What follows belongs to an exercise in optimizing a design on an open flow for small area and a short achievable clock period; a production flow would make more cautious choices.
Where RTL was checked, it was by simulation tests only, not by an equivalence proof against the original.
Not every run is shown, and edits may drop behaviour that the tests do not exercise.
Only the layout flow was run in runs 2 to 4, 7 and 8; the RTL was not checked for function there.

Figure 1. Sequential cells colored by netlist name (run 1).
Bar = 200 um. Other sequential cells in the stronger gray, the rest of the logic in the fainter gray.
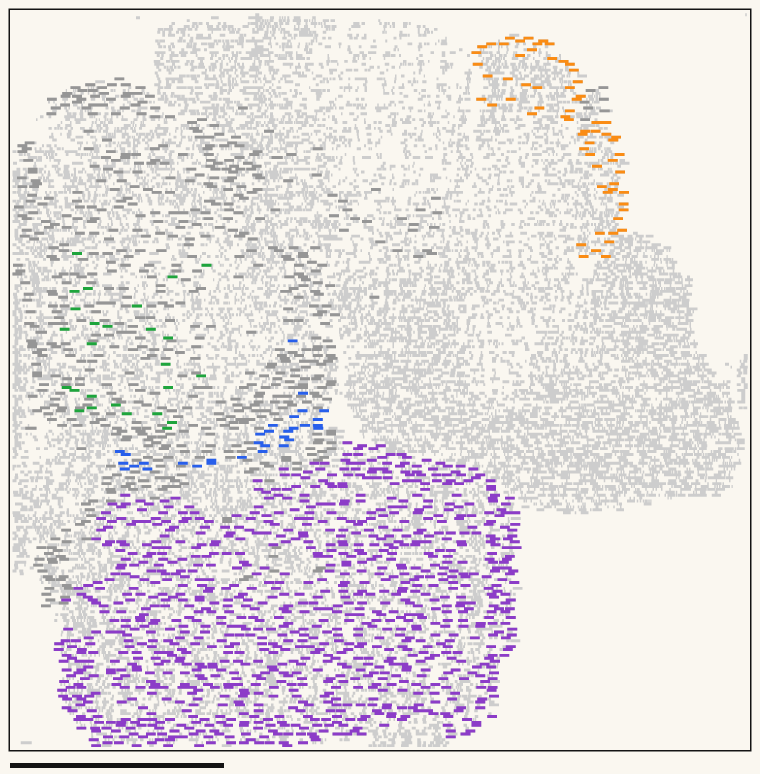
Figure 2. The clock network (run 1).
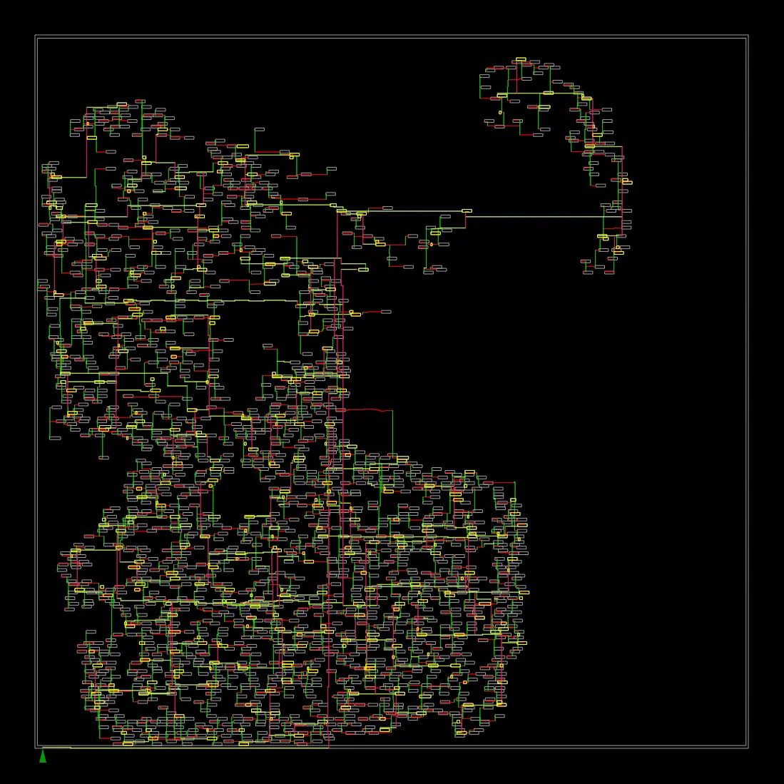
Figure 3. Routed clock nets over the placement (run 1).
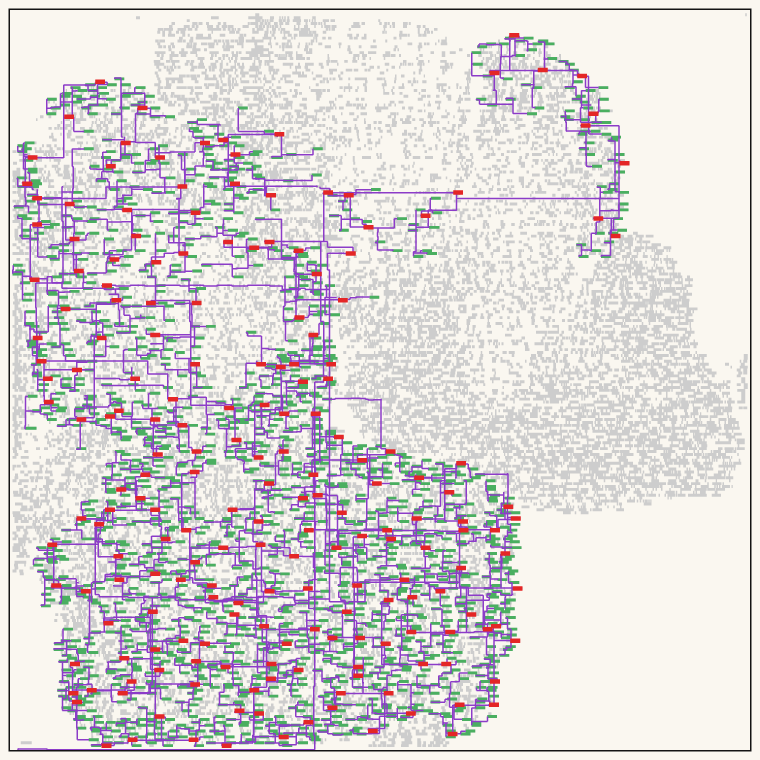
Figure 4. M1 wires (run 1).
Bar = 200 um. Supply wires on this layer in gray. Cells faint in the background.
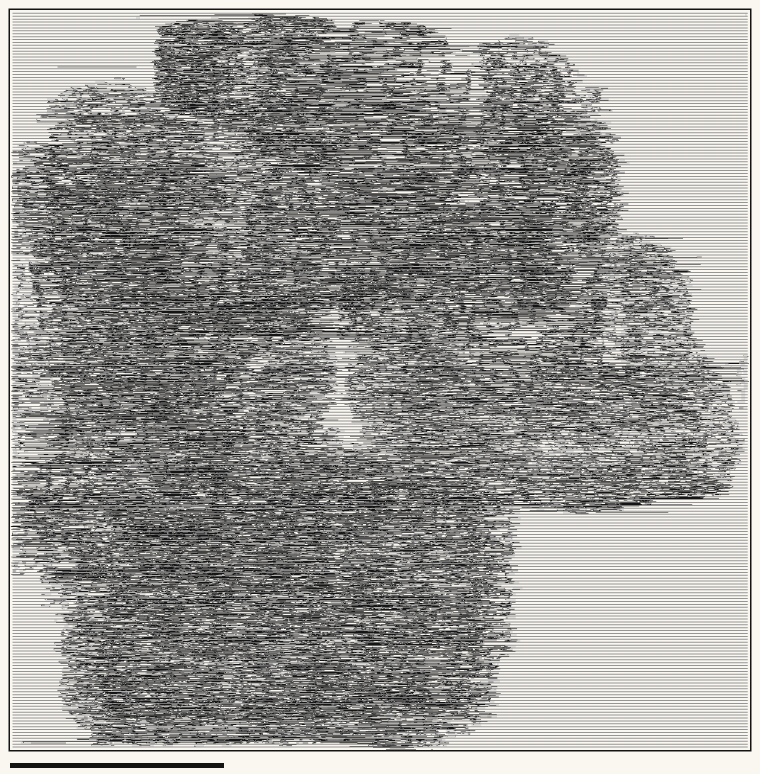
==> design/flow/design.v <==
module krv_core (
	input  wire        clk,
	input  wire        rstn,
	input  wire        kplic_int,
	input  wire        core_timer_int,
	output wire        wfi,
	output wire        instr_itcm_access,
	output wire [31:0] instr_itcm_addr,
	input  wire [31:0] instr_itcm_read_data,
	input  wire        instr_itcm_read_data_valid,
	output wire        data_dtcm_access,
	input  wire        data_dtcm_ready,
	output wire        data_dtcm_rd0_wr1,
	output wire [3:0]  data_dtcm_byte_strobe,
	output wire [31:0] data_dtcm_write_data,
	output wire [31:0] data_dtcm_addr,
	input  wire [31:0] data_dtcm_read_data,
	input  wire        data_dtcm_read_data_valid,
	output wire        IAHB_access,
	output wire [31:0] IAHB_addr,
	input  wire [31:0] IAHB_read_data,
	input  wire        IAHB_read_data_valid,
	output wire        DAHB_access,
	output wire        DAHB_rd0_wr1,
	output wire [2:0]  DAHB_size,
	output wire [31:0] DAHB_write_data,
	output wire [31:0] DAHB_addr,
	input  wire        DAHB_trans_buffer_full,
	input  wire [31:0] DAHB_read_data,
	input  wire        DAHB_read_data_valid
);
core u_core (
	.cpu_clk                    (clk),
	.cpu_rstn                   (rstn),
	.boot_addr                  (32'h0000_0000),
	.pg_resetn                  (1'b1),
	.wfi                        (wfi),
	.kplic_int                  (kplic_int),
	.core_timer_int             (core_timer_int),
	.instr_itcm_access          (instr_itcm_access),
	.instr_itcm_addr            (instr_itcm_addr),
	.instr_itcm_read_data       (instr_itcm_read_data),
	.instr_itcm_read_data_valid (instr_itcm_read_data_valid),
	.itcm_auto_load             (1'b0),
	.data_dtcm_access           (data_dtcm_access),
	.data_dtcm_ready            (data_dtcm_ready),
	.data_dtcm_rd0_wr1          (data_dtcm_rd0_wr1),
	.data_dtcm_byte_strobe      (data_dtcm_byte_strobe),
	.data_dtcm_write_data       (data_dtcm_write_data),
	.data_dtcm_addr             (data_dtcm_addr),
	.data_dtcm_read_data        (data_dtcm_read_data),
	.data_dtcm_read_data_valid  (data_dtcm_read_data_valid),
	.IAHB_access                (IAHB_access),
	.IAHB_addr                  (IAHB_addr),
	.IAHB_read_data             (IAHB_read_data),
	.IAHB_read_data_valid       (IAHB_read_data_valid),
	.DAHB_access                (DAHB_access),
	.DAHB_rd0_wr1               (DAHB_rd0_wr1),
	.DAHB_size                  (DAHB_size),
	.DAHB_write_data            (DAHB_write_data),
	.DAHB_addr                  (DAHB_addr),
	.DAHB_trans_buffer_full     (DAHB_trans_buffer_full),
	.DAHB_read_data             (DAHB_read_data),
	.DAHB_read_data_valid       (DAHB_read_data_valid)
);
endmodule

module reset_comb (
input wire cpu_rstn,				 
input wire pg_resetn,				 
output wire comb_rstn				 
);
assign comb_rstn = cpu_rstn && pg_resetn;
endmodule
module en_cnt (
input wire clk,
input wire rstn,
input wire en,
output reg [31:0] cnt
);
always @ (posedge clk or negedge rstn)
begin
	if(!rstn)
	begin
		cnt <= 0;
	end
	else
	begin 
		if(en)
		begin
			cnt <= cnt + 1;
		end
	end
end
endmodule
module imem_ctrl (
input wire cpu_clk,					 
input wire cpu_rstn,					 
input wire [32 - 1 : 0] next_pc,			 
input wire [32 - 1 : 0] pc,				 
output wire [32 - 1 : 0] instr_read_data,  	 
output wire instr_read_data_valid,			 
output wire instr_itcm_access,				 
output wire [32 - 1 : 0] instr_itcm_addr,	 
input wire [32 - 1 : 0] instr_itcm_read_data,	 
input wire instr_itcm_read_data_valid,			 
input wire itcm_auto_load,			 
output wire IAHB_access,				 
output wire [32 - 1 : 0] IAHB_addr,		 
input wire [32 - 1 : 0] IAHB_read_data,	 
input wire IAHB_read_data_valid				 
);
wire addr_itcm;
assign addr_itcm =(next_pc >= 32'h0000_0000) && (next_pc < 32'h0000_0000 + 32'h0000_4000);
wire addr_AHB;
assign addr_AHB = ~(addr_itcm);
reg addr_itcm_r;
reg addr_AHB_r;
always @ (posedge cpu_clk or negedge cpu_rstn)
begin
	if(!cpu_rstn)
	begin
		addr_itcm_r <= 1'b0;
		addr_AHB_r <= 1'b0;
	end
	else
	begin
		addr_itcm_r <= addr_itcm;
		addr_AHB_r <= addr_AHB;
	end
end
assign instr_itcm_access = addr_itcm;
assign instr_itcm_addr = next_pc;
assign IAHB_access = addr_AHB_r;
assign IAHB_addr = pc;
assign instr_read_data = ({32{(addr_itcm_r & instr_itcm_read_data_valid)}} & instr_itcm_read_data)
			|({32{(!itcm_auto_load & addr_AHB_r &  IAHB_read_data_valid)}} & IAHB_read_data);
assign instr_read_data_valid = (addr_itcm_r && instr_itcm_read_data_valid) || (!itcm_auto_load && addr_AHB_r && IAHB_read_data_valid);
endmodule
module fetch (
input wire cpu_clk,					 
input wire cpu_rstn,					 
input wire [32 - 1 : 0] boot_addr,		 
input wire jal_dec, 					 
input wire jalr_ex, 					 
input wire fence_dec,					 
output reg [32 - 1 : 0] pc_dec,		 
input wire dec_ready, 					 
output reg if_valid,					 
output reg [32 - 1 : 0] instr_dec,		 
input wire signed [32 - 1 : 0] src_data1_ex,	 
input wire signed [32 - 1 : 0] imm_ex,		 
input wire signed [32 - 1 : 0] imm_dec,	 
input wire [32 - 1 : 0] pc_ex,			 
input wire branch_taken_ex,				 
output reg [32 - 1 : 0] next_pc,		 
input wire instr_read_data_valid,			 
input wire [32 - 1 : 0] instr_read_data, 	 
output reg [32 - 1 : 0] pc,	
input wire mret,					 
output wire pc_misaligned,				 
output wire [32 - 1 : 0] fault_pc,		 
input wire trap,					 
input wire  [32 - 1 : 0] vector_addr,		 
input wire [32 - 1 : 0] mepc			 
);
wire if_bubble;
wire [32 - 1 : 0] addr_adder_res;
wire flush_if_r = 1'b0;
wire jal_dec_r = 1'b0;
wire jalr_ex_r = 1'b0;
wire branch_taken_ex_r = 1'b0;
wire mret_r = 1'b0;
wire fence_dec_r = 1'b0;
wire [32 - 1 : 0] imm_dec_f = imm_dec;
wire  [32 - 1 : 0] addr_adder_res_c = addr_adder_res;
wire if_stall = 1'b0;
assign if_bubble = !instr_read_data_valid || if_stall;
wire flush_if = fence_dec || fence_dec_r || jal_dec_r || jalr_ex_r || branch_taken_ex || branch_taken_ex_r || trap | mret || mret_r
;
wire jump = jal_dec || jalr_ex || ((jal_dec_r || jalr_ex_r) && !instr_read_data_valid);
always @ (posedge cpu_clk or negedge cpu_rstn)
begin
	if (~cpu_rstn)
	begin
		instr_dec <= {32{1'b0}};
		pc_dec <= {32{1'b0}};		 
		if_valid <= 1'b0;
	end
	else
	begin
		if(flush_if || (flush_if_r && !instr_read_data_valid))
		begin
			instr_dec <= {32{1'b0}};
			if_valid <= 1'b0;
		end
		else if(dec_ready)
		begin
			if_valid <= 1'b1;
			if(if_bubble || jump)
			begin
				instr_dec <= {32{1'b0}};
			end
			else
			begin
				instr_dec <= instr_read_data;
				pc_dec <= pc;
			end
		end
	end
end
reg [32 - 1 : 0] addr_adder_src1;
reg [32 - 1 : 0] addr_adder_src2;
assign addr_adder_res = addr_adder_src1 + addr_adder_src2;
always @ *
begin
	if(branch_taken_ex || (branch_taken_ex_r))	 
	begin
		addr_adder_src1 = pc_ex;
		addr_adder_src2 = imm_ex;
	end
	else if(jalr_ex || (jalr_ex_r))			 
	begin
		addr_adder_src1 = src_data1_ex;
		addr_adder_src2 = imm_ex;
	end
	else if(jal_dec || (jal_dec_r))			 
	begin
		addr_adder_src1 = pc_dec;
		addr_adder_src2 = imm_dec_f;
	end
	else						 
	begin
		addr_adder_src1 = pc;
		addr_adder_src2 = 4;
	end
end
wire keep_pc = fence_dec || (fence_dec_r && !instr_read_data_valid) || !dec_ready || !instr_read_data_valid;
always @*
begin
	if(trap)
	begin
		next_pc = vector_addr;
	end
	else if(branch_taken_ex || jalr_ex || jal_dec || ((branch_taken_ex_r || jalr_ex_r || jal_dec_r) && !instr_read_data_valid))
	begin
		next_pc = addr_adder_res_c;
	end
	else if(mret || (mret_r))
	begin
		next_pc = mepc;
	end
	else if (keep_pc)
	begin
		next_pc = pc;
	end
	else
	begin
		next_pc = addr_adder_res_c;
	end
end
always @ (posedge cpu_clk or negedge cpu_rstn)
begin
	if (~cpu_rstn)
	begin
		pc <= {32{1'b0}};		 
	end
	else
	begin
		pc <= next_pc;
	end
end
assign pc_misaligned = (|pc[1:0]);
assign fault_pc = pc_misaligned ? pc : {32{1'b0}};
wire [31:0] branch_taken_ex_cnt;
en_cnt u_branch_taken_ex_cnt (.clk(cpu_clk), .rstn(cpu_rstn), .en(branch_taken_ex), .cnt (branch_taken_ex_cnt));
wire [31:0] jal_dec_cnt;
en_cnt u_jal_dec_cnt (.clk(cpu_clk), .rstn(cpu_rstn), .en(jal_dec), .cnt (jal_dec_cnt));
wire [31:0] jalr_ex_cnt;
en_cnt u_jalr_ex_cnt (.clk(cpu_clk), .rstn(cpu_rstn), .en(jalr_ex), .cnt (jalr_ex_cnt));
endmodule
module imm_gen (
input wire [32 - 1 : 0] instr,	 
input wire imm_is_I_type,			 
input wire imm_is_S_type,			 
input wire imm_is_B_type,			 
input wire imm_is_J_type,			 
input wire imm_is_U_type,			 
output reg [32 - 1 : 0] imm		 
);
wire [4:0] imm_type;
assign imm_type = {imm_is_I_type,imm_is_S_type,imm_is_B_type,imm_is_J_type,imm_is_U_type};
always @ *
begin
	case (imm_type)
	5'b00001: imm = {instr[31:12],12'b0};								 
	5'b00010: imm =	{{12{instr[31]}},instr[19:12],instr[20],instr[30:21],1'b0};	 		 
	5'b00100: imm = {{20{instr[31]}},instr[7],instr[30:25],instr[11:8],1'b0};	 		 
	5'b01000: imm = {{21{instr[31]}},instr[30:25],instr[11:7]};				 	 
	5'b10000: imm = {{21{instr[31]}},instr[30:20]}; 						 
	default : imm = 32'b0;
	endcase
end
endmodule
module gprs (
input cpu_clk,					 
input cpu_rstn,					 
input wr_valid,					 
input [32 - 1 : 0] wr_data, 		 
input [5 - 1 : 0] rd_wb,		 
input [5 - 1 : 0] rs1_dec,		 
output [32 - 1 : 0] gprs_data1,	 
input [5 - 1 : 0] rs2_dec,		 
output [32 - 1 : 0] gprs_data2 	 
);
wire dbg_wr = 1'b0;
wire [16 - 1 : 0]	dbg_regno = 16'h0;
wire [32 - 1 : 0]	dbg_write_data = 32'h0;
wire [32 - 1 : 0] gprs_X [31:0];
reg wr_en [31:1];
integer i;
always @ *
begin
	for(i=1; i<32; i=i+1)
	begin
		wr_en[i] = (wr_valid && (i==rd_wb)) || (dbg_wr && (i==dbg_regno[4:0]));
	end
end
wire [32 - 1 : 0] gprs_wr_data = dbg_wr ? dbg_write_data : wr_data; 		 
genvar gprs_index;
generate 
	for (gprs_index = 0; gprs_index <32; gprs_index = gprs_index + 1)
	begin : GPRS_X
		if (gprs_index == 0)
		begin
		gpr0 u_gpr0 (
			     .rd_data 	(gprs_X[gprs_index])
		);
		end
		else
		begin
		gpr u_gpr (.clk		(cpu_clk),
			   .rstn	(cpu_rstn),
			   .wr_en 	(wr_en[gprs_index]),
			   .wr_data	(gprs_wr_data),
			   .rd_data	(gprs_X[gprs_index])
				);
		end
	end
endgenerate
assign gprs_data1 = gprs_X[rs1_dec];
assign gprs_data2 = gprs_X[rs2_dec];
endmodule
module gpr0 (
output wire [32 - 1 : 0] rd_data
);
assign rd_data = {32 {1'b0}};
endmodule
module gpr (
input clk,
input rstn,
input wr_en,
input [32 - 1 : 0]wr_data,
output reg [32 - 1 : 0] rd_data
);
always @ (posedge clk or negedge rstn)
begin
	if (!rstn)
	begin
		rd_data <= {32 {1'b0}};
	end
	else
	begin
		if (wr_en)
		begin
			rd_data <= wr_data;
		end
	end
end
endmodule
module dec(
input wire cpu_clk,						 
input wire cpu_rstn,						 
input wire if_valid,						 
output wire dec_ready,						 
input wire [32 - 1 : 0] instr_dec,			 
input wire [32 - 1 : 0] pc_dec,			 
output wire fence_dec,						 
output reg jalr_ex,						 
output wire jal_dec,						 
output reg signed [32 - 1 : 0] imm_ex,			 
output wire signed [32 - 1 : 0] imm_dec,		 
output wire mret,						 
output reg dec_valid,
input wire ex_ready,
input wire[32 - 1 : 0]  alu_result_ex,			 
output reg only_src2_used_ex,					 
output reg signed [32 - 1 : 0]  src_data1_ex,		 
output reg signed [32 - 1 : 0]  src_data2_ex,		 
output reg alu_add_ex  ,					 
output reg alu_sub_ex  ,					 
output reg alu_com_ex  ,					 
output reg alu_ucom_ex ,					 
output reg alu_and_ex  ,					 
output reg alu_or_ex   ,					 
output reg alu_xor_ex  ,					 
output reg alu_sll_ex  ,					 
output reg alu_srl_ex  ,					 
output reg alu_sra_ex  ,					 
output reg alu_mul_ex  ,					 
output reg alu_mulh_ex  ,					 
output reg alu_mulhsu_ex  ,					 
output reg alu_mulhu_ex  ,					 
output reg alu_rem_ex  ,					 
output reg alu_remu_ex  ,					 
output reg alu_div_ex  ,					 
output reg alu_divu_ex  ,					 
output reg beq_ex,						 
output reg bne_ex,  						 
output reg blt_ex,  						 
output reg bge_ex,  						 
output reg bltu_ex, 						 
output reg bgeu_ex, 						 
input wire branch_taken_ex,					 
output reg load_ex, 						 
output reg store_ex, 						 
output reg [32 - 1 : 0] store_data_ex,			 
output reg mem_H_ex,						 
output reg mem_B_ex,						 
output reg mem_U_ex,						 
output reg [5:0] rd_ex, 				 
output reg [32 - 1 : 0] pc_ex,				 
output reg [32 - 1 : 0] instr_ex,			 
input wire load_wait_data,
input wire [5:0] rd_mem,				 
input wire[32 - 1 : 0]  data_mem,			 
input wire mem_wb_data_valid,
input wire wr_valid_wb,						 
input wire[32 - 1 : 0]  wr_data_wb,			 
input wire [5:0] rd_wb,					 
input wire valid_interrupt,					 
input wire exception_met,					 
output wire load_x0,						 
output wire ecall,						 
output wire ebreak,						 
output wire instr_illegal,					 
output wire mcsr_rd,						 
output wire mcsr_wr,						 
output wire valid_mcsr_rd,					 
output wire valid_mcsr_wr,					 
output wire mcsr_set,						 
output wire mcsr_clr,						 
output wire [11:0] mcsr_addr,					 
output reg [32 - 1 : 0] mcsr_write_data,		 
input wire [32 - 1 : 0] mcsr_read_data,		 
output reg wfi							 
);
wire [32 - 1 : 0]     valid_instr;
wire [7 - 1 : 0]	funct7;
wire [12 - 1 : 0]	funct12;
wire [5 - 1 : 0]	rs2;
wire [5 - 1 : 0] 	rs1;
wire [5 - 1  : 0] 	rd;
wire [3 - 1 : 0]	funct3;
wire [7 - 1 : 0]	opcode;
assign valid_instr = (if_valid) ? instr_dec : {32{1'b0}};
assign opcode 	= valid_instr[6:0] ;
assign funct3 	= valid_instr[14:12] ;
assign funct7 	= valid_instr[31:25] ;
assign funct12 	= valid_instr[31:20] ;
assign rs1 	= valid_instr[19:15] ;
assign rs2 	= valid_instr[24:20] ;
assign rd 	= valid_instr[11:7] ;
wire instruction_is_lui;
wire instruction_is_auipc;
wire instruction_is_jal; 
wire instruction_is_jalr; 
wire instruction_is_branch;
wire instruction_is_alu_rr;
wire instruction_is_alu_ir;
wire instruction_is_load;
wire instruction_is_store;
wire instruction_is_system;
wire instruction_is_fence;
wire instruction_is_ecall_brk;
assign instruction_is_lui	 = (opcode==7'b0110111);
assign instruction_is_auipc	 = (opcode==7'b0010111);
assign instruction_is_jal	 = (opcode==7'b1101111);
assign instruction_is_jalr	 = (opcode==7'b1100111);
assign instruction_is_branch	 = (opcode==7'b1100011);
assign instruction_is_load	 = (opcode==7'b0000011);
assign instruction_is_store	 = (opcode==7'b0100011);
assign instruction_is_alu_ir	 = (opcode==7'b0010011);
assign instruction_is_alu_rr	 = (opcode==7'b0110011);
assign instruction_is_system	 = (opcode==7'b1110011);
assign instruction_is_fence	 = (opcode==7'b0001111);
assign instruction_is_ecall_brk	 = (opcode==7'b1110011);
wire R_type;
wire I_type;
wire S_type;
wire B_type;
wire J_type;
wire U_type;
assign R_type = instruction_is_alu_rr;
assign I_type = instruction_is_load | instruction_is_alu_ir |
			instruction_is_jalr;
assign S_type = instruction_is_store;
assign B_type = instruction_is_branch;
assign J_type = instruction_is_jal;
assign U_type = instruction_is_lui | instruction_is_auipc;
wire funct3_000;
wire funct3_001;
wire funct3_010;
wire funct3_011;
wire funct3_100;
wire funct3_101;
wire funct3_110;
wire funct3_111;
assign funct3_000 = (funct3 == 3'b000);
assign funct3_001 = (funct3 == 3'b001);
assign funct3_010 = (funct3 == 3'b010);
assign funct3_011 = (funct3 == 3'b011);
assign funct3_100 = (funct3 == 3'b100);
assign funct3_101 = (funct3 == 3'b101);
assign funct3_110 = (funct3 == 3'b110);
assign funct3_111 = (funct3 == 3'b111);
wire funct12_mret;
wire funct12_wfi;
wire funct12_ecall;
wire funct12_ebreak;
assign funct12_mret 	= 	(funct12 == 12'b0011_0000_0010);
assign funct12_wfi	= 	(funct12 == 12'b0001_0000_0101);
assign funct12_ecall	= 	(funct12 == 12'b0000_0000_0000);
assign funct12_ebreak	= 	(funct12 == 12'b0000_0000_0001);
wire funct7_000_0000;
wire funct7_000_0001;
wire funct7_010_0000;
assign funct7_000_0000 = (funct7 == 7'b0000000);
assign funct7_000_0001 = (funct7 == 7'b0000001);
assign funct7_010_0000 = (funct7 == 7'b0100000);
wire alu_add_dec;
wire alu_sub_dec;
wire alu_com_dec;
wire alu_ucom_dec;
wire alu_and_dec;
wire alu_or_dec;
wire alu_xor_dec;
wire alu_sll_dec;
wire alu_srl_dec;
wire alu_sra_dec;
wire alu_mul_dec;
wire alu_mulh_dec;
wire alu_mulhsu_dec;
wire alu_mulhu_dec;
wire alu_div_dec;
wire alu_divu_dec;
wire alu_rem_dec;
wire alu_remu_dec;
assign alu_add_dec = instruction_is_auipc || instruction_is_load || instruction_is_store ||
		   ((instruction_is_alu_ir || (instruction_is_alu_rr && funct7_000_0000)) && funct3_000 );
assign alu_sub_dec = (((instruction_is_alu_rr ) &&
		   funct3_000 && funct7_010_0000)) || (instruction_is_branch && (funct3_000 || funct3_001));
assign alu_com_dec = (instruction_is_branch && (funct3_100 || funct3_101 )) ||
		   ((instruction_is_alu_ir || (instruction_is_alu_rr && funct7_000_0000)) && funct3_010);
assign alu_ucom_dec = (instruction_is_branch && (funct3_110 || funct3_111)) ||
		   ((instruction_is_alu_ir || (instruction_is_alu_rr && funct7_000_0000)) &&
		    funct3_011);
assign alu_and_dec = (instruction_is_alu_ir || (instruction_is_alu_rr && funct7_000_0000))&&   funct3_111;
assign alu_or_dec  = (instruction_is_alu_ir || (instruction_is_alu_rr && funct7_000_0000)) &&
		   funct3_110;
assign alu_xor_dec = (instruction_is_alu_ir || (instruction_is_alu_rr && funct7_000_0000)) &&
		   funct3_100;
assign alu_sll_dec = (instruction_is_alu_ir || (instruction_is_alu_rr && funct7_000_0000)) &&
		   funct3_001;
assign alu_srl_dec = (instruction_is_alu_ir || instruction_is_alu_rr) &&
		   funct3_101 && funct7_000_0000;
assign alu_sra_dec = (instruction_is_alu_ir || instruction_is_alu_rr) &&
		   funct3_101 && funct7_010_0000;
assign alu_mul_dec = instruction_is_alu_rr &&
		   funct3_000 && funct7_000_0001;
assign alu_mulh_dec = instruction_is_alu_rr &&
		   funct3_001 && funct7_000_0001;
assign alu_mulhsu_dec = instruction_is_alu_rr &&
		   funct3_010 && funct7_000_0001;
assign alu_mulhu_dec = instruction_is_alu_rr &&
		   funct3_011 && funct7_000_0001;
assign alu_div_dec = instruction_is_alu_rr &&
		   funct3_100 && funct7_000_0001;
assign alu_divu_dec = instruction_is_alu_rr &&
		   funct3_101 && funct7_000_0001;
assign alu_rem_dec = instruction_is_alu_rr &&
		   funct3_110 && funct7_000_0001;
assign alu_remu_dec = instruction_is_alu_rr &&
		   funct3_111 && funct7_000_0001;
wire[32 - 1 : 0]  gprs_data1;
wire[32 - 1 : 0]  gprs_data2;
gprs u_gprs(
.cpu_clk		(cpu_clk),		 
.cpu_rstn		(cpu_rstn),		 
.wr_valid		(wr_valid_wb),		 
.wr_data		(wr_data_wb), 		 
.rd_wb			(rd_wb[4:0]),		 
.rs1_dec		(rs1),			 
.rs2_dec		(rs2),			 
.gprs_data1		(gprs_data1),		 
.gprs_data2		(gprs_data2)		 
);
imm_gen imm_gen_inst (
.instr 		(valid_instr),
.imm_is_I_type 	(I_type),
.imm_is_S_type 	(S_type),
.imm_is_B_type 	(B_type),
.imm_is_J_type 	(J_type),
.imm_is_U_type 	(U_type),
.imm		(imm_dec)
);
wire alu_use_rs2;
wire alu_use_imm;
assign alu_use_rs2 = R_type || B_type ;
assign alu_use_imm = I_type || S_type || U_type;
reg signed [32 - 1 : 0]  src_data1_dec;	 
reg signed [32 - 1 : 0]  src_data2_dec;	 
wire [5  : 0] 	rs1_dec;
wire [5  : 0]	rs2_dec;
assign rs1_dec = {1'b0,rs1};
assign rs2_dec = {1'b0,rs2};
wire dec_stall;
assign jal_dec = instruction_is_jal && !dec_stall;
wire jalr_dec = instruction_is_jalr && !dec_stall;
wire only_src2_used_dec = instruction_is_lui || mcsr_rd || instruction_is_jal || instruction_is_jalr;  
wire src1_not_used_dec = instruction_is_lui || instruction_is_jal;		   
reg pre_instr_is_load;
reg pre_instr_is_load_r;
always @ *
begin
	if(instruction_is_auipc)
	begin
		src_data1_dec = pc_dec ;
	end
	else
	begin
	  if(!src1_not_used_dec)
		begin
			if(rs1_dec == 0)
			begin
				src_data1_dec = 0;
			end
			else if((!(pre_instr_is_load || pre_instr_is_load_r)) &(rs1_dec == rd_ex))
			begin
				src_data1_dec = alu_result_ex;
			end
			else if (rs1_dec == rd_mem) 
			begin
				src_data1_dec = data_mem;
			end
			else if (rs1_dec == rd_wb)
			begin
				src_data1_dec = wr_data_wb;
			end
			else
			begin
				src_data1_dec = gprs_data1;
			end
		end
	  else  
		begin
			src_data1_dec = 0;
		end
	end
end
reg [32 - 1 : 0]  gprs_data2_mux;	 
always @ *
	begin
		if(rs2_dec == 0)
		begin
			gprs_data2_mux = 0;
		end
		else if(!(pre_instr_is_load || pre_instr_is_load_r) && (rs2_dec == rd_ex))
		begin
			gprs_data2_mux = alu_result_ex;
		end
		else if (rs2_dec == rd_mem)
		begin
			gprs_data2_mux = data_mem;
		end
		else if (rs2_dec == rd_wb)
		begin
			gprs_data2_mux = wr_data_wb;
		end
		else
		begin
			gprs_data2_mux = gprs_data2;
		end
	end
always @ *
begin
	if(instruction_is_jal || instruction_is_jalr)
	begin
		src_data2_dec = pc_dec + 4;
	end
	else if(mcsr_rd)
	begin
		src_data2_dec = (mcsr_read_data
);
	end
	else if (alu_use_rs2)
	begin
		src_data2_dec = gprs_data2_mux;
	end
	else if(alu_use_imm)
	begin
		src_data2_dec = imm_dec;
	end
	else
	begin
		src_data2_dec = 32'h0;
	end
end
wire dec_bubble = !if_valid || dec_stall;
wire flush_dec = branch_taken_ex || jalr_ex || exception_met
;
always @ (posedge cpu_clk or negedge cpu_rstn)
begin
	if (!cpu_rstn)
	begin
		dec_valid    <= 1'b0;
	end
	else
	begin
		if (flush_dec)
		begin
			dec_valid    <= 1'b0;
		end
		else if(ex_ready)
		begin
			dec_valid <= 1'b1;
		end
	end
end
always @ (posedge cpu_clk or negedge cpu_rstn)
begin
	if (!cpu_rstn)
	begin
		src_data1_ex <= {32{1'b0}}; 
		src_data2_ex <= {32{1'b0}}; 
		alu_add_ex <= 1'b0;
		alu_sub_ex <= 1'b0;
		alu_com_ex <= 1'b0;
		alu_ucom_ex <= 1'b0;
		alu_and_ex <= 1'b0;
		alu_or_ex <= 1'b0;
		alu_xor_ex <= 1'b0;
		alu_sll_ex <= 1'b0;
		alu_srl_ex <= 1'b0;
		alu_sra_ex <= 1'b0;
		alu_mul_ex <= 1'b0;
		alu_mulh_ex <= 1'b0;
		alu_mulhsu_ex <= 1'b0;
		alu_mulhu_ex <= 1'b0;
		alu_div_ex <= 1'b0;
		alu_divu_ex <= 1'b0;
		alu_rem_ex <= 1'b0;
		alu_remu_ex <= 1'b0;
	end
	else
	begin
		if (flush_dec)
		begin
			alu_add_ex <= 1'b0;
			alu_sub_ex <= 1'b0;
			alu_com_ex <= 1'b0;
			alu_ucom_ex <= 1'b0;
			alu_and_ex <= 1'b0;
			alu_or_ex <= 1'b0;
			alu_xor_ex <= 1'b0;
			alu_sll_ex <= 1'b0;
			alu_srl_ex <= 1'b0;
			alu_sra_ex <= 1'b0;
			alu_mul_ex <= 1'b0;
			alu_mulh_ex <= 1'b0;
			alu_mulhsu_ex <= 1'b0;
			alu_mulhu_ex <= 1'b0;
			alu_div_ex <= 1'b0;
			alu_divu_ex <= 1'b0;
			alu_rem_ex <= 1'b0;
			alu_remu_ex <= 1'b0;
		end
		else if(ex_ready)
		begin
			if(dec_bubble)
			begin
				src_data1_ex <= {32{1'b0}}; 
				src_data2_ex <= {32{1'b0}}; 
				alu_add_ex <= 1'b0;
				alu_sub_ex <= 1'b0;
				alu_com_ex <= 1'b0;
				alu_ucom_ex <= 1'b0;
				alu_and_ex <= 1'b0;
				alu_or_ex <= 1'b0;
				alu_xor_ex <= 1'b0;
				alu_sll_ex <= 1'b0;
				alu_srl_ex <= 1'b0;
				alu_sra_ex <= 1'b0;
				alu_mul_ex <= 1'b0;
				alu_mulh_ex <= 1'b0;
				alu_mulhsu_ex <= 1'b0;
				alu_mulhu_ex <= 1'b0;
				alu_div_ex <= 1'b0;
				alu_divu_ex <= 1'b0;
				alu_rem_ex <= 1'b0;
				alu_remu_ex <= 1'b0;
			end
			else
			begin
				src_data1_ex <= src_data1_dec; 
				src_data2_ex <= src_data2_dec; 
				alu_add_ex <= alu_add_dec;
				alu_sub_ex <= alu_sub_dec;
				alu_com_ex <= alu_com_dec;
				alu_ucom_ex<= alu_ucom_dec;
				alu_and_ex <= alu_and_dec;
				alu_or_ex  <= alu_or_dec;
				alu_xor_ex <= alu_xor_dec;
				alu_sll_ex <= alu_sll_dec;
				alu_srl_ex <= alu_srl_dec;
				alu_sra_ex <= alu_sra_dec;
				alu_mul_ex <= alu_mul_dec;
				alu_mulh_ex <= alu_mulh_dec;
				alu_mulhsu_ex <= alu_mulhsu_dec;
				alu_mulhu_ex <= alu_mulhu_dec;
				alu_div_ex <= alu_div_dec;
				alu_divu_ex<= alu_divu_dec;
				alu_rem_ex <= alu_rem_dec;
				alu_remu_ex <= alu_remu_dec;
			end
		end
	end
end
always @ (posedge cpu_clk or negedge cpu_rstn)
begin
	if (!cpu_rstn)
	begin
		beq_ex <= 1'b0;
		bne_ex <= 1'b0;
		blt_ex <= 1'b0;
		bge_ex <= 1'b0;
		bltu_ex <= 1'b0;
		bgeu_ex <= 1'b0;
	end
	else
	begin
		if (jalr_ex || exception_met)
			begin
				beq_ex <= 1'b0;
				bne_ex <= 1'b0;
				blt_ex <= 1'b0;
				bge_ex <= 1'b0;
				bltu_ex <= 1'b0;
				bgeu_ex <= 1'b0;
			end
			else if(ex_ready)
			begin
				if(dec_bubble)
				begin
					beq_ex <= 1'b0;
					bne_ex <= 1'b0;
					blt_ex <= 1'b0;
					bge_ex <= 1'b0;
					bltu_ex <= 1'b0;
					bgeu_ex <= 1'b0;
				end
				else
				begin
					beq_ex <= instruction_is_branch && funct3_000;
					bne_ex <= instruction_is_branch && funct3_001;
					blt_ex <= instruction_is_branch && funct3_100;
					bge_ex <= instruction_is_branch && funct3_101;
					bltu_ex <=instruction_is_branch && funct3_110;
					bgeu_ex <=instruction_is_branch && funct3_111;
				end
			end
	end
end
wire use_rd;
assign use_rd = R_type || I_type || U_type || J_type || mcsr_rd;
always @ (posedge cpu_clk or negedge cpu_rstn)
begin
	if(!cpu_rstn)
	begin
		rd_ex <= 32;
	end
	else
	begin
		if(flush_dec)
		begin
			rd_ex <= 32;
		end
		else if(ex_ready)
		begin
			if(dec_bubble || !use_rd)
				rd_ex <= 32;
			else
				rd_ex <= {1'b0,rd};
		end
	end
end
always @ (posedge cpu_clk or negedge cpu_rstn)
begin
	if(!cpu_rstn)
	begin
		store_ex <= 1'b0;
		load_ex <= 1'b0;
		mem_H_ex <= 1'b0;
		mem_B_ex <= 1'b0;
		mem_U_ex <= 1'b0;
		pc_ex <= 0;
		instr_ex <= 0;
		imm_ex <= {32{1'b0}};
		pre_instr_is_load <= 1'b0;
	end
	else
	begin
		if (flush_dec)
		begin
			store_ex <= 1'b0;
			load_ex <= 1'b0;
			pre_instr_is_load <= 1'b0;
			mem_H_ex <= 1'b0;
			mem_B_ex <= 1'b0;
			mem_U_ex <= 1'b0;
		end
		else if(ex_ready)
		begin
			if(dec_bubble)
			begin
				store_ex <= 1'b0;
				load_ex <= 1'b0;
				pre_instr_is_load <= 1'b0;
				mem_H_ex <= 1'b0;
				mem_B_ex <= 1'b0;
				mem_U_ex <= 1'b0;
				pc_ex <= pc_ex;
				instr_ex <= instr_ex;
			end
			else
			begin
				store_ex <= instruction_is_store;
				load_ex <= instruction_is_load;
				pre_instr_is_load <= instruction_is_load;
				mem_H_ex <= (instruction_is_load || instruction_is_store) && (funct3_001 || funct3_101); 
				mem_B_ex <= (instruction_is_load || instruction_is_store) && (funct3_000 || funct3_100); 
				mem_U_ex <= (instruction_is_load || instruction_is_store) && (funct3_101 || funct3_100); 
				pc_ex <= pc_dec;
				instr_ex <= instr_dec;
				imm_ex <= imm_dec;
			end
		end
	end
end
always@(posedge cpu_clk or negedge cpu_rstn)
begin
if(!cpu_rstn)
	begin
		store_data_ex<= {32{1'b0}};
		only_src2_used_ex <= 1'b0;
	end
	else
	begin
		if (flush_dec)
		begin
			store_data_ex<= 0;
			only_src2_used_ex <= 1'b0;
		end
		else if(ex_ready)
		begin
			if(dec_bubble)
			begin
				store_data_ex<= 0;
				only_src2_used_ex <= 1'b0;
			end
			else
			begin
				store_data_ex<= gprs_data2_mux;
				only_src2_used_ex <= only_src2_used_dec || instruction_is_jalr;
			end
		end
	end
end
always@(posedge cpu_clk or negedge cpu_rstn)
begin
if(!cpu_rstn)
	begin
		jalr_ex <= 1'b0;
	end
	else 
	begin
		if(exception_met || branch_taken_ex)
		begin
			jalr_ex <= 1'b0;
		end
		else if(ex_ready)
		begin
			if(dec_bubble)
			begin
				jalr_ex <= 1'b0;
			end
			else
			begin
				jalr_ex <= jalr_dec;
			end
		end
	end
end
assign mret = (instruction_is_system && funct12_mret && funct3_000) && !branch_taken_ex;
wire illegal_dret = 1'b0;
assign instr_illegal = illegal_dret;
assign  ecall = (instruction_is_ecall_brk && funct3_000 && funct12_ecall)
;
assign  ebreak = instruction_is_ecall_brk && funct3_000 && funct12_ebreak;
reg wfi_delay1;
reg wfi_delay2;
reg wfi_stall_delay;
wire wfi_i;
assign wfi_i =  ((instruction_is_system && funct12_wfi && funct3_000) && !branch_taken_ex)
;
always @ (posedge cpu_clk or negedge cpu_rstn)
begin
	if(!cpu_rstn)
	begin
		wfi_delay1 <= 1'b0;
		wfi_delay2 <= 1'b0;
		wfi <= 1'b0;
		wfi_stall_delay <= 1'b0;
	end
	else
	begin
		if(ex_ready)
		begin
			wfi_delay1 <= wfi_i;
			wfi_delay2 <= wfi_delay1;
			wfi <= wfi_delay2;
			wfi_stall_delay <= wfi;
		end
	end
end
assign mcsr_addr = valid_instr [31:20];
assign mcsr_rd = instruction_is_system && (((funct3_001 || funct3_101)&&(rd!=0)) || funct3_010 || funct3_011 || funct3_110 || funct3_111 );
assign mcsr_wr = instruction_is_system && (funct3_001 || funct3_101 || ((funct3_010 || funct3_011 || funct3_110 || funct3_111) && (rs1!=0)));
assign valid_mcsr_rd = (!flush_dec) && (ex_ready) && !dec_bubble && mcsr_rd;
assign valid_mcsr_wr = (!flush_dec) && (ex_ready) && !dec_bubble && mcsr_wr;
always @ *
begin
	if (funct3_001 || funct3_010 || funct3_011)
	begin
 		mcsr_write_data =src_data1_dec;
	end
	else if(funct3_101 || funct3_110 || funct3_111)
	begin
		mcsr_write_data = {27'h0, rs1};
	end
	else
	begin
		mcsr_write_data = 32'h0;
	end
end
assign mcsr_set = funct3_010 || funct3_110;
assign mcsr_clr = funct3_011 || funct3_111;
assign load_x0 = instruction_is_load && (!(|rd));
wire load_hazard_1st;  
wire load_hazard_2nd;  
wire rs1_wait_load_1st = ((!src1_not_used_dec) && (rs1_dec == rd_ex)) && load_ex;
wire rs2_wait_load_1st = (rs2_dec == rd_ex) && load_ex;
wire rs1_wait_load_2nd = ((!src1_not_used_dec) && (rs1_dec == rd_mem)) && load_wait_data;
wire rs2_wait_load_2nd = (rs2_dec == rd_mem) && load_wait_data;
reg load_hazard_1st_r;
reg load_hazard_2nd_r;
wire [5:0] hazard_rd_1st =  (rs1_wait_load_1st ? rs1_dec : (rs2_wait_load_1st ? rs2_dec : 6'h32));
wire [5:0] hazard_rd_2nd =  (rs1_wait_load_2nd ? rs1_dec : (rs2_wait_load_2nd ? rs2_dec : 6'h32));
wire [5:0] hazard_rd = load_hazard_2nd ? hazard_rd_2nd : hazard_rd_1st;
reg [5:0] hazard_rd_1st_r;
reg [5:0] hazard_rd_2nd_r;
wire load_hazard_1st_clr = mem_wb_data_valid && (rd_mem == hazard_rd_1st_r);
wire load_hazard_2nd_clr = mem_wb_data_valid && (rd_mem == hazard_rd_2nd_r);
assign load_hazard_1st =(((rs1_wait_load_1st || rs2_wait_load_1st )) ) && (!mret) && !load_hazard_1st_r && !load_hazard_1st_clr;
assign load_hazard_2nd =(((rs1_wait_load_2nd || rs2_wait_load_2nd )) ) && (!mret) && !load_hazard_2nd_r && !load_hazard_1st_r && !load_hazard_2nd_clr && !load_hazard_1st_clr;
wire load_hazard_stall_1st = (load_hazard_1st || load_hazard_1st_r) && (!load_hazard_1st_clr);
wire load_hazard_stall_2nd = (load_hazard_2nd || load_hazard_2nd_r) && (!load_hazard_2nd_clr);
wire load_hazard_stall;
assign load_hazard_stall = load_hazard_stall_1st || load_hazard_stall_2nd;  
always@(posedge cpu_clk or negedge cpu_rstn)
begin
	if(!cpu_rstn)
	begin
		load_hazard_1st_r <= 1'b0;
		hazard_rd_1st_r <= 6'h32;
	end
	else if(load_hazard_1st_clr)
	begin
		load_hazard_1st_r <= 1'b0;
		hazard_rd_1st_r <= 6'h32;
	end
	else if(load_hazard_1st)
	begin
		load_hazard_1st_r <= 1'b1;
		hazard_rd_1st_r <= hazard_rd_1st;
	end
end
always@(posedge cpu_clk or negedge cpu_rstn)
begin
	if(!cpu_rstn)
	begin
		load_hazard_2nd_r <= 1'b0;
		hazard_rd_2nd_r <= 6'h32;
	end
	else if(load_hazard_2nd_clr)
	begin
		load_hazard_2nd_r <= 1'b0;
		hazard_rd_2nd_r <= 6'h32;
	end
	else if(load_hazard_2nd)
	begin
		load_hazard_2nd_r <= 1'b1;
		hazard_rd_2nd_r <= hazard_rd_2nd;
	end
end
always@(posedge cpu_clk or negedge cpu_rstn)
begin
	if(!cpu_rstn)
	begin
		pre_instr_is_load_r <= 1'b0;
	end
	else if(load_hazard_1st_clr)
	begin
		pre_instr_is_load_r <= 1'b0;
	end
	else if(load_hazard_1st && pre_instr_is_load)
	begin
		pre_instr_is_load_r <= 1'b1;
	end
end
wire wfi_stall;
assign wfi_stall = wfi_i && !valid_interrupt;
wire fence_stall;
assign fence_dec = (instruction_is_fence && (funct3_000 || funct3_001)) && !fence_stall && !fence_d2 && !fence_d3;
reg fence_d1;
reg fence_d2;
reg fence_d3;
reg fence_d4;
reg fence_d5;
reg fence_d6;
always@(posedge cpu_clk or negedge cpu_rstn)
begin
	if(!cpu_rstn)
	begin
		fence_d1 <= 1'b0;
		fence_d2 <= 1'b0;
		fence_d3 <= 1'b0;
		fence_d4 <= 1'b0;
		fence_d5 <= 1'b0;
		fence_d6 <= 1'b0;
	end
	else
	begin
		fence_d1 <= fence_dec;
		fence_d2 <= fence_d1;
		fence_d3 <= fence_d2;
		fence_d4 <= fence_d3;
		fence_d5 <= fence_d4;
		fence_d6 <= fence_d5;
	end
end
assign fence_stall = fence_d1 || fence_d2 || fence_d3 || fence_d4 || fence_d5 ;
assign dec_stall = wfi_stall || load_hazard_stall || fence_stall
;
assign dec_ready = !dec_stall && (ex_ready);
wire [31:0] wfi_stall_cnt;
en_cnt u_wfi_stall_cnt (.clk(cpu_clk), .rstn(cpu_rstn), .en(wfi_stall), .cnt (wfi_stall_cnt));
wire [31:0] load_hazard_stall_cnt;
en_cnt u_load_hazard_stall_cnt (.clk(cpu_clk), .rstn(cpu_rstn), .en(load_hazard_stall), .cnt (load_hazard_stall_cnt));
wire [31:0] fence_stall_cnt;
en_cnt u_fence_stall_cnt (.clk(cpu_clk), .rstn(cpu_rstn), .en(fence_stall), .cnt (fence_stall_cnt));
endmodule
module div_u (
input wire cpu_clk,				 
input wire cpu_rstn,				 
input wire start,				 
output wire done,				 
input wire [32 - 1 : 0] div_src_data1,	 
input wire [32 - 1 : 0] div_src_data2,	 
output wire [32 - 1 : 0] rem_result,	 
output wire [32 - 1 : 0] div_result	 
);
parameter D_DATA_WIDTH = 32 * 2;
reg [D_DATA_WIDTH - 1 : 0] hold_r;
wire data1ltdata2 = div_src_data1 < div_src_data2;
wire data2equ1 = (div_src_data2 == 1);
wire data2equ0 = (div_src_data2 == 0);
wire single_cycle_div =  data1ltdata2 | data2equ1 | data2equ0;
reg start_r;
always @ (posedge cpu_clk or negedge cpu_rstn)
begin
	if(!cpu_rstn)
	begin
		start_r <= 1'b0;
	end
	else
	begin
		start_r <= start;
	end
end
assign start_rising = start && !start_r;
reg [5:0] div_cycle_cnt;
always @ (posedge cpu_clk or negedge cpu_rstn)
begin
	if(!cpu_rstn)
	begin
		div_cycle_cnt <= 5'h0;
	end
	else
	begin
		if(start_rising && (!single_cycle_div))
		begin
			div_cycle_cnt <= 5'h0;
		end
		else if(start)
		begin
			if(div_cycle_cnt == 32)
			begin
				div_cycle_cnt <= 5'h0;
			end
			else
			begin
				div_cycle_cnt <= div_cycle_cnt + 5'h1;
			end
		end
		else
		begin
			div_cycle_cnt <= 5'h0;
		end
	end
end
always @ (posedge cpu_clk or negedge cpu_rstn)
begin
	if(!cpu_rstn)
	begin
		hold_r <= {D_DATA_WIDTH{1'b0}};
	end
	else 
	begin
		if(start_rising && (!single_cycle_div))
		begin
			hold_r[32 : 1] <= div_src_data1[32 - 1 : 0];
		end
		else if(start)
		begin
			if(div_cycle_cnt < 32)
			begin
				if(hold_r[D_DATA_WIDTH - 1 : 32] >= div_src_data2)	
				begin	
					hold_r[0] <= 1'b1;
					hold_r[D_DATA_WIDTH - 1 : 32 + 1] <= hold_r[D_DATA_WIDTH - 1 : 32] - div_src_data2 ;
					hold_r[32 : 1] <= hold_r[32 - 1 : 0];
				end
				else
				begin
					hold_r[0] <= 1'b0;
					hold_r[D_DATA_WIDTH - 1 : 1] <= hold_r[D_DATA_WIDTH - 2 : 0];
				end
			end
		end
		else 
		begin
			hold_r <= 0;
		end
	end
end
assign done = single_cycle_div | (div_cycle_cnt == 32);
assign div_result = data2equ0 ? {32{1'b1}} : (data2equ1 ? div_src_data1 :  (data1ltdata2 ? {32{1'b0}} : (done ? hold_r[32 - 1 : 0] : {32{1'b0}})));
assign rem_result = data2equ1 ? {32{1'b0}} : ((data1ltdata2 | data2equ0) ? div_src_data1 : (done ? {1'b0,hold_r[D_DATA_WIDTH - 1 : 32 + 1]} : {32{1'b0}}));
endmodule
module alu (
input wire cpu_clk,					 
input wire cpu_rstn,					 
input wire dec_valid,
output wire ex_ready,
input wire signed [32 - 1 : 0] src_data1_ex,	 
input wire signed [32 - 1 : 0] src_data2_ex,	 
input wire only_src2_used_ex,				 
input wire alu_add_ex,					 
input wire alu_sub_ex,					 
input wire alu_com_ex,					 
input wire alu_ucom_ex,					 
input wire alu_and_ex,					 
input wire alu_or_ex,					 
input wire alu_xor_ex,					 
input wire alu_sll_ex,					 
input wire alu_srl_ex,					 
input wire alu_sra_ex,					 
input wire alu_mul_ex,					 
input wire alu_mulh_ex,					 
input wire alu_mulhsu_ex,				 
input wire alu_mulhu_ex,				 
input wire alu_rem_ex,					 
input wire alu_remu_ex,					 
input wire alu_div_ex,					 
input wire alu_divu_ex,					 
output wire [32 - 1 : 0] alu_result_ex,	 
input wire beq_ex,					 
input wire bne_ex,					 
input wire blt_ex,					 
input wire bge_ex,					 
input wire bltu_ex,					 
input wire bgeu_ex,					 
output wire branch_taken_ex,				 
input wire load_ex, 	  				 
input wire store_ex, 	    				 
input wire mem_H_ex,					 
input wire mem_B_ex,					 
input wire mem_U_ex,					 
input wire [32 - 1 : 0] store_data_ex, 	 
input wire [5 : 0] rd_ex,			 
output reg ex_valid,					 
input wire mem_ready,					 
output reg [32 - 1 : 0] alu_result_mem,	 
output reg [5:0] rd_mem,			 
output reg load_mem, 					 
output reg store_mem,         				 
output reg mem_H_mem,					 
output reg mem_B_mem,					 
output reg mem_U_mem,					 
output reg [32 - 1 : 0] store_data_mem,	 
output wire [32 - 1 : 0] mem_addr_mem		 
);
wire signed [32 - 1 : 0] adder_src_data1;	 
wire signed [32 - 1 : 0] adder_src_data2;	 
wire signed [32 - 1 : 0] adder_result;		 
assign adder_src_data1 = (alu_add_ex | alu_sub_ex )? src_data1_ex : {32 {1'b0}};
assign adder_src_data2 = alu_add_ex ? src_data2_ex : (alu_sub_ex ? (~src_data2_ex + 32'h1) : {32 {1'b0}});
assign adder_result = adder_src_data1 + adder_src_data2;
wire signed [32 - 1 : 0] com_src_data1;	 
wire signed [32 - 1 : 0] com_src_data2;	 
wire signed [32 - 1 : 0] com_result;		 
assign com_src_data1 = alu_com_ex ? src_data1_ex : {32 {1'b0}};
assign com_src_data2 = alu_com_ex ? src_data2_ex : {32 {1'b0}};
assign com_result = (com_src_data1 < com_src_data2);
wire [32 - 1 : 0] ucom_src_data1;		 
wire [32 - 1 : 0] ucom_src_data2;		 
wire [32 - 1 : 0] ucom_result;			 
assign ucom_src_data1 = alu_ucom_ex ? src_data1_ex : {32 {1'b0}};
assign ucom_src_data2 = alu_ucom_ex ? src_data2_ex : {32 {1'b0}};
assign ucom_result = (ucom_src_data1 < ucom_src_data2);
wire signed [32 - 1 : 0] and_result;		 
assign and_result = alu_and_ex ? src_data1_ex & src_data2_ex : {32{1'b0}};
wire signed [32 - 1 : 0] or_result;		 
assign or_result = alu_or_ex ? src_data1_ex | src_data2_ex : {32{1'b0}};
wire signed [32 - 1 : 0] xor_result;		 
assign xor_result = alu_xor_ex ? src_data1_ex ^ src_data2_ex : {32{1'b0}};
wire [5 - 1 : 0] shamt;
assign shamt = src_data2_ex[5 - 1 : 0];
wire signed [32 - 1 : 0] sll_result;		 
assign sll_result = alu_sll_ex ? src_data1_ex << shamt : {32{1'b0}};
wire signed [32 - 1 : 0] srl_result;		 
assign srl_result = alu_srl_ex ? src_data1_ex >> shamt : {32{1'b0}};
reg signed [32 - 1 : 0] sra_result;		 
always @*
begin
	if(alu_sra_ex)
	begin
		case(shamt)
		5'd0: sra_result = {src_data1_ex};
		5'd1: sra_result = {src_data1_ex[31],src_data1_ex[31:1]};
		5'd2: sra_result = {{2{src_data1_ex[31]}},src_data1_ex[31:2]};
		5'd3: sra_result = {{3{src_data1_ex[31]}},src_data1_ex[31:3]};
		5'd4: sra_result = {{4{src_data1_ex[31]}},src_data1_ex[31:4]};
		5'd5: sra_result = {{5{src_data1_ex[31]}},src_data1_ex[31:5]};
		5'd6: sra_result = {{6{src_data1_ex[31]}},src_data1_ex[31:6]};
		5'd7: sra_result = {{7{src_data1_ex[31]}},src_data1_ex[31:7]};
		5'd8: sra_result = {{8{src_data1_ex[31]}},src_data1_ex[31:8]};
		5'd9: sra_result = {{9{src_data1_ex[31]}},src_data1_ex[31:9]};
		5'd10: sra_result = {{10{src_data1_ex[31]}},src_data1_ex[31:10]};
		5'd11: sra_result = {{11{src_data1_ex[31]}},src_data1_ex[31:11]};
		5'd12: sra_result = {{12{src_data1_ex[31]}},src_data1_ex[31:12]};
		5'd13: sra_result = {{13{src_data1_ex[31]}},src_data1_ex[31:13]};
		5'd14: sra_result = {{14{src_data1_ex[31]}},src_data1_ex[31:14]};
		5'd15: sra_result = {{15{src_data1_ex[31]}},src_data1_ex[31:15]};
		5'd16: sra_result = {{16{src_data1_ex[31]}},src_data1_ex[31:16]};
		5'd17: sra_result = {{17{src_data1_ex[31]}},src_data1_ex[31:17]};
		5'd18: sra_result = {{18{src_data1_ex[31]}},src_data1_ex[31:18]};
		5'd19: sra_result = {{19{src_data1_ex[31]}},src_data1_ex[31:19]};
		5'd20: sra_result = {{20{src_data1_ex[31]}},src_data1_ex[31:20]};
		5'd21: sra_result = {{21{src_data1_ex[31]}},src_data1_ex[31:21]};
		5'd22: sra_result = {{22{src_data1_ex[31]}},src_data1_ex[31:22]};
		5'd23: sra_result = {{23{src_data1_ex[31]}},src_data1_ex[31:23]};
		5'd24: sra_result = {{24{src_data1_ex[31]}},src_data1_ex[31:24]};
		5'd25: sra_result = {{25{src_data1_ex[31]}},src_data1_ex[31:25]};
		5'd26: sra_result = {{26{src_data1_ex[31]}},src_data1_ex[31:26]};
		5'd27: sra_result = {{27{src_data1_ex[31]}},src_data1_ex[31:27]};
		5'd28: sra_result = {{28{src_data1_ex[31]}},src_data1_ex[31:28]};
		5'd29: sra_result = {{29{src_data1_ex[31]}},src_data1_ex[31:29]};
		5'd30: sra_result = {{30{src_data1_ex[31]}},src_data1_ex[31:30]};
		5'd31: sra_result = {{31{src_data1_ex[31]}},src_data1_ex[31:31]};
		endcase
	end
	else
	begin
		sra_result = {32{1'b0}};
	end
end
parameter D_DATA_WIDTH = 2*32;
wire alu_use_mulh = alu_mulh_ex | alu_mulhsu_ex | alu_mulhu_ex;
wire mul_data1_u = alu_mulhu_ex;
wire mul_data2_u = alu_mulhu_ex | alu_mulhsu_ex;
wire mul_data1_s = alu_mul_ex | alu_mulh_ex | alu_mulhsu_ex;
wire mul_data2_s = alu_mul_ex | alu_mulh_ex;
wire [32 - 1 : 0] mul_src_data1_s = mul_data1_s ? (src_data1_ex[31] ? ~(src_data1_ex - 32'h1) : src_data1_ex) : {32 {1'b0}};	 
wire [32 - 1 : 0] mul_src_data2_s = mul_data2_s ? (src_data2_ex[31] ? ~(src_data2_ex - 32'h1) : src_data2_ex) : {32 {1'b0}};	 
wire [32 - 1 : 0] mul_src_data1_u = mul_data1_u ? src_data1_ex : {32 {1'b0}};	 
wire [32 - 1 : 0] mul_src_data2_u = mul_data2_u ? src_data2_ex : {32 {1'b0}};	 
wire [32 - 1 : 0] mul_src_data1 = mul_data1_u ? mul_src_data1_u : mul_src_data1_s;	 
wire [32 - 1 : 0] mul_src_data2 = mul_data2_u ? mul_src_data2_u : mul_src_data2_s;	 
wire [32 - 1 : 0] mul_result_h;	
wire [32 - 1 : 0] mul_result_l;	
assign {mul_result_h,mul_result_l} = (mul_src_data1) * (mul_src_data2);
wire [32 - 1 : 0] mul_result_h_s_i;	
wire [32 - 1 : 0] mul_result_l_s_i;	
assign {mul_result_h_s_i,mul_result_l_s_i} =  ((|src_data1_ex) & (|src_data2_ex) & (src_data1_ex[31] ^ src_data2_ex[31])) ? (~({mul_result_h,mul_result_l}) + 32'h1) : {mul_result_h,mul_result_l};
wire [32 - 1 : 0] mul_result_h_s = alu_mulh_ex ? mul_result_h_s_i : {D_DATA_WIDTH {1'b0}};	
wire [32 - 1 : 0] mul_result_l_s = alu_mul_ex ? mul_result_l_s_i : {D_DATA_WIDTH {1'b0}};	
wire [32 - 1 : 0] mul_result_h_u;	
wire [32 - 1 : 0] mul_result_l_u;	
assign {mul_result_h_u,mul_result_l_u} = alu_mulhu_ex ? {mul_result_h,mul_result_l} : {D_DATA_WIDTH {1'b0}};
wire signed[32 - 1 : 0] mul_result_h_su;	
wire signed[32 - 1 : 0] mul_result_l_su;	
assign {mul_result_h_su,mul_result_l_su} = alu_mulhsu_ex ?  (((|src_data1_ex) & (|src_data2_ex) & (src_data1_ex[31])) ? (~({mul_result_h,mul_result_l}) + 32'h1) : {mul_result_h,mul_result_l}): {D_DATA_WIDTH {1'b0}};
wire alu_use_div_u = alu_divu_ex | alu_remu_ex;
wire [32 - 1 : 0] div_src_data1_u;	 
wire [32 - 1 : 0] div_src_data2_u;	 
assign div_src_data1_u = alu_use_div_u ? src_data1_ex : {32 {1'b0}};
assign div_src_data2_u = alu_use_div_u ? src_data2_ex : 32'h1; 
wire alu_use_div_s = alu_div_ex | alu_rem_ex ;
wire [32 - 1 : 0] div_src_data1_s;	 
wire [32 - 1 : 0] div_src_data2_s;	 
assign div_src_data1_s = alu_use_div_s ? (src_data1_ex[31] ? ~(src_data1_ex - 32'h1) : src_data1_ex) : {32 {1'b0}};
assign div_src_data2_s = alu_use_div_s ? (src_data2_ex[31] ? ~(src_data2_ex - 32'h1) : src_data2_ex) : 32'h1; 
wire [32 - 1 : 0] div_src_data1;	 
wire [32 - 1 : 0] div_src_data2;	 
assign div_src_data1 = alu_use_div_u ? div_src_data1_u : div_src_data1_s;
assign div_src_data2 = alu_use_div_u ? div_src_data2_u : div_src_data2_s;
wire [32 - 1 : 0] div_result;		 
wire [32 - 1 : 0] rem_result;		 
wire div_start = alu_use_div_u | alu_use_div_s;
wire div_done;
div_u u_div_u (
.cpu_clk	(cpu_clk),
.cpu_rstn	(cpu_rstn),
.start		(div_start),
.done		(div_done),
.div_src_data1	(div_src_data1),	
.div_src_data2	(div_src_data2),	
.rem_result	(rem_result),
.div_result	(div_result)
);
wire [32 - 1 : 0] div_result_s_i =  ((|src_data2_ex) && (src_data1_ex[31] ^ src_data2_ex[31])) ? (~div_result + 32'h1) : div_result;
wire [32 - 1 : 0] div_result_s = alu_div_ex ? div_result_s_i : {32 {1'b0}};		
wire [32 - 1 : 0] div_result_u_i =  div_result;
wire [32 - 1 : 0] div_result_u = alu_divu_ex ? div_result_u_i : {32 {1'b0}};		
wire [32 - 1 : 0] rem_result_s_i = src_data1_ex[31] ? (~rem_result + 32'h1) : rem_result;
wire [32 - 1 : 0] rem_result_s = (alu_rem_ex) ? rem_result_s_i : {32 {1'b0}};		 
wire [32 - 1 : 0] rem_result_u_i = rem_result;
wire [32 - 1 : 0] rem_result_u = (alu_remu_ex) ? rem_result_u_i : {32 {1'b0}};		 
wire signed [32 - 1 : 0] alu_result;
assign alu_result = adder_result | com_result | ucom_result | and_result | or_result |
xor_result | sll_result | srl_result | sra_result | mul_result_h_s | mul_result_l_s | mul_result_h_u |  mul_result_h_su |  div_result_u |rem_result_u | div_result_s | rem_result_s; 
assign alu_result_ex = (only_src2_used_ex ? src_data2_ex : alu_result);
wire flush_ex = 1'b0;
wire ex_bubble = !dec_valid || ex_stall;
always@(posedge cpu_clk or negedge cpu_rstn)
begin
	if(!cpu_rstn)
	begin
		alu_result_mem <= {32{1'b0}};
		ex_valid <= 1'b0;
	end
	else
	begin
		if(flush_ex)
		begin
			ex_valid <= 1'b0;
			alu_result_mem <= {32{1'b0}};
		end
	   	else if(mem_ready)
	   	begin
	   	     	ex_valid <= 1'b1;           
			if(ex_bubble)
			begin
				alu_result_mem <= {32{1'b0}};
			end
			else
			begin
	   	     		alu_result_mem <= alu_result_ex;
			end
	   	end
	end
end
assign mem_addr_mem = (load_mem || store_mem ) ? alu_result_mem : {32{1'b0}};
always@(posedge cpu_clk or negedge cpu_rstn)
begin
	if(!cpu_rstn)
	begin
		rd_mem <= 32;
		load_mem <= 1'b0;
		store_mem <= 1'b0;
		mem_H_mem <= 1'b0;
		mem_B_mem <= 1'b0;
		mem_U_mem <= 1'b0;
		store_data_mem <= {32{1'b0}};
	end
	else
	begin
		if(flush_ex)
		begin
			rd_mem <= 32;
			load_mem <= 1'b0;
			store_mem <= 1'b0;
			mem_H_mem <= 1'b0;
			mem_B_mem <= 1'b0;
			mem_U_mem <= 1'b0;
			store_data_mem <= {32{1'b0}};
		end
	   	else if(mem_ready)
	   	begin
	   	     if(ex_bubble)
	   	     begin
	   	     	rd_mem <= 32;
	   	     	load_mem <= 1'b0;
	   	     	store_mem <= 1'b0;
	   	     	mem_H_mem <= 1'b0;
	   	     	mem_B_mem <= 1'b0;
	   	     	mem_U_mem <= 1'b0;
	   	     	store_data_mem <= {32{1'b0}};
	   	     end
	   	     else
	   	     begin
	   	     	rd_mem <= rd_ex;
	   	     	load_mem <= load_ex;
	   	     	store_mem <= store_ex;
	   	     	mem_H_mem <= mem_H_ex;
	   	     	mem_B_mem <= mem_B_ex;
	   	     	mem_U_mem <= mem_U_ex;
	   	     	store_data_mem <= store_data_ex;
	   	     end
	   	end
	end
end
wire adder_res_neq0;
assign adder_res_neq0 = alu_sub_ex && (|adder_result);
wire adder_res_equ0;
assign adder_res_equ0 = ~adder_res_neq0;
wire branch_beq_taken;
wire branch_bne_taken;
wire branch_blt_taken;
wire branch_bge_taken;
wire branch_bltu_taken;
wire branch_bgeu_taken;
assign branch_beq_taken = beq_ex & (adder_res_equ0);
assign branch_bne_taken = bne_ex & (adder_res_neq0);
assign branch_blt_taken = blt_ex & (com_result);
assign branch_bge_taken = bge_ex & (!com_result);
assign branch_bltu_taken = bltu_ex & (ucom_result);
assign branch_bgeu_taken = bgeu_ex & (!ucom_result);
assign branch_taken_ex = branch_beq_taken | branch_bne_taken | branch_blt_taken | branch_bge_taken | branch_bltu_taken | branch_bgeu_taken;
wire ex_stall = (div_start && !div_done) 
;
assign ex_ready = !ex_stall && mem_ready;
wire [31:0] ex_stall_cnt;
en_cnt u_ex_stall_cnt (.clk(cpu_clk), .rstn(cpu_rstn), .en(ex_stall), .cnt (ex_stall_cnt));
endmodule
module dmem_ctrl (
input wire cpu_clk,						 
input wire cpu_rstn,						 
input load_ex,							 
input store_ex,							 
input load_mem,							 
input store_mem,						 
input wire mem_H_mem,						 
input wire mem_B_mem,						 
input wire mem_U_mem,						 
input wire [32 - 1 : 0]  store_data_mem,		 
input wire [32 - 1 : 0] mem_addr_mem,   		 
input wire [5:0] rd_mem,				 
input wire [32 - 1 : 0] alu_result_mem,		 
input wire ex_valid,						 
output wire mem_ready,
output reg [5:0] rd_wb,					 
output reg [32 - 1 : 0] alu_result_wb,			 
output reg alu_result_valid_wb,		       			 
output reg load_wb,						 
output reg [32 - 1 : 0] load_data_wb,			 
output reg load_data_valid_wb,					 
input wire wb_ready,
output wire mem_wb_data_valid,			 		 
output wire [32 - 1 : 0] data_mem,			 
output wire load_wait_data,					 
input wire dtcm_en,						 
input wire [32 - 1 : 0] dtcm_start_addr,		 
output wire data_dtcm_access,					 
input wire data_dtcm_ready,					 
output wire data_dtcm_rd0_wr1,					 
output wire [3:0] data_dtcm_byte_strobe,			 
output wire [32 - 1 : 0]  data_dtcm_write_data,	 
output wire [32 - 1 : 0] data_dtcm_addr,		 
input wire [32 - 1 : 0] data_dtcm_read_data,		 
input wire data_dtcm_read_data_valid,				 
output wire DAHB_access,					 
output wire DAHB_rd0_wr1,					 
output wire [2:0] DAHB_size,					 
output wire [32 - 1 : 0] DAHB_write_data,		 
output wire [32 - 1 : 0] DAHB_addr,			 
input wire DAHB_trans_buffer_full,				 
input wire [32 - 1 : 0] DAHB_read_data,		 
input wire DAHB_read_data_valid					 
);
wire mem_bubble = !ex_valid || dmem_stall;
reg load_mem_r;
always @ (posedge cpu_clk or negedge cpu_rstn)
begin
	if(!cpu_rstn)
	begin
		load_mem_r <= 1'b0;
	end
	else
	begin
		if(!load_stall)
		load_mem_r <= 1'b0;
		else if(load_mem)
		load_mem_r <= 1'b1;
	end
end
wire mem_access;
assign mem_access = (load_mem || store_mem) && (!load_wait_data_r);
wire addr_dtcm;
wire addr_AHB;
assign addr_dtcm = dtcm_en && (mem_addr_mem >= dtcm_start_addr) && (mem_addr_mem < (dtcm_start_addr + 32'h0000_4000));
assign addr_AHB = ~(addr_dtcm );
reg addr_dtcm_r;
reg addr_AHB_r;
always @ (posedge cpu_clk or negedge cpu_rstn)
begin
	if(!cpu_rstn)
	begin
		addr_dtcm_r <= 1'b0;
		addr_AHB_r <= 1'b0;
	end
	else
	begin
		addr_dtcm_r <= addr_dtcm;
		addr_AHB_r <= addr_AHB;
	end
end
wire rd0_wr1;								 
reg [32 - 1 : 0]  mem_write_data;
wire [3:0] mem_byte_strobe;
assign mem_byte_strobe = mem_B_mem ? (4'b0001<<mem_addr_mem[1:0]) : 		 
			(mem_H_mem ? (4'b0011<<{mem_addr_mem[1],1'b0}) : 	 
			4'b1111);				   		 
reg mem_U_mem_r;
reg mem_B_mem_r;
reg mem_H_mem_r;
reg [3:0] mem_byte_strobe_r;
always @ (posedge cpu_clk or negedge cpu_rstn)
begin
	if(!cpu_rstn)
	begin
		mem_byte_strobe_r <= 4'h0;
		mem_U_mem_r <= 1'b0;
		mem_H_mem_r <= 1'b0;
		mem_B_mem_r <= 1'b0;
	end
	else
	begin
		mem_byte_strobe_r <= mem_byte_strobe;
		mem_U_mem_r <= mem_U_mem;
		mem_H_mem_r <= mem_H_mem;
		mem_B_mem_r <= mem_B_mem;
	end
end
assign rd0_wr1 = store_mem;
reg [32 - 1 : 0]  store_data_for_sb;
reg [32 - 1 : 0]  store_data_for_sh;
always @ *
begin
	case (mem_byte_strobe)
		4'b0001:  store_data_for_sb = {24'h0,store_data_mem[7:0]};
		4'b0010:  store_data_for_sb = {16'h0,store_data_mem[7:0], 8'h0};
		4'b0100:  store_data_for_sb = {8'h0,store_data_mem[7:0], 16'h0};
		4'b1000:  store_data_for_sb = {store_data_mem[7:0], 24'h0};
		default:  store_data_for_sb = 32'h0;
	endcase
end
always @ *
begin
	case (mem_byte_strobe)
		4'b0011:  store_data_for_sh = {16'h0,store_data_mem[15:0]};
		4'b1100:  store_data_for_sh = {store_data_mem[15:0], 16'h0};
		default:  store_data_for_sh = 32'h0;
	endcase
end
always @ *
begin
	case ({mem_H_mem,mem_B_mem})
	2'b00: mem_write_data = store_data_mem;	 	  
	2'b01: mem_write_data = store_data_for_sb;	  
	2'b10: mem_write_data = store_data_for_sh;	  
	default: mem_write_data = {32{1'b0}};
	endcase
end
assign data_dtcm_access 	= mem_access && addr_dtcm; 
assign data_dtcm_rd0_wr1 	= rd0_wr1;
assign data_dtcm_write_data 	= mem_write_data;
assign data_dtcm_addr 		= mem_addr_mem - dtcm_start_addr;
assign data_dtcm_byte_strobe 	= mem_byte_strobe;
assign DAHB_access 		= mem_access && addr_AHB; 
assign DAHB_rd0_wr1 		= rd0_wr1;
assign DAHB_write_data 		= mem_write_data;
assign DAHB_addr 		= mem_addr_mem;
assign DAHB_size 		= mem_B_mem ? 3'b000 : (mem_H_mem ? 3'b001 : 3'b010);
wire [32 - 1 : 0] mem_read_data;
assign mem_read_data = data_dtcm_read_data_valid ? data_dtcm_read_data : (DAHB_read_data_valid ? DAHB_read_data : (  {32{1'b0}}));
wire load_data_sign_bit;
assign load_data_sign_bit = mem_byte_strobe_r[3]? mem_read_data[31] : 
			   (mem_byte_strobe_r[2]? mem_read_data[23] : 
			   (mem_byte_strobe_r[1]? mem_read_data[15] :
			    			mem_read_data[7]));
reg [32 - 1 : 0] mem_wb_data;
reg [32 - 1 : 0] mem_wb_data_for_lb;
reg [32 - 1 : 0] mem_wb_data_for_lh;
reg [32 - 1 : 0] mem_wb_data_for_lbu;
reg [32 - 1 : 0] mem_wb_data_for_lhu;
always @ *
begin
	case(mem_byte_strobe_r)
		4'b0001: mem_wb_data_for_lb = {{24{load_data_sign_bit}}, mem_read_data[7:0]};
		4'b0010: mem_wb_data_for_lb = {{24{load_data_sign_bit}}, mem_read_data[15:8]};
		4'b0100: mem_wb_data_for_lb = {{24{load_data_sign_bit}}, mem_read_data[23:16]};
		4'b1000: mem_wb_data_for_lb = {{24{load_data_sign_bit}}, mem_read_data[31:24]};
		default: mem_wb_data_for_lb = {32{1'b0}};
	endcase
end
always @ *
begin
	case(mem_byte_strobe_r)
		4'b0001: mem_wb_data_for_lbu = {{24{1'b0}}, mem_read_data[7:0]};
		4'b0010: mem_wb_data_for_lbu = {{24{1'b0}}, mem_read_data[15:8]};
		4'b0100: mem_wb_data_for_lbu = {{24{1'b0}}, mem_read_data[23:16]};
		4'b1000: mem_wb_data_for_lbu = {{24{1'b0}}, mem_read_data[31:24]};
		default: mem_wb_data_for_lbu = {32{1'b0}};
	endcase
end
always @ *
begin
	case(mem_byte_strobe_r)
		4'b0011: mem_wb_data_for_lh = {{16{load_data_sign_bit}}, mem_read_data[15:0]};
		4'b1100: mem_wb_data_for_lh = {{16{load_data_sign_bit}}, mem_read_data[31:16]};
		default: mem_wb_data_for_lh = {32{1'b0}};
	endcase
end
always @ *
begin
	case(mem_byte_strobe_r)
		4'b0011: mem_wb_data_for_lhu = {{16{1'b0}}, mem_read_data[15:0]};
		4'b1100: mem_wb_data_for_lhu = {{16{1'b0}}, mem_read_data[31:16]};
		default: mem_wb_data_for_lhu = {32{1'b0}};
	endcase
end
always @ *
begin
	if (mem_U_mem_r)
	begin
		case ({mem_H_mem_r,mem_B_mem_r})
		2'b00: mem_wb_data = mem_read_data;		  
		2'b01: mem_wb_data = mem_wb_data_for_lbu;	  
		2'b10: mem_wb_data = mem_wb_data_for_lhu;	  
		default: mem_wb_data = {32{1'b0}};
		endcase
	end
	else
	begin
		case ({mem_H_mem_r,mem_B_mem_r})
		2'b00: mem_wb_data = mem_read_data;		  
		2'b01: mem_wb_data = mem_wb_data_for_lb;	  
		2'b10: mem_wb_data = mem_wb_data_for_lh;	  
		default: mem_wb_data = {32{1'b0}};
		endcase
	end
end
assign mem_wb_data_valid = (addr_dtcm_r && data_dtcm_read_data_valid) | (addr_AHB_r && DAHB_read_data_valid) ;
always@(posedge cpu_clk or negedge cpu_rstn)
begin
	if(~cpu_rstn)
	begin
		alu_result_wb <= {32{1'b0}};
		alu_result_valid_wb <= 1'b0;
		load_data_wb <= {32{1'b0}};
		load_data_valid_wb <= 1'b0;
	end
	else
	begin
		if(mem_bubble)
		begin
			alu_result_wb <= {32{1'b0}};
			alu_result_valid_wb <= 1'b0;
			load_data_wb <= {32{1'b0}};
			load_data_valid_wb <= 1'b0;
		end
		else
		begin
			alu_result_wb <= alu_result_mem;
			alu_result_valid_wb <= !(load_mem || store_mem);
			load_data_wb <= mem_wb_data;
			load_data_valid_wb <= mem_wb_data_valid;
		end
	end
end
always@(posedge cpu_clk or negedge cpu_rstn)
begin
	if(~cpu_rstn)
	begin
		rd_wb <= {1'b1,{5{1'b0}}};
	end
	else
	begin
		if(mem_bubble)
		begin
			rd_wb <= {1'b1,{5{1'b0}}};
		end
		else
		begin
			rd_wb <= rd_mem;
		end
	end
end
always@(posedge cpu_clk or negedge cpu_rstn)
begin
	if(~cpu_rstn)
	begin
		load_wb <= 1'b0;
	end
	else
	begin
		if(mem_bubble)
		begin
			load_wb <= 1'b0;
		end
		else
		begin
			load_wb <= load_mem;
		end
	end
end
assign data_mem = (load_mem || load_mem_r)? mem_wb_data : alu_result_mem;
reg load_wait_data_r;
assign load_wait_data = load_mem || load_wait_data_r;
always@(posedge cpu_clk or negedge cpu_rstn)
begin
	if(~cpu_rstn)
	begin
		load_wait_data_r <= 1'b0;
	end
	else 
	begin
		if(mem_wb_data_valid)
		begin
			load_wait_data_r <= 1'b0;
		end
		else if(load_mem)
		begin
			load_wait_data_r <= 1'b1;
		end
	end
end
wire load_stall = (load_mem & (!mem_wb_data_valid));
wire store_stall = (store_mem && ((addr_AHB && DAHB_trans_buffer_full) || (addr_dtcm && !data_dtcm_ready)));
wire dmem_stall =  (load_stall || store_stall);
assign mem_ready = !dmem_stall && wb_ready;
wire [31:0] load_stall_cnt;
en_cnt u_load_stall_cnt (.clk(cpu_clk), .rstn(cpu_rstn), .en(load_stall), .cnt (load_stall_cnt));
wire [31:0] store_stall_cnt;
en_cnt u_store_stall_cnt (.clk(cpu_clk), .rstn(cpu_rstn), .en(store_stall), .cnt (store_stall_cnt));
endmodule
module wb_ctrl (
input wire cpu_clk,				 
input wire cpu_rstn,				 
input wire [32 - 1 : 0] alu_result_wb,	 
input wire alu_result_valid_wb,		       	 
input load_wb,					 
input wire [32 - 1 : 0] load_data_wb,	 
input wire load_data_valid_wb,			 
output wire wb_ready,
output reg [32 - 1 : 0] wr_data_wb,     
output reg wr_valid_wb				 
);
wire wb_type;
assign wb_type = load_wb;
always @ *
begin
	case (wb_type)
	1'b0: begin					 
		wr_data_wb = alu_result_wb;
		wr_valid_wb = alu_result_valid_wb;
	end
	1'b1: begin					 
		wr_data_wb = load_data_wb;
		wr_valid_wb =load_data_valid_wb;
	end
	default: begin
		wr_data_wb = {32{1'b0}};
		wr_valid_wb = 1'b0;
	end
	endcase
end
assign wb_ready = 1;
endmodule
module mcsr (
input wire cpu_clk,					 
input wire cpu_rstn,					 
input  wire [32 - 1 : 0] instr_dec,		 
input wire [11:0] csr_addr,				 
input wire mcsr_rd,					 
input wire mcsr_wr,					 
input wire valid_mcsr_rd,				 
input wire valid_mcsr_wr,				 
input wire mcsr_set,					 
input wire mcsr_clr,					 
input wire [32 - 1 : 0] write_data,		 
output wire [32 - 1 : 0] read_data,		 
input wire meip,					 
input wire mtip,					 
input wire [32 - 1 : 0] mepc,			 
input wire [32 - 1 : 0] mcause,		 
input wire [32 - 1 : 0] mtval,			 
input wire valid_interrupt,				 
input wire mret,					 
output wire mepc_sel,					 
output wire mcause_sel,					 
output wire mtval_sel,					 
output wire csr_illegal_access,				 
output wire [32 - 1 : 0] illegal_instr,	 
output reg meie,					 
output reg mtie,					 
output reg mstatus_mie,					 
output reg [1:0] mtvec_mode,				 
output reg [31:0] mtvec_base,				 
output reg dtcm_en,					 
output reg [32 - 1 : 0] dtcm_start_addr	 
);
wire dbg_csrs_access = 1'b0;
wire dbg_wr = 1'b0;
wire dbg_rd = 1'b0;
wire [32 - 1 : 0]	dbg_write_data = 32'h0;
wire [11:0] dbg_addr = 12'h0;
wire [11:0] csr_access_addr = dbg_csrs_access ? dbg_addr : csr_addr;
wire mvendorid_sel 	= (csr_access_addr == 12'hF11);
wire marchid_sel 	= (csr_access_addr == 12'hF12);
wire mimpid_sel 	= (csr_access_addr == 12'hF13);
wire mhartid_sel 	= (csr_access_addr == 12'hF14);
wire mstatus_sel 	= (csr_access_addr == 12'h300);
wire misa_sel 		= (csr_access_addr == 12'h301);
wire mie_sel 		= (csr_access_addr == 12'h304);
wire mtvec_sel 		= (csr_access_addr == 12'h305);
assign mepc_sel 		= (csr_access_addr == 12'h341);
assign mcause_sel 	= (csr_access_addr == 12'h342);
assign mtval_sel 		= (csr_access_addr == 12'h343);
wire mip_sel 		= (csr_access_addr == 12'h344);
wire tcm_ctrl_sel	= (csr_access_addr == 12'h500);
wire dtcm_start_addr_sel	= (csr_access_addr == 12'h504);
wire stvec_sel			= (csr_access_addr == 12'h105);
wire satp_sel			= (csr_access_addr == 12'h180);
wire pmpcfg0_sel		= (csr_access_addr == 12'h3a0);
wire pmpaddr0_sel		= (csr_access_addr == 12'h3b0);
wire medeleg_sel		= (csr_access_addr == 12'h302);
wire mideleg_sel		= (csr_access_addr == 12'h303);
wire [20 - 1 : 0] mcsr_sel;
assign mcsr_sel = {mvendorid_sel,marchid_sel,mimpid_sel,mhartid_sel,mstatus_sel,misa_sel,mie_sel,mtvec_sel,mepc_sel,mcause_sel,mtval_sel,mip_sel,tcm_ctrl_sel,dtcm_start_addr_sel,stvec_sel, satp_sel, pmpcfg0_sel, pmpaddr0_sel, medeleg_sel, mideleg_sel};
wire non_exist_csr_access;
assign non_exist_csr_access = (mcsr_rd | mcsr_wr) & (!(|mcsr_sel));
wire wr_ro_csr;
assign wr_ro_csr = (mvendorid_sel | marchid_sel | mimpid_sel | mhartid_sel) & mcsr_wr;
assign csr_illegal_access = non_exist_csr_access | wr_ro_csr;
assign illegal_instr = csr_illegal_access ? instr_dec : {32{1'b0}};
reg [25:0] misa;
always @ (posedge cpu_clk or negedge cpu_rstn)
begin
	if(!cpu_rstn)
	begin
		misa <= 26'h000_0100;
	end
	else
	begin
		if (dbg_wr && misa_sel)
		begin
			misa = dbg_write_data[25:0];
		end
		else if (misa_sel & valid_mcsr_wr)
		begin
			if(mcsr_set)
			begin
				misa <= misa | write_data[25:0];
			end
			else if(mcsr_clr)
			begin
				misa <= misa & (~write_data[25:0]);
			end
			else
			begin
				misa <= write_data[25:0];
			end
		end
		else
		begin
			misa <= misa;
		end
	end
end
wire [32 - 1 : 0] misa_rd_data;
assign misa_rd_data = (misa_sel)? {2'h1,4'h0,misa} : {32{1'b0}};
wire [32 - 1 : 0] mvendorid_rd_data;
assign mvendorid_rd_data = {32{1'b0}};	 
wire [32 - 1 : 0] marchid_rd_data;
assign marchid_rd_data = (marchid_sel) ? {1'h0,31'h0} : {32{1'b0}};  
wire [32 - 1 : 0] mimpid_rd_data;
assign mimpid_rd_data = (mimpid_sel) ? {4'h1,28'h0} : {32{1'b0}};  
wire [32 - 1 : 0] mhartid_rd_data;
assign mhartid_rd_data = {32{1'b0}};
reg is_int;
always @ (posedge cpu_clk or negedge cpu_rstn)
begin
	if(!cpu_rstn)
	begin
		is_int <= 1'b0;
	end
	else
	begin
		if(mret)
		begin
			is_int <= 1'b0;
		end
		else if(valid_interrupt)
		begin
			is_int <= 1'b1;
		end
	end
end
reg mstatus_mpie;
always @ (posedge cpu_clk or negedge cpu_rstn)
begin
	if(!cpu_rstn)
	begin
		mstatus_mpie <= 1'b0;
	end
	else
	begin
		if (dbg_wr && mstatus_sel)
		begin
			mstatus_mpie = dbg_write_data[7];
		end
		else if(mret && is_int)
		begin
			mstatus_mpie <= 1'b1;
		end
		else if(valid_interrupt)
		begin
			mstatus_mpie <= mstatus_mie;
		end
		else if(mstatus_sel & valid_mcsr_wr)
		begin
			if(mcsr_set)
			begin
				mstatus_mpie <= mstatus_mpie | write_data[7];
			end
			else if(mcsr_clr)
			begin
				mstatus_mpie <= mstatus_mpie & (~write_data[7]);
			end
			else
			begin
				mstatus_mpie <= write_data[7];
			end
		end
	end
end
always @ (posedge cpu_clk or negedge cpu_rstn)
begin
	if(!cpu_rstn)
	begin
		mstatus_mie <= 1'b0;
	end
	else
	begin
		if (dbg_wr && mstatus_sel)
		begin
			mstatus_mie = dbg_write_data[3];
		end
		else if(mret && is_int)
		begin
			mstatus_mie <= mstatus_mpie;  
		end
		else if(valid_interrupt)
		begin
			mstatus_mie <= 1'b0;  
		end
		else if(mstatus_sel & valid_mcsr_wr)
		begin
			if(mcsr_set)
			begin
				mstatus_mie <= mstatus_mie | write_data[3];
			end
			else if(mcsr_clr)
			begin
				mstatus_mie <= mstatus_mie & (~write_data[3]);
			end
			else
			begin
				mstatus_mie <= write_data[3];
			end
		end
		else
		begin
			mstatus_mie <= mstatus_mie;
		end
	end
end
wire [32 - 1 : 0] mstatus_rd_data;
assign mstatus_rd_data = (mstatus_sel) ? {24'h0,mstatus_mpie,3'h0,mstatus_mie,3'h0} : {32{1'b0}}; 
always @ (posedge cpu_clk or negedge cpu_rstn)
begin
	if(!cpu_rstn)
	begin
		mtvec_mode <= 2'h0;
		mtvec_base <= 30'h0000_0000;
	end
	else
	begin
		if (dbg_wr && mtvec_sel)
		begin
			mtvec_mode = dbg_write_data[1:0];
			mtvec_base <= {dbg_write_data[31:2],2'h0};
		end
		else if(mtvec_sel & valid_mcsr_wr)
		begin
			if(mcsr_set)
			begin
				mtvec_mode <= mtvec_mode | write_data[1:0];
				mtvec_base <= mtvec_base | write_data[31:2];
			end
			else if(mcsr_clr)
			begin
				mtvec_mode <= mtvec_mode & (~write_data[1:0]);
				mtvec_base <= mtvec_base & (~write_data[31:2]);
			end
			else
			begin
				mtvec_mode <= write_data[1:0];
				mtvec_base <= {write_data[31:2],2'h0};
			end
		end
		else
		begin
			mtvec_mode <= mtvec_mode;
			mtvec_base <= mtvec_base;
		end
	end
end
wire [32 - 1 : 0] mtvec_rd_data;
assign mtvec_rd_data = (mtvec_sel) ? {mtvec_base[31:2], mtvec_mode} : {32{1'b0}}; 
wire [32 - 1 : 0] mip_rd_data;
assign mip_rd_data = (mip_sel) ? {20'h0, meip,3'h0, mtip, 7'h0} : {32{1'b0}}; 
always @ (posedge cpu_clk or negedge cpu_rstn)
begin
	if(!cpu_rstn)
	begin
		meie <= 1'b1;
		mtie <= 1'b1;
	end
	else
	begin
		if (dbg_wr && mie_sel)
		begin
			meie <= dbg_write_data[11];
			mtie <= dbg_write_data[7];
		end
		else if(mie_sel & valid_mcsr_wr)
		begin
			if(mcsr_set)
			begin
				meie <= meie | write_data[11];
				mtie <= mtie | write_data[7];
			end
			else if(mcsr_clr)
			begin
				meie <= meie & (~write_data[11]);
				mtie <= mtie & (~write_data[7]);
			end
			else
			begin
				meie <= write_data[11];
				mtie <= write_data[7];
			end
		end
		else
		begin
			meie <= meie;
			mtie <= mtie;
		end
	end
end
wire [32 - 1 : 0] mie_rd_data;
assign mie_rd_data = (mie_sel) ? {20'h0, meie, 3'h0, mtie, 7'h0} : {32{1'b0}}; 
wire [32 - 1 : 0] mepc_rd_data;
assign mepc_rd_data = (mepc_sel) ? mepc : {32{1'b0}}; 
wire [32 - 1 : 0] mcause_rd_data;
assign mcause_rd_data = (mcause_sel) ? mcause : {32{1'b0}}; 
wire [32 - 1 : 0] mtval_rd_data;
assign mtval_rd_data = (mtval_sel) ? mtval : {32{1'b0}}; 
always @ (posedge cpu_clk or negedge cpu_rstn)
begin
	if(!cpu_rstn)
	begin
		dtcm_start_addr <= 32'h0004_0000;
	end
	else
	begin
		if (dbg_wr && dtcm_start_addr_sel)
		begin
			dtcm_start_addr <= dbg_write_data;
		end
		else if (dtcm_start_addr_sel & valid_mcsr_wr)
		begin
			if(mcsr_set)
			begin
				dtcm_start_addr <= dtcm_start_addr | write_data;
			end
			else if(mcsr_clr)
			begin
				dtcm_start_addr <= dtcm_start_addr & (~write_data);
			end
			else
			begin
				dtcm_start_addr <= write_data;
			end
		end
		else
		begin
			dtcm_start_addr <= dtcm_start_addr;
		end
	end
end
wire [32 - 1 : 0] dtcm_start_addr_rd_data;
assign dtcm_start_addr_rd_data = (dtcm_start_addr_sel)? dtcm_start_addr : {32{1'b0}};
always @ (posedge cpu_clk or negedge cpu_rstn)
begin
	if(!cpu_rstn)
	begin
		dtcm_en <= 1'h1;
	end
	else
	begin
		if (dbg_wr && tcm_ctrl_sel)
		begin
			dtcm_en <= dbg_write_data[0];
		end
		else if (tcm_ctrl_sel & valid_mcsr_wr)
		begin
			if(mcsr_set)
			begin
				dtcm_en <= dtcm_en | write_data[0];
			end
			else if(mcsr_clr)
			begin
				dtcm_en <= dtcm_en & (~write_data[0]);
			end
			else
			begin
				dtcm_en <= write_data[0];
			end
		end
		else
		begin
			dtcm_en <= dtcm_en;
		end
	end
end
wire [32 - 1 : 0] tcm_ctrl_rd_data;
assign tcm_ctrl_rd_data = (tcm_ctrl_sel)? {31'h0, dtcm_en} : {32{1'b0}};
assign read_data = {32{valid_mcsr_rd || dbg_rd}} & 
		       (misa_rd_data |
			mvendorid_rd_data |
			marchid_rd_data |
			mimpid_rd_data |
			mhartid_rd_data |
			mstatus_rd_data |
			mtvec_rd_data |
			mip_rd_data |
			mie_rd_data |
			mepc_rd_data |
			mcause_rd_data |
			mtval_rd_data |
			dtcm_start_addr_rd_data |
			tcm_ctrl_rd_data
	   		);
endmodule
module trap_ctrl (
input wire cpu_clk,					 
input wire cpu_rstn,					 
input wire kplic_int,					 
input wire timer_int,					 
input wire pc_misaligned,				 
input wire [32 - 1 : 0] pc,			 
input wire [32 - 1 : 0] fault_pc,		 
output wire exception_met,				 
output wire trap,					 
output reg  [32 - 1 : 0] vector_addr,		 
input wire load_x0,					 
input wire ecall,
input wire instr_illegal,
input wire valid_mcsr_rd,				 
input wire valid_mcsr_wr,				 
input wire mcsr_set,					 
input wire mcsr_clr,					 
input wire [32 - 1 : 0] write_data,		 
input wire branch_taken_ex,				 
input wire csr_illegal_access,				 
input wire [32 - 1 : 0] illegal_instr,	 
input wire mepc_sel,					 
input wire mcause_sel,					 
input wire mtval_sel,					 
input wire mstatus_mie,					 
input wire meie,					 
input wire mtie,					 
input wire [1:0] mtvec_mode,				 
input wire [31:0] mtvec_base,				 
output wire valid_interrupt,				 
output reg meip,					 
output reg mtip,					 
output reg [32 - 1 : 0] mepc,			 
output reg [32 - 1 : 0] mcause,		 
output reg [32 - 1 : 0] mtval			 
);
wire [32 - 1 : 0]	dbg_write_data = {32{1'b0}};
wire 				dbg_mode = 1'b0;
wire 				dbg_wr = 1'b0;
reg kplic_int_sync1;
reg kplic_int_sync2; 
always @ (posedge cpu_clk or negedge cpu_rstn)
begin
	if (!cpu_rstn)
	begin
		kplic_int_sync1 <= 1'b0;
		kplic_int_sync2 <= 1'b0;
	end
	else
	begin
		kplic_int_sync1 <= kplic_int;
		kplic_int_sync2 <= kplic_int_sync1;
	end
end
always @ (posedge cpu_clk or negedge cpu_rstn)
begin
	if (!cpu_rstn)
	begin
		meip <= 1'b0;
	end
	else
	begin
		meip <= kplic_int_sync2;
	end
end
always @ (posedge cpu_clk or negedge cpu_rstn)
begin
	if (!cpu_rstn)
	begin
		mtip <= 1'b0;
	end
	else
	begin
		mtip <= timer_int;
	end
end
wire valid_wr;
assign valid_wr = valid_mcsr_wr;
wire valid_timer_int;
wire valid_ex_int;
always @ (posedge cpu_clk or negedge cpu_rstn)
begin
	if (!cpu_rstn)
	begin
		mepc <= {32{1'b0}};
	end
	else
	begin
		if (dbg_wr && mepc_sel)
		begin
			mepc = dbg_write_data;
		end
		else if(mepc_sel & valid_wr)	 
		begin
			if(mcsr_set)
			begin
				mepc <= mepc | write_data;
			end
			else if(mcsr_clr)
			begin
				mepc <= mepc & (~write_data);
			end
			else
			begin
				mepc <= write_data;
			end
		end
		else 		 
		begin
			if(exception_met)	 
			begin
				if(ecall)
				begin
					mepc <= pc - 4;
				end
				else
				begin
					mepc <= pc;
				end
			end
			else if (valid_ex_int)
			begin
				mepc <= pc;	 
			end
			else 			 
			begin
				mepc <= mepc;		
			end
		end
	end
end
always @ (posedge cpu_clk or negedge cpu_rstn)
begin
	if (!cpu_rstn)
	begin
		mcause <= {32{1'b1}}; 
	end
	else
	begin
		if (dbg_wr && mcause_sel)
		begin
			mcause = dbg_write_data;
		end
		else if(mcause_sel & valid_wr)	 
		begin
			if(mcsr_set)
			begin
				mcause <= mcause | write_data;
			end
			else if(mcsr_clr)
			begin
				mcause <= mcause & (~write_data);
			end
			else
			begin
				mcause <= write_data;
			end
		end
		else
		begin
			if(exception_met)	 
			begin
				if(pc_misaligned)
				begin
					mcause <= 32'h0;
				end
				else if(load_x0)
				begin
					mcause <= 32'h5;
				end
				else if(csr_illegal_access)
				begin
					mcause <= 32'h2;
				end
				else if(ecall)
				begin
					mcause <= 32'hb;
				end
			end
			else if(valid_timer_int)
			begin
				mcause <= 32'h8000_0007;
			end
			else if(valid_ex_int)
			begin
				mcause <= 32'h8000_000B;
			end
			else
			begin
				mcause <= mcause;
			end
		end
	end
end
always @ (posedge cpu_clk or negedge cpu_rstn)
begin
	if (!cpu_rstn)
	begin
		mtval <= {32{1'b0}}; 
	end
	else
	begin
		if (dbg_wr && mtval_sel)
		begin
			mtval = dbg_write_data;
		end
		else if(mtval_sel & valid_wr)	 
		begin
			if(mcsr_set)
			begin
				mtval <= mtval | write_data;
			end
			else if(mcsr_clr)
			begin
				mtval <= mtval & (~write_data);
			end
			else
			begin
				mtval <= write_data;
			end
		end
		else
		begin
			if(exception_met)	 
			begin
				if(pc_misaligned)
				begin
					mtval <= fault_pc;
				end
				else if(csr_illegal_access)
				begin
					mtval <= illegal_instr;
				end
			end
			else 
			begin
				mtval <= mtval;
			end
		end
	end
end
always @ *
begin
	case (mtvec_mode)
		2'b00: begin
			vector_addr = mtvec_base;
		end
		2'b01: begin
			if(exception_met)						 
			begin
				vector_addr = mtvec_base;
			end
			else								 
			begin
				vector_addr = mtvec_base + (mcause << 2);
			end
		end
		default: begin
			vector_addr = mtvec_base;
		end
	endcase
end
assign valid_interrupt = valid_ex_int || valid_timer_int;
assign valid_ex_int = mstatus_mie && meie && meip;
assign valid_timer_int = mstatus_mie && mtie && mtip;
assign exception_met = pc_misaligned | load_x0 | csr_illegal_access | ecall | instr_illegal;
assign trap = (exception_met | valid_interrupt)
;
endmodule
module core (
	input  wire cpu_clk,						 
	input  wire cpu_rstn,						 
	input  wire [32 - 1 : 0] boot_addr,			 
	input  wire pg_resetn,						 
	output wire wfi,						 
	input  wire kplic_int,						 
	input wire core_timer_int,					 
	output wire instr_itcm_access,					 
	output wire [32 - 1 : 0] instr_itcm_addr,		 
	input  wire [32 - 1 : 0] instr_itcm_read_data,		 
	input  wire instr_itcm_read_data_valid,				 
	input  wire itcm_auto_load,					 
	output wire data_dtcm_access,	      				 
	input  wire data_dtcm_ready,					 
	output wire data_dtcm_rd0_wr1,					 
	output wire [3:0] data_dtcm_byte_strobe,			 
	output wire [32 - 1 : 0]  data_dtcm_write_data,	 
	output wire [32 - 1 : 0] data_dtcm_addr,		 
	input  wire [32 - 1 : 0] data_dtcm_read_data,		 
	input  wire data_dtcm_read_data_valid,				 
	output wire IAHB_access,					 
	output wire [32 - 1 : 0] IAHB_addr,			 
	input  wire [32 - 1 : 0] IAHB_read_data,		 
	input  wire IAHB_read_data_valid,				 
	output wire DAHB_access,					 
	output wire DAHB_rd0_wr1,					 
	output wire [2:0] DAHB_size,					 
	output wire [32 - 1 : 0]  DAHB_write_data,		 
	output wire [32 - 1 : 0] DAHB_addr,			 
	input  wire DAHB_trans_buffer_full,				 
	input  wire [32 - 1 : 0] DAHB_read_data,		 
	input  wire DAHB_read_data_valid				 
);
wire 					jal_dec;
wire 					jalr_ex;
wire 					fence_dec;
wire [32 - 1 : 0] 		pc_dec;
wire [5:0] 			rd_ex;
wire signed [32 - 1 : 0]  	src_data1_ex;	
wire signed [32 - 1 : 0]  	src_data2_ex;	
wire signed [32 - 1 : 0] 	imm_ex;
wire signed [32 - 1 : 0] 	imm_dec;
wire					alu_add_ex  ;
wire					alu_sub_ex  ;
wire					alu_com_ex  ;
wire					alu_ucom_ex ;
wire					alu_and_ex  ;
wire					alu_or_ex   ;
wire					alu_xor_ex  ;
wire					alu_sll_ex  ;
wire					alu_srl_ex  ;
wire					alu_sra_ex  ;
wire					alu_mul_ex  ;
wire					alu_mulh_ex  ;
wire					alu_mulhsu_ex  ;
wire					alu_mulhu_ex  ;
wire					alu_rem_ex  ;
wire					alu_remu_ex  ;
wire					alu_div_ex  ;
wire					alu_divu_ex  ;
wire 					beq_ex;
wire 					bne_ex;
wire 					blt_ex;
wire 					bge_ex;
wire 					bltu_ex;
wire 					bgeu_ex;
wire 					branch_taken_ex;
wire [32 - 1 : 0]		alu_result_ex;				
wire 					load_ex;
wire 					store_ex;
wire 					mem_H_ex;
wire 					mem_B_ex;
wire 					mem_U_ex;
wire [32 - 1 : 0] 		store_data_ex;
wire 					only_src2_used_ex;	
wire [32 - 1 : 0] 		pc_ex;
wire [32 - 1 : 0]		mem_addr_ex;
wire [32 - 1 : 0]		data_mem;				
wire [5:0] 			rd_mem;
wire [32 - 1 : 0]		alu_result_mem;		
wire 					load_mem;
wire 					store_mem;
wire 					mem_H_mem;
wire 					mem_B_mem;
wire 					mem_U_mem;
wire [32 - 1 : 0]		store_data_mem;
wire [32 - 1 : 0]		mem_addr_mem;
wire 					mem_wb_data_valid;
wire 					load_wait_data;
wire [5:0] 			rd_wb;
wire signed [32 - 1 : 0]	wr_data_wb;					
wire 					wr_valid_wb;
wire [32 - 1 : 0]		alu_result_wb;				
wire 					alu_result_valid_wb;
wire 					load_wb;	
wire [32 - 1 : 0] 		load_data_wb;
wire 					load_data_valid_wb;
 wire [11:0] 				mcsr_addr;
 wire 					mcsr_rd;
 wire 					mcsr_wr;
 wire 					valid_mcsr_rd;
 wire 					valid_mcsr_wr;
 wire 					mcsr_set;
 wire 					mcsr_clr;
 wire 					meip;		
 wire 					mtip;		
 wire 					meie;		
 wire 					mtie;		
 wire [32 - 1 : 0] 		mepc;		
 wire [32 - 1 : 0] 		dpc;		
 wire [32 - 1 : 0] 		mcause;	
 wire [32 - 1 : 0] 		mtval;	
 wire [32 - 1 : 0] 		mcsr_write_data;
 wire [32 - 1 : 0] 		mcsr_read_data;
 wire 					dtcm_en;
 wire [32 - 1 : 0] 		dtcm_start_addr;
wire [32 - 1 : 0] 		pc;
wire 					pc_misaligned;
wire 					load_x0;
wire 					csr_illegal_access;
wire [32 - 1 : 0] 		fault_pc;	 
wire 					trap;
wire 					exception_met;
wire 					ecall;
wire 					instr_illegal;
wire 					ebreak;
wire  [32 - 1 : 0] 		vector_addr;
wire 					mret;
wire 					mepc_sel;
wire 					mcause_sel;
wire 					mtval_sel;
wire [32 - 1 : 0] 		illegal_instr;
wire 					valid_interrupt;
wire 					mstatus_mie;
wire [1:0] 				mtvec_mode;
wire [31:0] 				mtvec_base;
wire [32 - 1 : 0] 		instr_dec	;
wire 					instr_read_data_valid;	
wire [32 - 1 : 0] 		instr_read_data;
wire [32 - 1 : 0] 		next_pc;
wire 					if_valid;
wire 					dec_valid;
wire 					ex_valid;
wire 					dec_ready;
wire 					ex_ready;
wire 					mem_ready;
wire 					wb_ready;
wire 					comb_rstn;
reset_comb u_reset_comb (
	.cpu_rstn	(cpu_rstn),
	.pg_resetn	(pg_resetn),
	.comb_rstn	(comb_rstn)
);
imem_ctrl u_imem_ctrl(
.cpu_clk			(cpu_clk),		
.cpu_rstn			(comb_rstn),		
.next_pc			(next_pc),
.pc				(pc),	
.instr_read_data		(instr_read_data),
.instr_read_data_valid		(instr_read_data_valid),
.instr_itcm_access		(instr_itcm_access),	
.instr_itcm_addr		(instr_itcm_addr),
.instr_itcm_read_data		(instr_itcm_read_data),
.instr_itcm_read_data_valid	(instr_itcm_read_data_valid),
.itcm_auto_load			(itcm_auto_load),
.IAHB_access			(IAHB_access),	
.IAHB_addr			(IAHB_addr),
.IAHB_read_data			(IAHB_read_data),
.IAHB_read_data_valid		(IAHB_read_data_valid)
);
fetch u_fetch(
.cpu_clk		(cpu_clk),		
.cpu_rstn		(comb_rstn),		
.boot_addr		(boot_addr),
.next_pc		(next_pc),	
.pc			(pc),	
.instr_read_data	(instr_read_data),
.instr_read_data_valid	(instr_read_data_valid),	
.pc_dec			(pc_dec),
.if_valid		(if_valid ),		
.dec_ready		(dec_ready),		
.instr_dec		(instr_dec ),	
.jal_dec		(jal_dec), 
.jalr_ex		(jalr_ex), 
.fence_dec		(fence_dec),
.pc_ex			(pc_ex),
.branch_taken_ex	(branch_taken_ex),
.src_data1_ex		(src_data1_ex ),
.imm_ex			(imm_ex),
.imm_dec		(imm_dec),
.mret			(mret),
.pc_misaligned 		(pc_misaligned),
.fault_pc		(fault_pc),
.trap			(trap),
.vector_addr		(vector_addr),
.mepc			(mepc)
);
dec u_dec (
.cpu_clk		(cpu_clk ),	
.cpu_rstn		(comb_rstn ),	
.if_valid		(if_valid ),		
.dec_ready		(dec_ready),		
.instr_dec		(instr_dec ),
.pc_dec			(pc_dec),
.jal_dec		(jal_dec), 
.jalr_ex		(jalr_ex), 
.fence_dec		(fence_dec),
.dec_valid		(dec_valid ),		
.ex_ready		(ex_ready),		
.alu_result_ex		(alu_result_ex),
.only_src2_used_ex 	(only_src2_used_ex),
.src_data1_ex		(src_data1_ex ),
.src_data2_ex		(src_data2_ex ),
.alu_add_ex  		(alu_add_ex ),
.alu_sub_ex  		(alu_sub_ex ),
.alu_com_ex  		(alu_com_ex ),
.alu_ucom_ex 		(alu_ucom_ex ),
.alu_and_ex  		(alu_and_ex ),
.alu_or_ex   		(alu_or_ex ),
.alu_xor_ex  		(alu_xor_ex ),
.alu_sll_ex  		(alu_sll_ex ),
.alu_srl_ex  		(alu_srl_ex ),
.alu_sra_ex  		(alu_sra_ex ),
.alu_mul_ex  		(alu_mul_ex ),
.alu_mulh_ex  		(alu_mulh_ex ),
.alu_mulhsu_ex  	(alu_mulhsu_ex ),
.alu_mulhu_ex  		(alu_mulhu_ex ),
.alu_rem_ex  		(alu_rem_ex ),
.alu_remu_ex  		(alu_remu_ex ),
.alu_div_ex  		(alu_div_ex ),
.alu_divu_ex  		(alu_divu_ex ),
.beq_ex			(beq_ex),
.bne_ex			(bne_ex),
.blt_ex			(blt_ex),
.bge_ex			(bge_ex),
.bltu_ex		(bltu_ex),
.bgeu_ex		(bgeu_ex),
.branch_taken_ex	(branch_taken_ex),
.load_ex		(load_ex),
.store_ex		(store_ex),
.mem_H_ex		(mem_H_ex),
.mem_B_ex		(mem_B_ex),
.mem_U_ex		(mem_U_ex),
.store_data_ex		(store_data_ex),
.pc_ex			(pc_ex),
.rd_ex			(rd_ex ), 
.imm_ex			(imm_ex),
.imm_dec		(imm_dec),
.data_mem		(data_mem),
.rd_mem			(rd_mem ),	
.mem_wb_data_valid	(mem_wb_data_valid),
.load_wait_data		(load_wait_data),
.rd_wb			(rd_wb ),	
.wr_valid_wb		(wr_valid_wb ),	
.wr_data_wb		(wr_data_wb),
.mcsr_addr		(mcsr_addr),
.mcsr_rd		(mcsr_rd),
.mcsr_wr		(mcsr_wr),
.valid_mcsr_rd		(valid_mcsr_rd),
.valid_mcsr_wr		(valid_mcsr_wr),
.mcsr_set		(mcsr_set),
.mcsr_clr		(mcsr_clr),
.mcsr_write_data	(mcsr_write_data),
.mcsr_read_data		(mcsr_read_data),
.valid_interrupt	(valid_interrupt),
.exception_met		(exception_met),
.ecall			(ecall),
.ebreak			(ebreak),
.instr_illegal		(instr_illegal),
.load_x0		(load_x0),
.mret			(mret),
.wfi			(wfi)
);
alu u_alu (
.cpu_clk		(cpu_clk ),				
.cpu_rstn		(comb_rstn),				
.alu_result_ex		(alu_result_ex),
.only_src2_used_ex 	(only_src2_used_ex),
.dec_valid		(dec_valid ),		
.ex_ready		(ex_ready),		
.src_data1_ex		(src_data1_ex ),
.src_data2_ex		(src_data2_ex ),	
.alu_add_ex		(alu_add_ex ),				
.alu_sub_ex		(alu_sub_ex ),				
.alu_com_ex		(alu_com_ex ),				
.alu_ucom_ex		(alu_ucom_ex ),				
.alu_and_ex		(alu_and_ex ),				
.alu_or_ex		(alu_or_ex ),				
.alu_xor_ex		(alu_xor_ex ),				
.alu_sll_ex		(alu_sll_ex ),				
.alu_srl_ex		(alu_srl_ex ),				
.alu_sra_ex		(alu_sra_ex ),				
.alu_mul_ex  		(alu_mul_ex ),
.alu_mulh_ex  		(alu_mulh_ex ),
.alu_mulhsu_ex  	(alu_mulhsu_ex ),
.alu_mulhu_ex  		(alu_mulhu_ex ),
.alu_rem_ex  		(alu_rem_ex ),
.alu_remu_ex  		(alu_remu_ex ),
.alu_div_ex  		(alu_div_ex ),
.alu_divu_ex  		(alu_divu_ex ),
.beq_ex			(beq_ex),
.bne_ex			(bne_ex),
.blt_ex			(blt_ex),
.bge_ex			(bge_ex),
.bltu_ex		(bltu_ex),
.bgeu_ex		(bgeu_ex),
.branch_taken_ex	(branch_taken_ex),
.rd_ex			(rd_ex ),			
.load_ex		(load_ex),
.store_ex		(store_ex),
.mem_H_ex		(mem_H_ex),
.mem_B_ex		(mem_B_ex),
.mem_U_ex		(mem_U_ex),
.store_data_ex		(store_data_ex),
.alu_result_mem		(alu_result_mem ),				
.ex_valid		(ex_valid ),				
.mem_ready		(mem_ready),		
.rd_mem			(rd_mem),				
.load_mem		(load_mem),
.store_mem		(store_mem),
.mem_H_mem		(mem_H_mem),
.mem_B_mem		(mem_B_mem),
.mem_U_mem		(mem_U_mem),
.store_data_mem		(store_data_mem),
.mem_addr_mem		(mem_addr_mem)
);
dmem_ctrl u_dmem_ctrl (
.cpu_clk			(cpu_clk ),				
.cpu_rstn			(comb_rstn),				
.load_ex			(load_ex),
.store_ex			(store_ex),
.load_mem			(load_mem),
.store_mem			(store_mem),
.mem_H_mem			(mem_H_mem),
.mem_B_mem			(mem_B_mem),
.mem_U_mem			(mem_U_mem),
.store_data_mem			(store_data_mem),
.mem_addr_mem			(mem_addr_mem),
.alu_result_mem			(alu_result_mem ),		
.ex_valid			(ex_valid ),				
.mem_ready			(mem_ready),		
.data_mem			(data_mem),
.mem_wb_data_valid		(mem_wb_data_valid),
.load_wait_data			(load_wait_data),
.rd_mem				(rd_mem),		
.wb_ready			(wb_ready),		
.load_wb 			(load_wb),			
.alu_result_wb			(alu_result_wb ),				
.alu_result_valid_wb		(alu_result_valid_wb ),				
.load_data_wb			(load_data_wb ),				
.load_data_valid_wb		(load_data_valid_wb ),				
.rd_wb				(rd_wb ),	
.dtcm_en			(dtcm_en),
.dtcm_start_addr		(dtcm_start_addr),
.data_dtcm_access		(data_dtcm_access),
.data_dtcm_ready		(data_dtcm_ready),
.data_dtcm_rd0_wr1		(data_dtcm_rd0_wr1),	
.data_dtcm_byte_strobe		(data_dtcm_byte_strobe),
.data_dtcm_write_data		(data_dtcm_write_data),
.data_dtcm_addr			(data_dtcm_addr),
.data_dtcm_read_data		(data_dtcm_read_data),
.data_dtcm_read_data_valid	(data_dtcm_read_data_valid),
.DAHB_access			(DAHB_access),
.DAHB_rd0_wr1			(DAHB_rd0_wr1),	
.DAHB_size			(DAHB_size),
.DAHB_write_data		(DAHB_write_data),
.DAHB_addr			(DAHB_addr),
.DAHB_trans_buffer_full		(DAHB_trans_buffer_full),
.DAHB_read_data			(DAHB_read_data),
.DAHB_read_data_valid		(DAHB_read_data_valid)
);
wb_ctrl u_wb_ctrl (
.cpu_clk			(cpu_clk ),				
.cpu_rstn			(comb_rstn),				
.wb_ready			(wb_ready),		
.load_wb 			(load_wb),			
.alu_result_wb			(alu_result_wb ),				
.alu_result_valid_wb		(alu_result_valid_wb ),				
.load_data_wb			(load_data_wb ),				
.load_data_valid_wb		(load_data_valid_wb ),	
.wr_valid_wb			(wr_valid_wb ),	
.wr_data_wb			(wr_data_wb)
);
mcsr u_mcsr(
.cpu_clk		(cpu_clk),		
.cpu_rstn		(comb_rstn),	
.instr_dec		(instr_dec ),	
.csr_addr		(mcsr_addr),
.mcsr_rd		(mcsr_rd),
.mcsr_wr		(mcsr_wr),
.valid_mcsr_rd		(valid_mcsr_rd),
.valid_mcsr_wr		(valid_mcsr_wr),
.mcsr_set		(mcsr_set),
.mcsr_clr		(mcsr_clr),
.write_data		(mcsr_write_data),
.read_data		(mcsr_read_data),
.valid_interrupt	(valid_interrupt),
.mret			(mret),
.meip			(meip),		
.mtip			(mtip),		
.mepc			(mepc),	
.mcause			(mcause),	
.mtval			(mtval),	
.mepc_sel		(mepc_sel),
.mcause_sel		(mcause_sel),
.mtval_sel		(mtval_sel),
.csr_illegal_access	(csr_illegal_access),
.illegal_instr		(illegal_instr ),	
.mstatus_mie		(mstatus_mie),
.meie			(meie),
.mtie			(mtie),
.mtvec_mode		(mtvec_mode),
.mtvec_base		(mtvec_base),
.dtcm_en		(dtcm_en),
.dtcm_start_addr	(dtcm_start_addr)
);
trap_ctrl u_trap_ctrl (
.cpu_clk		(cpu_clk),		
.cpu_rstn		(comb_rstn),	
.branch_taken_ex	(branch_taken_ex),
.pc_misaligned 		(pc_misaligned),
.pc			(pc),	
.fault_pc		(fault_pc),
.load_x0		(load_x0),
.csr_illegal_access	(csr_illegal_access),
.illegal_instr		(illegal_instr ),	
.kplic_int		(kplic_int),
.timer_int		(core_timer_int),
.valid_mcsr_rd		(valid_mcsr_rd),
.valid_mcsr_wr		(valid_mcsr_wr),
.mcsr_set		(mcsr_set),
.mcsr_clr		(mcsr_clr),
.write_data		(mcsr_write_data),
.mepc_sel		(mepc_sel),
.mcause_sel		(mcause_sel),
.mtval_sel		(mtval_sel),
.mstatus_mie		(mstatus_mie),
.meie			(meie),
.mtie			(mtie),
.mtvec_mode		(mtvec_mode),
.mtvec_base		(mtvec_base),
.valid_interrupt	(valid_interrupt),
.meip			(meip),				
.mtip			(mtip),		
.mepc			(mepc),
.mcause			(mcause),	
.mtval			(mtval),	
.trap			(trap),
.exception_met		(exception_met),
.ecall			(ecall),
.instr_illegal		(instr_illegal),
.vector_addr		(vector_addr)
);
endmodule
==> design/flow/run.sh <==
#!/bin/bash
# synth_recipe.tcl (not shown) runs the flow's synth.tcl, then flattens the netlist and writes it again
# the make line also repeats each setting of config.mk as NAME=value (left out here)
make -C /OpenROAD-flow-scripts/flow DESIGN_CONFIG=/design/flow/config.mk WORK_HOME=/design/flow/orfs CLKGATE_MAP_FILE= SYNTH_SCRIPT=/design/flow/synth_recipe.tcl finish
==> design/flow/config.mk <==
export PLATFORM = sky130hd
export DESIGN_NAME = krv_core
export DESIGN_NICKNAME = krv_core
export VERILOG_FILES = /design/flow/design.v
export SDC_FILE = /design/flow/constraint.sdc
export NUM_CORES = 8
export LEC_CHECK = 0
export CAP_MARGIN = 35
export CORE_MARGIN = 2
export CORE_UTILIZATION = 32
export PLACE_DENSITY = 0.55
export SLEW_MARGIN = 35
==> design/flow/constraint.sdc <==
create_clock -name core_clock -period 25.0 [get_ports {clk}]
set_input_delay 5.0000 -clock core_clock [delete_from_list [all_inputs] [get_ports {clk}]]
set_output_delay 5.0000 -clock core_clock [all_outputs]
set_load 0.01 [all_outputs]
==> flow_summary.json, run 1 <==
{
  "worst_slew_pin_slew_ns": 1.21,
  "track_usage_pct": 38.8,
  "dp_cells": 24250,
  "postSynthAreaPerCell_sq_um": 8.20,
  "rsz0062_at_grt": "no",
  "ctsHoldBuffers": 0,
  "critPathBufInv": 7,
  "die_h_um": 691,
  "cts_buffer_depth": 4,
  "root_buffer": "clkbuf_16",
  "cp_top_family": "compound AO/OA/AOI/OAI gates",
  "syn_inst": 18423,
  "critPathRequiredTime_ns": 20.00,
  "max_freq_mhz": 48.8,
  "grt_overflow": 0,
  "synthFlopType": "dfrtp_1",
  "hold_viol_final": 0,
  "grt_pass1_wl_um": 1300000,
  "nets": 19897,
  "yosysMostFrequentCell": "nand2_1",
  "htree_levels": 4,
  "placed_area_sq_mm": 0.165,
  "ant_nets": 0,
  "slew_headroom_pct": 18.5,
  "tritoncts": "built",
  "routabilityCongestion": 1.08,
  "dp_slack_ns": 5.62,
  "period_needed_ns": 20.49,
  "ys_types": 117,
  "antenna_found_initial": 136,
  "die_w_um": 691,
  "synth_edf_count": 0,
  "tns_ns": 0,
  "critPathLaunchType": "register",
  "viasPerCell": 6.68,
  "start_util_pct": 32.1,
  "worst_path_most_repeated_cell": "o21ai_0",
  "post_cts_buffers": 0,
  "crit_arrival_ns": 15.49,
  "yosysWarnings": 16,
  "cts_resized": 0,
  "portBuffers": 342,
  "min_period_over_period_pct": 82.0,
  "cts.sink_count": 1741,
  "syn_area_sq_mm": 0.151,
  "finalSetupViolCount": 0,
  "synth-seq-cells": 1741,
  "grt_max_degree": 168,
  "synthArstFlopShare_pct": 100,
  "fp.coreArea_sq_mm": 0.471,
  "setup_ws_ns": 4.51,
  "post_drt_wl_per_cell_um": 38.9,
  "synth_top_area_cell": "dfrtp_1",
  "finalInstanceArea_sq_mm": 0.173,
  "grt_pass1_vias": 153939,
  "drc": 0,
  "dieArea_sq_mm": 0.478,
  "crit_type": "register to output pin",
  "cp_max_fo": 54,
  "cap_violations": 0,
  "synth_top_area_share_pct": 28.1,
  "drtIter0Drc": 28859,
  "numCtsBuffers": 201,
  "hp-class": "register to register",
  "clkTransAtPathRegs_ns": 0.07,
  "area_delta_synth_final_pct": 14.4,
  "status": "no timing/DRC/antenna violations",
  "slowest_stage": "nor3_1",
  "drive_above_1_share_pct": 10.1,
  "dp_hpwl_um": 693000,
  "seq_area_frac_synth_pct": 28.9,
  "synthTopCellsByArea": "dfrtp_1 (28%), fa_1 (12%), nand2_1 (5.9%)",
  "slew_viol_final": 0,
  "stdcell_count": 24728,
  "rows": 252,
  "worstSetupEndpointType": "output pin",
  "io_pins": 344,
  "slowest_delay_ns": 0.66,
  "firstDrtPassIters": 13,
  "synth_common_cells": "nand2_1 (2386), nor2_1 (2042), dfrtp_1 (1695)"
}
Notes on Figure 1 above:
legend:
  orange:
    netlist_name: u_core.u_alu.u_div_u.hold_r
    sequential_cells: 64
    where: upper right
  green:
    netlist_name: u_core.u_mcsr.misa
    sequential_cells: 26
    where: middle left
  purple:
    netlist_name: u_core.u_dec.u_gprs.GPRS_X.genblk1.u_gpr.rd_data
    sequential_cells: 992
  blue:
    netlist_name: u_core.u_alu.alu_result_mem
    sequential_cells: 32
sequential share of cell area: 25.3%
Reg area: 0.0437 sq mm
Finished Core Util: 36.7%

Notes on Figure 2 above:
Seq Cell Count: 1741
Worst Skew: 0.140 ns
number of clock buffers in the layout: 280

Notes on Figure 3 above:
legend:
  purple:
    item: clock wires
    length: 28.3 mm
  green:
    item: flip-flops
    count: 1741
  red:
    item: cells driving clock nets
    count: 201
routed clock nets: 202
insertion delay to the later sink of the worst-skew pair: 1.03 ns

Notes on Figure 4 above:
share of all routed wire: 37%
nets with wire on the layer: 18421
wire length on this layer: 357 mm
main direction: horizontal
final WL: 963000 um
detailed-route via count: 165243
GR met1 Demand/Resource: 48.6%

-- run 1: worst reg2reg max path, delay by kind of cell, from the launching register on --
kind / cells / cell delay [ns]
buffers and inverters: 7 / 1.41
AO/OA/AOI/OAI: 10 / 4.16
adder cells (fa/ha/maj): 10 / 4.13
XOR/XNOR: 1 / 0.24
AND/OR/NAND/NOR: 14 / 5.80
flip-flops: 1 / 0.55
-- run 1: final timing paths --
check / from / endpoint / slack [ns] / cells after the start
worst max-delay path: u_core.u_dec.src_data2_ex[1]$_DFFE_PN0P_ / instr_itcm_access / 4.51 / 49
worst min-delay path: u_core.u_trap_ctrl.kplic_int_sync1$_DFF_PN0_ / u_core.u_trap_ctrl.kplic_int_sync2$_DFF_PN0_ / 0.35 / 0
worst max register to register: u_core.u_dec.src_data2_ex[1]$_DFFE_PN0P_ / u_core.u_trap_ctrl.mepc[18]$_DFFE_PN0P_ / 8.67 / 42
worst min register to register: u_core.u_trap_ctrl.kplic_int_sync1$_DFF_PN0_ / u_core.u_trap_ctrl.kplic_int_sync2$_DFF_PN0_ / 0.35 / 0
max in group asynchronous: rstn / async pin / 17.60 / 7
min in group asynchronous: rstn / async pin / 3.84 / 1
-- run 1: registers in the layout, indices dropped and copies added, names as in the netlist, 26 cells and up --
| signal | flops |
|---|---|
| u_core.u_alu.u_div_u.hold_r | 64 |
| u_core.u_fetch.pc | 32 |
| u_core.u_dec.u_gprs.GPRS_X.genblk1.u_gpr.rd_data | 992 |
| u_core.u_fetch.pc_dec | 32 |
| u_core.u_trap_ctrl.mepc | 32 |
| u_core.u_alu.store_data_mem | 32 |
| u_core.u_dmem_ctrl.load_data_wb | 32 |
| u_core.u_dec.pc_ex | 32 |
| u_core.u_trap_ctrl.mcause | 32 |
| u_core.u_mcsr.dtcm_start_addr | 32 |
| u_core.u_fetch.instr_dec | 32 |
| u_core.u_dec.src_data1_ex | 32 |
| u_core.u_dec.src_data2_ex | 32 |
| u_core.u_mcsr.mtvec_base | 32 |
| u_core.u_dec.store_data_ex | 32 |
| u_core.u_trap_ctrl.mtval | 32 |
| u_core.u_alu.alu_result_mem | 32 |
| u_core.u_dec.imm_ex | 32 |
| u_core.u_mcsr.misa | 26 |
| u_core.u_dmem_ctrl.alu_result_wb | 32 |
-- run 1: metal layers --
metal | global-route usage [%] | vias to the layer above | share of wire (%)
li1 | - | 65126 | -
met1 | 48.6 | 82111 | 37
met2 | 51.7 | 14200 | 38
met3 | 18.9 | 3712 | 16
met4 | 26.7 | 94 | 8.7
met5 | 0.460 | - | 0.10
-- run 1: final cells by class --
cell class | count | area [sq um]
fill | 48917 | 298000
multi-input combinational | 14016 | 99700
sequential | 1741 | 43700
timing repair buffer | 1173 | 10200
tap | 6223 | 7790
clock buffer | 280 | 5860
inverter | 1116 | 4190
clock inverter | 91 | 1220
antenna | 88 | 220
-- run 1: layout by cell type, fill, tap and decap left out, types with 204 or more instances in the layout --
cell             netlist  layout
ha_1                 609     609
clkdlybuf4s50_1        0     340
clkbuf_16              0     204
xnor2_1              235     233
a21oi_1             1335    1318
o21ai_0             1334    1306
inv_1               1101    1097
dfrtp_1             1695    1675
nor3_1               336     298
nand4_1              229     229
nor2_1              2042    1949
a22o_1               357     351
fa_1                 901     901
nand3_1              269     263
nand2_1             2386    2360
buf_4                 43     768
a22oi_1              670     667
a221oi_1             331     326
-- run 1: cell families (layout without fill, tap and decap cells) --
group,Yosys count,count (layout),share of synthesized area [%]
compound gates,5691,5691,24.9
xor+xnor,364,364,2.11
fa+ha+maj,1510,1510,17.0
buf+inv,2666,2660,6.76
flops,1741,1741,28.9
mux,331,331,2.56
other cells,1,89,0.00248
simple gates,6119,6119,17.8
-- run 1: through the flow --
stage / hold WS [ns]
6_report: 0.346
5_1_grt: 0.354
4_1_cts: 0.350
3_5_place_dp: 0.336
3_3_place_gp: 0.339
2_1_floorplan: 0.331
## Run 2: large edit since run 1, in outline
design/flow/design.v: 3035 -> 2632 lines; modules unchanged: 5
  imem_ctrl: edited, 44 -> 41 lines
  fetch: edited, 142 -> 96 lines
  npc_sel: new, 46 lines
  gprs: edited, 49 -> 43 lines
  dec: edited, 802 -> 612 lines
  div_u: edited, 98 -> 106 lines
  alu: edited, 297 -> 190 lines
  dmem_ctrl: edited, 312 -> 255 lines
  mcsr: edited, 388 -> 353 lines
  trap_ctrl: edited, 270 -> 255 lines
  core: edited, 455 -> 484 lines
  removed: gpr0, gpr
==> module trap_ctrl as of run 2 <==
module trap_ctrl (
input wire cpu_clk,					 
input wire cpu_rstn,					 
input wire kplic_int,					 
input wire timer_int,					 
input wire pc_misaligned,				 
input wire [32 - 1 : 0] pc,			 
output wire exception_met,				 
output wire trap,					 
output reg  [32 - 1 : 0] vector_addr,		 
input wire load_x0,					 
input wire ecall,
input wire instr_illegal,
input wire valid_mcsr_rd,				 
input wire valid_mcsr_wr,				 
input wire mcsr_set,					 
input wire mcsr_clr,					 
input wire [32 - 1 : 0] write_data,		 
input wire branch_taken_ex,				 
input wire csr_illegal_access,				 
input wire [32 - 1 : 0] illegal_instr,	 
input wire mepc_sel,					 
input wire mcause_sel,					 
input wire mtval_sel,					 
input wire mstatus_mie,					 
input wire meie,					 
input wire mtie,					 
input wire [1:0] mtvec_mode,				 
input wire [31:0] mtvec_base,				 
output wire valid_interrupt,				 
output reg meip,					 
output reg mtip,					 
output reg [32 - 1 : 0] mepc,			 
output reg [32 - 1 : 0] mcause,		 
output reg [32 - 1 : 0] mtval			 
);
reg kplic_int_sync1;
reg kplic_int_sync2; 
always @ (posedge cpu_clk or negedge cpu_rstn)
begin
	if (!cpu_rstn)
	begin
		kplic_int_sync1 <= 1'b0;
		kplic_int_sync2 <= 1'b0;
	end
	else
	begin
		kplic_int_sync1 <= kplic_int;
		kplic_int_sync2 <= kplic_int_sync1;
	end
end
always @ (posedge cpu_clk or negedge cpu_rstn)
begin
	if (!cpu_rstn)
	begin
		meip <= 1'b0;
	end
	else
	begin
		meip <= kplic_int_sync2;
	end
end
always @ (posedge cpu_clk or negedge cpu_rstn)
begin
	if (!cpu_rstn)
	begin
		mtip <= 1'b0;
	end
	else
	begin
		mtip <= timer_int;
	end
end
wire [32 - 1 : 0] fault_pc = pc;	 
wire valid_wr;
assign valid_wr = valid_mcsr_wr;
wire valid_timer_int;
wire valid_ex_int;
always @ (posedge cpu_clk or negedge cpu_rstn)
begin
	if (!cpu_rstn)
	begin
		mepc <= {32{1'b0}};
	end
	else
	begin
		if(mepc_sel & valid_wr)	 
		begin
			if(mcsr_set)
			begin
				mepc <= mepc | write_data;
			end
			else if(mcsr_clr)
			begin
				mepc <= mepc & (~write_data);
			end
			else
			begin
				mepc <= write_data;
			end
		end
		else 		 
		begin
			if(exception_met)	 
			begin
				if(ecall)
				begin
					mepc <= pc - 4;
				end
				else
				begin
					mepc <= pc;
				end
			end
			else if (valid_ex_int)
			begin
				mepc <= pc;	 
			end
			else 			 
			begin
				mepc <= mepc;		
			end
		end
	end
end
always @ (posedge cpu_clk or negedge cpu_rstn)
begin
	if (!cpu_rstn)
	begin
		mcause <= {32{1'b1}}; 
	end
	else
	begin
		if(mcause_sel & valid_wr)	 
		begin
			if(mcsr_set)
			begin
				mcause <= mcause | write_data;
			end
			else if(mcsr_clr)
			begin
				mcause <= mcause & (~write_data);
			end
			else
			begin
				mcause <= write_data;
			end
		end
		else
		begin
			if(exception_met)	 
			begin
				if(pc_misaligned)
				begin
					mcause <= 32'h0;
				end
				else if(load_x0)
				begin
					mcause <= 32'h5;
				end
				else if(csr_illegal_access)
				begin
					mcause <= 32'h2;
				end
				else if(ecall)
				begin
					mcause <= 32'hb;
				end
			end
			else if(valid_timer_int)
			begin
				mcause <= 32'h8000_0007;
			end
			else if(valid_ex_int)
			begin
				mcause <= 32'h8000_000B;
			end
			else
			begin
				mcause <= mcause;
			end
		end
	end
end
always @ (posedge cpu_clk or negedge cpu_rstn)
begin
	if (!cpu_rstn)
	begin
		mtval <= {32{1'b0}}; 
	end
	else
	begin
		if(mtval_sel & valid_wr)	 
		begin
			if(mcsr_set)
			begin
				mtval <= mtval | write_data;
			end
			else if(mcsr_clr)
			begin
				mtval <= mtval & (~write_data);
			end
			else
			begin
				mtval <= write_data;
			end
		end
		else
		begin
			if(exception_met)	 
			begin
				if(pc_misaligned)
				begin
					mtval <= fault_pc;
				end
				else if(csr_illegal_access)
				begin
					mtval <= illegal_instr;
				end
			end
			else 
			begin
				mtval <= mtval;
			end
		end
	end
end
always @ *
begin
	case (mtvec_mode)
		2'b00: begin
			vector_addr = mtvec_base;
		end
		2'b01: begin
			if(exception_met)						 
			begin
				vector_addr = mtvec_base;
			end
			else								 
			begin
				vector_addr = mtvec_base + (mcause << 2);
			end
		end
		default: begin
			vector_addr = mtvec_base;
		end
	endcase
end
assign valid_interrupt = valid_ex_int || valid_timer_int;
assign valid_ex_int = mstatus_mie && meie && meip;
assign valid_timer_int = mstatus_mie && mtie && mtip;
assign exception_met = pc_misaligned | load_x0 | csr_illegal_access | ecall | instr_illegal;
assign trap = (exception_met | valid_interrupt)
;
endmodule
==> module imem_ctrl as of run 2 <==
module imem_ctrl (
input wire cpu_clk,					 
input wire cpu_rstn,					 
input wire [32 - 1 : 0] next_pc,		 
input wire next_pc_itcm,				 
input wire [32 - 1 : 0] pc,			 
output wire [32 - 1 : 0] instr_read_data,  	 
output reg addr_itcm_r,
output reg addr_AHB_r,
output wire instr_itcm_access,				 
output wire [32 - 1 : 0] instr_itcm_addr,	 
input wire [32 - 1 : 0] instr_itcm_read_data,	 
input wire instr_itcm_read_data_valid,			 
output wire IAHB_access,				 
output wire [32 - 1 : 0] IAHB_addr,		 
input wire [32 - 1 : 0] IAHB_read_data,	 
input wire IAHB_read_data_valid				 
);
wire addr_itcm = next_pc_itcm;
wire addr_AHB = ~addr_itcm;
always @ (posedge cpu_clk or negedge cpu_rstn)
begin
	if(!cpu_rstn)
	begin
		addr_itcm_r <= 1'b0;
		addr_AHB_r <= 1'b0;
	end
	else
	begin
		addr_itcm_r <= addr_itcm;
		addr_AHB_r <= addr_AHB;
	end
end
assign instr_itcm_access = addr_itcm;
assign instr_itcm_addr = {18'h0, next_pc[13:0]};
assign IAHB_access = addr_AHB_r;
assign IAHB_addr = pc;
wire itcm_v = addr_itcm_r & instr_itcm_read_data_valid;
wire iahb_v = addr_AHB_r & IAHB_read_data_valid;
assign instr_read_data = ({32{itcm_v}} & instr_itcm_read_data) | ({32{iahb_v}} & IAHB_read_data);
endmodule
==> module gprs as of run 2 <==
module gprs (
input cpu_clk,					 
input cpu_rstn,					 
input wr_valid,					 
input [32 - 1 : 0] wr_data, 		 
input [5 - 1 : 0] rd_wb,		 
input [5 - 1 : 0] rs1_dec,		 
output [32 - 1 : 0] gprs_data1,	 
input [5 - 1 : 0] rs2_dec,		 
output [32 - 1 : 0] gprs_data2 	 
);
reg [32 - 1 : 0] gpr_q [31:1];
genvar gi;
generate
	for (gi = 1; gi < 32; gi = gi + 1)
	begin : GPRS_X
		always @ (posedge cpu_clk or negedge cpu_rstn)
		begin
			if (!cpu_rstn)
			begin
				gpr_q[gi] <= {32 {1'b0}};
			end
			else
			begin
				if (wr_valid && (rd_wb == gi))
				begin
					gpr_q[gi] <= wr_data;
				end
			end
		end
	end
endgenerate
wire [32 - 1 : 0] gprs_X [31:0];
assign gprs_X[0] = {32 {1'b0}};
generate
	for (gi = 1; gi < 32; gi = gi + 1)
	begin : GPRS_R
		assign gprs_X[gi] = gpr_q[gi];
	end
endgenerate
assign gprs_data1 = gprs_X[rs1_dec];
assign gprs_data2 = gprs_X[rs2_dec];
endmodule
==> module npc_sel as of run 2 <==
module npc_sel (
input wire [32 - 1 : 0] move_target,
input wire [32 - 1 : 0] pc,
input wire z_move,
input wire z_pc,
input wire early_jump,
input wire mret_raw,
input wire jal_raw,
input wire fence_dec,
input wire stall_v0,				 
input wire stall_v1,				 
input wire ex_stall,
input wire load_mem,
input wire store_mem,
input wire addr_dtcm,
input wire addr_dtcm_r,
input wire daddr_AHB_r,
input wire addr_itcm_r,
input wire iaddr_AHB_r,
input wire data_dtcm_read_data_valid,
input wire DAHB_read_data_valid,
input wire data_dtcm_ready,
input wire DAHB_trans_buffer_full,
input wire instr_itcm_read_data_valid,
input wire IAHB_read_data_valid,
output wire mem_wb_data_valid,
output wire instr_read_data_valid,
output wire dec_stall,
output wire mem_ready,
output wire ex_ready,
output wire dec_ready,
output wire [32 - 1 : 0] next_pc,
output wire next_pc_itcm
);
assign mem_wb_data_valid = (addr_dtcm_r & data_dtcm_read_data_valid) | (daddr_AHB_r & DAHB_read_data_valid);
assign instr_read_data_valid = (addr_itcm_r & instr_itcm_read_data_valid) | (iaddr_AHB_r & IAHB_read_data_valid);
assign dec_stall = mem_wb_data_valid ? stall_v1 : stall_v0;
wire store_stall = store_mem & (addr_dtcm ? ~data_dtcm_ready : DAHB_trans_buffer_full);
assign mem_ready = ~(load_mem & ~mem_wb_data_valid) & ~store_stall;
assign ex_ready = ~ex_stall & mem_ready;
assign dec_ready = ~dec_stall & ex_ready;
wire normal = ~jal_raw & ~mret_raw & ~fence_dec;
wire move = early_jump | mret_raw | (jal_raw & ~dec_stall) | (normal & dec_ready & instr_read_data_valid);
assign next_pc = move ? move_target : pc;
assign next_pc_itcm = move ? z_move : z_pc;
endmodule
==> module alu as of run 2 <==
module alu (
input wire cpu_clk,					 
input wire cpu_rstn,					 
input wire dec_valid,
input wire ex_ready,
output wire ex_stall,
input wire [32 - 1 : 0] src_data1_ex,		 
input wire [32 - 1 : 0] src_data2_ex,		 
input wire only_src2_used_ex,				 
input wire alu_add_ex,
input wire alu_sub_ex,
input wire alu_com_ex,
input wire alu_ucom_ex,
input wire alu_and_ex,
input wire alu_or_ex,
input wire alu_xor_ex,
input wire alu_sll_ex,
input wire alu_srl_ex,
input wire alu_sra_ex,
input wire alu_mul_ex,
input wire alu_mulh_ex,
input wire alu_mulhsu_ex,
input wire alu_mulhu_ex,
input wire alu_rem_ex,
input wire alu_remu_ex,
input wire alu_div_ex,
input wire alu_divu_ex,
output wire [32 - 1 : 0] alu_result_ex,	 
input wire beq_ex,
input wire bne_ex,
input wire blt_ex,
input wire bge_ex,
input wire bltu_ex,
input wire bgeu_ex,
output wire branch_taken_ex,				 
input wire load_ex,
input wire store_ex,
input wire mem_H_ex,
input wire mem_B_ex,
input wire mem_U_ex,
input wire [32 - 1 : 0] store_data_ex,
input wire [5 : 0] rd_ex,
output reg ex_valid,
input wire mem_ready,
output reg [32 - 1 : 0] alu_result_mem,
output reg [5:0] rd_mem,
output reg load_mem,
output reg store_mem,
output reg mem_H_mem,
output reg mem_B_mem,
output reg mem_U_mem,
output reg [32 - 1 : 0] store_data_mem
);
wire [31:0] s1 = src_data1_ex;
wire [31:0] s2 = src_data2_ex;
wire inv = alu_sub_ex | alu_com_ex | alu_ucom_ex;
wire [32:0] sum33 = {1'b0, s1} + {1'b0, s2 ^ {32{inv}}} + {32'h0, inv};
wire [31:0] adder_result = (alu_add_ex | alu_sub_ex) ? sum33[31:0] : 32'h0;
wire ult = ~sum33[32];
wire slt = (s1[31] ^ s2[31]) ? s1[31] : sum33[31];
wire com_result  = alu_com_ex & slt;
wire ucom_result = alu_ucom_ex & ult;
wire [31:0] logic_result = ({32{alu_and_ex}} & (s1 & s2)) |
			   ({32{alu_or_ex}}  & (s1 | s2)) |
			   ({32{alu_xor_ex}} & (s1 ^ s2));
wire [4:0] shamt = s2[4:0];
wire [31:0] s1_rev;
genvar gi;
generate
	for (gi = 0; gi < 32; gi = gi + 1)
	begin : REV_IN
		assign s1_rev[gi] = s1[31 - gi];
	end
endgenerate
wire sh_fill = alu_sra_ex & s1[31];
wire [31:0] sh_in = alu_sll_ex ? s1_rev : s1;
wire [63:0] sh_ext = {{32{sh_fill}}, sh_in};
wire [63:0] sh_ext_s = sh_ext >> shamt;
wire [31:0] sh_out = sh_ext_s[31:0];
wire [31:0] sh_out_rev;
generate
	for (gi = 0; gi < 32; gi = gi + 1)
	begin : REV_OUT
		assign sh_out_rev[gi] = sh_out[31 - gi];
	end
endgenerate
wire [31:0] shift_result = ({32{alu_sll_ex}} & sh_out_rev) | ({32{alu_srl_ex | alu_sra_ex}} & sh_out);
wire mul_a_s = (alu_mulh_ex | alu_mulhsu_ex) & s1[31];
wire mul_b_s = alu_mulh_ex & s2[31];
wire [31:0] mul_xa = mul_a_s ? s2 : 32'h0;
wire [31:0] mul_xb = mul_b_s ? s1 : 32'h0;
wire [63:0] mul_p = s1 * s2 + {~mul_xa, 32'h0} + {~mul_xb, 32'h0} + 64'h2_0000_0000;
wire mul_hi = alu_mulh_ex | alu_mulhsu_ex | alu_mulhu_ex;
wire [31:0] mul_result = ({32{alu_mul_ex}} & mul_p[31:0]) | ({32{mul_hi}} & mul_p[63:32]);
wire div_start = alu_div_ex | alu_divu_ex | alu_rem_ex | alu_remu_ex;
wire div_signed = alu_div_ex | alu_rem_ex;
wire div_done;
wire [31:0] div_result;
wire [31:0] rem_result;
div_u u_div_u (
.cpu_clk	(cpu_clk),
.cpu_rstn	(cpu_rstn),
.start		(div_start),
.signed_op	(div_signed),
.done		(div_done),
.src1		(s1),
.src2		(s2),
.rem_result	(rem_result),
.div_result	(div_result)
);
wire div_neg = alu_div_ex & (|s2) & (s1[31] ^ s2[31]);
wire rem_neg = alu_rem_ex & s1[31];
wire [31:0] dr_mag = (alu_div_ex | alu_divu_ex) ? div_result : rem_result;
wire dr_do_neg = div_neg | rem_neg;
wire [31:0] dr_val = (dr_mag ^ {32{dr_do_neg}}) + {31'h0, dr_do_neg};
wire [31:0] div_rem_result = {32{div_start}} & dr_val;
wire [32 - 1 : 0] alu_result;
assign alu_result = adder_result | {31'h0, com_result} | {31'h0, ucom_result} | logic_result |
		    shift_result | mul_result | div_rem_result;
assign alu_result_ex = only_src2_used_ex ? src_data2_ex : alu_result;
assign ex_stall = div_start & ~div_done;
wire ex_bubble = !dec_valid || ex_stall;
always@(posedge cpu_clk or negedge cpu_rstn)
begin
	if(!cpu_rstn)
	begin
		alu_result_mem <= {32{1'b0}};
		ex_valid <= 1'b0;
	end
	else
	begin
		if(mem_ready)
		begin
			ex_valid <= 1'b1;
			if(ex_bubble)
			begin
				alu_result_mem <= {32{1'b0}};
			end
			else
			begin
				alu_result_mem <= alu_result_ex;
			end
		end
	end
end
always@(posedge cpu_clk or negedge cpu_rstn)
begin
	if(!cpu_rstn)
	begin
		rd_mem <= 32;
		load_mem <= 1'b0;
		store_mem <= 1'b0;
		mem_H_mem <= 1'b0;
		mem_B_mem <= 1'b0;
		mem_U_mem <= 1'b0;
		store_data_mem <= {32{1'b0}};
	end
	else
	begin
		if(mem_ready)
		begin
			if(ex_bubble)
			begin
				rd_mem <= 32;
				load_mem <= 1'b0;
				store_mem <= 1'b0;
				mem_H_mem <= 1'b0;
				mem_B_mem <= 1'b0;
				mem_U_mem <= 1'b0;
				store_data_mem <= {32{1'b0}};
			end
			else
			begin
				rd_mem <= rd_ex;
				load_mem <= load_ex;
				store_mem <= store_ex;
				mem_H_mem <= mem_H_ex;
				mem_B_mem <= mem_B_ex;
				mem_U_mem <= mem_U_ex;
				store_data_mem <= store_data_ex;
			end
		end
	end
end
wire src_neq = |(s1 ^ s2);
wire adder_res_neq0 = alu_sub_ex & src_neq;
assign branch_taken_ex = (beq_ex & ~adder_res_neq0) | (bne_ex & adder_res_neq0) |
			 (blt_ex & com_result) | (bge_ex & ~com_result) |
			 (bltu_ex & ucom_result) | (bgeu_ex & ~ucom_result);
endmodule
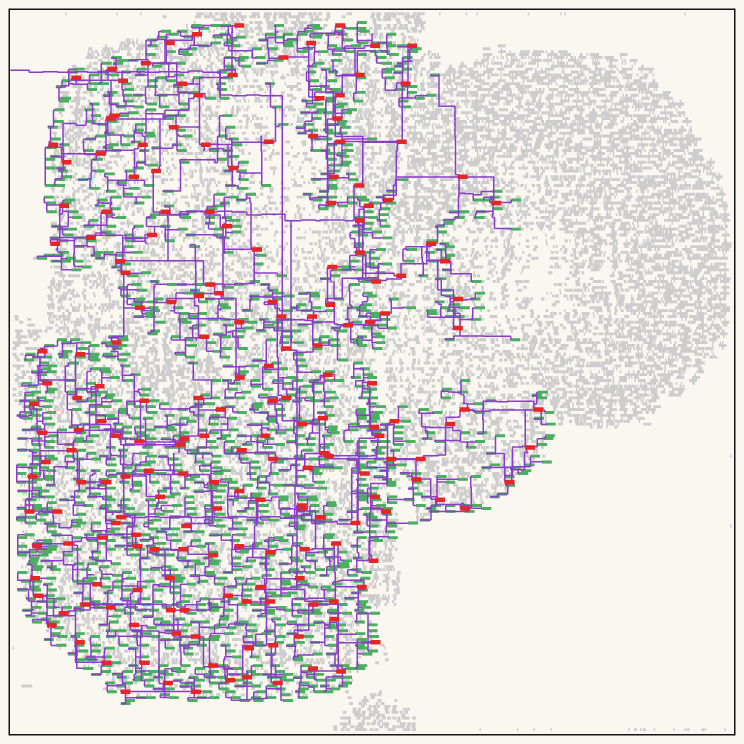
Figure 5: run 2, routed clock nets over the placement.
legend:
  green:
    item: flip-flops
    count: 1741
  red:
    item: cells driving clock nets
    count: 200
  purple:
    item: clock wires
    length: 27.3 mm
routed clock nets: 201
Worst Skew: 0.125 ns
insertion delay to the later sink of the worst-skew pair: 0.98 ns

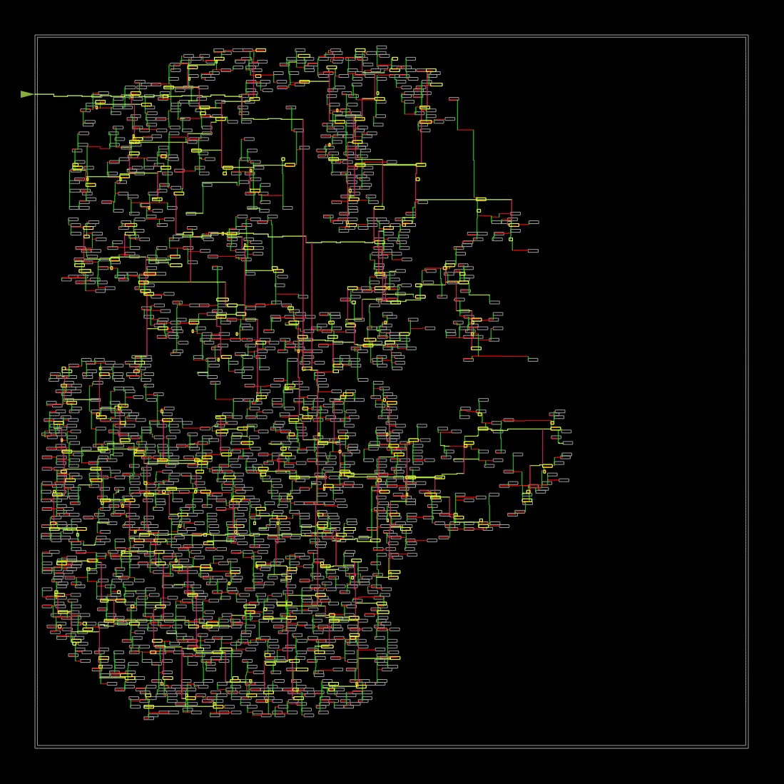
Figure 6: run 2, the clock network.
cts bufs inserted: 200
number of clock buffers in the layout: 267
Sink Count: 1741

==> run 2 against run 1 <==
  * Setup slack gained 5.4 ns
  * Still clean
  * Largest cell class unchanged
  * Sequential share of layout area grew 1.4 points
  * Global-route usage shrank 3.7 points
==> flow_summary.json, run 2 <==
{
  "status": "no timing/DRC/antenna violations",
  "hold_ws_ns": 0.347,
  "synth_common_cells": "nand2_1 (2382), nor2_1 (1696), dfrtp_1 (1695)",
  "synth_top_area_cell": "dfrtp_1",
  "worstSetupEndpointType": "output pin",
  "syn_area_sq_mm": 0.145,
  "postSynthAreaPerCell_sq_um": 8.43,
  "synth_top_area_share_pct": 29.3,
  "worst_path_most_repeated_cell": "clkdlybuf4s50_1",
  "track_usage_pct": 35.1,
  "rows": 247,
  "routabilityCongestion": 1.07,
  "stdcell_count": 23208,
  "grt_pass1_vias": 137541,
  "grt_max_degree": 144,
  "slew_viol_final": 0,
  "crit_chain": "clkdlybuf4s50_1 -> a22oi_1 -> or4_1 -> inv_1 -> a21oi_1 -> or3_1 -> o211ai_1 -> buf_4 -> nor2_1 -> a221oi_1 -> clkdlybuf4s50_1",
  "start_util_pct": 32.1,
  "slowest_delay_ns": 0.83,
  "drive_above_1_share_pct": 8.72,
  "cp_max_fo": 62,
  "regMostFlops": "u_core.u_dec.u_gprs.gpr_q",
  "nets": 18756,
  "rr_endpoint": "u_core.u_mcsr.misa[15]$_DFFE_PN0P_",
  "r2r_slack_ns": 12.72,
  "yosysWarnings": 12,
  "critPathLaunchType": "input pin",
  "worst_slew_pin_slew_ns": 1.15,
  "synthFlopType": "dfrtp_1",
  "portBuffers": 306,
  "largest_reg_flops": 992,
  "cts_buffer_depth": 4,
  "cap_violations": 0,
  "hp-class": "register to register",
  "firstDrtPassIters": 9,
  "hold_viol_final": 0,
  "hold_start": "u_core.u_trap_ctrl.kplic_int_sync2$_DFF_PN0_",
  "dp_cells": 22773,
  "post_cts_buffers": 0,
  "syn_inst": 17185,
  "synth_edf_count": 0,
  "ys_types": 113,
  "rsz0062_at_grt": "no",
  "drtIter0Drc": 23792,
  "drc": 0,
  "hold_depth": 0,
  "period_needed_ns": 15.07,
  "critPathBufInv": 4,
  "yosysMostFrequentCell": "nand2_1",
  "dp_hpwl_um": 579000,
  "ff2ff_path_depth": 33,
  "layout_common_cells": "nand2_1 (2366), dfrtp_1 (1681), nor2_1 (1607)",
  "slowest_stage": "clkdlybuf4s50_1",
  "dieArea_sq_mm": 0.458,
  "seq_area_frac_synth_pct": 30.1,
  "min_to": "u_core.u_trap_ctrl.meip$_DFF_PN0_",
  "die_w_um": 677,
  "tns_ns": 0,
  "area_delta_synth_final_pct": 13.1,
  "crit_type": "input pin to output pin",
  "slew_headroom_pct": 23.2,
  "antenna_found_initial": 111,
  "fp.coreArea_sq_mm": 0.452,
  "clkTransAtPathRegs_ns": 0.06,
  "layout_commonest_cell": "nand2_1",
  "synthArstFlopShare_pct": 100,
  "grt_overflow": 0,
  "synth-seq-cells": 1741,
  "viasPerCell": 6.32,
  "cp_top_family": "buffers and inverters",
  "synthTopCellsByArea": "dfrtp_1 (29%), fa_1 (13%), nand2_1 (6.2%)",
  "max_freq_mhz": 66.4,
  "root_buffer": "clkbuf_16",
  "ctsHoldBuffers": 0,
  "reg_top3": "u_core.u_dec.u_gprs.gpr_q (992), u_core.u_alu.u_div_u.hold_r (64)",
  "ant_nets": 0,
  "nFillCells": 46775,
  "htree_levels": 4,
  "cts_resized": 0,
  "tritoncts": "built",
  "crit_arrival_ns": 10.07,
  "min_period_over_period_pct": 60.3,
  "grt_pass1_wl_um": 1140000,
  "finalSetupViolCount": 0,
  "critPathRequiredTime_ns": 20.00,
  "io_pins": 344,
  "post_drt_wl_per_cell_um": 35.8,
  "r2r_start": "u_core.u_dec.src_data1_ex[15]$_DFFE_PN0P_",
  "fin_util_pct": 36.3,
  "die_h_um": 677
}
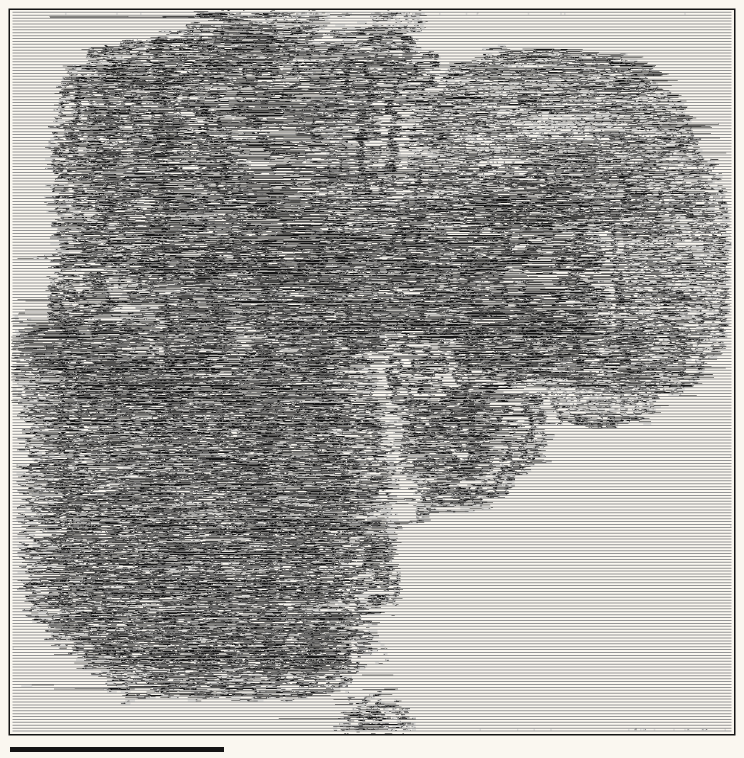
Figure 7: run 2, M1 wires.
Bar = 200 um. Supply wires on this layer in gray. Cells faint in the background.
wire length on this layer: 302 mm
share of all routed wire: 36%
longest straight run: 151 um
nets with wire on the layer: 17489
main direction: horizontal
detailed-route via count: 146735
final WL: 830000 um

-- run 2: cell count changes after synthesis, sizes merged, moves of 149 or more --
| cell | previous run | this run |
|---|---|---|
| a21oi | 1336 | 1169 |
| clkbuf | 1368 | 1093 |
| nor2 | 2046 | 1699 |
| o21ai | 1371 | 1202 |
| inv | 1105 | 1347 |
| a221oi | 333 | 184 |
-- run 2: final cells by class --
class | instances | area [sq um] | share of cell area, %
sequential | 1741 | 43600 | 26.6
tap | 5976 | 7480 | 4.56
clock inverter | 92 | 1270 | 0.778
multi-input combinational | 12740 | 92100 | 56.2
inverter | 1372 | 5150 | 3.14
antenna | 66 | 165 | 0.101
clock buffer | 267 | 5650 | 3.45
timing repair buffer | 954 | 8360 | 5.10
-- run 2: worst max-delay path by stage --
stage | slack [ns] | endpoint | start | depth (start not counted)
global placement | 10.09 | instr_itcm_access | DAHB_read_data_valid | 11
global route | 9.86 | instr_itcm_access | DAHB_read_data_valid | 11
detailed placement | 10.14 | instr_itcm_access | DAHB_read_data_valid | 11
finish | 9.93 | instr_itcm_access | DAHB_read_data_valid | 11
CTS | 10.14 | instr_itcm_access | DAHB_read_data_valid | 11
floorplan | 12.18 | instr_itcm_addr[13] | data_dtcm_read_data_valid | 10
-- run 2: layer usage --
metal	vias up	track usage (%)	wire length [um]
li1	59323	-	-
met1	72488	43.3	302000
met2	11508	49.3	333000
met3	3352	13.4	115000
met4	64	26.6	79300
met5	-	0	597
-- run 2: kinds of logic (layout without fill, tap and decap cells) --
kind of cell / after synthesis / after routing / synth area share (%)
xor+xnor: 428 / 428 / 2.59
mux: 315 / 315 / 2.51
other cells: 1 / 103 / 0.00259
buf+inv: 2740 / 2685 / 7.39
fa+ha+maj: 1609 / 1609 / 18.9
compound gates: 4904 / 4904 / 22.1
flops: 1741 / 1741 / 30.1
simple gates: 5447 / 5447 / 16.3
-- run 2: stage by stage --
stage          area, sq um  setup WS, ns
3_3_place_gp        156000         10.09
5_1_grt             164000          9.86
6_report            164000          9.93
2_1_floorplan       145000         12.18
4_1_cts             163000         10.14
3_5_place_dp        156000         10.14
==> run 2 -> run 3 <==
--- a/design/flow/design.v
+++ b/design/flow/design.v
@@ -148,8 +148,8 @@
 output reg [32 - 1 : 0] instr_dec,		 
 input wire [32 - 1 : 0] src_data1_ex,		 
 input wire [32 - 1 : 0] imm_ex,		 
-input wire [32 - 1 : 0] imm_dec,		 
-input wire [32 - 1 : 0] pc_ex,			 
+input wire [32 - 1 : 0] br_target_ex,		 
+input wire [32 - 1 : 0] jal_target,		 
 input wire branch_taken_ex,				 
 input wire ex_ready,					 
 input wire [32 - 1 : 0] next_pc,		 
@@ -173,35 +173,41 @@
 begin
 	if (~cpu_rstn)
 	begin
-		instr_dec <= {32{1'b0}};
-		pc_dec <= {32{1'b0}};
 		if_valid <= 1'b0;
 	end
 	else
 	begin
 		if(flush_if)
 		begin
-			instr_dec <= {32{1'b0}};
 			if_valid <= 1'b0;
 		end
 		else if(dec_ready)
 		begin
 			if_valid <= 1'b1;
-			if(!instr_read_data_valid || jump)
-			begin
-				instr_dec <= {32{1'b0}};
-			end
-			else
-			begin
-				instr_dec <= instr_read_data;
-				pc_dec <= pc;
-			end
 		end
 	end
 end
-wire [32 - 1 : 0] br_target   = pc_ex + imm_ex;
+always @ (posedge cpu_clk)
+begin
+	if(flush_if)
+	begin
+		instr_dec <= {32{1'b0}};
+	end
+	else if(dec_ready)
+	begin
+		if(!instr_read_data_valid || jump)
+		begin
+			instr_dec <= {32{1'b0}};
+		end
+		else
+		begin
+			instr_dec <= instr_read_data;
+			pc_dec <= pc;
+		end
+	end
+end
+wire [32 - 1 : 0] br_target   = br_target_ex;
 wire [32 - 1 : 0] jalr_target = src_data1_ex + imm_ex;
-wire [32 - 1 : 0] jal_target  = pc_dec + imm_dec;
 wire [32 - 1 : 0] pc_inc      = pc + 32'h4;
 assign early_jump = trap | branch_taken_ex | jalr_ex;
 wire [32 - 1 : 0] early_target = trap ? vector_addr : (branch_taken_ex ? br_target : jalr_target);
@@ -311,22 +317,28 @@
 output [32 - 1 : 0] gprs_data2 	 
 );
 reg [32 - 1 : 0] gpr_q [31:1];
+reg [31:1] gpr_valid;
 genvar gi;
 generate
 	for (gi = 1; gi < 32; gi = gi + 1)
 	begin : GPRS_X
+		wire wr_en = wr_valid && (rd_wb == gi);
+		always @ (posedge cpu_clk)
+		begin
+			if (wr_en)
+			begin
+				gpr_q[gi] <= wr_data;
+			end
+		end
 		always @ (posedge cpu_clk or negedge cpu_rstn)
 		begin
 			if (!cpu_rstn)
 			begin
-				gpr_q[gi] <= {32 {1'b0}};
+				gpr_valid[gi] <= 1'b0;
 			end
-			else
+			else if (wr_en)
 			begin
-				if (wr_valid && (rd_wb == gi))
-				begin
-					gpr_q[gi] <= wr_data;
-				end
+				gpr_valid[gi] <= 1'b1;
 			end
 		end
 	end
@@ -336,7 +348,7 @@
 generate
 	for (gi = 1; gi < 32; gi = gi + 1)
 	begin : GPRS_R
-		assign gprs_X[gi] = gpr_q[gi];
+		assign gprs_X[gi] = gpr_q[gi] & {32{gpr_valid[gi]}};
 	end
 endgenerate
 assign gprs_data1 = gprs_X[rs1_dec];
@@ -397,7 +409,8 @@
 output reg mem_B_ex,
 output reg mem_U_ex,
 output reg [5:0] rd_ex,
-output reg [32 - 1 : 0] pc_ex,
+output reg [32 - 1 : 0] br_target_ex,			 
+output wire [32 - 1 : 0] jal_target,			 
 input wire load_wait_data,
 input wire [5:0] rd_mem,
 input wire[32 - 1 : 0]  data_mem,
@@ -567,28 +580,13 @@
 		end
 	end
 end
-always @ (posedge cpu_clk or negedge cpu_rstn)
+always @ (posedge cpu_clk)
 begin
-	if (!cpu_rstn)
+	if (!flush_dec && ex_ready)
 	begin
-		src_data1_ex <= {32{1'b0}};
-		src_data2_ex <= {32{1'b0}};
-	end
-	else
-	begin
-		if (!flush_dec && ex_ready)
-		begin
-			if(dec_bubble)
-			begin
-				src_data1_ex <= {32{1'b0}};
-				src_data2_ex <= {32{1'b0}};
-			end
-			else
-			begin
-				src_data1_ex <= src_data1_dec;
-				src_data2_ex <= src_data2_dec;
-			end
-		end
+		src_data1_ex <= src_data1_dec;
+		src_data2_ex <= src_data2_dec;
+		store_data_ex <= gprs_data2_mux;
 	end
 end
 always @ (posedge cpu_clk or negedge cpu_rstn)
@@ -745,39 +743,29 @@
 		end
 	end
 end
-always @ (posedge cpu_clk or negedge cpu_rstn)
+assign jal_target = pc_dec + imm_dec;
+always @ (posedge cpu_clk)
 begin
-	if(!cpu_rstn)
+	if (!flush_dec && ex_ready && !dec_bubble)
 	begin
-		pc_ex <= 0;
-		imm_ex <= {32{1'b0}};
-	end
-	else
-	begin
-		if (!flush_dec && ex_ready && !dec_bubble)
-		begin
-			pc_ex <= pc_dec;
-			imm_ex <= imm_dec;
-		end
+		br_target_ex <= jal_target;
+		imm_ex <= imm_dec;
 	end
 end
 always@(posedge cpu_clk or negedge cpu_rstn)
 begin
 if(!cpu_rstn)
 	begin
-		store_data_ex<= {32{1'b0}};
 		only_src2_used_ex <= 1'b0;
 	end
 	else
 	begin
 		if (flush_dec || (ex_ready && dec_bubble))
 		begin
-			store_data_ex<= 0;
 			only_src2_used_ex <= 1'b0;
 		end
 		else if(ex_ready)
 		begin
-			store_data_ex<= gprs_data2_mux;
 			only_src2_used_ex <= only_src2_used_dec || instruction_is_jalr;
 		end
 	end
@@ -1186,7 +1174,6 @@
 begin
 	if(!cpu_rstn)
 	begin
-		alu_result_mem <= {32{1'b0}};
 		ex_valid <= 1'b0;
 	end
 	else
@@ -1194,17 +1181,17 @@
 		if(mem_ready)
 		begin
 			ex_valid <= 1'b1;
-			if(ex_bubble)
-			begin
-				alu_result_mem <= {32{1'b0}};
-			end
-			else
-			begin
-				alu_result_mem <= alu_result_ex;
-			end
 		end
 	end
 end
+always@(posedge cpu_clk)
+begin
+	if(mem_ready)
+	begin
+		alu_result_mem <= alu_result_ex;
+		store_data_mem <= store_data_ex;
+	end
+end
 always@(posedge cpu_clk or negedge cpu_rstn)
 begin
 	if(!cpu_rstn)
@@ -1215,7 +1202,6 @@
 		mem_H_mem <= 1'b0;
 		mem_B_mem <= 1'b0;
 		mem_U_mem <= 1'b0;
-		store_data_mem <= {32{1'b0}};
 	end
 	else
 	begin
@@ -1229,7 +1215,6 @@
 				mem_H_mem <= 1'b0;
 				mem_B_mem <= 1'b0;
 				mem_U_mem <= 1'b0;
-				store_data_mem <= {32{1'b0}};
 			end
 			else
 			begin
@@ -1239,7 +1224,6 @@
 				mem_H_mem <= mem_H_ex;
 				mem_B_mem <= mem_B_ex;
 				mem_U_mem <= mem_U_ex;
-				store_data_mem <= store_data_ex;
 			end
 		end
 	end
@@ -1267,12 +1251,8 @@
 output reg addr_dtcm_r,
 output reg addr_AHB_r,
 output reg [5:0] rd_wb,					 
-output reg [32 - 1 : 0] alu_result_wb,			 
-output reg alu_result_valid_wb,		       			 
-output reg load_wb,						 
-output reg [32 - 1 : 0] load_data_wb,			 
-output reg load_data_valid_wb,					 
-input wire wb_ready,
+output reg [32 - 1 : 0] wr_data_wb,			 
+output reg wr_valid_wb,						 
 input wire mem_wb_data_valid,			 		 
 output wire [32 - 1 : 0] data_mem,			 
 output wire load_wait_data,					 
@@ -1455,35 +1435,27 @@
 begin
 	if(~cpu_rstn)
 	begin
-		alu_result_wb <= {32{1'b0}};
-		alu_result_valid_wb <= 1'b0;
-		load_data_wb <= {32{1'b0}};
-		load_data_valid_wb <= 1'b0;
+		wr_valid_wb <= 1'b0;
 		rd_wb <= {1'b1,{5{1'b0}}};
-		load_wb <= 1'b0;
 	end
 	else
 	begin
 		if(mem_bubble)
 		begin
-			alu_result_wb <= {32{1'b0}};
-			alu_result_valid_wb <= 1'b0;
-			load_data_wb <= {32{1'b0}};
-			load_data_valid_wb <= 1'b0;
+			wr_valid_wb <= 1'b0;
 			rd_wb <= {1'b1,{5{1'b0}}};
-			load_wb <= 1'b0;
 		end
 		else
 		begin
-			alu_result_wb <= alu_result_mem;
-			alu_result_valid_wb <= !ls_mem;
-			load_data_wb <= mem_wb_data;
-			load_data_valid_wb <= mem_wb_data_valid;
+			wr_valid_wb <= load_mem ? mem_wb_data_valid : !ls_mem;
 			rd_wb <= rd_mem;
-			load_wb <= load_mem;
 		end
 	end
 end
+always@(posedge cpu_clk)
+begin
+	wr_data_wb <= load_mem ? mem_wb_data : alu_result_mem;
+end
 assign data_mem = (load_mem || load_mem_r)? mem_wb_data : alu_result_mem;
 assign load_wait_data = load_mem || load_wait_data_r;
 always@(posedge cpu_clk or negedge cpu_rstn)
@@ -1505,39 +1477,6 @@
 	end
 end
 endmodule
-module wb_ctrl (
-input wire cpu_clk,				 
-input wire cpu_rstn,				 
-input wire [32 - 1 : 0] alu_result_wb,	 
-input wire alu_result_valid_wb,		       	 
-input load_wb,					 
-input wire [32 - 1 : 0] load_data_wb,	 
-input wire load_data_valid_wb,			 
-output wire wb_ready,
-output reg [32 - 1 : 0] wr_data_wb,     
-output reg wr_valid_wb				 
-);
-wire wb_type;
-assign wb_type = load_wb;
-always @ *
-begin
-	case (wb_type)
-	1'b0: begin					 
-		wr_data_wb = alu_result_wb;
-		wr_valid_wb = alu_result_valid_wb;
-	end
-	1'b1: begin					 
-		wr_data_wb = load_data_wb;
-		wr_valid_wb =load_data_valid_wb;
-	end
-	default: begin
-		wr_data_wb = {32{1'b0}};
-		wr_valid_wb = 1'b0;
-	end
-	endcase
-end
-assign wb_ready = 1;
-endmodule
 module mcsr (
 input wire cpu_clk,					 
 input wire cpu_rstn,					 
@@ -2180,11 +2119,188 @@
 	input  wire [32 - 1 : 0] DAHB_read_data,
 	input  wire DAHB_read_data_valid
 );
-wire 					jal_raw;
-wire 					mret_raw;
+wire [32 - 1 : 0] move_target;
+wire z_move;
+wire z_pc;
+wire early_jump;
+wire mret_raw;
+wire jal_raw;
+wire fence_dec;
+wire dec_stall_v0;
+wire dec_stall_v1;
+wire ex_stall;
+wire load_mem;
+wire store_mem;
+wire addr_dtcm;
+wire addr_dtcm_r;
+wire daddr_AHB_r;
+wire addr_itcm_r;
+wire iaddr_AHB_r;
+wire [32 - 1 : 0] pc;
+wire mem_wb_data_valid;
+wire instr_read_data_valid;
+wire dec_stall;
+wire mem_ready;
+wire ex_ready;
+wire dec_ready;
+wire [32 - 1 : 0] next_pc;
+wire next_pc_itcm;
+core_body u_body (
+.cpu_clk		(cpu_clk),
+.cpu_rstn		(cpu_rstn),
+.boot_addr		(boot_addr),
+.pg_resetn		(pg_resetn),
+.wfi		(wfi),
+.kplic_int		(kplic_int),
+.core_timer_int		(core_timer_int),
+.instr_itcm_access		(instr_itcm_access),
+.instr_itcm_addr		(instr_itcm_addr),
+.instr_itcm_read_data		(instr_itcm_read_data),
+.instr_itcm_read_data_valid		(instr_itcm_read_data_valid),
+.itcm_auto_load		(itcm_auto_load),
+.data_dtcm_access		(data_dtcm_access),
+.data_dtcm_ready		(data_dtcm_ready),
+.data_dtcm_rd0_wr1		(data_dtcm_rd0_wr1),
+.data_dtcm_byte_strobe		(data_dtcm_byte_strobe),
+.data_dtcm_write_data		(data_dtcm_write_data),
+.data_dtcm_addr		(data_dtcm_addr),
+.data_dtcm_read_data		(data_dtcm_read_data),
+.data_dtcm_read_data_valid		(data_dtcm_read_data_valid),
+.IAHB_access		(IAHB_access),
+.IAHB_addr		(IAHB_addr),
+.IAHB_read_data		(IAHB_read_data),
+.IAHB_read_data_valid		(IAHB_read_data_valid),
+.DAHB_access		(DAHB_access),
+.DAHB_rd0_wr1		(DAHB_rd0_wr1),
+.DAHB_size		(DAHB_size),
+.DAHB_write_data		(DAHB_write_data),
+.DAHB_addr		(DAHB_addr),
+.DAHB_trans_buffer_full		(DAHB_trans_buffer_full),
+.DAHB_read_data		(DAHB_read_data),
+.DAHB_read_data_valid		(DAHB_read_data_valid),
+.move_target		(move_target),
+.z_move		(z_move),
+.z_pc		(z_pc),
+.early_jump		(early_jump),
+.mret_raw		(mret_raw),
+.jal_raw		(jal_raw),
+.fence_dec		(fence_dec),
+.dec_stall_v0		(dec_stall_v0),
+.dec_stall_v1		(dec_stall_v1),
+.ex_stall		(ex_stall),
+.load_mem		(load_mem),
+.store_mem		(store_mem),
+.addr_dtcm		(addr_dtcm),
+.addr_dtcm_r		(addr_dtcm_r),
+.daddr_AHB_r		(daddr_AHB_r),
+.addr_itcm_r		(addr_itcm_r),
+.iaddr_AHB_r		(iaddr_AHB_r),
+.pc		(pc),
+.mem_wb_data_valid		(mem_wb_data_valid),
+.instr_read_data_valid		(instr_read_data_valid),
+.dec_stall		(dec_stall),
+.mem_ready		(mem_ready),
+.ex_ready		(ex_ready),
+.dec_ready		(dec_ready),
+.next_pc		(next_pc),
+.next_pc_itcm		(next_pc_itcm)
+);
+npc_sel u_npc_sel (
+.move_target			(move_target),
+.pc				(pc),
+.z_move				(z_move),
+.z_pc				(z_pc),
+.early_jump			(early_jump),
+.mret_raw			(mret_raw),
+.jal_raw			(jal_raw),
+.fence_dec			(fence_dec),
+.stall_v0			(dec_stall_v0),
+.stall_v1			(dec_stall_v1),
+.ex_stall			(ex_stall),
+.load_mem			(load_mem),
+.store_mem			(store_mem),
+.addr_dtcm			(addr_dtcm),
+.addr_dtcm_r			(addr_dtcm_r),
+.daddr_AHB_r			(daddr_AHB_r),
+.addr_itcm_r			(addr_itcm_r),
+.iaddr_AHB_r			(iaddr_AHB_r),
+.data_dtcm_read_data_valid	(data_dtcm_read_data_valid),
+.DAHB_read_data_valid		(DAHB_read_data_valid),
+.data_dtcm_ready		(data_dtcm_ready),
+.DAHB_trans_buffer_full		(DAHB_trans_buffer_full),
+.instr_itcm_read_data_valid	(instr_itcm_read_data_valid),
+.IAHB_read_data_valid		(IAHB_read_data_valid),
+.mem_wb_data_valid		(mem_wb_data_valid),
+.instr_read_data_valid		(instr_read_data_valid),
+.dec_stall			(dec_stall),
+.mem_ready			(mem_ready),
+.ex_ready			(ex_ready),
+.dec_ready			(dec_ready),
+.next_pc			(next_pc),
+.next_pc_itcm			(next_pc_itcm)
+);
+endmodule
+module core_body (
+	input  wire cpu_clk,						 
+	input  wire cpu_rstn,						 
+	input  wire [32 - 1 : 0] boot_addr,			 
+	input  wire pg_resetn,						 
+	output wire wfi,						 
+	input  wire kplic_int,						 
+	input wire core_timer_int,					 
+	output wire instr_itcm_access,
+	output wire [32 - 1 : 0] instr_itcm_addr,
+	input  wire [32 - 1 : 0] instr_itcm_read_data,
+	input  wire instr_itcm_read_data_valid,
+	input  wire itcm_auto_load,					 
+	output wire data_dtcm_access,
+	input  wire data_dtcm_ready,
+	output wire data_dtcm_rd0_wr1,
+	output wire [3:0] data_dtcm_byte_strobe,
+	output wire [32 - 1 : 0]  data_dtcm_write_data,
+	output wire [32 - 1 : 0] data_dtcm_addr,
+	input  wire [32 - 1 : 0] data_dtcm_read_data,
+	input  wire data_dtcm_read_data_valid,
+	output wire IAHB_access,
+	output wire [32 - 1 : 0] IAHB_addr,
+	input  wire [32 - 1 : 0] IAHB_read_data,
+	input  wire IAHB_read_data_valid,
+	output wire DAHB_access,
+	output wire DAHB_rd0_wr1,
+	output wire [2:0] DAHB_size,
+	output wire [32 - 1 : 0]  DAHB_write_data,
+	output wire [32 - 1 : 0] DAHB_addr,
+	input  wire DAHB_trans_buffer_full,
+	input  wire [32 - 1 : 0] DAHB_read_data,
+	input  wire DAHB_read_data_valid,
+	output wire [32 - 1 : 0] move_target,
+	output wire z_move,
+	output wire z_pc,
+	output wire early_jump,
+	output wire mret_raw,
+	output wire jal_raw,
+	output wire fence_dec,
+	output wire dec_stall_v0,
+	output wire dec_stall_v1,
+	output wire ex_stall,
+	output wire load_mem,
+	output wire store_mem,
+	output wire addr_dtcm,
+	output wire addr_dtcm_r,
+	output wire daddr_AHB_r,
+	output wire addr_itcm_r,
+	output wire iaddr_AHB_r,
+	output wire [32 - 1 : 0] pc,
+	input  wire mem_wb_data_valid,
+	input  wire instr_read_data_valid,
+	input  wire dec_stall,
+	input  wire mem_ready,
+	input  wire ex_ready,
+	input  wire dec_ready,
+	input  wire [32 - 1 : 0] next_pc,
+	input  wire next_pc_itcm
+);
 wire 					jalr_ex;
-wire 					fence_dec;
-wire 					dec_stall;
 wire [32 - 1 : 0] 		pc_dec;
 wire [5:0] 			rd_ex;
 wire [32 - 1 : 0]  		src_data1_ex;
@@ -2204,17 +2320,15 @@
 wire 					mem_U_ex;
 wire [32 - 1 : 0] 		store_data_ex;
 wire 					only_src2_used_ex;
-wire [32 - 1 : 0] 		pc_ex;
+wire [32 - 1 : 0] 		br_target_ex;
+wire [32 - 1 : 0] 		jal_target;
 wire [32 - 1 : 0]		data_mem;
 wire [5:0] 			rd_mem;
 wire [32 - 1 : 0]		alu_result_mem;
-wire 					load_mem;
-wire 					store_mem;
 wire 					mem_H_mem;
 wire 					mem_B_mem;
 wire 					mem_U_mem;
 wire [32 - 1 : 0]		store_data_mem;
-wire 					mem_wb_data_valid;
 wire 					load_wait_data;
 wire [5:0] 			rd_wb;
 wire [32 - 1 : 0]		wr_data_wb;
@@ -2242,7 +2356,6 @@
 wire [32 - 1 : 0] 		mcsr_read_data;
 wire 					dtcm_en;
 wire [32 - 1 : 0] 		dtcm_start_addr;
-wire [32 - 1 : 0] 		pc;
 wire 					pc_misaligned;
 wire 					load_x0;
 wire 					csr_illegal_access;
@@ -2262,30 +2375,12 @@
 wire [1:0] 				mtvec_mode;
 wire [31:0] 				mtvec_base;
 wire [32 - 1 : 0] 		instr_dec;
-wire 					instr_read_data_valid;
 wire [32 - 1 : 0] 		instr_read_data;
-wire [32 - 1 : 0] 		next_pc;
-wire 					next_pc_itcm;
 wire 					if_valid;
 wire 					dec_valid;
 wire 					ex_valid;
-wire 					dec_ready;
-wire 					ex_ready;
-wire 					ex_stall;
-wire 					mem_ready;
 wire 					wb_ready;
 wire 					comb_rstn;
-wire [32 - 1 : 0] 		move_target;
-wire 					z_move;
-wire 					z_pc;
-wire 					early_jump;
-wire 					dec_stall_v0;
-wire 					dec_stall_v1;
-wire 					addr_dtcm;
-wire 					addr_dtcm_r;
-wire 					daddr_AHB_r;
-wire 					addr_itcm_r;
-wire 					iaddr_AHB_r;
 assign comb_rstn = cpu_rstn;
 imem_ctrl u_imem_ctrl(
 .cpu_clk			(cpu_clk),
@@ -2319,8 +2414,8 @@
 .instr_dec		(instr_dec),
 .src_data1_ex		(src_data1_ex),
 .imm_ex			(imm_ex),
-.imm_dec		(imm_dec),
-.pc_ex			(pc_ex),
+.br_target_ex		(br_target_ex),
+.jal_target		(jal_target),
 .branch_taken_ex	(branch_taken_ex),
 .ex_ready		(ex_ready),
 .next_pc		(next_pc),
@@ -2391,7 +2486,8 @@
 .mem_B_ex		(mem_B_ex),
 .mem_U_ex		(mem_U_ex),
 .rd_ex			(rd_ex ),
-.pc_ex			(pc_ex),
+.br_target_ex		(br_target_ex),
+.jal_target		(jal_target),
 .load_wait_data		(load_wait_data),
 .rd_mem			(rd_mem ),
 .data_mem		(data_mem),
@@ -2486,12 +2582,8 @@
 .addr_dtcm_r			(addr_dtcm_r),
 .addr_AHB_r			(daddr_AHB_r),
 .rd_wb				(rd_wb ),
-.alu_result_wb			(alu_result_wb ),
-.alu_result_valid_wb		(alu_result_valid_wb ),
-.load_wb 			(load_wb),
-.load_data_wb			(load_data_wb ),
-.load_data_valid_wb		(load_data_valid_wb ),
-.wb_ready			(wb_ready),
+.wr_data_wb			(wr_data_wb ),
+.wr_valid_wb			(wr_valid_wb ),
 .mem_wb_data_valid		(mem_wb_data_valid),
 .data_mem			(data_mem),
 .load_wait_data			(load_wait_data),
@@ -2514,52 +2606,6 @@
 .DAHB_read_data			(DAHB_read_data),
 .DAHB_read_data_valid		(DAHB_read_data_valid)
 );
-npc_sel u_npc_sel (
-.move_target			(move_target),
-.pc				(pc),
-.z_move				(z_move),
-.z_pc				(z_pc),
-.early_jump			(early_jump),
-.mret_raw			(mret_raw),
-.jal_raw			(jal_raw),
-.fence_dec			(fence_dec),
-.stall_v0			(dec_stall_v0),
-.stall_v1			(dec_stall_v1),
-.ex_stall			(ex_stall),
-.load_mem			(load_mem),
-.store_mem			(store_mem),
-.addr_dtcm			(addr_dtcm),
-.addr_dtcm_r			(addr_dtcm_r),
-.daddr_AHB_r			(daddr_AHB_r),
-.addr_itcm_r			(addr_itcm_r),
-.iaddr_AHB_r			(iaddr_AHB_r),
-.data_dtcm_read_data_valid	(data_dtcm_read_data_valid),
-.DAHB_read_data_valid		(DAHB_read_data_valid),
-.data_dtcm_ready		(data_dtcm_ready),
-.DAHB_trans_buffer_full		(DAHB_trans_buffer_full),
-.instr_itcm_read_data_valid	(instr_itcm_read_data_valid),
-.IAHB_read_data_valid		(IAHB_read_data_valid),
-.mem_wb_data_valid		(mem_wb_data_valid),
-.instr_read_data_valid		(instr_read_data_valid),
-.dec_stall			(dec_stall),
-.mem_ready			(mem_ready),
-.ex_ready			(ex_ready),
-.dec_ready			(dec_ready),
-.next_pc			(next_pc),
-.next_pc_itcm			(next_pc_itcm)
-);
-wb_ctrl u_wb_ctrl (
-.cpu_clk			(cpu_clk ),
-.cpu_rstn			(comb_rstn),
-.wb_ready			(wb_ready),
-.load_wb 			(load_wb),
-.alu_result_wb			(alu_result_wb ),
-.alu_result_valid_wb		(alu_result_valid_wb ),
-.load_data_wb			(load_data_wb ),
-.load_data_valid_wb		(load_data_valid_wb ),
-.wr_valid_wb			(wr_valid_wb ),
-.wr_data_wb			(wr_data_wb)
-);
 mcsr u_mcsr(
 .cpu_clk		(cpu_clk),
 .cpu_rstn		(comb_rstn),
==> design/flow/flow/run.sh (new file) <==
#!/bin/bash
# Layout flow: the standard ORFS flow, with the timing repair steps asked
# to keep a larger setup margin (so they keep improving paths that already
# meet the clock) and plain buffers on the ports.  Every tool's output goes
# to standard.log in this folder.
set -euo pipefail
bash standard.sh SETUP_SLACK_MARGIN=13.5 "BUFFER_PORTS_ARGS=-buffer_cell sky130_fd_sc_hd__buf_2" finish > standard.log 2>&1
==> design/flow/standard.sh (new file) <==
#!/bin/bash
# synth_recipe.tcl (not shown) runs the flow's synth.tcl, then flattens the netlist and writes it again
# the make line also repeats each setting of config.mk as NAME=value (left out here)
make -C /OpenROAD-flow-scripts/flow DESIGN_CONFIG=/design/flow/config.mk WORK_HOME=/design/flow/orfs CLKGATE_MAP_FILE= SYNTH_SCRIPT=/design/flow/synth_recipe.tcl "${@:-finish}"
--- a/design/flow/config.mk
+++ b/design/flow/config.mk
@@ -10,3 +10,5 @@
 export CORE_UTILIZATION = 32
 export PLACE_DENSITY = 0.55
 export SLEW_MARGIN = 35
+export SYNTH_HIERARCHICAL = 1
+export SYNTH_MINIMUM_KEEP_SIZE = 2000
removed: design/flow/run.sh
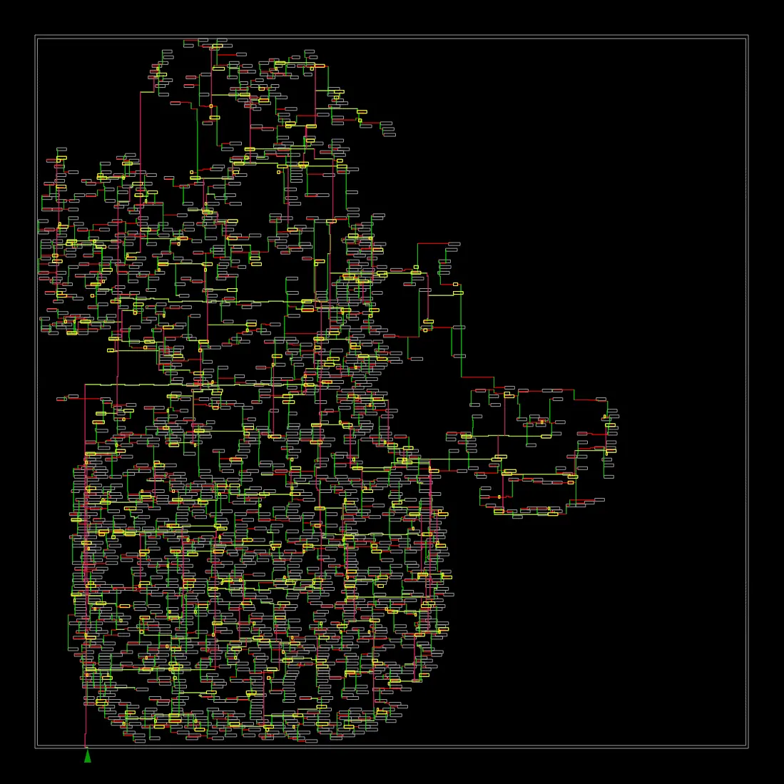
Figure 8: run 3, the clock network.
Worst Skew: 0.139 ns
Sink Count: 1738
Seq Cell Count: 1738
cts bufs inserted: 199

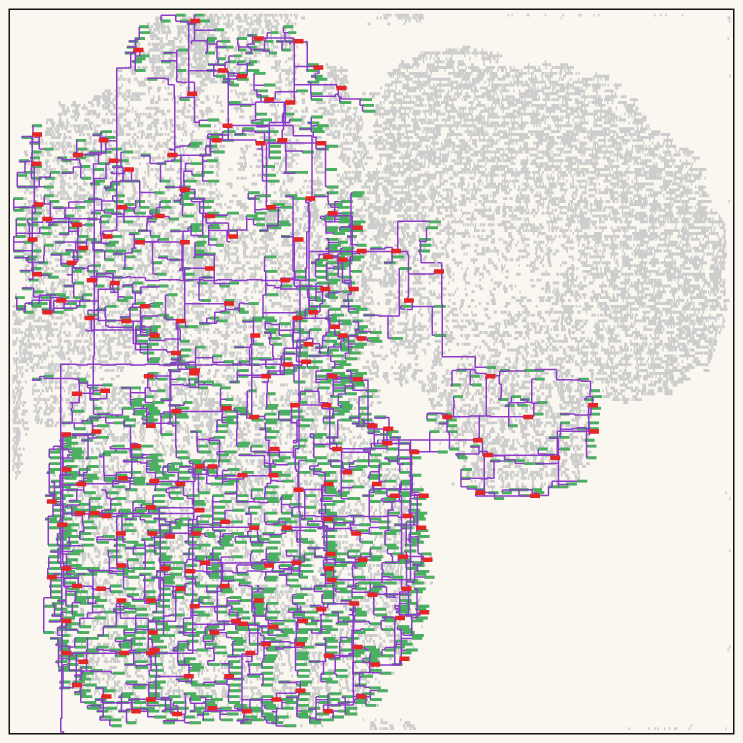
Figure 9: run 3, routed clock nets over the placement.
legend:
  purple:
    item: clock wires
    length: 27.1 mm
  red:
    item: cells driving clock nets
    count: 199
  green:
    item: flip-flops
    count: 1738
routed clock nets: 200
insertion delay to the later sink of the worst-skew pair: 1.01 ns

==> run 3 against run 2 <==
  * Still clean
  * Clock skew up 0.013 ns
==> flow_summary.json, run 3 <==
{
  "hold_viol_final": 0,
  "syn_area_sq_mm": 0.144,
  "worstSetupEndpointType": "output pin",
  "grt_pass1_wl_um": 1070000,
  "drc": 0,
  "hold_ws_ns": 0.347,
  "regMostFlops": "u_core.u_body.u_dec.u_gprs.gpr_q",
  "min_period_over_period_pct": 48.9,
  "nets": 17413,
  "crit_type": "register to output pin",
  "layout_commonest_cell": "nand2_1",
  "tns_ns": 0,
  "clkTransAtPathRegs_ns": 0.06,
  "dieArea_sq_mm": 0.456,
  "portBuffers": 306,
  "slew_viol_final": 0,
  "ctsHoldBuffers": 0,
  "finalSetupViolCount": 0,
  "rsz0062_at_grt": "yes",
  "critPathLaunchType": "register",
  "drt-total-wl_um": 796000,
  "tritoncts": "built",
  "start_util_pct": 32.1,
  "antenna_found_initial": 75,
  "htree_levels": 4,
  "cts_buffer_depth": 4,
  "area_delta_synth_final_pct": 13.2,
  "post_drt_wl_per_cell_um": 36.4,
  "viasPerCell": 6.34,
  "yosysWarnings": 17,
  "drtIter0Drc": 22431,
  "cp_max_fo": 20,
  "grt_pass1_vias": 129866,
  "firstDrtPassIters": 11,
  "cap_violations": 0,
  "slew_headroom_pct": 25.3,
  "layout_common_cells": "nand2_1 (2112), inv_1 (1352), edfxtp_1 (1248)",
  "max_freq_mhz": 81.8,
  "io_pins": 344,
  "root_buffer": "clkbuf_16",
  "die_h_um": 675,
  "status": "no timing/DRC/antenna violations",
  "ant_nets": 0,
  "syn_inst": 15764,
  "track_usage_pct": 33.8,
  "vias": 138716,
  "postSynthAreaPerCell_sq_um": 9.15,
  "grt_max_degree": 102,
  "grt_overflow": 0,
  "drive_above_1_share_pct": 13.7,
  "worst_slew_pin_slew_ns": 1.09,
  "routabilityCongestion": 1.04,
  "crit_arrival_ns": 7.23,
  "largest_reg_flops": 992,
  "critPathRequiredTime_ns": 20.00,
  "dp_hpwl_um": 539000,
  "hp-class": "register to register",
  "period_needed_ns": 12.23,
  "reg_top3": "u_core.u_body.u_dec.u_gprs.gpr_q (992), u_core.u_body.u_alu.u_div_u.hold_r (64)",
  "die_w_um": 675
}
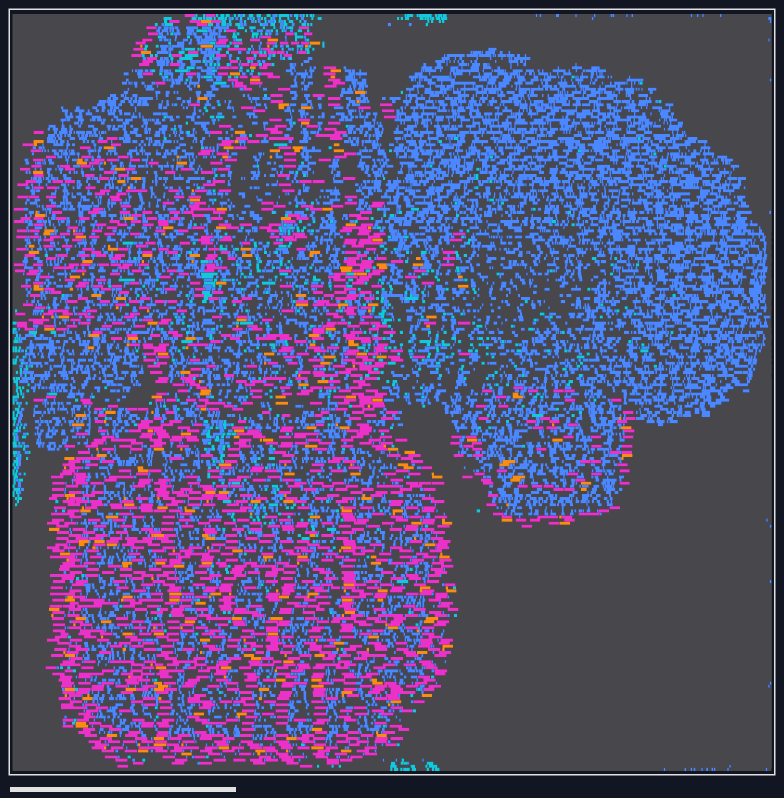
Figure 10: run 3, cell classes on the final placement.
Bar = 200 um. Fill, decap, tap and diode cells in gray.
legend:
  magenta:
    class: flops
    cells: 1738
    share_of_their_area: 32%
  orange:
    class: clock drivers and dummy loads
    cells: 373
    share_of_their_area: 4.3%
  blue:
    class: all other logic
    cells: 12770
    share_of_their_area: 59%
  cyan:
    class: other buffers and delay cells
    cells: 989
    share_of_their_area: 4.9%
core area: 0.449 sq mm
row cnt: 246
design area: 0.163 sq mm
sequential share of cell area: 30.4%
Finished Core Util: 36.4%

## run 3: timing repair
item / in CTS / in global routing
hold endpoints to repair: 0 / 0
pin swaps: 58 / 64
buffers inserted: 90 / 50
resized for setup: 263 / 197
gates cloned: 18 / 1
setup endpoints to repair: 167 / 162
## run 3: area by class of cell
cell class              instances  area (sq um)
fillers                     45946        286000
multi-input cells           11367         86500
flip-flops and latches       1738         49600
repair buffers                989          7580
well taps                    5952          7450
clock buffers                 268          5510
inverters                    1401          5340
clock inverters               105          1140
diodes                         50           125
repair inverters                2          12.5
## run 3: final timing paths
path | start | to | slack [ns] | cells after the start
min in group asynchronous | rstn | u_core.u_body.u_fetch.pc[31]$_DFF_PN0_ | 4.10 | 1
max reg2reg | u_core.u_body.u_dec.src_data1_ex[14]$_DFFE_PP_ | u_core.u_body.u_trap_ctrl.mepc[4]$_DFFE_PN0P_ | 13.44 | 40
min reg2reg | u_core.u_body.u_trap_ctrl.kplic_int_sync2$_DFF_PN0_ | u_core.u_body.u_trap_ctrl.meip$_DFF_PN0_ | 0.35 | 0
max in group asynchronous | rstn | u_core.u_body.u_trap_ctrl.mepc[17]$_DFFE_PN0P_ | 18.06 | 4
max | u_core.u_body.u_fetch.if_valid$_DFFE_PN0P_ | instr_itcm_access | 12.77 | 19
min | u_core.u_body.u_trap_ctrl.kplic_int_sync2$_DFF_PN0_ | u_core.u_body.u_trap_ctrl.meip$_DFF_PN0_ | 0.35 | 0
## run 3: routing by layer
metal / wire length (um) / up-vias / track usage, %
met1: 297000 / 68945 / 42.9
met4: 68800 / 43 / 23.5
met3: 107000 / 3026 / 11.7
met5: 750 / - / 0.478
met2: 322000 / 11233 / 47.8
li1: - / 55469 / -
## run 3: worst max-delay path, stage by stage (launching register included)
cell and delay, ns:
dfrtp_2 0.42, buf_4 0.17, bufbuf_16 0.30, nand2_1 0.34, inv_2 0.27, nor4_1 0.80
a21oi_1 0.30, a31oi_1 0.33, o31a_1 0.19, buf_4 0.25, and2_2 0.60, mux2i_1 0.59
o211a_1 0.25, nand4_1 0.27, o41ai_4 0.41, nor3b_2 0.23, nand4b_1 0.13, o211ai_1 0.16
buf_4 0.18, buf_6 0.10
## run 3: per-stage QoR
stage          worst slack [ns]  instance area, sq um  util, %  cells
5_1_grt                   12.69                163000     36.3  21831
2_1_floorplan             13.53                144000        -  15800
3_3_place_gp              11.51                152000     33.9  21279
4_1_cts                   12.81                162000     36.0  21769
6_report                  12.77                163000     36.4  21872
3_5_place_dp              11.35                153000     34.0  21288
==> run 4: too many edits to list; what changed since run 3 <==
design/flow/design.v: 2678 -> 4481 lines; modules unchanged: 3
  mul33_array: new, 2030 lines
  mul_fa: new, 4 lines
  mul_ha: new, 4 lines
  core_body: edited, 436 -> 2175 lines
  removed: reset_comb, en_cnt, imem_ctrl, fetch, imm_gen, gprs, dec, div_u, alu, dmem_ctrl, mcsr, trap_ctrl
==> module mul_fa as of run 4 <==
module mul_fa (input wire a, input wire b, input wire ci, output wire s, output wire co);
assign s = a ^ b ^ ci;
assign co = (a & b) | (a & ci) | (b & ci);
endmodule
==> module mul_ha as of run 4 <==
module mul_ha (input wire a, input wire b, output wire s, output wire co);
assign s = a ^ b;
assign co = a & b;
endmodule
--- a/design/flow/config.mk
+++ b/design/flow/config.mk
@@ -12,3 +12,2 @@
 export SLEW_MARGIN = 35
 export SYNTH_HIERARCHICAL = 1
-export SYNTH_MINIMUM_KEEP_SIZE = 2000
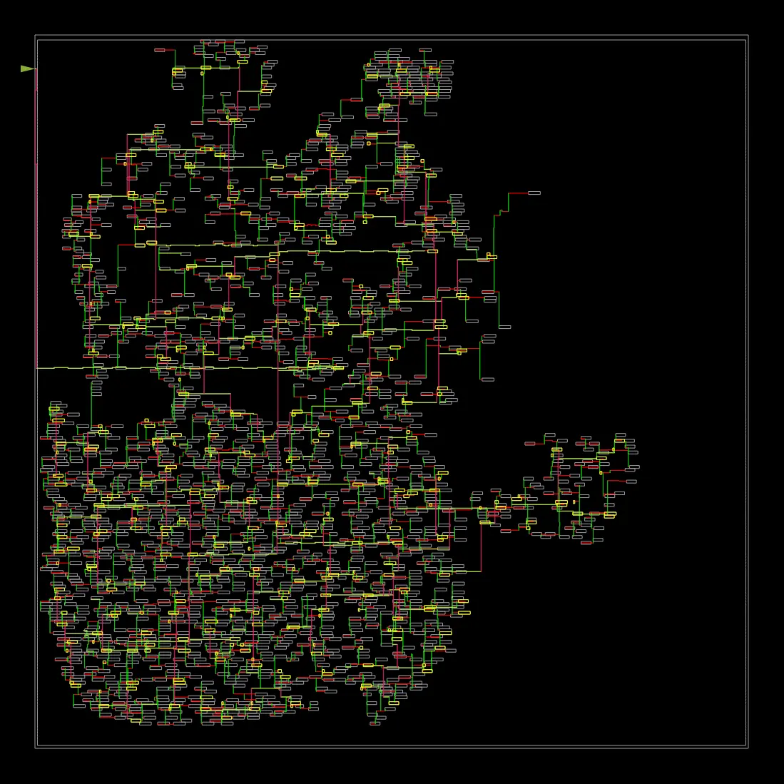
Figure 11: run 4, the clock network.
cts bufs inserted: 201
Worst Skew: 0.137 ns
number of clock buffers in the layout: 283

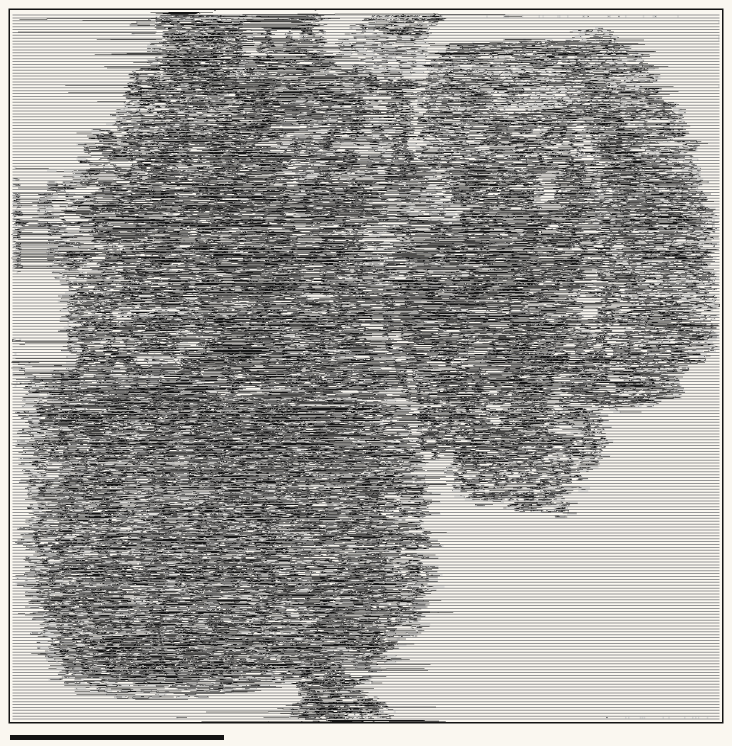
Figure 12: run 4, M1 wires.
Bar = 200 um. Supply wires on this layer in gray. Cells faint in the background.
wire length on this layer: 310 mm
longest straight run: 163 um
GR met1 Demand/Resource: 46.3%
final WL: 854000 um
detailed-route via count: 139879

==> run 4 against run 3 <==
  * Utilization is 0.52 points higher
  * Setup slack better by 0.34 ns
  * Register-to-register slack worse by 0.03 ns
  * Maximum frequency increased by 2.8%
  * Highest routed layer unchanged
==> flow_summary.json, run 4 <==
{
  "fin_util_pct": 36.9,
  "firstDrtPassIters": 12,
  "clkTransAtPathRegs_ns": 0.06,
  "dp_hpwl_um": 578000,
  "track_usage_pct": 37.1,
  "regArea_sq_mm": 0.0495,
  "hp-class": "register to register",
  "layout_commonest_cell": "nand3_1",
  "nets": 16301,
  "drive_above_1_share_pct": 14.4,
  "slew_headroom_pct": 16.0,
  "min_period_over_period_pct": 47.6,
  "worst_path_most_repeated_cell": "nand2_4",
  "die_w_um": 666,
  "yosysWarnings": 8,
  "hold_ws_ns": 0.351,
  "max_freq_mhz": 84.1,
  "nFillCells": 43681,
  "cts.sink_count": 1738,
  "die_h_um": 666,
  "grt_overflow": 0,
  "hold_viol_final": 0,
  "regMostFlops": "u_core.u_body.u_dec__u_gprs__gpr_q",
  "cp_max_fo": 4,
  "critPathBufInv": 4,
  "slowest_stage": "or4_4",
  "rows": 242,
  "drc": 0,
  "htree_levels": 4,
  "postSynthAreaPerCell_sq_um": 9.46,
  "clk_latency_ns": 1.01,
  "syn_area_sq_mm": 0.140,
  "crit_start": "u_core.u_body.u_fetch__if_valid$_DFFE_PN0P_",
  "critPathRequiredTime_ns": 20.00,
  "grt_busiest_layer": "met2",
  "fp.coreArea_sq_mm": 0.435,
  "cp_top_family": "compound AO/OA/AOI/OAI gates",
  "reg_top3": "u_core.u_body.u_dec__u_gprs__gpr_q (992), u_core.u_body.u_alu__u_div_u__hold_r (64)",
  "root_buffer": "clkbuf_16",
  "start_util_pct": 32.2,
  "grt_pass1_vias": 129688,
  "worst_slew_pin_slew_ns": 1.23,
  "cts_buffer_depth": 4,
  "dieArea_sq_mm": 0.443,
  "multi_input_area_sq_mm": 0.0867,
  "rsz0062_at_grt": "yes",
  "ant_nets": 0,
  "r2r_start": "u_core.u_body.u_dec__src_data2_ex[1]$_DFFE_PP_",
  "stdcell_count": 20794,
  "hold_start": "u_core.u_body.u_trap_ctrl__kplic_int_sync2$_DFF_PN0_",
  "routabilityCongestion": 1.11,
  "io_pins": 344,
  "tritoncts": "built",
  "status": "no timing/DRC/antenna violations",
  "largest_reg_flops": 992,
  "cap_violations": 0,
  "viasPerCell": 6.73,
  "slowest_delay_ns": 0.54,
  "gr-usage-met3_pct": 14.4,
  "grt_max_degree": 80,
  "crit_type": "register to output pin",
  "finalSetupViolCount": 0,
  "dp_cells": 20175,
  "syn_inst": 14811,
  "grt_use_met2_pct": 50.9,
  "drtIter0Drc": 26796,
  "area_delta_synth_final_pct": 14.6,
  "antenna_found_initial": 124,
  "grt_pass1_wl_um": 1140000,
  "ctsHoldBuffers": 0,
  "layout_common_cells": "nand3_1 (2078), edfxtp_1 (1248), and2_1 (1077)",
  "tns_ns": 0,
  "critPathLaunchType": "register",
  "portBuffers": 306,
  "worstSetupEndpointType": "output pin",
  "period_needed_ns": 11.89,
  "crit_arrival_ns": 6.89,
  "post_drt_wl_per_cell_um": 41.1,
  "slew_viol_final": 0
}
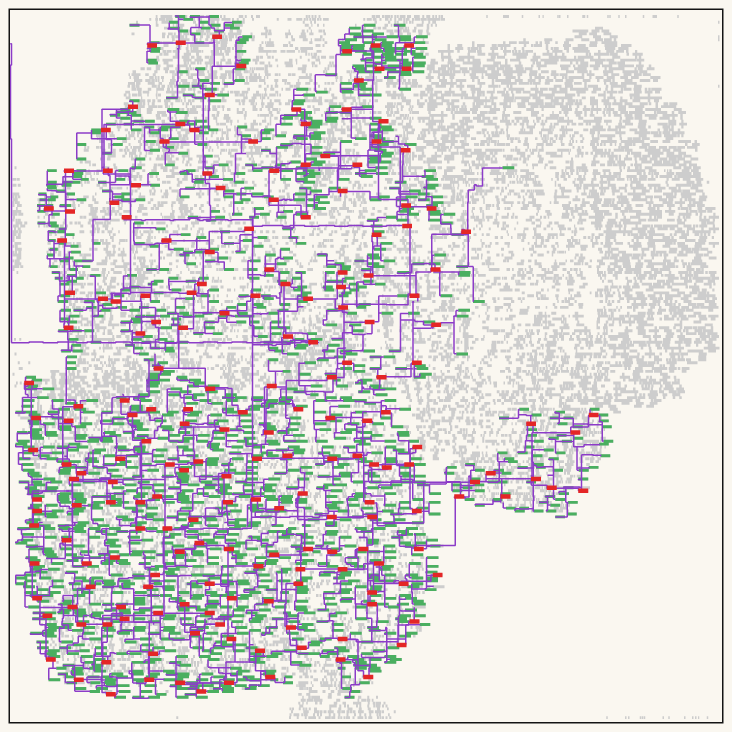
Figure 13: run 4, routed clock nets over the placement.
legend:
  red:
    item: cells driving clock nets
    count: 201
  green:
    item: flip-flops
    count: 1738
  purple:
    item: clock wires
    length: 27.1 mm
routed clock nets: 202

==> run 4: per-stage QoR <==
step                      setup WS, ns  cell area, sq um
final                            13.11            160000
after CTS                        13.20            159000
after detailed placement         11.79            150000
after floorplan                  13.57            140000
after global routing             12.92            160000
after global placement           11.44            149000
==> run 4: layer usage <==
metal / wire length (um) / vias up
li1: - / 54154
met3: 122000 / 3489
met2: 336000 / 12658
met4: 85100 / 71
met5: 824 / -
met1: 310000 / 69507
==> run 4: final timing paths <==
path	to	slack, ns	cells after the start
max	instr_itcm_access	13.11	31
min	u_core.u_body.u_trap_ctrl__meip$_DFF_PN0_	0.35	0
max reg2reg	u_core.u_body.u_trap_ctrl__mcause[1]$_DFFE_PN1P_	13.41	28
min reg2reg	u_core.u_body.u_trap_ctrl__meip$_DFF_PN0_	0.35	0
max in group asynchronous	u_core.u_body.u_alu__u_div_u__div_cycle_cnt[5]$_DFF_PN0_	18.17	4
min in group asynchronous	u_core.u_body.u_fetch__pc[13]$_DFF_PN0_	4.12	1
==> run 4: layout make-up <==
class                   instances  share of cell area (%)
diodes                         79                   0.123
flip-flops and latches       1738                    30.9
well taps                    5734                    4.47
clock buffers                 283                    3.65
repair buffers               1058                    5.38
clock inverters                92                   0.710
inverters                     315                   0.756
multi-input cells           11495                    54.0
==> run 4: timing repair <==
action	in CTS	in global routing
pin swaps	81	76
setup endpoints to repair	17	29
buffers inserted	99	38
gates cloned	15	2
resized for setup	267	104
==> run 4 -> run 5 <==
--- a/design/flow/design.v
+++ b/design/flow/design.v
@@ -2422,7 +2422,8 @@
 wire [32 - 1 : 0] 		dtcm_start_addr;
 wire 					pc_misaligned;
 wire 					load_x0;
-wire 					csr_illegal_access;
+wire [6:0] 				pd_dec;
+wire 					vector_in_itcm;
 wire 					trap;
 wire 					exception_met;
 wire 					ecall;
@@ -2433,7 +2434,6 @@
 wire 					mepc_sel;
 wire 					mcause_sel;
 wire 					mtval_sel;
-wire [32 - 1 : 0] 		illegal_instr;
 wire 					valid_interrupt;
 wire 					mstatus_mie;
 wire [1:0] 				mtvec_mode;
@@ -2505,6 +2505,8 @@
 assign if_valid = u_fetch__if_valid;
 reg [32 - 1 : 0] u_fetch__instr_dec;
 assign instr_dec = u_fetch__instr_dec;
+reg [6:0] u_fetch__pd_dec;
+assign pd_dec = u_fetch__pd_dec;
 wire [32 - 1 : 0] u_fetch__src_data1_ex = src_data1_ex;
 wire [32 - 1 : 0] u_fetch__imm_ex = imm_ex;
 wire [32 - 1 : 0] u_fetch__br_target_ex = br_target_ex;
@@ -2528,6 +2530,7 @@
 assign pc_misaligned = u_fetch__pc_misaligned;
 wire  u_fetch__trap = trap;
 wire [32 - 1 : 0] u_fetch__vector_addr = vector_addr;
+wire  u_fetch__vector_in_itcm = vector_in_itcm;
 wire [32 - 1 : 0] u_fetch__mepc = mepc;
 wire u_fetch__mret = u_fetch__mret_raw & ~u_fetch__branch_taken_ex;
 wire u_fetch__jal_dec = u_fetch__jal_raw & ~u_fetch__dec_stall;
@@ -2551,25 +2554,72 @@
 		end
 	end
 end
-always @ (posedge u_fetch__cpu_clk)
+wire [6:0] u_fetch__pd_in;
+wire [32 - 1 : 0] u_fetch__u_predec__instr = u_fetch__instr_read_data;
+wire [6:0] u_fetch__u_predec__flags;
+assign u_fetch__pd_in = u_fetch__u_predec__flags;
+wire [6:0] u_fetch__u_predec__opcode = u_fetch__u_predec__instr[6:0];
+wire [2:0] u_fetch__u_predec__funct3 = u_fetch__u_predec__instr[14:12];
+wire [11:0] u_fetch__u_predec__funct12 = u_fetch__u_predec__instr[31:20];
+wire [4:0] u_fetch__u_predec__rd = u_fetch__u_predec__instr[11:7];
+wire [4:0] u_fetch__u_predec__rs1 = u_fetch__u_predec__instr[19:15];
+wire u_fetch__u_predec__is_system = (u_fetch__u_predec__opcode == 7'b1110011);
+wire u_fetch__u_predec__f3_000 = (u_fetch__u_predec__funct3 == 3'b000);
+wire u_fetch__u_predec__f3_001 = (u_fetch__u_predec__funct3 == 3'b001);
+wire u_fetch__u_predec__f3_101 = (u_fetch__u_predec__funct3 == 3'b101);
+wire u_fetch__u_predec__f3_rs = (u_fetch__u_predec__funct3 == 3'b010) || (u_fetch__u_predec__funct3 == 3'b011) || (u_fetch__u_predec__funct3 == 3'b110) || (u_fetch__u_predec__funct3 == 3'b111);
+wire u_fetch__u_predec__csr_rd = u_fetch__u_predec__is_system && (((u_fetch__u_predec__f3_001 || u_fetch__u_predec__f3_101) && (u_fetch__u_predec__rd != 0)) || u_fetch__u_predec__f3_rs);
+wire u_fetch__u_predec__csr_wr = u_fetch__u_predec__is_system && (u_fetch__u_predec__f3_001 || u_fetch__u_predec__f3_101 || (u_fetch__u_predec__f3_rs && (u_fetch__u_predec__rs1 != 0)));
+wire [11:0] u_fetch__u_predec__a = u_fetch__u_predec__funct12;
+wire u_fetch__u_predec__csr_ro = (u_fetch__u_predec__a == 12'hF11) || (u_fetch__u_predec__a == 12'hF12) || (u_fetch__u_predec__a == 12'hF13) || (u_fetch__u_predec__a == 12'hF14);
+wire u_fetch__u_predec__csr_exists = u_fetch__u_predec__csr_ro || (u_fetch__u_predec__a == 12'h300) || (u_fetch__u_predec__a == 12'h301) || (u_fetch__u_predec__a == 12'h304) ||
+		  (u_fetch__u_predec__a == 12'h305) || (u_fetch__u_predec__a == 12'h341) || (u_fetch__u_predec__a == 12'h342) || (u_fetch__u_predec__a == 12'h343) ||
+		  (u_fetch__u_predec__a == 12'h344) || (u_fetch__u_predec__a == 12'h500) || (u_fetch__u_predec__a == 12'h504) ||
+		  (u_fetch__u_predec__a == 12'h105) || (u_fetch__u_predec__a == 12'h180) || (u_fetch__u_predec__a == 12'h3a0) || (u_fetch__u_predec__a == 12'h3b0) ||
+		  (u_fetch__u_predec__a == 12'h302) || (u_fetch__u_predec__a == 12'h303);
+assign u_fetch__u_predec__flags[0] = (u_fetch__u_predec__opcode == 7'b1101111);
+assign u_fetch__u_predec__flags[1] = u_fetch__u_predec__is_system && u_fetch__u_predec__f3_000 && (u_fetch__u_predec__funct12 == 12'b0011_0000_0010);
+assign u_fetch__u_predec__flags[2] = (u_fetch__u_predec__opcode == 7'b0001111) && (u_fetch__u_predec__f3_000 || u_fetch__u_predec__f3_001);
+assign u_fetch__u_predec__flags[3] = u_fetch__u_predec__is_system && u_fetch__u_predec__f3_000 && (u_fetch__u_predec__funct12 == 12'b0001_0000_0101);
+assign u_fetch__u_predec__flags[4] = (u_fetch__u_predec__opcode == 7'b0000011) && (u_fetch__u_predec__rd == 0);
+assign u_fetch__u_predec__flags[5] = u_fetch__u_predec__is_system && u_fetch__u_predec__f3_000 && (u_fetch__u_predec__funct12 == 12'b0000_0000_0000);
+assign u_fetch__u_predec__flags[6] = ((u_fetch__u_predec__csr_rd || u_fetch__u_predec__csr_wr) && !u_fetch__u_predec__csr_exists) || (u_fetch__u_predec__csr_ro && u_fetch__u_predec__csr_wr);
+always @ (posedge u_fetch__cpu_clk or negedge u_fetch__cpu_rstn)
 begin
-	if(u_fetch__flush_if)
+	if (~u_fetch__cpu_rstn)
 	begin
 		u_fetch__instr_dec <= {32{1'b0}};
+		u_fetch__pd_dec <= 7'h0;
 	end
-	else if(u_fetch__dec_ready)
+	else
 	begin
-		if(!u_fetch__instr_read_data_valid || u_fetch__jump)
+		if(u_fetch__flush_if)
 		begin
 			u_fetch__instr_dec <= {32{1'b0}};
+			u_fetch__pd_dec <= 7'h0;
 		end
-		else
+		else if(u_fetch__dec_ready)
 		begin
-			u_fetch__instr_dec <= u_fetch__instr_read_data;
-			u_fetch__pc_dec <= u_fetch__pc;
+			if(!u_fetch__instr_read_data_valid || u_fetch__jump)
+			begin
+				u_fetch__instr_dec <= {32{1'b0}};
+				u_fetch__pd_dec <= 7'h0;
+			end
+			else
+			begin
+				u_fetch__instr_dec <= u_fetch__instr_read_data;
+				u_fetch__pd_dec <= u_fetch__pd_in;
+			end
 		end
 	end
 end
+always @ (posedge u_fetch__cpu_clk)
+begin
+	if(!u_fetch__flush_if && u_fetch__dec_ready && u_fetch__instr_read_data_valid && !u_fetch__jump)
+	begin
+		u_fetch__pc_dec <= u_fetch__pc;
+	end
+end
 wire [32 - 1 : 0] u_fetch__br_target   = u_fetch__br_target_ex;
 wire [32 - 1 : 0] u_fetch__jalr_target = u_fetch__src_data1_ex + u_fetch__imm_ex;
 wire [32 - 1 : 0] u_fetch__pc_inc      = u_fetch__pc + 32'h4;
@@ -2577,7 +2627,7 @@
 wire [32 - 1 : 0] u_fetch__early_target = u_fetch__trap ? u_fetch__vector_addr : (u_fetch__branch_taken_ex ? u_fetch__br_target : u_fetch__jalr_target);
 wire [32 - 1 : 0] u_fetch__seq_target = u_fetch__jal_raw ? u_fetch__jal_target : (u_fetch__mret_raw ? u_fetch__mepc : u_fetch__pc_inc);
 assign u_fetch__move_target = u_fetch__early_jump ? u_fetch__early_target : u_fetch__seq_target;
-wire u_fetch__z_vec  = ~(|u_fetch__vector_addr[31:14]);
+wire u_fetch__z_vec  = u_fetch__vector_in_itcm;
 wire u_fetch__z_br   = ~(|u_fetch__br_target[31:14]);
 wire u_fetch__z_jalr = ~(|u_fetch__jalr_target[31:14]);
 wire u_fetch__z_jal  = ~(|u_fetch__jal_target[31:14]);
@@ -2609,6 +2659,7 @@
 wire  u_dec__dec_stall_v1;
 assign dec_stall_v1 = u_dec__dec_stall_v1;
 wire [32 - 1 : 0] u_dec__instr_dec = instr_dec;
+wire [6:0] u_dec__pd_dec = pd_dec;
 wire [32 - 1 : 0] u_dec__pc_dec = pc_dec;
 wire  u_dec__fence_dec;
 assign fence_dec = u_dec__fence_dec;
@@ -2745,7 +2796,7 @@
 wire [5 - 1  : 0] 	u_dec__rd;
 wire [3 - 1 : 0]	u_dec__funct3;
 wire [7 - 1 : 0]	u_dec__opcode;
-assign u_dec__valid_instr = (u_dec__if_valid) ? u_dec__instr_dec : {32{1'b0}};
+assign u_dec__valid_instr = u_dec__instr_dec;
 assign u_dec__opcode 	= u_dec__valid_instr[6:0] ;
 assign u_dec__funct3 	= u_dec__valid_instr[14:12] ;
 assign u_dec__funct7 	= u_dec__valid_instr[31:25] ;
@@ -2755,7 +2806,7 @@
 assign u_dec__rd 	= u_dec__valid_instr[11:7] ;
 wire u_dec__instruction_is_lui	 = (u_dec__opcode==7'b0110111);
 wire u_dec__instruction_is_auipc	 = (u_dec__opcode==7'b0010111);
-wire u_dec__instruction_is_jal	 = (u_dec__opcode==7'b1101111);
+wire u_dec__instruction_is_jal	 = u_dec__pd_dec[0];
 wire u_dec__instruction_is_jalr	 = (u_dec__opcode==7'b1100111);
 wire u_dec__instruction_is_branch	 = (u_dec__opcode==7'b1100011);
 wire u_dec__instruction_is_load	 = (u_dec__opcode==7'b0000011);
@@ -3094,13 +3145,16 @@
 		end
 	end
 end
-assign u_dec__jal_target = u_dec__pc_dec + u_dec__imm_dec;
+wire [32 - 1 : 0] u_dec__imm_j = {{12{u_dec__valid_instr[31]}}, u_dec__valid_instr[19:12], u_dec__valid_instr[20], u_dec__valid_instr[30:21], 1'b0};
+wire [32 - 1 : 0] u_dec__imm_b = {{20{u_dec__valid_instr[31]}}, u_dec__valid_instr[7], u_dec__valid_instr[30:25], u_dec__valid_instr[11:8], 1'b0};
+wire [32 - 1 : 0] u_dec__imm_i = {{21{u_dec__valid_instr[31]}}, u_dec__valid_instr[30:20]};
+assign u_dec__jal_target = u_dec__pc_dec + u_dec__imm_j;
 always @ (posedge u_dec__cpu_clk)
 begin
 	if (!u_dec__flush_dec && u_dec__ex_ready && !u_dec__dec_bubble)
 	begin
-		u_dec__br_target_ex <= u_dec__jal_target;
-		u_dec__imm_ex <= u_dec__imm_dec;
+		u_dec__br_target_ex <= u_dec__pc_dec + u_dec__imm_b;
+		u_dec__imm_ex <= u_dec__imm_i;
 	end
 end
 always@(posedge u_dec__cpu_clk or negedge u_dec__cpu_rstn)
@@ -3139,14 +3193,14 @@
 		end
 	end
 end
-assign u_dec__mret_raw = u_dec__instruction_is_system && u_dec__funct12_mret && u_dec__funct3_000;
+assign u_dec__mret_raw = u_dec__pd_dec[1];
 assign u_dec__mret = u_dec__mret_raw && !u_dec__branch_taken_ex;
 assign u_dec__instr_illegal = 1'b0;
-assign  u_dec__ecall = u_dec__instruction_is_system && u_dec__funct3_000 && u_dec__funct12_ecall;
+assign  u_dec__ecall = u_dec__pd_dec[5];
 assign  u_dec__ebreak = u_dec__instruction_is_system && u_dec__funct3_000 && u_dec__funct12_ebreak;
 reg u_dec__wfi_delay1;
 reg u_dec__wfi_delay2;
-wire u_dec__wfi_i = u_dec__instruction_is_system && u_dec__funct12_wfi && u_dec__funct3_000 && !u_dec__branch_taken_ex;
+wire u_dec__wfi_i = u_dec__pd_dec[3] && !u_dec__branch_taken_ex;
 always @ (posedge u_dec__cpu_clk or negedge u_dec__cpu_rstn)
 begin
 	if(!u_dec__cpu_rstn)
@@ -3187,7 +3241,7 @@
 end
 assign u_dec__mcsr_set = u_dec__funct3_010 || u_dec__funct3_110;
 assign u_dec__mcsr_clr = u_dec__funct3_011 || u_dec__funct3_111;
-assign u_dec__load_x0 = u_dec__instruction_is_load && (!(|u_dec__rd));
+assign u_dec__load_x0 = u_dec__pd_dec[4];
 wire u_dec__rs1_wait_load_1st = ((!u_dec__src1_not_used_dec) && (u_dec__rs1_dec == u_dec__rd_ex)) && u_dec__load_ex;
 wire u_dec__rs2_wait_load_1st = (u_dec__rs2_dec == u_dec__rd_ex) && u_dec__load_ex;
 wire u_dec__rs1_wait_load_2nd = ((!u_dec__src1_not_used_dec) && (u_dec__rs1_dec == u_dec__rd_mem)) && u_dec__load_wait_data;
@@ -3269,7 +3323,7 @@
 reg u_dec__fence_d4;
 reg u_dec__fence_d5;
 wire u_dec__fence_stall = u_dec__fence_d1 || u_dec__fence_d2 || u_dec__fence_d3 || u_dec__fence_d4 || u_dec__fence_d5 ;
-assign u_dec__fence_dec = (u_dec__instruction_is_fence && (u_dec__funct3_000 || u_dec__funct3_001)) && !u_dec__fence_stall;
+assign u_dec__fence_dec = u_dec__pd_dec[2] && !u_dec__fence_stall;
 always@(posedge u_dec__cpu_clk or negedge u_dec__cpu_rstn)
 begin
 	if(!u_dec__cpu_rstn)
@@ -3357,11 +3411,10 @@
 assign store_data_mem = u_alu__store_data_mem;
 wire [31:0] u_alu__s1 = u_alu__src_data1_ex;
 wire [31:0] u_alu__s2 = u_alu__src_data2_ex;
-wire u_alu__inv = u_alu__alu_sub_ex | u_alu__alu_com_ex | u_alu__alu_ucom_ex;
-wire [32:0] u_alu__sum33 = {1'b0, u_alu__s1} + {1'b0, u_alu__s2 ^ {32{u_alu__inv}}} + {32'h0, u_alu__inv};
+wire [32:0] u_alu__sum33 = {1'b0, u_alu__s1} + {1'b0, u_alu__s2 ^ {32{u_alu__alu_sub_ex}}} + {32'h0, u_alu__alu_sub_ex};
 wire [31:0] u_alu__adder_result = (u_alu__alu_add_ex | u_alu__alu_sub_ex) ? u_alu__sum33[31:0] : 32'h0;
-wire u_alu__ult = ~u_alu__sum33[32];
-wire u_alu__slt = (u_alu__s1[31] ^ u_alu__s2[31]) ? u_alu__s1[31] : u_alu__sum33[31];
+wire u_alu__ult = u_alu__s1 < u_alu__s2;
+wire u_alu__slt = (u_alu__s1[31] ^ u_alu__s2[31]) ? u_alu__s1[31] : u_alu__ult;
 wire u_alu__com_result  = u_alu__alu_com_ex & u_alu__slt;
 wire u_alu__ucom_result = u_alu__alu_ucom_ex & u_alu__ult;
 wire [31:0] u_alu__logic_result = ({32{u_alu__alu_and_ex}} & (u_alu__s1 & u_alu__s2)) |
@@ -3674,9 +3727,17 @@
 wire u_dmem_ctrl__ls_mem = u_dmem_ctrl__load_mem || u_dmem_ctrl__store_mem;
 wire u_dmem_ctrl__mem_access = u_dmem_ctrl__ls_mem && (!u_dmem_ctrl__load_wait_data_r);
 wire [32 - 1 : 0] u_dmem_ctrl__mem_addr_mem = u_dmem_ctrl__ls_mem ? u_dmem_ctrl__alu_result_mem : {32{1'b0}};
-wire [32 : 0] u_dmem_ctrl__dtcm_offset = {1'b0, u_dmem_ctrl__mem_addr_mem} - {1'b0, u_dmem_ctrl__dtcm_start_addr};
-wire u_dmem_ctrl__dtcm_end_wraps = &u_dmem_ctrl__dtcm_start_addr[32 - 1 : 14];
-assign u_dmem_ctrl__addr_dtcm = u_dmem_ctrl__dtcm_en && !u_dmem_ctrl__dtcm_offset[32] && !(|u_dmem_ctrl__dtcm_offset[32 - 1 : 14]) && !u_dmem_ctrl__dtcm_end_wraps;
+wire [32 - 1 : 0] u_dmem_ctrl__ma = u_dmem_ctrl__alu_result_mem;
+wire [32 - 1 : 0] u_dmem_ctrl__ds = u_dmem_ctrl__dtcm_start_addr;
+wire u_dmem_ctrl__dtcm_end_wraps = &u_dmem_ctrl__ds[32 - 1 : 14];
+wire [17:0] u_dmem_ctrl__ds_hi_inc = u_dmem_ctrl__ds[32 - 1 : 14] + 18'h1;
+wire u_dmem_ctrl__hi_eq  = (u_dmem_ctrl__ma[32 - 1 : 14] == u_dmem_ctrl__ds[32 - 1 : 14]);
+wire u_dmem_ctrl__hi_eq1 = (u_dmem_ctrl__ma[32 - 1 : 14] == u_dmem_ctrl__ds_hi_inc);
+wire u_dmem_ctrl__lo_ge  = (u_dmem_ctrl__ma[13:0] >= u_dmem_ctrl__ds[13:0]);
+assign u_dmem_ctrl__addr_dtcm = u_dmem_ctrl__dtcm_en && !u_dmem_ctrl__dtcm_end_wraps && ((u_dmem_ctrl__hi_eq && u_dmem_ctrl__lo_ge) || (u_dmem_ctrl__hi_eq1 && !u_dmem_ctrl__lo_ge));
+wire u_dmem_ctrl__addr_dtcm_idle = u_dmem_ctrl__dtcm_en && (u_dmem_ctrl__ds == {32{1'b0}});
+wire u_dmem_ctrl__addr_dtcm_reg = u_dmem_ctrl__ls_mem ? u_dmem_ctrl__addr_dtcm : u_dmem_ctrl__addr_dtcm_idle;
+wire [13:0] u_dmem_ctrl__dtcm_offset = u_dmem_ctrl__ma[13:0] - u_dmem_ctrl__ds[13:0];
 wire u_dmem_ctrl__addr_AHB = ~(u_dmem_ctrl__addr_dtcm );
 always @ (posedge u_dmem_ctrl__cpu_clk or negedge u_dmem_ctrl__cpu_rstn)
 begin
@@ -3687,8 +3748,8 @@
 	end
 	else
 	begin
-		u_dmem_ctrl__addr_dtcm_r <= u_dmem_ctrl__addr_dtcm;
-		u_dmem_ctrl__addr_AHB_r <= u_dmem_ctrl__addr_AHB;
+		u_dmem_ctrl__addr_dtcm_r <= u_dmem_ctrl__addr_dtcm_reg;
+		u_dmem_ctrl__addr_AHB_r <= ~u_dmem_ctrl__addr_dtcm_reg;
 	end
 end
 wire [3:0] u_dmem_ctrl__mem_byte_strobe;
@@ -3733,7 +3794,7 @@
 assign u_dmem_ctrl__data_dtcm_access 	= u_dmem_ctrl__mem_access && u_dmem_ctrl__addr_dtcm;
 assign u_dmem_ctrl__data_dtcm_rd0_wr1 	= u_dmem_ctrl__store_mem;
 assign u_dmem_ctrl__data_dtcm_write_data 	= u_dmem_ctrl__mem_write_data;
-assign u_dmem_ctrl__data_dtcm_addr 		= {18'h0, u_dmem_ctrl__dtcm_offset[13:0]};
+assign u_dmem_ctrl__data_dtcm_addr 		= {18'h0, u_dmem_ctrl__dtcm_offset};
 assign u_dmem_ctrl__data_dtcm_byte_strobe 	= u_dmem_ctrl__mem_byte_strobe;
 assign u_dmem_ctrl__DAHB_access 		= u_dmem_ctrl__mem_access && u_dmem_ctrl__addr_AHB;
 assign u_dmem_ctrl__DAHB_rd0_wr1 		= u_dmem_ctrl__store_mem;
@@ -3881,9 +3942,7 @@
 wire  u_mcsr__mtval_sel;
 assign mtval_sel = u_mcsr__mtval_sel;
 wire  u_mcsr__csr_illegal_access;
-assign csr_illegal_access = u_mcsr__csr_illegal_access;
 wire [32 - 1 : 0] u_mcsr__illegal_instr;
-assign illegal_instr = u_mcsr__illegal_instr;
 reg  u_mcsr__meie;
 assign meie = u_mcsr__meie;
 reg  u_mcsr__mtie;
@@ -4227,8 +4286,10 @@
 assign exception_met = u_trap_ctrl__exception_met;
 wire  u_trap_ctrl__trap;
 assign trap = u_trap_ctrl__trap;
-reg [32 - 1 : 0] u_trap_ctrl__vector_addr;
+wire [32 - 1 : 0] u_trap_ctrl__vector_addr;
 assign vector_addr = u_trap_ctrl__vector_addr;
+wire  u_trap_ctrl__vector_in_itcm;
+assign vector_in_itcm = u_trap_ctrl__vector_in_itcm;
 wire  u_trap_ctrl__load_x0 = load_x0;
 wire  u_trap_ctrl__ecall = ecall;
 wire  u_trap_ctrl__instr_illegal = instr_illegal;
@@ -4238,8 +4299,8 @@
 wire  u_trap_ctrl__mcsr_clr = mcsr_clr;
 wire [32 - 1 : 0] u_trap_ctrl__write_data = mcsr_write_data;
 wire  u_trap_ctrl__branch_taken_ex = branch_taken_ex;
-wire  u_trap_ctrl__csr_illegal_access = csr_illegal_access;
-wire [32 - 1 : 0] u_trap_ctrl__illegal_instr = illegal_instr;
+wire  u_trap_ctrl__csr_illegal_access = pd_dec[6];
+wire [32 - 1 : 0] u_trap_ctrl__illegal_instr = instr_dec;
 wire  u_trap_ctrl__mepc_sel = mepc_sel;
 wire  u_trap_ctrl__mcause_sel = mcause_sel;
 wire  u_trap_ctrl__mtval_sel = mtval_sel;
@@ -4451,27 +4512,10 @@
 		end
 	end
 end
-always @ *
-begin
-	case (u_trap_ctrl__mtvec_mode)
-		2'b00: begin
-			u_trap_ctrl__vector_addr = u_trap_ctrl__mtvec_base;
-		end
-		2'b01: begin
-			if(u_trap_ctrl__exception_met)						 
-			begin
-				u_trap_ctrl__vector_addr = u_trap_ctrl__mtvec_base;
-			end
-			else								 
-			begin
-				u_trap_ctrl__vector_addr = u_trap_ctrl__mtvec_base + (u_trap_ctrl__mcause << 2);
-			end
-		end
-		default: begin
-			u_trap_ctrl__vector_addr = u_trap_ctrl__mtvec_base;
-		end
-	endcase
-end
+wire [32 - 1 : 0] u_trap_ctrl__vector_int = u_trap_ctrl__mtvec_base + (u_trap_ctrl__mcause << 2);
+wire u_trap_ctrl__vector_sel_int = (u_trap_ctrl__mtvec_mode == 2'b01) && !u_trap_ctrl__exception_met;
+assign u_trap_ctrl__vector_addr = u_trap_ctrl__vector_sel_int ? u_trap_ctrl__vector_int : u_trap_ctrl__mtvec_base;
+assign u_trap_ctrl__vector_in_itcm = u_trap_ctrl__vector_sel_int ? ~(|u_trap_ctrl__vector_int[31:14]) : ~(|u_trap_ctrl__mtvec_base[31:14]);
 assign u_trap_ctrl__valid_interrupt = u_trap_ctrl__valid_ex_int || u_trap_ctrl__valid_timer_int;
 assign u_trap_ctrl__valid_ex_int = u_trap_ctrl__mstatus_mie && u_trap_ctrl__meie && u_trap_ctrl__meip;
 assign u_trap_ctrl__valid_timer_int = u_trap_ctrl__mstatus_mie && u_trap_ctrl__mtie && u_trap_ctrl__mtip;
--- a/design/flow/config.mk
+++ b/design/flow/config.mk
@@ -8,6 +8,8 @@
 export CAP_MARGIN = 35
 export CORE_MARGIN = 2
 export CORE_UTILIZATION = 32
+export CTS_BUF_LIST = sky130_fd_sc_hd__clkbuf_4 sky130_fd_sc_hd__clkbuf_8
+export CTS_CLUSTER_SIZE = 20
 export PLACE_DENSITY = 0.55
 export SLEW_MARGIN = 35
 export SYNTH_HIERARCHICAL = 1
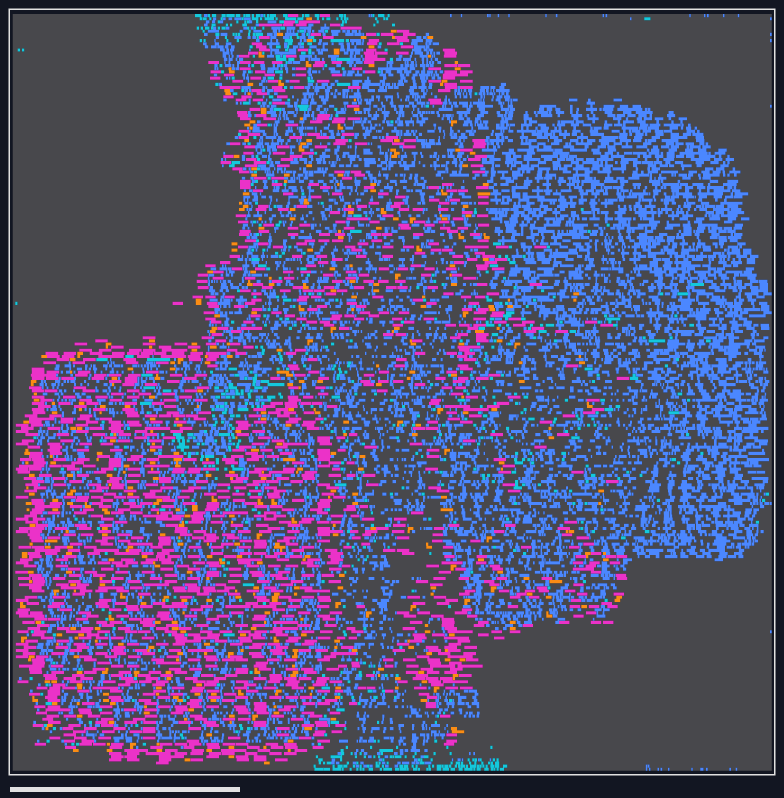
Figure 14: run 5, cell classes on the final placement.
Bar = 200 um. Fill, decap, tap and diode cells in gray.
legend:
  orange:
    class: clock drivers and dummy loads
    cells: 572
    share_of_their_area: 4.4%
  magenta:
    class: flops
    cells: 1725
    share_of_their_area: 33%
  cyan:
    class: other buffers and delay cells
    cells: 939
    share_of_their_area: 5.0%
  blue:
    class: all other logic
    cells: 11684
    share_of_their_area: 58%
row cnt: 242
sequential share of cell area: 31.3%

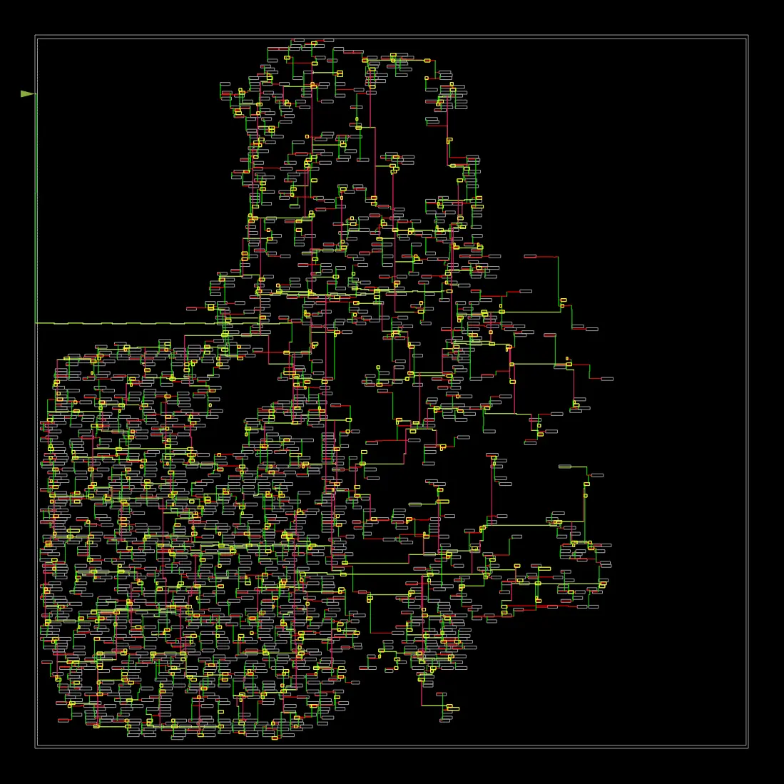
Figure 15: run 5, the clock network.
Sink Count: 1725
Seq Cell Count: 1725
insertion delay to the later sink of the worst-skew pair: 1.22 ns

==> run 5 against run 4 <==
  * Sequential share of layout area is 0.41 points higher
  * Still clean
  * Setup slack better by 0.078 ns
  * Critical path type unchanged
  * Clock skew is 0.065 ns higher
  * Sequential cell count is 13 lower
  * Via count is 3.8% lower
==> flow_summary.json, run 5 <==
{
  "critPathLaunchType": "register",
  "syn_inst": 14653,
  "firstDrtPassIters": 10,
  "die_w_um": 664,
  "portBuffers": 306,
  "track_usage_pct": 34.1,
  "dieArea_sq_mm": 0.442,
  "tns_ns": 0,
  "cts_buffer_depth": 4,
  "fp.coreArea_sq_mm": 0.435,
  "post_drt_wl_per_cell_um": 38.0,
  "grt_pass1_wl_um": 1060000,
  "vias": 134531,
  "syn_area_sq_mm": 0.140,
  "drc": 0,
  "hold_viol_final": 0,
  "drive_above_1_share_pct": 14.0,
  "period_needed_ns": 11.81,
  "postSynthAreaPerCell_sq_um": 9.53,
  "finalSetupViolCount": 0,
  "worst_slew_pin_slew_ns": 1.13,
  "cp_max_fo": 40,
  "clkTransAtPathRegs_ns": 0.06,
  "htree_levels": 5,
  "min_period_over_period_pct": 47.2,
  "grt_overflow": 0,
  "status": "no timing/DRC/antenna violations",
  "crit_arrival_ns": 6.81,
  "slowest_stage": "or4_1",
  "io_pins": 344,
  "worstSetupEndpointType": "output pin",
  "reg_top3": "u_core.u_body.u_dec__u_gprs__gpr_q (992), u_core.u_body.u_alu__u_div_u__hold_r (64)",
  "max_freq_mhz": 84.7,
  "viasPerCell": 6.50,
  "nFillCells": 43816,
  "crit_chain": "clkbuf_8 -> inv_1 -> ha_1 -> xor2_1 -> nand4_1 -> or4_1 -> or2_1 -> o21bai_1 -> or2_2 -> a21oi_4 -> nor2_1 -> and3_1 -> buf_4 -> and4b_2 -> o211ai_1 -> buf_4 -> buf_6",
  "critPathRequiredTime_ns": 20.00,
  "numCtsBuffers": 312,
  "slowest_delay_ns": 0.65,
  "nets": 16149,
  "antenna_found_initial": 73,
  "hp-class": "register to register",
  "grt_pass1_vias": 127412,
  "layout_common_cells": "nand3_1 (2104), edfxtp_1 (1228), and2_1 (1112)",
  "grt_max_degree": 105,
  "slew_headroom_pct": 24.8,
  "root_buffer": "clkbuf_8",
  "dp_cells": 19997,
  "finalInstanceArea_sq_mm": 0.158,
  "placed_area_sq_mm": 0.149,
  "drtIter0Drc": 22833,
  "dp_hpwl_um": 532000,
  "layout_commonest_cell": "nand3_1",
  "start_util_pct": 32.1,
  "die_h_um": 664,
  "ctsHoldBuffers": 0,
  "drt-total-wl_um": 787000,
  "cp_top_family": "simple AND/OR/NAND/NOR gates",
  "stdcell_count": 20698,
  "ant_nets": 0,
  "tritoncts": "built",
  "critPathBufInv": 5,
  "worst_path_most_repeated_cell": "buf_4",
  "yosysWarnings": 8,
  "slew_viol_final": 0,
  "area_delta_synth_final_pct": 12.9,
  "crit_type": "register to output pin",
  "routabilityCongestion": 1.03,
  "largest_reg_flops": 992,
  "rsz0062_at_grt": "yes",
  "cap_violations": 0,
  "regMostFlops": "u_core.u_body.u_dec__u_gprs__gpr_q"
}
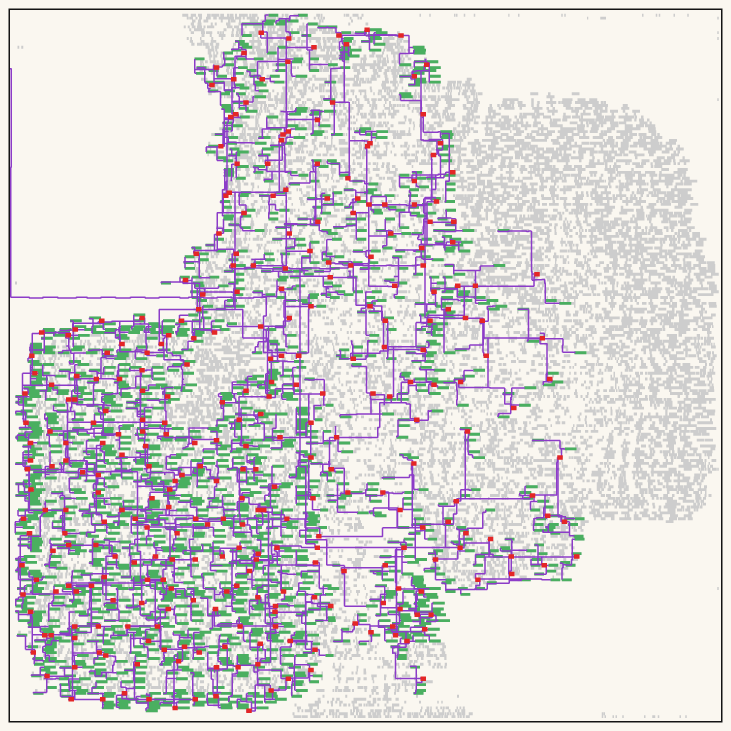
Figure 16: run 5, routed clock nets over the placement.
legend:
  purple:
    item: clock wires
    length: 28.4 mm
  red:
    item: cells driving clock nets
    count: 312
  green:
    item: flip-flops
    count: 1725
routed clock nets: 313
Worst Skew: 0.201 ns

==> run 5: final cells by class <==
class / count / area [sq um] / share of cell area [%]
inverter: 292 / 1130 / 0.716
timing repair buffer: 939 / 7500 / 4.76
antenna: 44 / 110 / 0.0699
multi-input combinational: 11392 / 85800 / 54.4
tap: 5734 / 7170 / 4.55
sequential: 1725 / 49300 / 31.3
clock buffer: 462 / 5720 / 3.63
clock inverter: 110 / 857 / 0.544
==> run 5: worst paths after layout <==
path | start | to | slack [ns] | cells past startpoint
setup / recovery | u_core.u_body.u_dec__src_data2_ex[24]$_DFFE_PP_ | instr_itcm_access | 13.19 | 17
hold / removal | u_core.u_body.u_dec__store_data_ex[24]$_DFFE_PP_ | u_core.u_body.u_alu__store_data_mem[24]$_DFFE_PP_ | 0.33 | 0
setup reg to reg | u_core.u_body.u_dec__src_data2_ex[4]$_DFFE_PP_ | u_core.u_body.u_mcsr__mstatus_mie$_DFFE_PN0P_ | 13.67 | 30
hold reg to reg | u_core.u_body.u_dec__store_data_ex[24]$_DFFE_PP_ | u_core.u_body.u_alu__store_data_mem[24]$_DFFE_PP_ | 0.33 | 0
max in group asynchronous | rstn | u_core.u_body.u_dec__u_gprs__gpr_valid[19]$_DFFE_PN0P_ | 18.27 | 4
min in group asynchronous | rstn | u_core.u_body.u_fetch__pc[16]$_DFF_PN0_ | 3.89 | 1
==> run 5: what timing repair did <==
item,in CTS,in global routing
hold endpoints to repair,0,0
gates cloned,12,2
setup endpoints to repair,15,59
resized for setup,112,122
pin swaps,22,16
setup buffers,41,23
==> run 5: per-layer routing <==
| layer | track usage, % | vias up | part of all wire, % |
|---|---|---|---|
| li1 | - | 53570 | - |
| met1 | 40.1 | 66414 | 35 |
| met2 | 51.2 | 11136 | 43 |
| met3 | 11.0 | 3369 | 12 |
| met4 | 27.5 | 42 | 10 |
| met5 | 0.358 | - | 0.066 |
==> run 5: through the flow <==
| stage | util, % | hold WS [ns] | setup WS, ns |
|---|---|---|---|
| floorplan | - | 0.331 | 13.62 |
| global placement | 34.1 | 0.333 | 11.40 |
| detailed placement | 34.3 | 0.338 | 11.95 |
| CTS | 36.0 | 0.319 | 13.25 |
| global route | 36.2 | 0.370 | 13.18 |
| finish | 36.3 | 0.331 | 13.19 |
==> run 5 -> run 6 <==
--- a/design/flow/config.mk
+++ b/design/flow/config.mk
@@ -8,8 +8,6 @@
 export CAP_MARGIN = 35
 export CORE_MARGIN = 2
 export CORE_UTILIZATION = 32
-export CTS_BUF_LIST = sky130_fd_sc_hd__clkbuf_4 sky130_fd_sc_hd__clkbuf_8
-export CTS_CLUSTER_SIZE = 20
 export PLACE_DENSITY = 0.55
 export SLEW_MARGIN = 35
 export SYNTH_HIERARCHICAL = 1
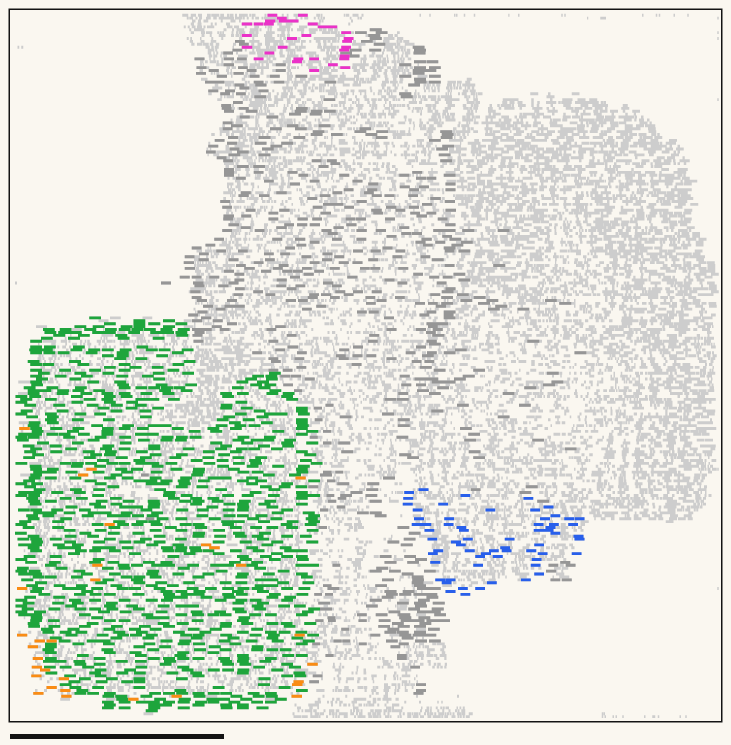
Figure 17: run 6, sequential cells colored by netlist name.
Bar = 200 um. Other sequential cells in the stronger gray, the rest of the logic in the fainter gray.
legend:
  green:
    netlist_name: u_core.u_body.u_dec__u_gprs__gpr_q
    sequential_cells: 992
  blue:
    netlist_name: u_core.u_body.u_alu__u_div_u__hold_r
    sequential_cells: 64
  magenta:
    netlist_name: u_core.u_body.u_fetch__pc
    sequential_cells: 32
    where: top center
  orange:
    netlist_name: u_core.u_body.u_dec__u_gprs__gpr_valid
    sequential_cells: 31
sequential share of cell area: 31.4%
Reg area: 0.0493 sq mm
Finished Core Util: 36.1%

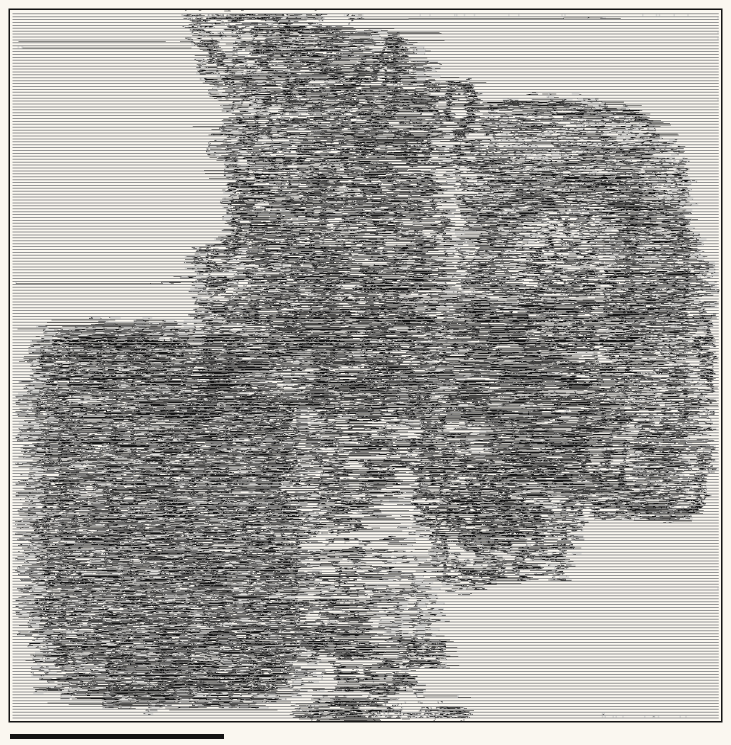
Figure 18: run 6, M1 wires.
Bar = 200 um. Supply wires on this layer in gray. Cells faint in the background.
nets with wire on the layer: 14834
longest straight run: 158 um
GR met1 Demand/Resource: 40.1%
final WL: 782000 um
detailed-route via count: 133239

==> run 6 against run 5 <==
  * Critical path depth is 8 lower
  * Final cell count shrank 1.2%
  * Die area is the same
  * Critical path type is now input pin to output pin
  * Largest cell class unchanged
==> flow_summary.json, run 6 <==
{
  "syn_area_sq_mm": 0.140,
  "cts.sink_count": 1725,
  "die_h_um": 664,
  "fin_worst_skew_ns": 0.153,
  "critPathLaunchType": "input pin",
  "layout_commonest_cell": "nand3_1",
  "cap_violations": 0,
  "grt_max_degree": 105,
  "hp-class": "register to register",
  "placed_area_sq_mm": 0.149,
  "grt_pass1_wl_um": 1050000,
  "finalInstanceArea_sq_mm": 0.157,
  "io_pins": 344,
  "area_delta_synth_final_pct": 12.4,
  "rsz0062_at_grt": "yes",
  "die_w_um": 664,
  "rr_endpoint": "u_core.u_body.u_mcsr__dtcm_start_addr[30]$_DFFE_PN0P_",
  "clkTransAtPathRegs_ns": 0.06,
  "portBuffers": 306,
  "yosysWarnings": 8,
  "start_util_pct": 32.1,
  "fp.coreArea_sq_mm": 0.435,
  "multi_input_area_sq_mm": 0.0856,
  "viasPerCell": 6.51,
  "nets": 16002,
  "reg_top3": "u_core.u_body.u_dec__u_gprs__gpr_q (992), u_core.u_body.u_alu__u_div_u__hold_r (64)",
  "ant_nets": 0,
  "syn_inst": 14653,
  "drive_above_1_share_pct": 12.2,
  "nFillCells": 43739,
  "period_needed_ns": 11.79,
  "regMostFlops": "u_core.u_body.u_dec__u_gprs__gpr_q",
  "slew_viol_final": 0,
  "ctsHoldBuffers": 0,
  "grt_overflow": 0,
  "hold_depth": 0,
  "worstSetupEndpointType": "output pin",
  "worst_slew_pin_slew_ns": 1.18,
  "tritoncts": "built",
  "track_usage_pct": 34.0,
  "dieArea_sq_mm": 0.442,
  "ff2ff_path_depth": 27,
  "finalSetupViolCount": 0,
  "crit_arrival_ns": 6.79,
  "min_period_over_period_pct": 47.2,
  "htree_levels": 4,
  "dp_hpwl_um": 532000,
  "max_freq_mhz": 84.8,
  "numCtsBuffers": 193,
  "firstDrtPassIters": 9,
  "r2r_slack_ns": 13.46,
  "cp_max_fo": 4,
  "postSynthAreaPerCell_sq_um": 9.53,
  "slew_headroom_pct": 20.5,
  "root_buffer": "clkbuf_16",
  "largest_reg_flops": 992,
  "drc": 0,
  "hold_viol_final": 0,
  "r2r_start": "u_core.u_body.u_dec__src_data2_ex[2]$_DFFE_PP_",
  "layout_common_cells": "nand3_1 (2105), edfxtp_1 (1228), and2_1 (1112)",
  "post_drt_wl_per_cell_um": 38.2,
  "hold_start": "u_core.u_body.u_trap_ctrl__kplic_int_sync2$_DFF_PN0_",
  "routabilityCongestion": 1.03,
  "rows": 242,
  "tns_ns": 0,
  "grt_pass1_vias": 126146,
  "cts_buffer_depth": 4,
  "critPathRequiredTime_ns": 20.00,
  "antenna_found_initial": 61,
  "crit_type": "input pin to output pin",
  "min_to": "u_core.u_body.u_trap_ctrl__meip$_DFF_PN0_",
  "status": "no timing/DRC/antenna violations",
  "drtIter0Drc": 22655
}
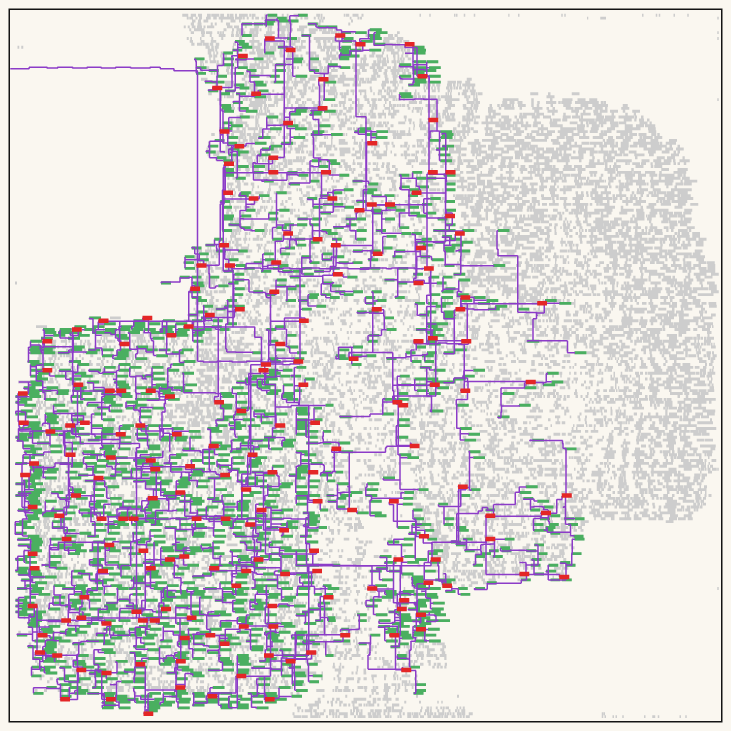
Figure 19: run 6, routed clock nets over the placement.
legend:
  green:
    item: flip-flops
    count: 1725
  red:
    item: cells driving clock nets
    count: 193
  purple:
    item: clock wires
    length: 26.5 mm
routed clock nets: 194
insertion delay to the later sink of the worst-skew pair: 1.01 ns

run 6: cell types whose count changed in the layout (fill, tap and decap cells not counted), moves of 6 or more:
cell       delta
clkbuf_8    -350
clkbuf_16   +195
clkbuf_4    -102
clkbuf_1     +34
buf_4        -17
bufinv_16    +14
buf_12       -11
buf_2         +7
clkinv_2      -7
inv_8         -7
buf_6         -6
run 6: final cells by class:
class	instances	area share, %
Sequential cell	1725	31.4
Timing Repair Buffer	911	4.50
Clock inverter	116	0.795
Clock buffer	244	3.35
Multi-Input combinational cell	11392	54.6
Tap cell	5734	4.57
Inverter	292	0.709
Antenna cell	41	0.0654
run 6: how the worst max path moves through the flow:
stage	startpoint	to	slack [ns]	cells after the start
after global placement	data_dtcm_read_data_valid	instr_itcm_access	11.40	7
after floorplan	DAHB_read_data_valid	instr_itcm_addr[10]	13.62	7
after detailed placement	data_dtcm_read_data_valid	instr_itcm_access	11.95	8
final	DAHB_read_data_valid	instr_itcm_access	13.21	9
after CTS	DAHB_read_data_valid	instr_itcm_addr[3]	13.25	9
after global routing	DAHB_read_data_valid	instr_itcm_access	13.20	11
run 6: layer usage:
metal	up-vias	GRT usage [%]	share of wire [%]
li1	53237	-	-
met1	65796	40.1	35
met2	10888	50.8	42
met3	3282	10.6	12
met4	36	27.5	10
met5	-	0.488	0.064
run 6: critical path, cell delays in order:
cell and delay (ns):
buf_8 0.10, a22oi_4 0.18, buf_12 0.23, mux2i_4 0.35, buf_16 0.15, and4b_2 0.31, o211ai_1 0.13, buf_4 0.17
buf_2 0.14
run 6: what timing repair did:
action / CTS / global route
gates cloned: 10 / 0
setup buffers: 26 / 12
setup endpoints to repair: 15 / 45
endpoints found under the hold margin: 0 / 0
gates resized for setup: 103 / 61
pin swaps: 18 / 9
run 6: stage by stage:
stage / setup slack [ns] / hold WS, ns / cells
global route: 13.20 / 0.367 / 20417
floorplan: 13.62 / 0.331 / 14689
global placement: 11.40 / 0.333 / 19980
finish: 13.21 / 0.351 / 20455
detailed placement: 11.95 / 0.338 / 19997
CTS: 13.25 / 0.351 / 20393
## Run 7: large edit since run 6, in outline
design/flow/design.v: 4525 -> 4573 lines; modules unchanged: 5
  mul33_array: edited, 2030 -> 2060 lines
  core_body: edited, 2219 -> 2237 lines
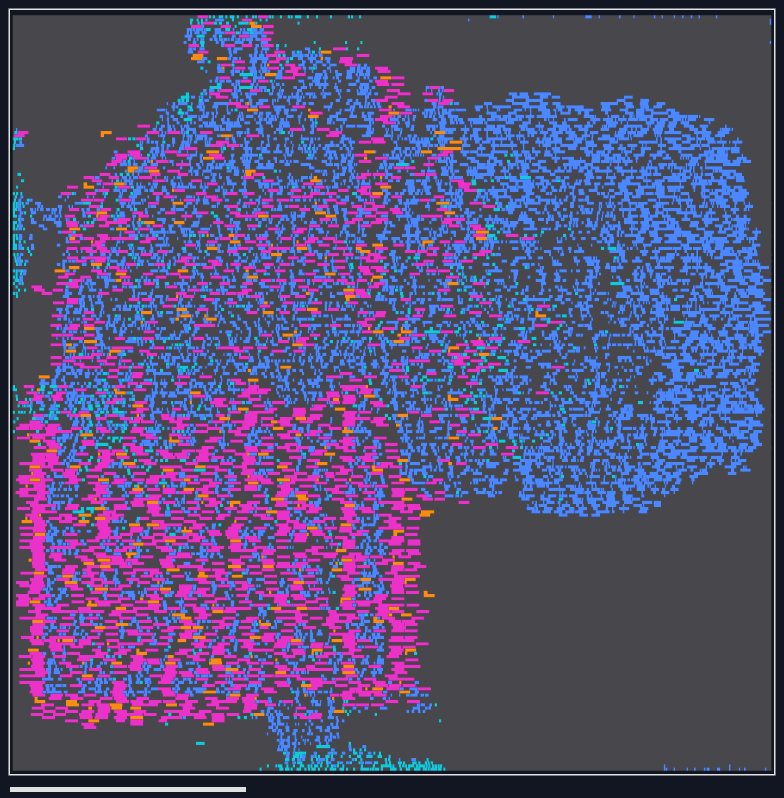
Figure 20: run 7, cell classes on the final placement.
Bar = 200 um. Fill, decap, tap and diode cells in gray.
legend:
  magenta:
    class: flops
    cells: 1725
    share_of_their_area: 35%
  orange:
    class: clock drivers and dummy loads
    cells: 345
    share_of_their_area: 4.6%
  blue:
    class: all other logic
    cells: 10309
    share_of_their_area: 56%
  cyan:
    class: other buffers and delay cells
    cells: 859
    share_of_their_area: 4.5%
sequential share of cell area: 33.2%
design area: 0.148 sq mm
Finished Core Util: 36.2%
row cnt: 235

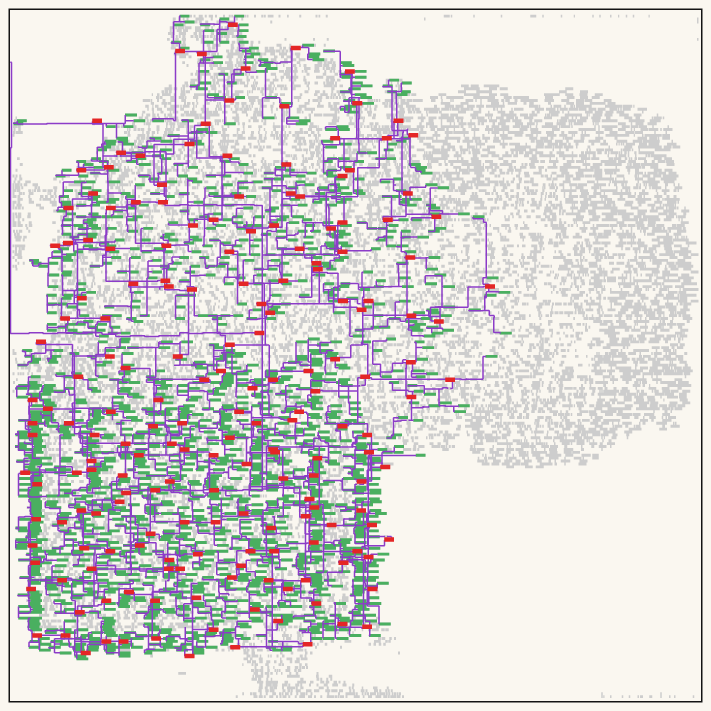
Figure 21: run 7, routed clock nets over the placement.
legend:
  green:
    item: flip-flops
    count: 1725
  purple:
    item: clock wires
    length: 24.8 mm
  red:
    item: cells driving clock nets
    count: 190
routed clock nets: 191
insertion delay to the later sink of the worst-skew pair: 0.96 ns
Worst Skew: 0.136 ns

==> run 7 against run 6 <==
  * Synthesized area down 5.4%
  * Largest cell class unchanged
  * Via count down 7.1%
  * Routed wire length down 7.8%
  * Register-to-register slack better by 0.11 ns
  * Utilization up 0.098 points
==> flow_summary.json, run 7 <==
{
  "viasPerCell": 6.61,
  "min_period_over_period_pct": 47.0,
  "syn_inst": 13127,
  "tritoncts": "built",
  "slew_headroom_pct": 22.2,
  "finalSetupViolCount": 0,
  "grt_max_degree": 99,
  "postSynthAreaPerCell_sq_um": 10.1,
  "worstSetupEndpointType": "output pin",
  "period_needed_ns": 11.74,
  "drt-total-wl_um": 721000,
  "ant_nets": 0,
  "die_h_um": 646,
  "status": "no timing/DRC/antenna violations",
  "hp-class": "register to register",
  "grt_overflow": 0,
  "htree_levels": 4,
  "crit_type": "register to output pin",
  "cap_violations": 0,
  "drive_above_1_share_pct": 12.9,
  "die_w_um": 646,
  "portBuffers": 306,
  "nFillCells": 40955,
  "io_pins": 344,
  "cts.sink_count": 1725,
  "max_freq_mhz": 85.2,
  "hold_ws_ns": 0.350,
  "track_usage_pct": 33.3,
  "antenna_found_initial": 50,
  "vias": 123836,
  "dieArea_sq_mm": 0.418,
  "start_util_pct": 32.2,
  "area_delta_synth_final_pct": 12.5,
  "grt_pass1_wl_um": 976000,
  "reg_top3": "u_core.u_body.u_dec__u_gprs__gpr_q (992), u_core.u_body.u_alu__u_div_u__hold_r (64)",
  "hold_viol_final": 0,
  "grt_pass1_vias": 117575,
  "worst_slew_pin_slew_ns": 1.17,
  "regMostFlops": "u_core.u_body.u_dec__u_gprs__gpr_q",
  "dp_hpwl_um": 483000,
  "layout_commonest_cell": "nand2_1",
  "firstDrtPassIters": 10,
  "critPathRequiredTime_ns": 20.00,
  "clkTransAtPathRegs_ns": 0.06,
  "nets": 14572,
  "syn_area_sq_mm": 0.132,
  "post_drt_wl_per_cell_um": 38.5,
  "drtIter0Drc": 23100,
  "routabilityCongestion": 1.06,
  "cts_buffer_depth": 4,
  "layout_common_cells": "nand2_1 (1787), edfxtp_1 (1228), fa_1 (968)",
  "largest_reg_flops": 992,
  "yosysWarnings": 8,
  "tns_ns": 0,
  "ctsHoldBuffers": 0,
  "rsz0062_at_grt": "yes",
  "drc": 0,
  "root_buffer": "clkbuf_16",
  "slew_viol_final": 0,
  "crit_arrival_ns": 6.74,
  "cp_max_fo": 37,
  "fp.coreArea_sq_mm": 0.410,
  "critPathLaunchType": "register"
}
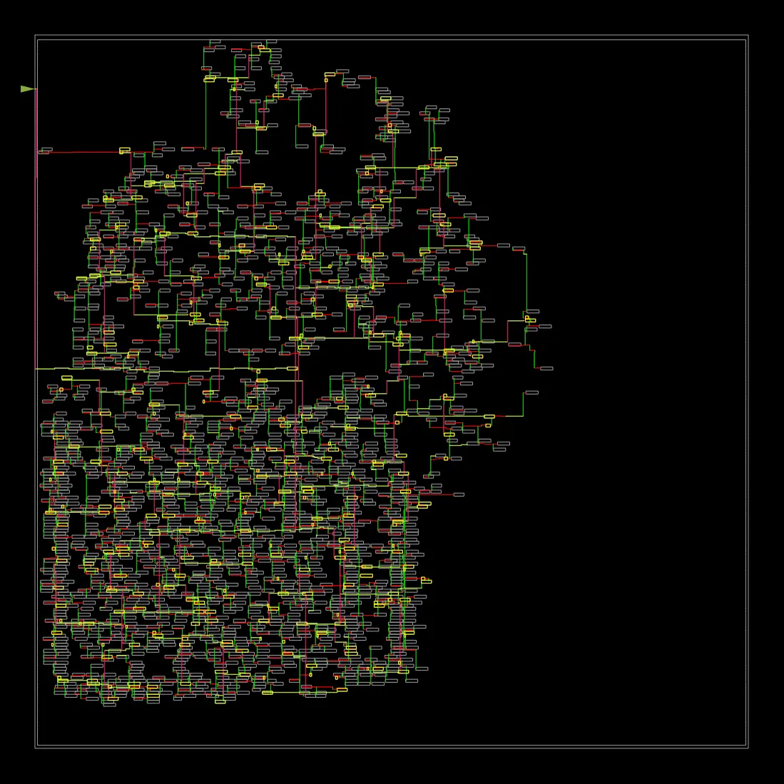
Figure 22: run 7, the clock network.
number of clock buffers in the layout: 234
cts bufs inserted: 190

## run 7: worst max-delay path, stage by stage, from the launching register on
cell      delay (ns)
edfxtp_1        0.32
buf_4           0.46
buf_6           0.37
xor2_1          0.15
ha_1            0.42
nand2_1         0.12
nor4_1          0.50
and2_1          0.20
o21ai_1         0.11
a211oi_4        0.50
nor3_1          0.21
or3_1           0.63
a31oi_4         0.27
nand2_1         0.14
nor3_2          0.13
buf_4           0.41
and4b_4         0.33
o211ai_1        0.19
buf_4           0.20
buf_6           0.11
## run 7: per-layer routing
layer  GRT usage, %  wire length, um
met4           24.9            68200
met3           11.6            99200
met1           41.4           259000
met5         0.0925              344
met2           47.6           294000
## run 7: path summary, 6_finish.rpt
check | endpoint | start | cells past startpoint | slack [ns]
max reg2reg | u_core.u_body.u_dec__src_data2_ex[9]$_DFFE_PP_ | u_core.u_body.u_dec__src_data1_ex[6]$_DFFE_PP_ | 24 | 13.57
max | instr_itcm_access | u_core.u_body.u_dec__src_data2_ex[16]$_DFFE_PP_ | 19 | 13.26
min in group asynchronous | u_core.u_body.u_alu__u_div_u__div_cycle_cnt[3]$_DFF_PN0_ | rstn | 1 | 4.05
min reg2reg | u_core.u_body.u_trap_ctrl__meip$_DFF_PN0_ | u_core.u_body.u_trap_ctrl__kplic_int_sync2$_DFF_PN0_ | 0 | 0.35
max in group asynchronous | u_core.u_body.u_mcsr__dtcm_start_addr[10]$_DFFE_PN0P_ | rstn | 4 | 18.35
min | u_core.u_body.u_trap_ctrl__meip$_DFF_PN0_ | u_core.u_body.u_trap_ctrl__kplic_int_sync2$_DFF_PN0_ | 0 | 0.35
## run 7: through the flow
stage | utilization (%) | worst slack (ns) | std cells | area (sq um)
2_1_floorplan | - | 13.62 | 13163 | 132000
3_3_place_gp | 34.1 | 11.44 | 18262 | 140000
3_5_place_dp | 34.2 | 11.79 | 18274 | 140000
4_1_cts | 36.0 | 13.23 | 18661 | 148000
5_1_grt | 36.2 | 13.05 | 18692 | 148000
6_report | 36.2 | 13.26 | 18732 | 148000
## run 7: repair_timing
item / 4_1_cts / 5_1_grt
pin swaps: 23 / 20
gates resized for setup: 82 / 78
endpoints found under the setup margin: 15 / 18
buffers inserted: 36 / 16
cloned: 6 / 4
## run 7: layout make-up
class | instances | area [sq um] | share of cell area [%]
timing repair buffer | 859 | 6400 | 4.31
timing repair inverter | 1 | 5.00 | 0.00337
tap | 5451 | 6820 | 4.59
inverter | 343 | 1290 | 0.872
multi-input combinational | 9965 | 78100 | 52.6
clock inverter | 111 | 1410 | 0.949
antenna | 43 | 108 | 0.0725
sequential | 1725 | 49300 | 33.2
clock buffer | 234 | 5080 | 3.42
==> run 7 -> run 8 <==
--- a/design/flow/design.v
+++ b/design/flow/design.v
@@ -2193,6 +2193,7 @@
 wire dec_ready;
 wire [32 - 1 : 0] next_pc;
 wire next_pc_itcm;
+wire move_e, move_a1, move_a0, move_b1, move_b0;
 core_body u_body (
 .cpu_clk		(cpu_clk),
 .cpu_rstn		(cpu_rstn),
@@ -2251,17 +2252,23 @@
 .ex_ready		(ex_ready),
 .dec_ready		(dec_ready),
 .next_pc		(next_pc),
-.next_pc_itcm		(next_pc_itcm)
+.next_pc_itcm		(next_pc_itcm),
+.move_e		(move_e),
+.move_a1		(move_a1),
+.move_a0		(move_a0),
+.move_b1		(move_b1),
+.move_b0		(move_b0)
 );
 npc_sel u_npc_sel (
 .move_target			(move_target),
 .pc				(pc),
 .z_move				(z_move),
 .z_pc				(z_pc),
-.early_jump			(early_jump),
-.mret_raw			(mret_raw),
-.jal_raw			(jal_raw),
-.fence_dec			(fence_dec),
+.move_e			(move_e),
+.move_a1			(move_a1),
+.move_a0			(move_a0),
+.move_b1			(move_b1),
+.move_b0			(move_b0),
 .stall_v0			(dec_stall_v0),
 .stall_v1			(dec_stall_v1),
 .ex_stall			(ex_stall),
@@ -2293,10 +2300,11 @@
 input wire [32 - 1 : 0] pc,
 input wire z_move,
 input wire z_pc,
-input wire early_jump,
-input wire mret_raw,
-input wire jal_raw,
-input wire fence_dec,
+input wire move_e,				 
+input wire move_a1,				 
+input wire move_a0,				 
+input wire move_b1,				 
+input wire move_b0,				 
 input wire stall_v0,				 
 input wire stall_v1,				 
 input wire ex_stall,
@@ -2324,13 +2332,13 @@
 );
 assign mem_wb_data_valid = (addr_dtcm_r & data_dtcm_read_data_valid) | (daddr_AHB_r & DAHB_read_data_valid);
 assign instr_read_data_valid = (addr_itcm_r & instr_itcm_read_data_valid) | (iaddr_AHB_r & IAHB_read_data_valid);
-assign dec_stall = mem_wb_data_valid ? stall_v1 : stall_v0;
 wire store_stall = store_mem & (addr_dtcm ? ~data_dtcm_ready : DAHB_trans_buffer_full);
+assign dec_stall = mem_wb_data_valid ? stall_v1 : stall_v0;
 assign mem_ready = ~(load_mem & ~mem_wb_data_valid) & ~store_stall;
 assign ex_ready = ~ex_stall & mem_ready;
 assign dec_ready = ~dec_stall & ex_ready;
-wire normal = ~jal_raw & ~mret_raw & ~fence_dec;
-wire move = early_jump | mret_raw | (jal_raw & ~dec_stall) | (normal & dec_ready & instr_read_data_valid);
+wire move = move_e | (mem_wb_data_valid ? move_a1 : move_a0) |
+	    (instr_read_data_valid & ~store_stall & (mem_wb_data_valid ? move_b1 : move_b0));
 assign next_pc = move ? move_target : pc;
 assign next_pc_itcm = move ? z_move : z_pc;
 endmodule
@@ -2392,8 +2400,19 @@
 	input  wire ex_ready,
 	input  wire dec_ready,
 	input  wire [32 - 1 : 0] next_pc,
-	input  wire next_pc_itcm
+	input  wire next_pc_itcm,
+	output wire move_e,
+	output wire move_a1,
+	output wire move_a0,
+	output wire move_b1,
+	output wire move_b0
 );
+wire move_normal = ~jal_raw & ~mret_raw & ~fence_dec;
+assign move_e  = early_jump | mret_raw;
+assign move_a1 = jal_raw & ~dec_stall_v1;
+assign move_a0 = jal_raw & ~dec_stall_v0;
+assign move_b1 = move_normal & ~dec_stall_v1 & ~ex_stall;
+assign move_b0 = move_normal & ~dec_stall_v0 & ~ex_stall & ~load_mem;
 wire 					jalr_ex;
 wire [32 - 1 : 0] 		pc_dec;
 wire [5:0] 			rd_ex;
@@ -2453,6 +2472,8 @@
 wire 					pc_misaligned;
 wire 					load_x0;
 wire [6:0] 				pd_dec;
+wire [32 - 1 : 0]  		mul_src1_ex;
+wire [32 - 1 : 0]  		mul_src2_ex;
 wire 					vector_in_itcm;
 wire 					trap;
 wire 					exception_met;
@@ -2715,6 +2736,10 @@
 assign src_data1_ex = u_dec__src_data1_ex;
 reg [32 - 1 : 0] u_dec__src_data2_ex;
 assign src_data2_ex = u_dec__src_data2_ex;
+reg [32 - 1 : 0] u_dec__mul_src1_ex;
+assign mul_src1_ex = u_dec__mul_src1_ex;
+reg [32 - 1 : 0] u_dec__mul_src2_ex;
+assign mul_src2_ex = u_dec__mul_src2_ex;
 reg  u_dec__alu_add_ex;
 assign alu_add_ex = u_dec__alu_add_ex;
 reg  u_dec__alu_sub_ex;
@@ -3039,6 +3064,15 @@
 		u_dec__store_data_ex <= u_dec__gprs_data2_mux;
 	end
 end
+wire u_dec__alu_mul_any_dec = u_dec__alu_mul_dec | u_dec__alu_mulh_dec | u_dec__alu_mulhsu_dec | u_dec__alu_mulhu_dec;
+always @ (posedge u_dec__cpu_clk)
+begin
+	if (!u_dec__flush_dec && u_dec__ex_ready && u_dec__alu_mul_any_dec)
+	begin
+		u_dec__mul_src1_ex <= u_dec__src_data1_dec;
+		u_dec__mul_src2_ex <= u_dec__src_data2_dec;
+	end
+end
 always @ (posedge u_dec__cpu_clk or negedge u_dec__cpu_rstn)
 begin
 	if (!u_dec__cpu_rstn)
@@ -3402,6 +3436,8 @@
 assign ex_stall = u_alu__ex_stall;
 wire [32 - 1 : 0] u_alu__src_data1_ex = src_data1_ex;
 wire [32 - 1 : 0] u_alu__src_data2_ex = src_data2_ex;
+wire [32 - 1 : 0] u_alu__mul_src1_ex = mul_src1_ex;
+wire [32 - 1 : 0] u_alu__mul_src2_ex = mul_src2_ex;
 wire  u_alu__only_src2_used_ex = only_src2_used_ex;
 wire  u_alu__alu_add_ex = alu_add_ex;
 wire  u_alu__alu_sub_ex = alu_sub_ex;
@@ -3490,12 +3526,12 @@
 	end
 endgenerate
 wire [31:0] u_alu__shift_result = ({32{u_alu__alu_sll_ex}} & u_alu__sh_out_rev) | ({32{u_alu__alu_srl_ex | u_alu__alu_sra_ex}} & u_alu__sh_out);
-wire u_alu__mul_a_s = (u_alu__alu_mulh_ex | u_alu__alu_mulhsu_ex) & u_alu__s1[31];
-wire u_alu__mul_b_s = u_alu__alu_mulh_ex & u_alu__s2[31];
+wire u_alu__mul_a_s = (u_alu__alu_mulh_ex | u_alu__alu_mulhsu_ex) & u_alu__mul_src1_ex[31];
+wire u_alu__mul_b_s = u_alu__alu_mulh_ex & u_alu__mul_src2_ex[31];
 wire [63:0] u_alu__mul_p;
 mul33_array u_mul (
-.a	(u_alu__s1),
-.b	(u_alu__s2),
+.a	(u_alu__mul_src1_ex),
+.b	(u_alu__mul_src2_ex),
 .a_s	(u_alu__mul_a_s),
 .b_s	(u_alu__mul_b_s),
 .p	(u_alu__mul_p)
@@ -3515,7 +3551,6 @@
 assign u_alu__div_done = u_alu__u_div_u__done;
 wire [32 - 1 : 0] u_alu__u_div_u__src1 = u_alu__s1;
 wire [32 - 1 : 0] u_alu__u_div_u__src2 = u_alu__s2;
-wire [32 - 1 : 0] u_alu__u_div_u__src_sum = u_alu__sum33[31:0];
 wire [32 - 1 : 0] u_alu__u_div_u__rem_result;
 assign u_alu__rem_result = u_alu__u_div_u__rem_result;
 wire [32 - 1 : 0] u_alu__u_div_u__div_result;
@@ -3526,15 +3561,12 @@
 wire u_alu__u_div_u__neg2 = u_alu__u_div_u__signed_op & u_alu__u_div_u__src2[31];
 wire [32 - 1 : 0] u_alu__u_div_u__div_src_data1 = u_alu__u_div_u__neg1 ? (~u_alu__u_div_u__src1 + 32'h1) : u_alu__u_div_u__src1;
 wire [32 - 1 : 0] u_alu__u_div_u__div_src_data2 = u_alu__u_div_u__neg2 ? (~u_alu__u_div_u__src2 + 32'h1) : u_alu__u_div_u__src2;
-wire [32:0] u_alu__u_div_u__lt_diff = {1'b0, u_alu__u_div_u__src1} - {1'b0, u_alu__u_div_u__src2};
-wire u_alu__u_div_u__raw_lt = u_alu__u_div_u__lt_diff[32];
-wire u_alu__u_div_u__raw_eq = (u_alu__u_div_u__src1 == u_alu__u_div_u__src2);
-wire u_alu__u_div_u__raw_gt = ~u_alu__u_div_u__raw_lt & ~u_alu__u_div_u__raw_eq;
-wire [31:0] u_alu__u_div_u__lt_sum = u_alu__u_div_u__src_sum;
 wire [31:0] u_alu__u_div_u__sum0_req = {u_alu__u_div_u__src1[30:0] | u_alu__u_div_u__src2[30:0], 1'b0};
 wire u_alu__u_div_u__sum_is0 = &(~(u_alu__u_div_u__src1 ^ u_alu__u_div_u__src2 ^ u_alu__u_div_u__sum0_req));
-wire u_alu__u_div_u__data1ltdata2 = (u_alu__u_div_u__neg1 == u_alu__u_div_u__neg2) ? (u_alu__u_div_u__neg1 ? u_alu__u_div_u__raw_gt : u_alu__u_div_u__raw_lt) :
-		    (u_alu__u_div_u__neg1 ? (~u_alu__u_div_u__lt_sum[31] & ~u_alu__u_div_u__sum_is0) : u_alu__u_div_u__lt_sum[31]);
+wire [31:0] u_alu__u_div_u__cmp_p = u_alu__u_div_u__neg2 ? (u_alu__u_div_u__src2 ^ {32{~u_alu__u_div_u__neg1}}) : (u_alu__u_div_u__src1 ^ {32{u_alu__u_div_u__neg1}});
+wire [31:0] u_alu__u_div_u__cmp_q = u_alu__u_div_u__neg2 ? u_alu__u_div_u__src1 : u_alu__u_div_u__src2;
+wire u_alu__u_div_u__cmp_l = u_alu__u_div_u__cmp_p < u_alu__u_div_u__cmp_q;
+wire u_alu__u_div_u__data1ltdata2 = (~u_alu__u_div_u__neg1 & u_alu__u_div_u__neg2) ? ~u_alu__u_div_u__cmp_l : ((u_alu__u_div_u__neg1 & ~u_alu__u_div_u__neg2) ? (u_alu__u_div_u__cmp_l & ~u_alu__u_div_u__sum_is0) : u_alu__u_div_u__cmp_l);
 wire u_alu__u_div_u__data2equ0 = ~(|u_alu__u_div_u__src2);
 wire u_alu__u_div_u__data2equ1 = (u_alu__u_div_u__src2 == 32'h1) | (u_alu__u_div_u__signed_op & (&u_alu__u_div_u__src2));
 wire u_alu__u_div_u__single_cycle_div =  u_alu__u_div_u__data1ltdata2 | u_alu__u_div_u__data2equ1 | u_alu__u_div_u__data2equ0;
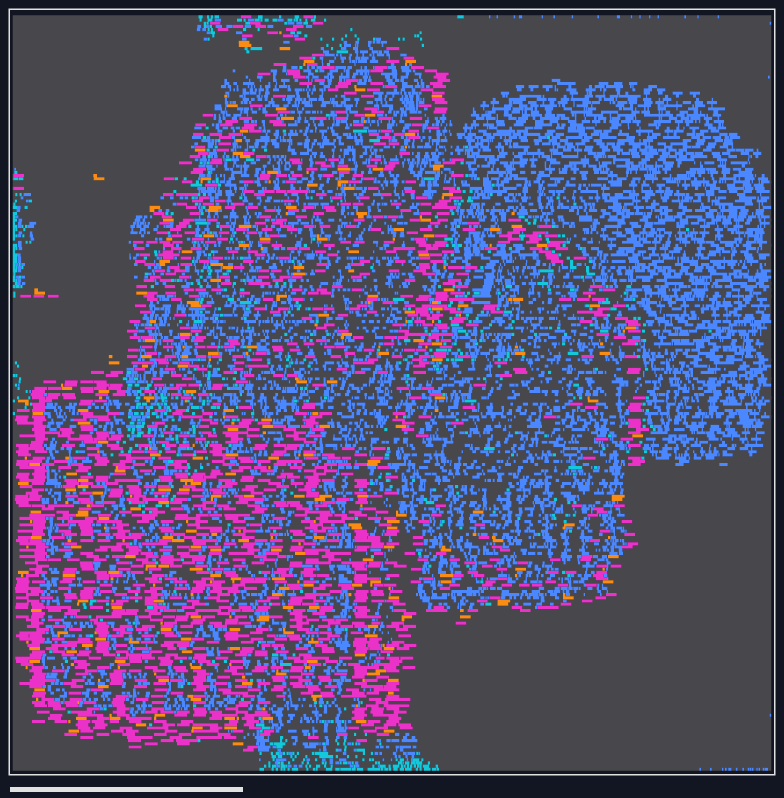
Figure 23: run 8, cell classes on the final placement.
Bar = 200 um. Fill, decap, tap and diode cells in gray.
legend:
  cyan:
    class: other buffers and delay cells
    cells: 882
    share_of_their_area: 4.6%
  blue:
    class: all other logic
    cells: 10455
    share_of_their_area: 56%
  orange:
    class: clock drivers and dummy loads
    cells: 381
    share_of_their_area: 4.7%
  magenta:
    class: flops
    cells: 1789
    share_of_their_area: 35%
core area: 0.421 sq mm
sequential share of cell area: 33.5%
row cnt: 238
design area: 0.153 sq mm
Finished Core Util: 36.3%

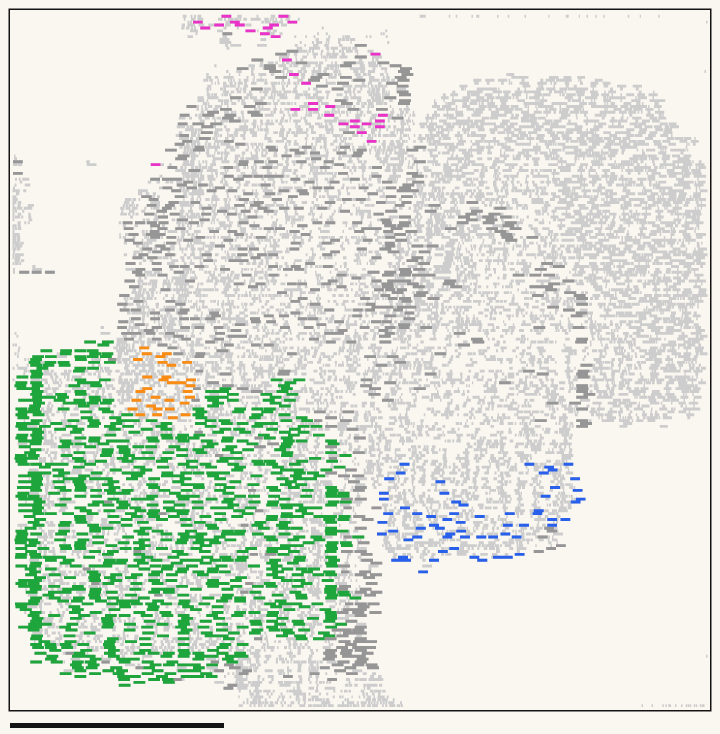
Figure 24: run 8, sequential cells colored by netlist name.
Bar = 200 um. Other sequential cells in the stronger gray, the rest of the logic in the fainter gray.
legend:
  magenta:
    netlist_name: u_core.u_body.u_fetch__pc
    sequential_cells: 32
    where: top center
  blue:
    netlist_name: u_core.u_body.u_alu__u_div_u__hold_r
    sequential_cells: 64
  green:
    netlist_name: u_core.u_body.u_dec__u_gprs__gpr_q
    sequential_cells: 992
  orange:
    netlist_name: u_core.u_body.u_dec__u_gprs__gpr_valid
    sequential_cells: 31
    where: middle left
not colored: 670
Reg area: 0.0512 sq mm

==> run 8 against run 7 <==
  * Still clean
  * Sequential cell count grew 64
  * Global-route usage decreased by 0.11 points
  * Utilization is 0.14 points higher
  * Critical endpoint is now instr_itcm_addr[4]
==> flow_summary.json, run 8 <==
{
  "worst_slew_pin_slew_ns": 1.10,
  "ff2ff_path_depth": 27,
  "nMultiInputCombCells": 10086,
  "status": "no timing/DRC/antenna violations",
  "dp_slack_ns": 11.87,
  "cts.sink_count": 1789,
  "cap_violations": 0,
  "root_buffer": "clkbuf_16",
  "slowest_stage": "mux2_4",
  "dp_hpwl_um": 498000,
  "critPathRequiredTime_ns": 20.00,
  "crit_type": "input pin to output pin",
  "stdcell_count": 19198,
  "buffers": 882,
  "drc": 0,
  "post_drt_wl_per_cell_um": 38.4,
  "slowest_delay_ns": 0.35,
  "slew_viol_final": 0,
  "tritoncts": "built",
  "syn_area_sq_mm": 0.135,
  "tns_ns": 0,
  "clkTransAtPathRegs_ns": 0.05,
  "dp_cells": 18683,
  "yosysWarnings": 8,
  "slew_headroom_pct": 26.7,
  "drive_above_1_share_pct": 13.5,
  "antenna_found_initial": 69,
  "reg_top3": "u_core.u_body.u_dec__u_gprs__gpr_q (992), u_core.u_body.u_alu__u_div_u__hold_r (64)",
  "period_needed_ns": 11.66,
  "io_pins": 344,
  "syn_inst": 13363,
  "max_freq_mhz": 85.8,
  "grt_overflow": 0,
  "min_period_over_period_pct": 46.6,
  "worstSetupEndpointType": "output pin",
  "cp_top_family": "buffers and inverters",
  "grt_pass1_vias": 118748,
  "cts_buffer_depth": 4,
  "worst_path_most_repeated_cell": "buf_12",
  "routabilityCongestion": 1.06,
  "buffer_area_share_pct": 4.36,
  "crit_start": "data_dtcm_read_data_valid",
  "hold_depth": 0,
  "portBuffers": 306,
  "hold_ws_ns": 0.348,
  "crit_arrival_ns": 6.66,
  "postSynthAreaPerCell_sq_um": 10.1,
  "numCtsBuffers": 205,
  "grt_pass1_wl_um": 996000,
  "clock_area_share_pct": 4.52,
  "largest_reg_flops": 992,
  "tapCellCount": 5640
}
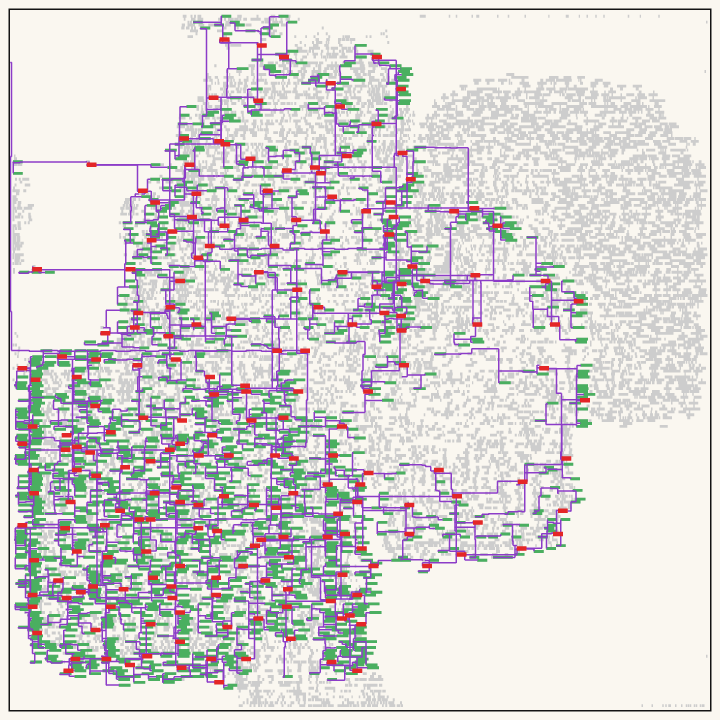
Figure 25: run 8, routed clock nets over the placement.
legend:
  purple:
    item: clock wires
    length: 27.2 mm
  green:
    item: flip-flops
    count: 1789
  red:
    item: cells driving clock nets
    count: 205
routed clock nets: 206
Worst Skew: 0.147 ns
insertion delay to the later sink of the worst-skew pair: 1.00 ns

run 8: cell types whose count changed in the layout (fill, tap and decap cells not counted), moves of 33 or more:
cell	previous run	this run
a21oi_1	611	690
a221oi_1	267	302
a22o_1	342	377
a22oi_1	561	487
buf_4	469	507
edfxtp_1	1228	1292
mux2i_1	179	146
nor2_1	697	749
nor3_1	155	204
o21ai_0	608	546
run 8: worst max-delay path by stage:
| stage | end | cells past startpoint |
|---|---|---|
| global route | instr_itcm_access | 9 |
| detailed placement | instr_itcm_access | 20 |
| finish | instr_itcm_addr[4] | 9 |
| floorplan | instr_itcm_addr[10] | 28 |
| global placement | instr_itcm_access | 22 |
| CTS | instr_itcm_access | 9 |
run 8: what timing repair did:
action | 4_1_cts | 5_1_grt
buffers inserted | 25 | 31
pin swaps | 7 | 16
hold buffers | 0 | 0
endpoints found under the setup margin | 15 | 16
gates cloned | 6 | 5
resized for setup | 92 | 50
run 8: per-layer routing:
metal  routed length [um]  vias to the layer above  track usage [%]
met5                  582                        -            0.283
met4                71000                       54             25.3
met3                99600                     2853             11.8
met2               306000                    10860             48.2
met1               260000                    62802             40.2
li1                     -                    49314                -
run 8: metrics by stage:
stage	instance area (sq um)
floorplan	136000
global placement	144000
detailed placement	144000
CTS	152000
global route	153000
finish	153000

[separate check: timing with driven ports]
Ports are ideal in the flow. The routed layouts listed here were re-timed in OpenROAD. Step 1: set_driving_cell puts a clkbuf_16 on clk and a buf_2 on each other input, an assumption about the parent block. Step 2, shift: input delay + t, output delay - t, t = (earliest + latest rising clock arrival at the registers) / 2. This alone moves slack from input paths to output paths. Three values: no drivers, after step 1, after step 2; two values: the first two.
run | t, ns | setup slack, ns | worst data-port slew with drivers (ns)
run 1 | 1.072 | 4.507 / 4.397 / 5.469 | 0.09
run 2 | 1.042 | 9.929 / 9.893 / 9.893 | 0.10
run 3 | 1.079 | 12.773 / 12.641 / 12.837 | 0.13
run 4 | 1.050 | 13.112 / 13.004 / 13.046 | 0.19
run 5 | 1.190 | 13.190 / 13.107 / 13.018 | 0.14
run 6 | 1.034 | 13.211 / 13.127 / 12.928 | 0.14
run 7 | 0.983 | 13.257 / 13.162 / 13.186 | 0.12
run 8 | 1.034 | 13.342 / 13.241 / 13.241 | 0.15
After both steps every run listed still meets setup and hold. For run 6, which loses most, drivers alone change the setup slack by -0.084 ns; drivers and shift together by -0.283 ns.
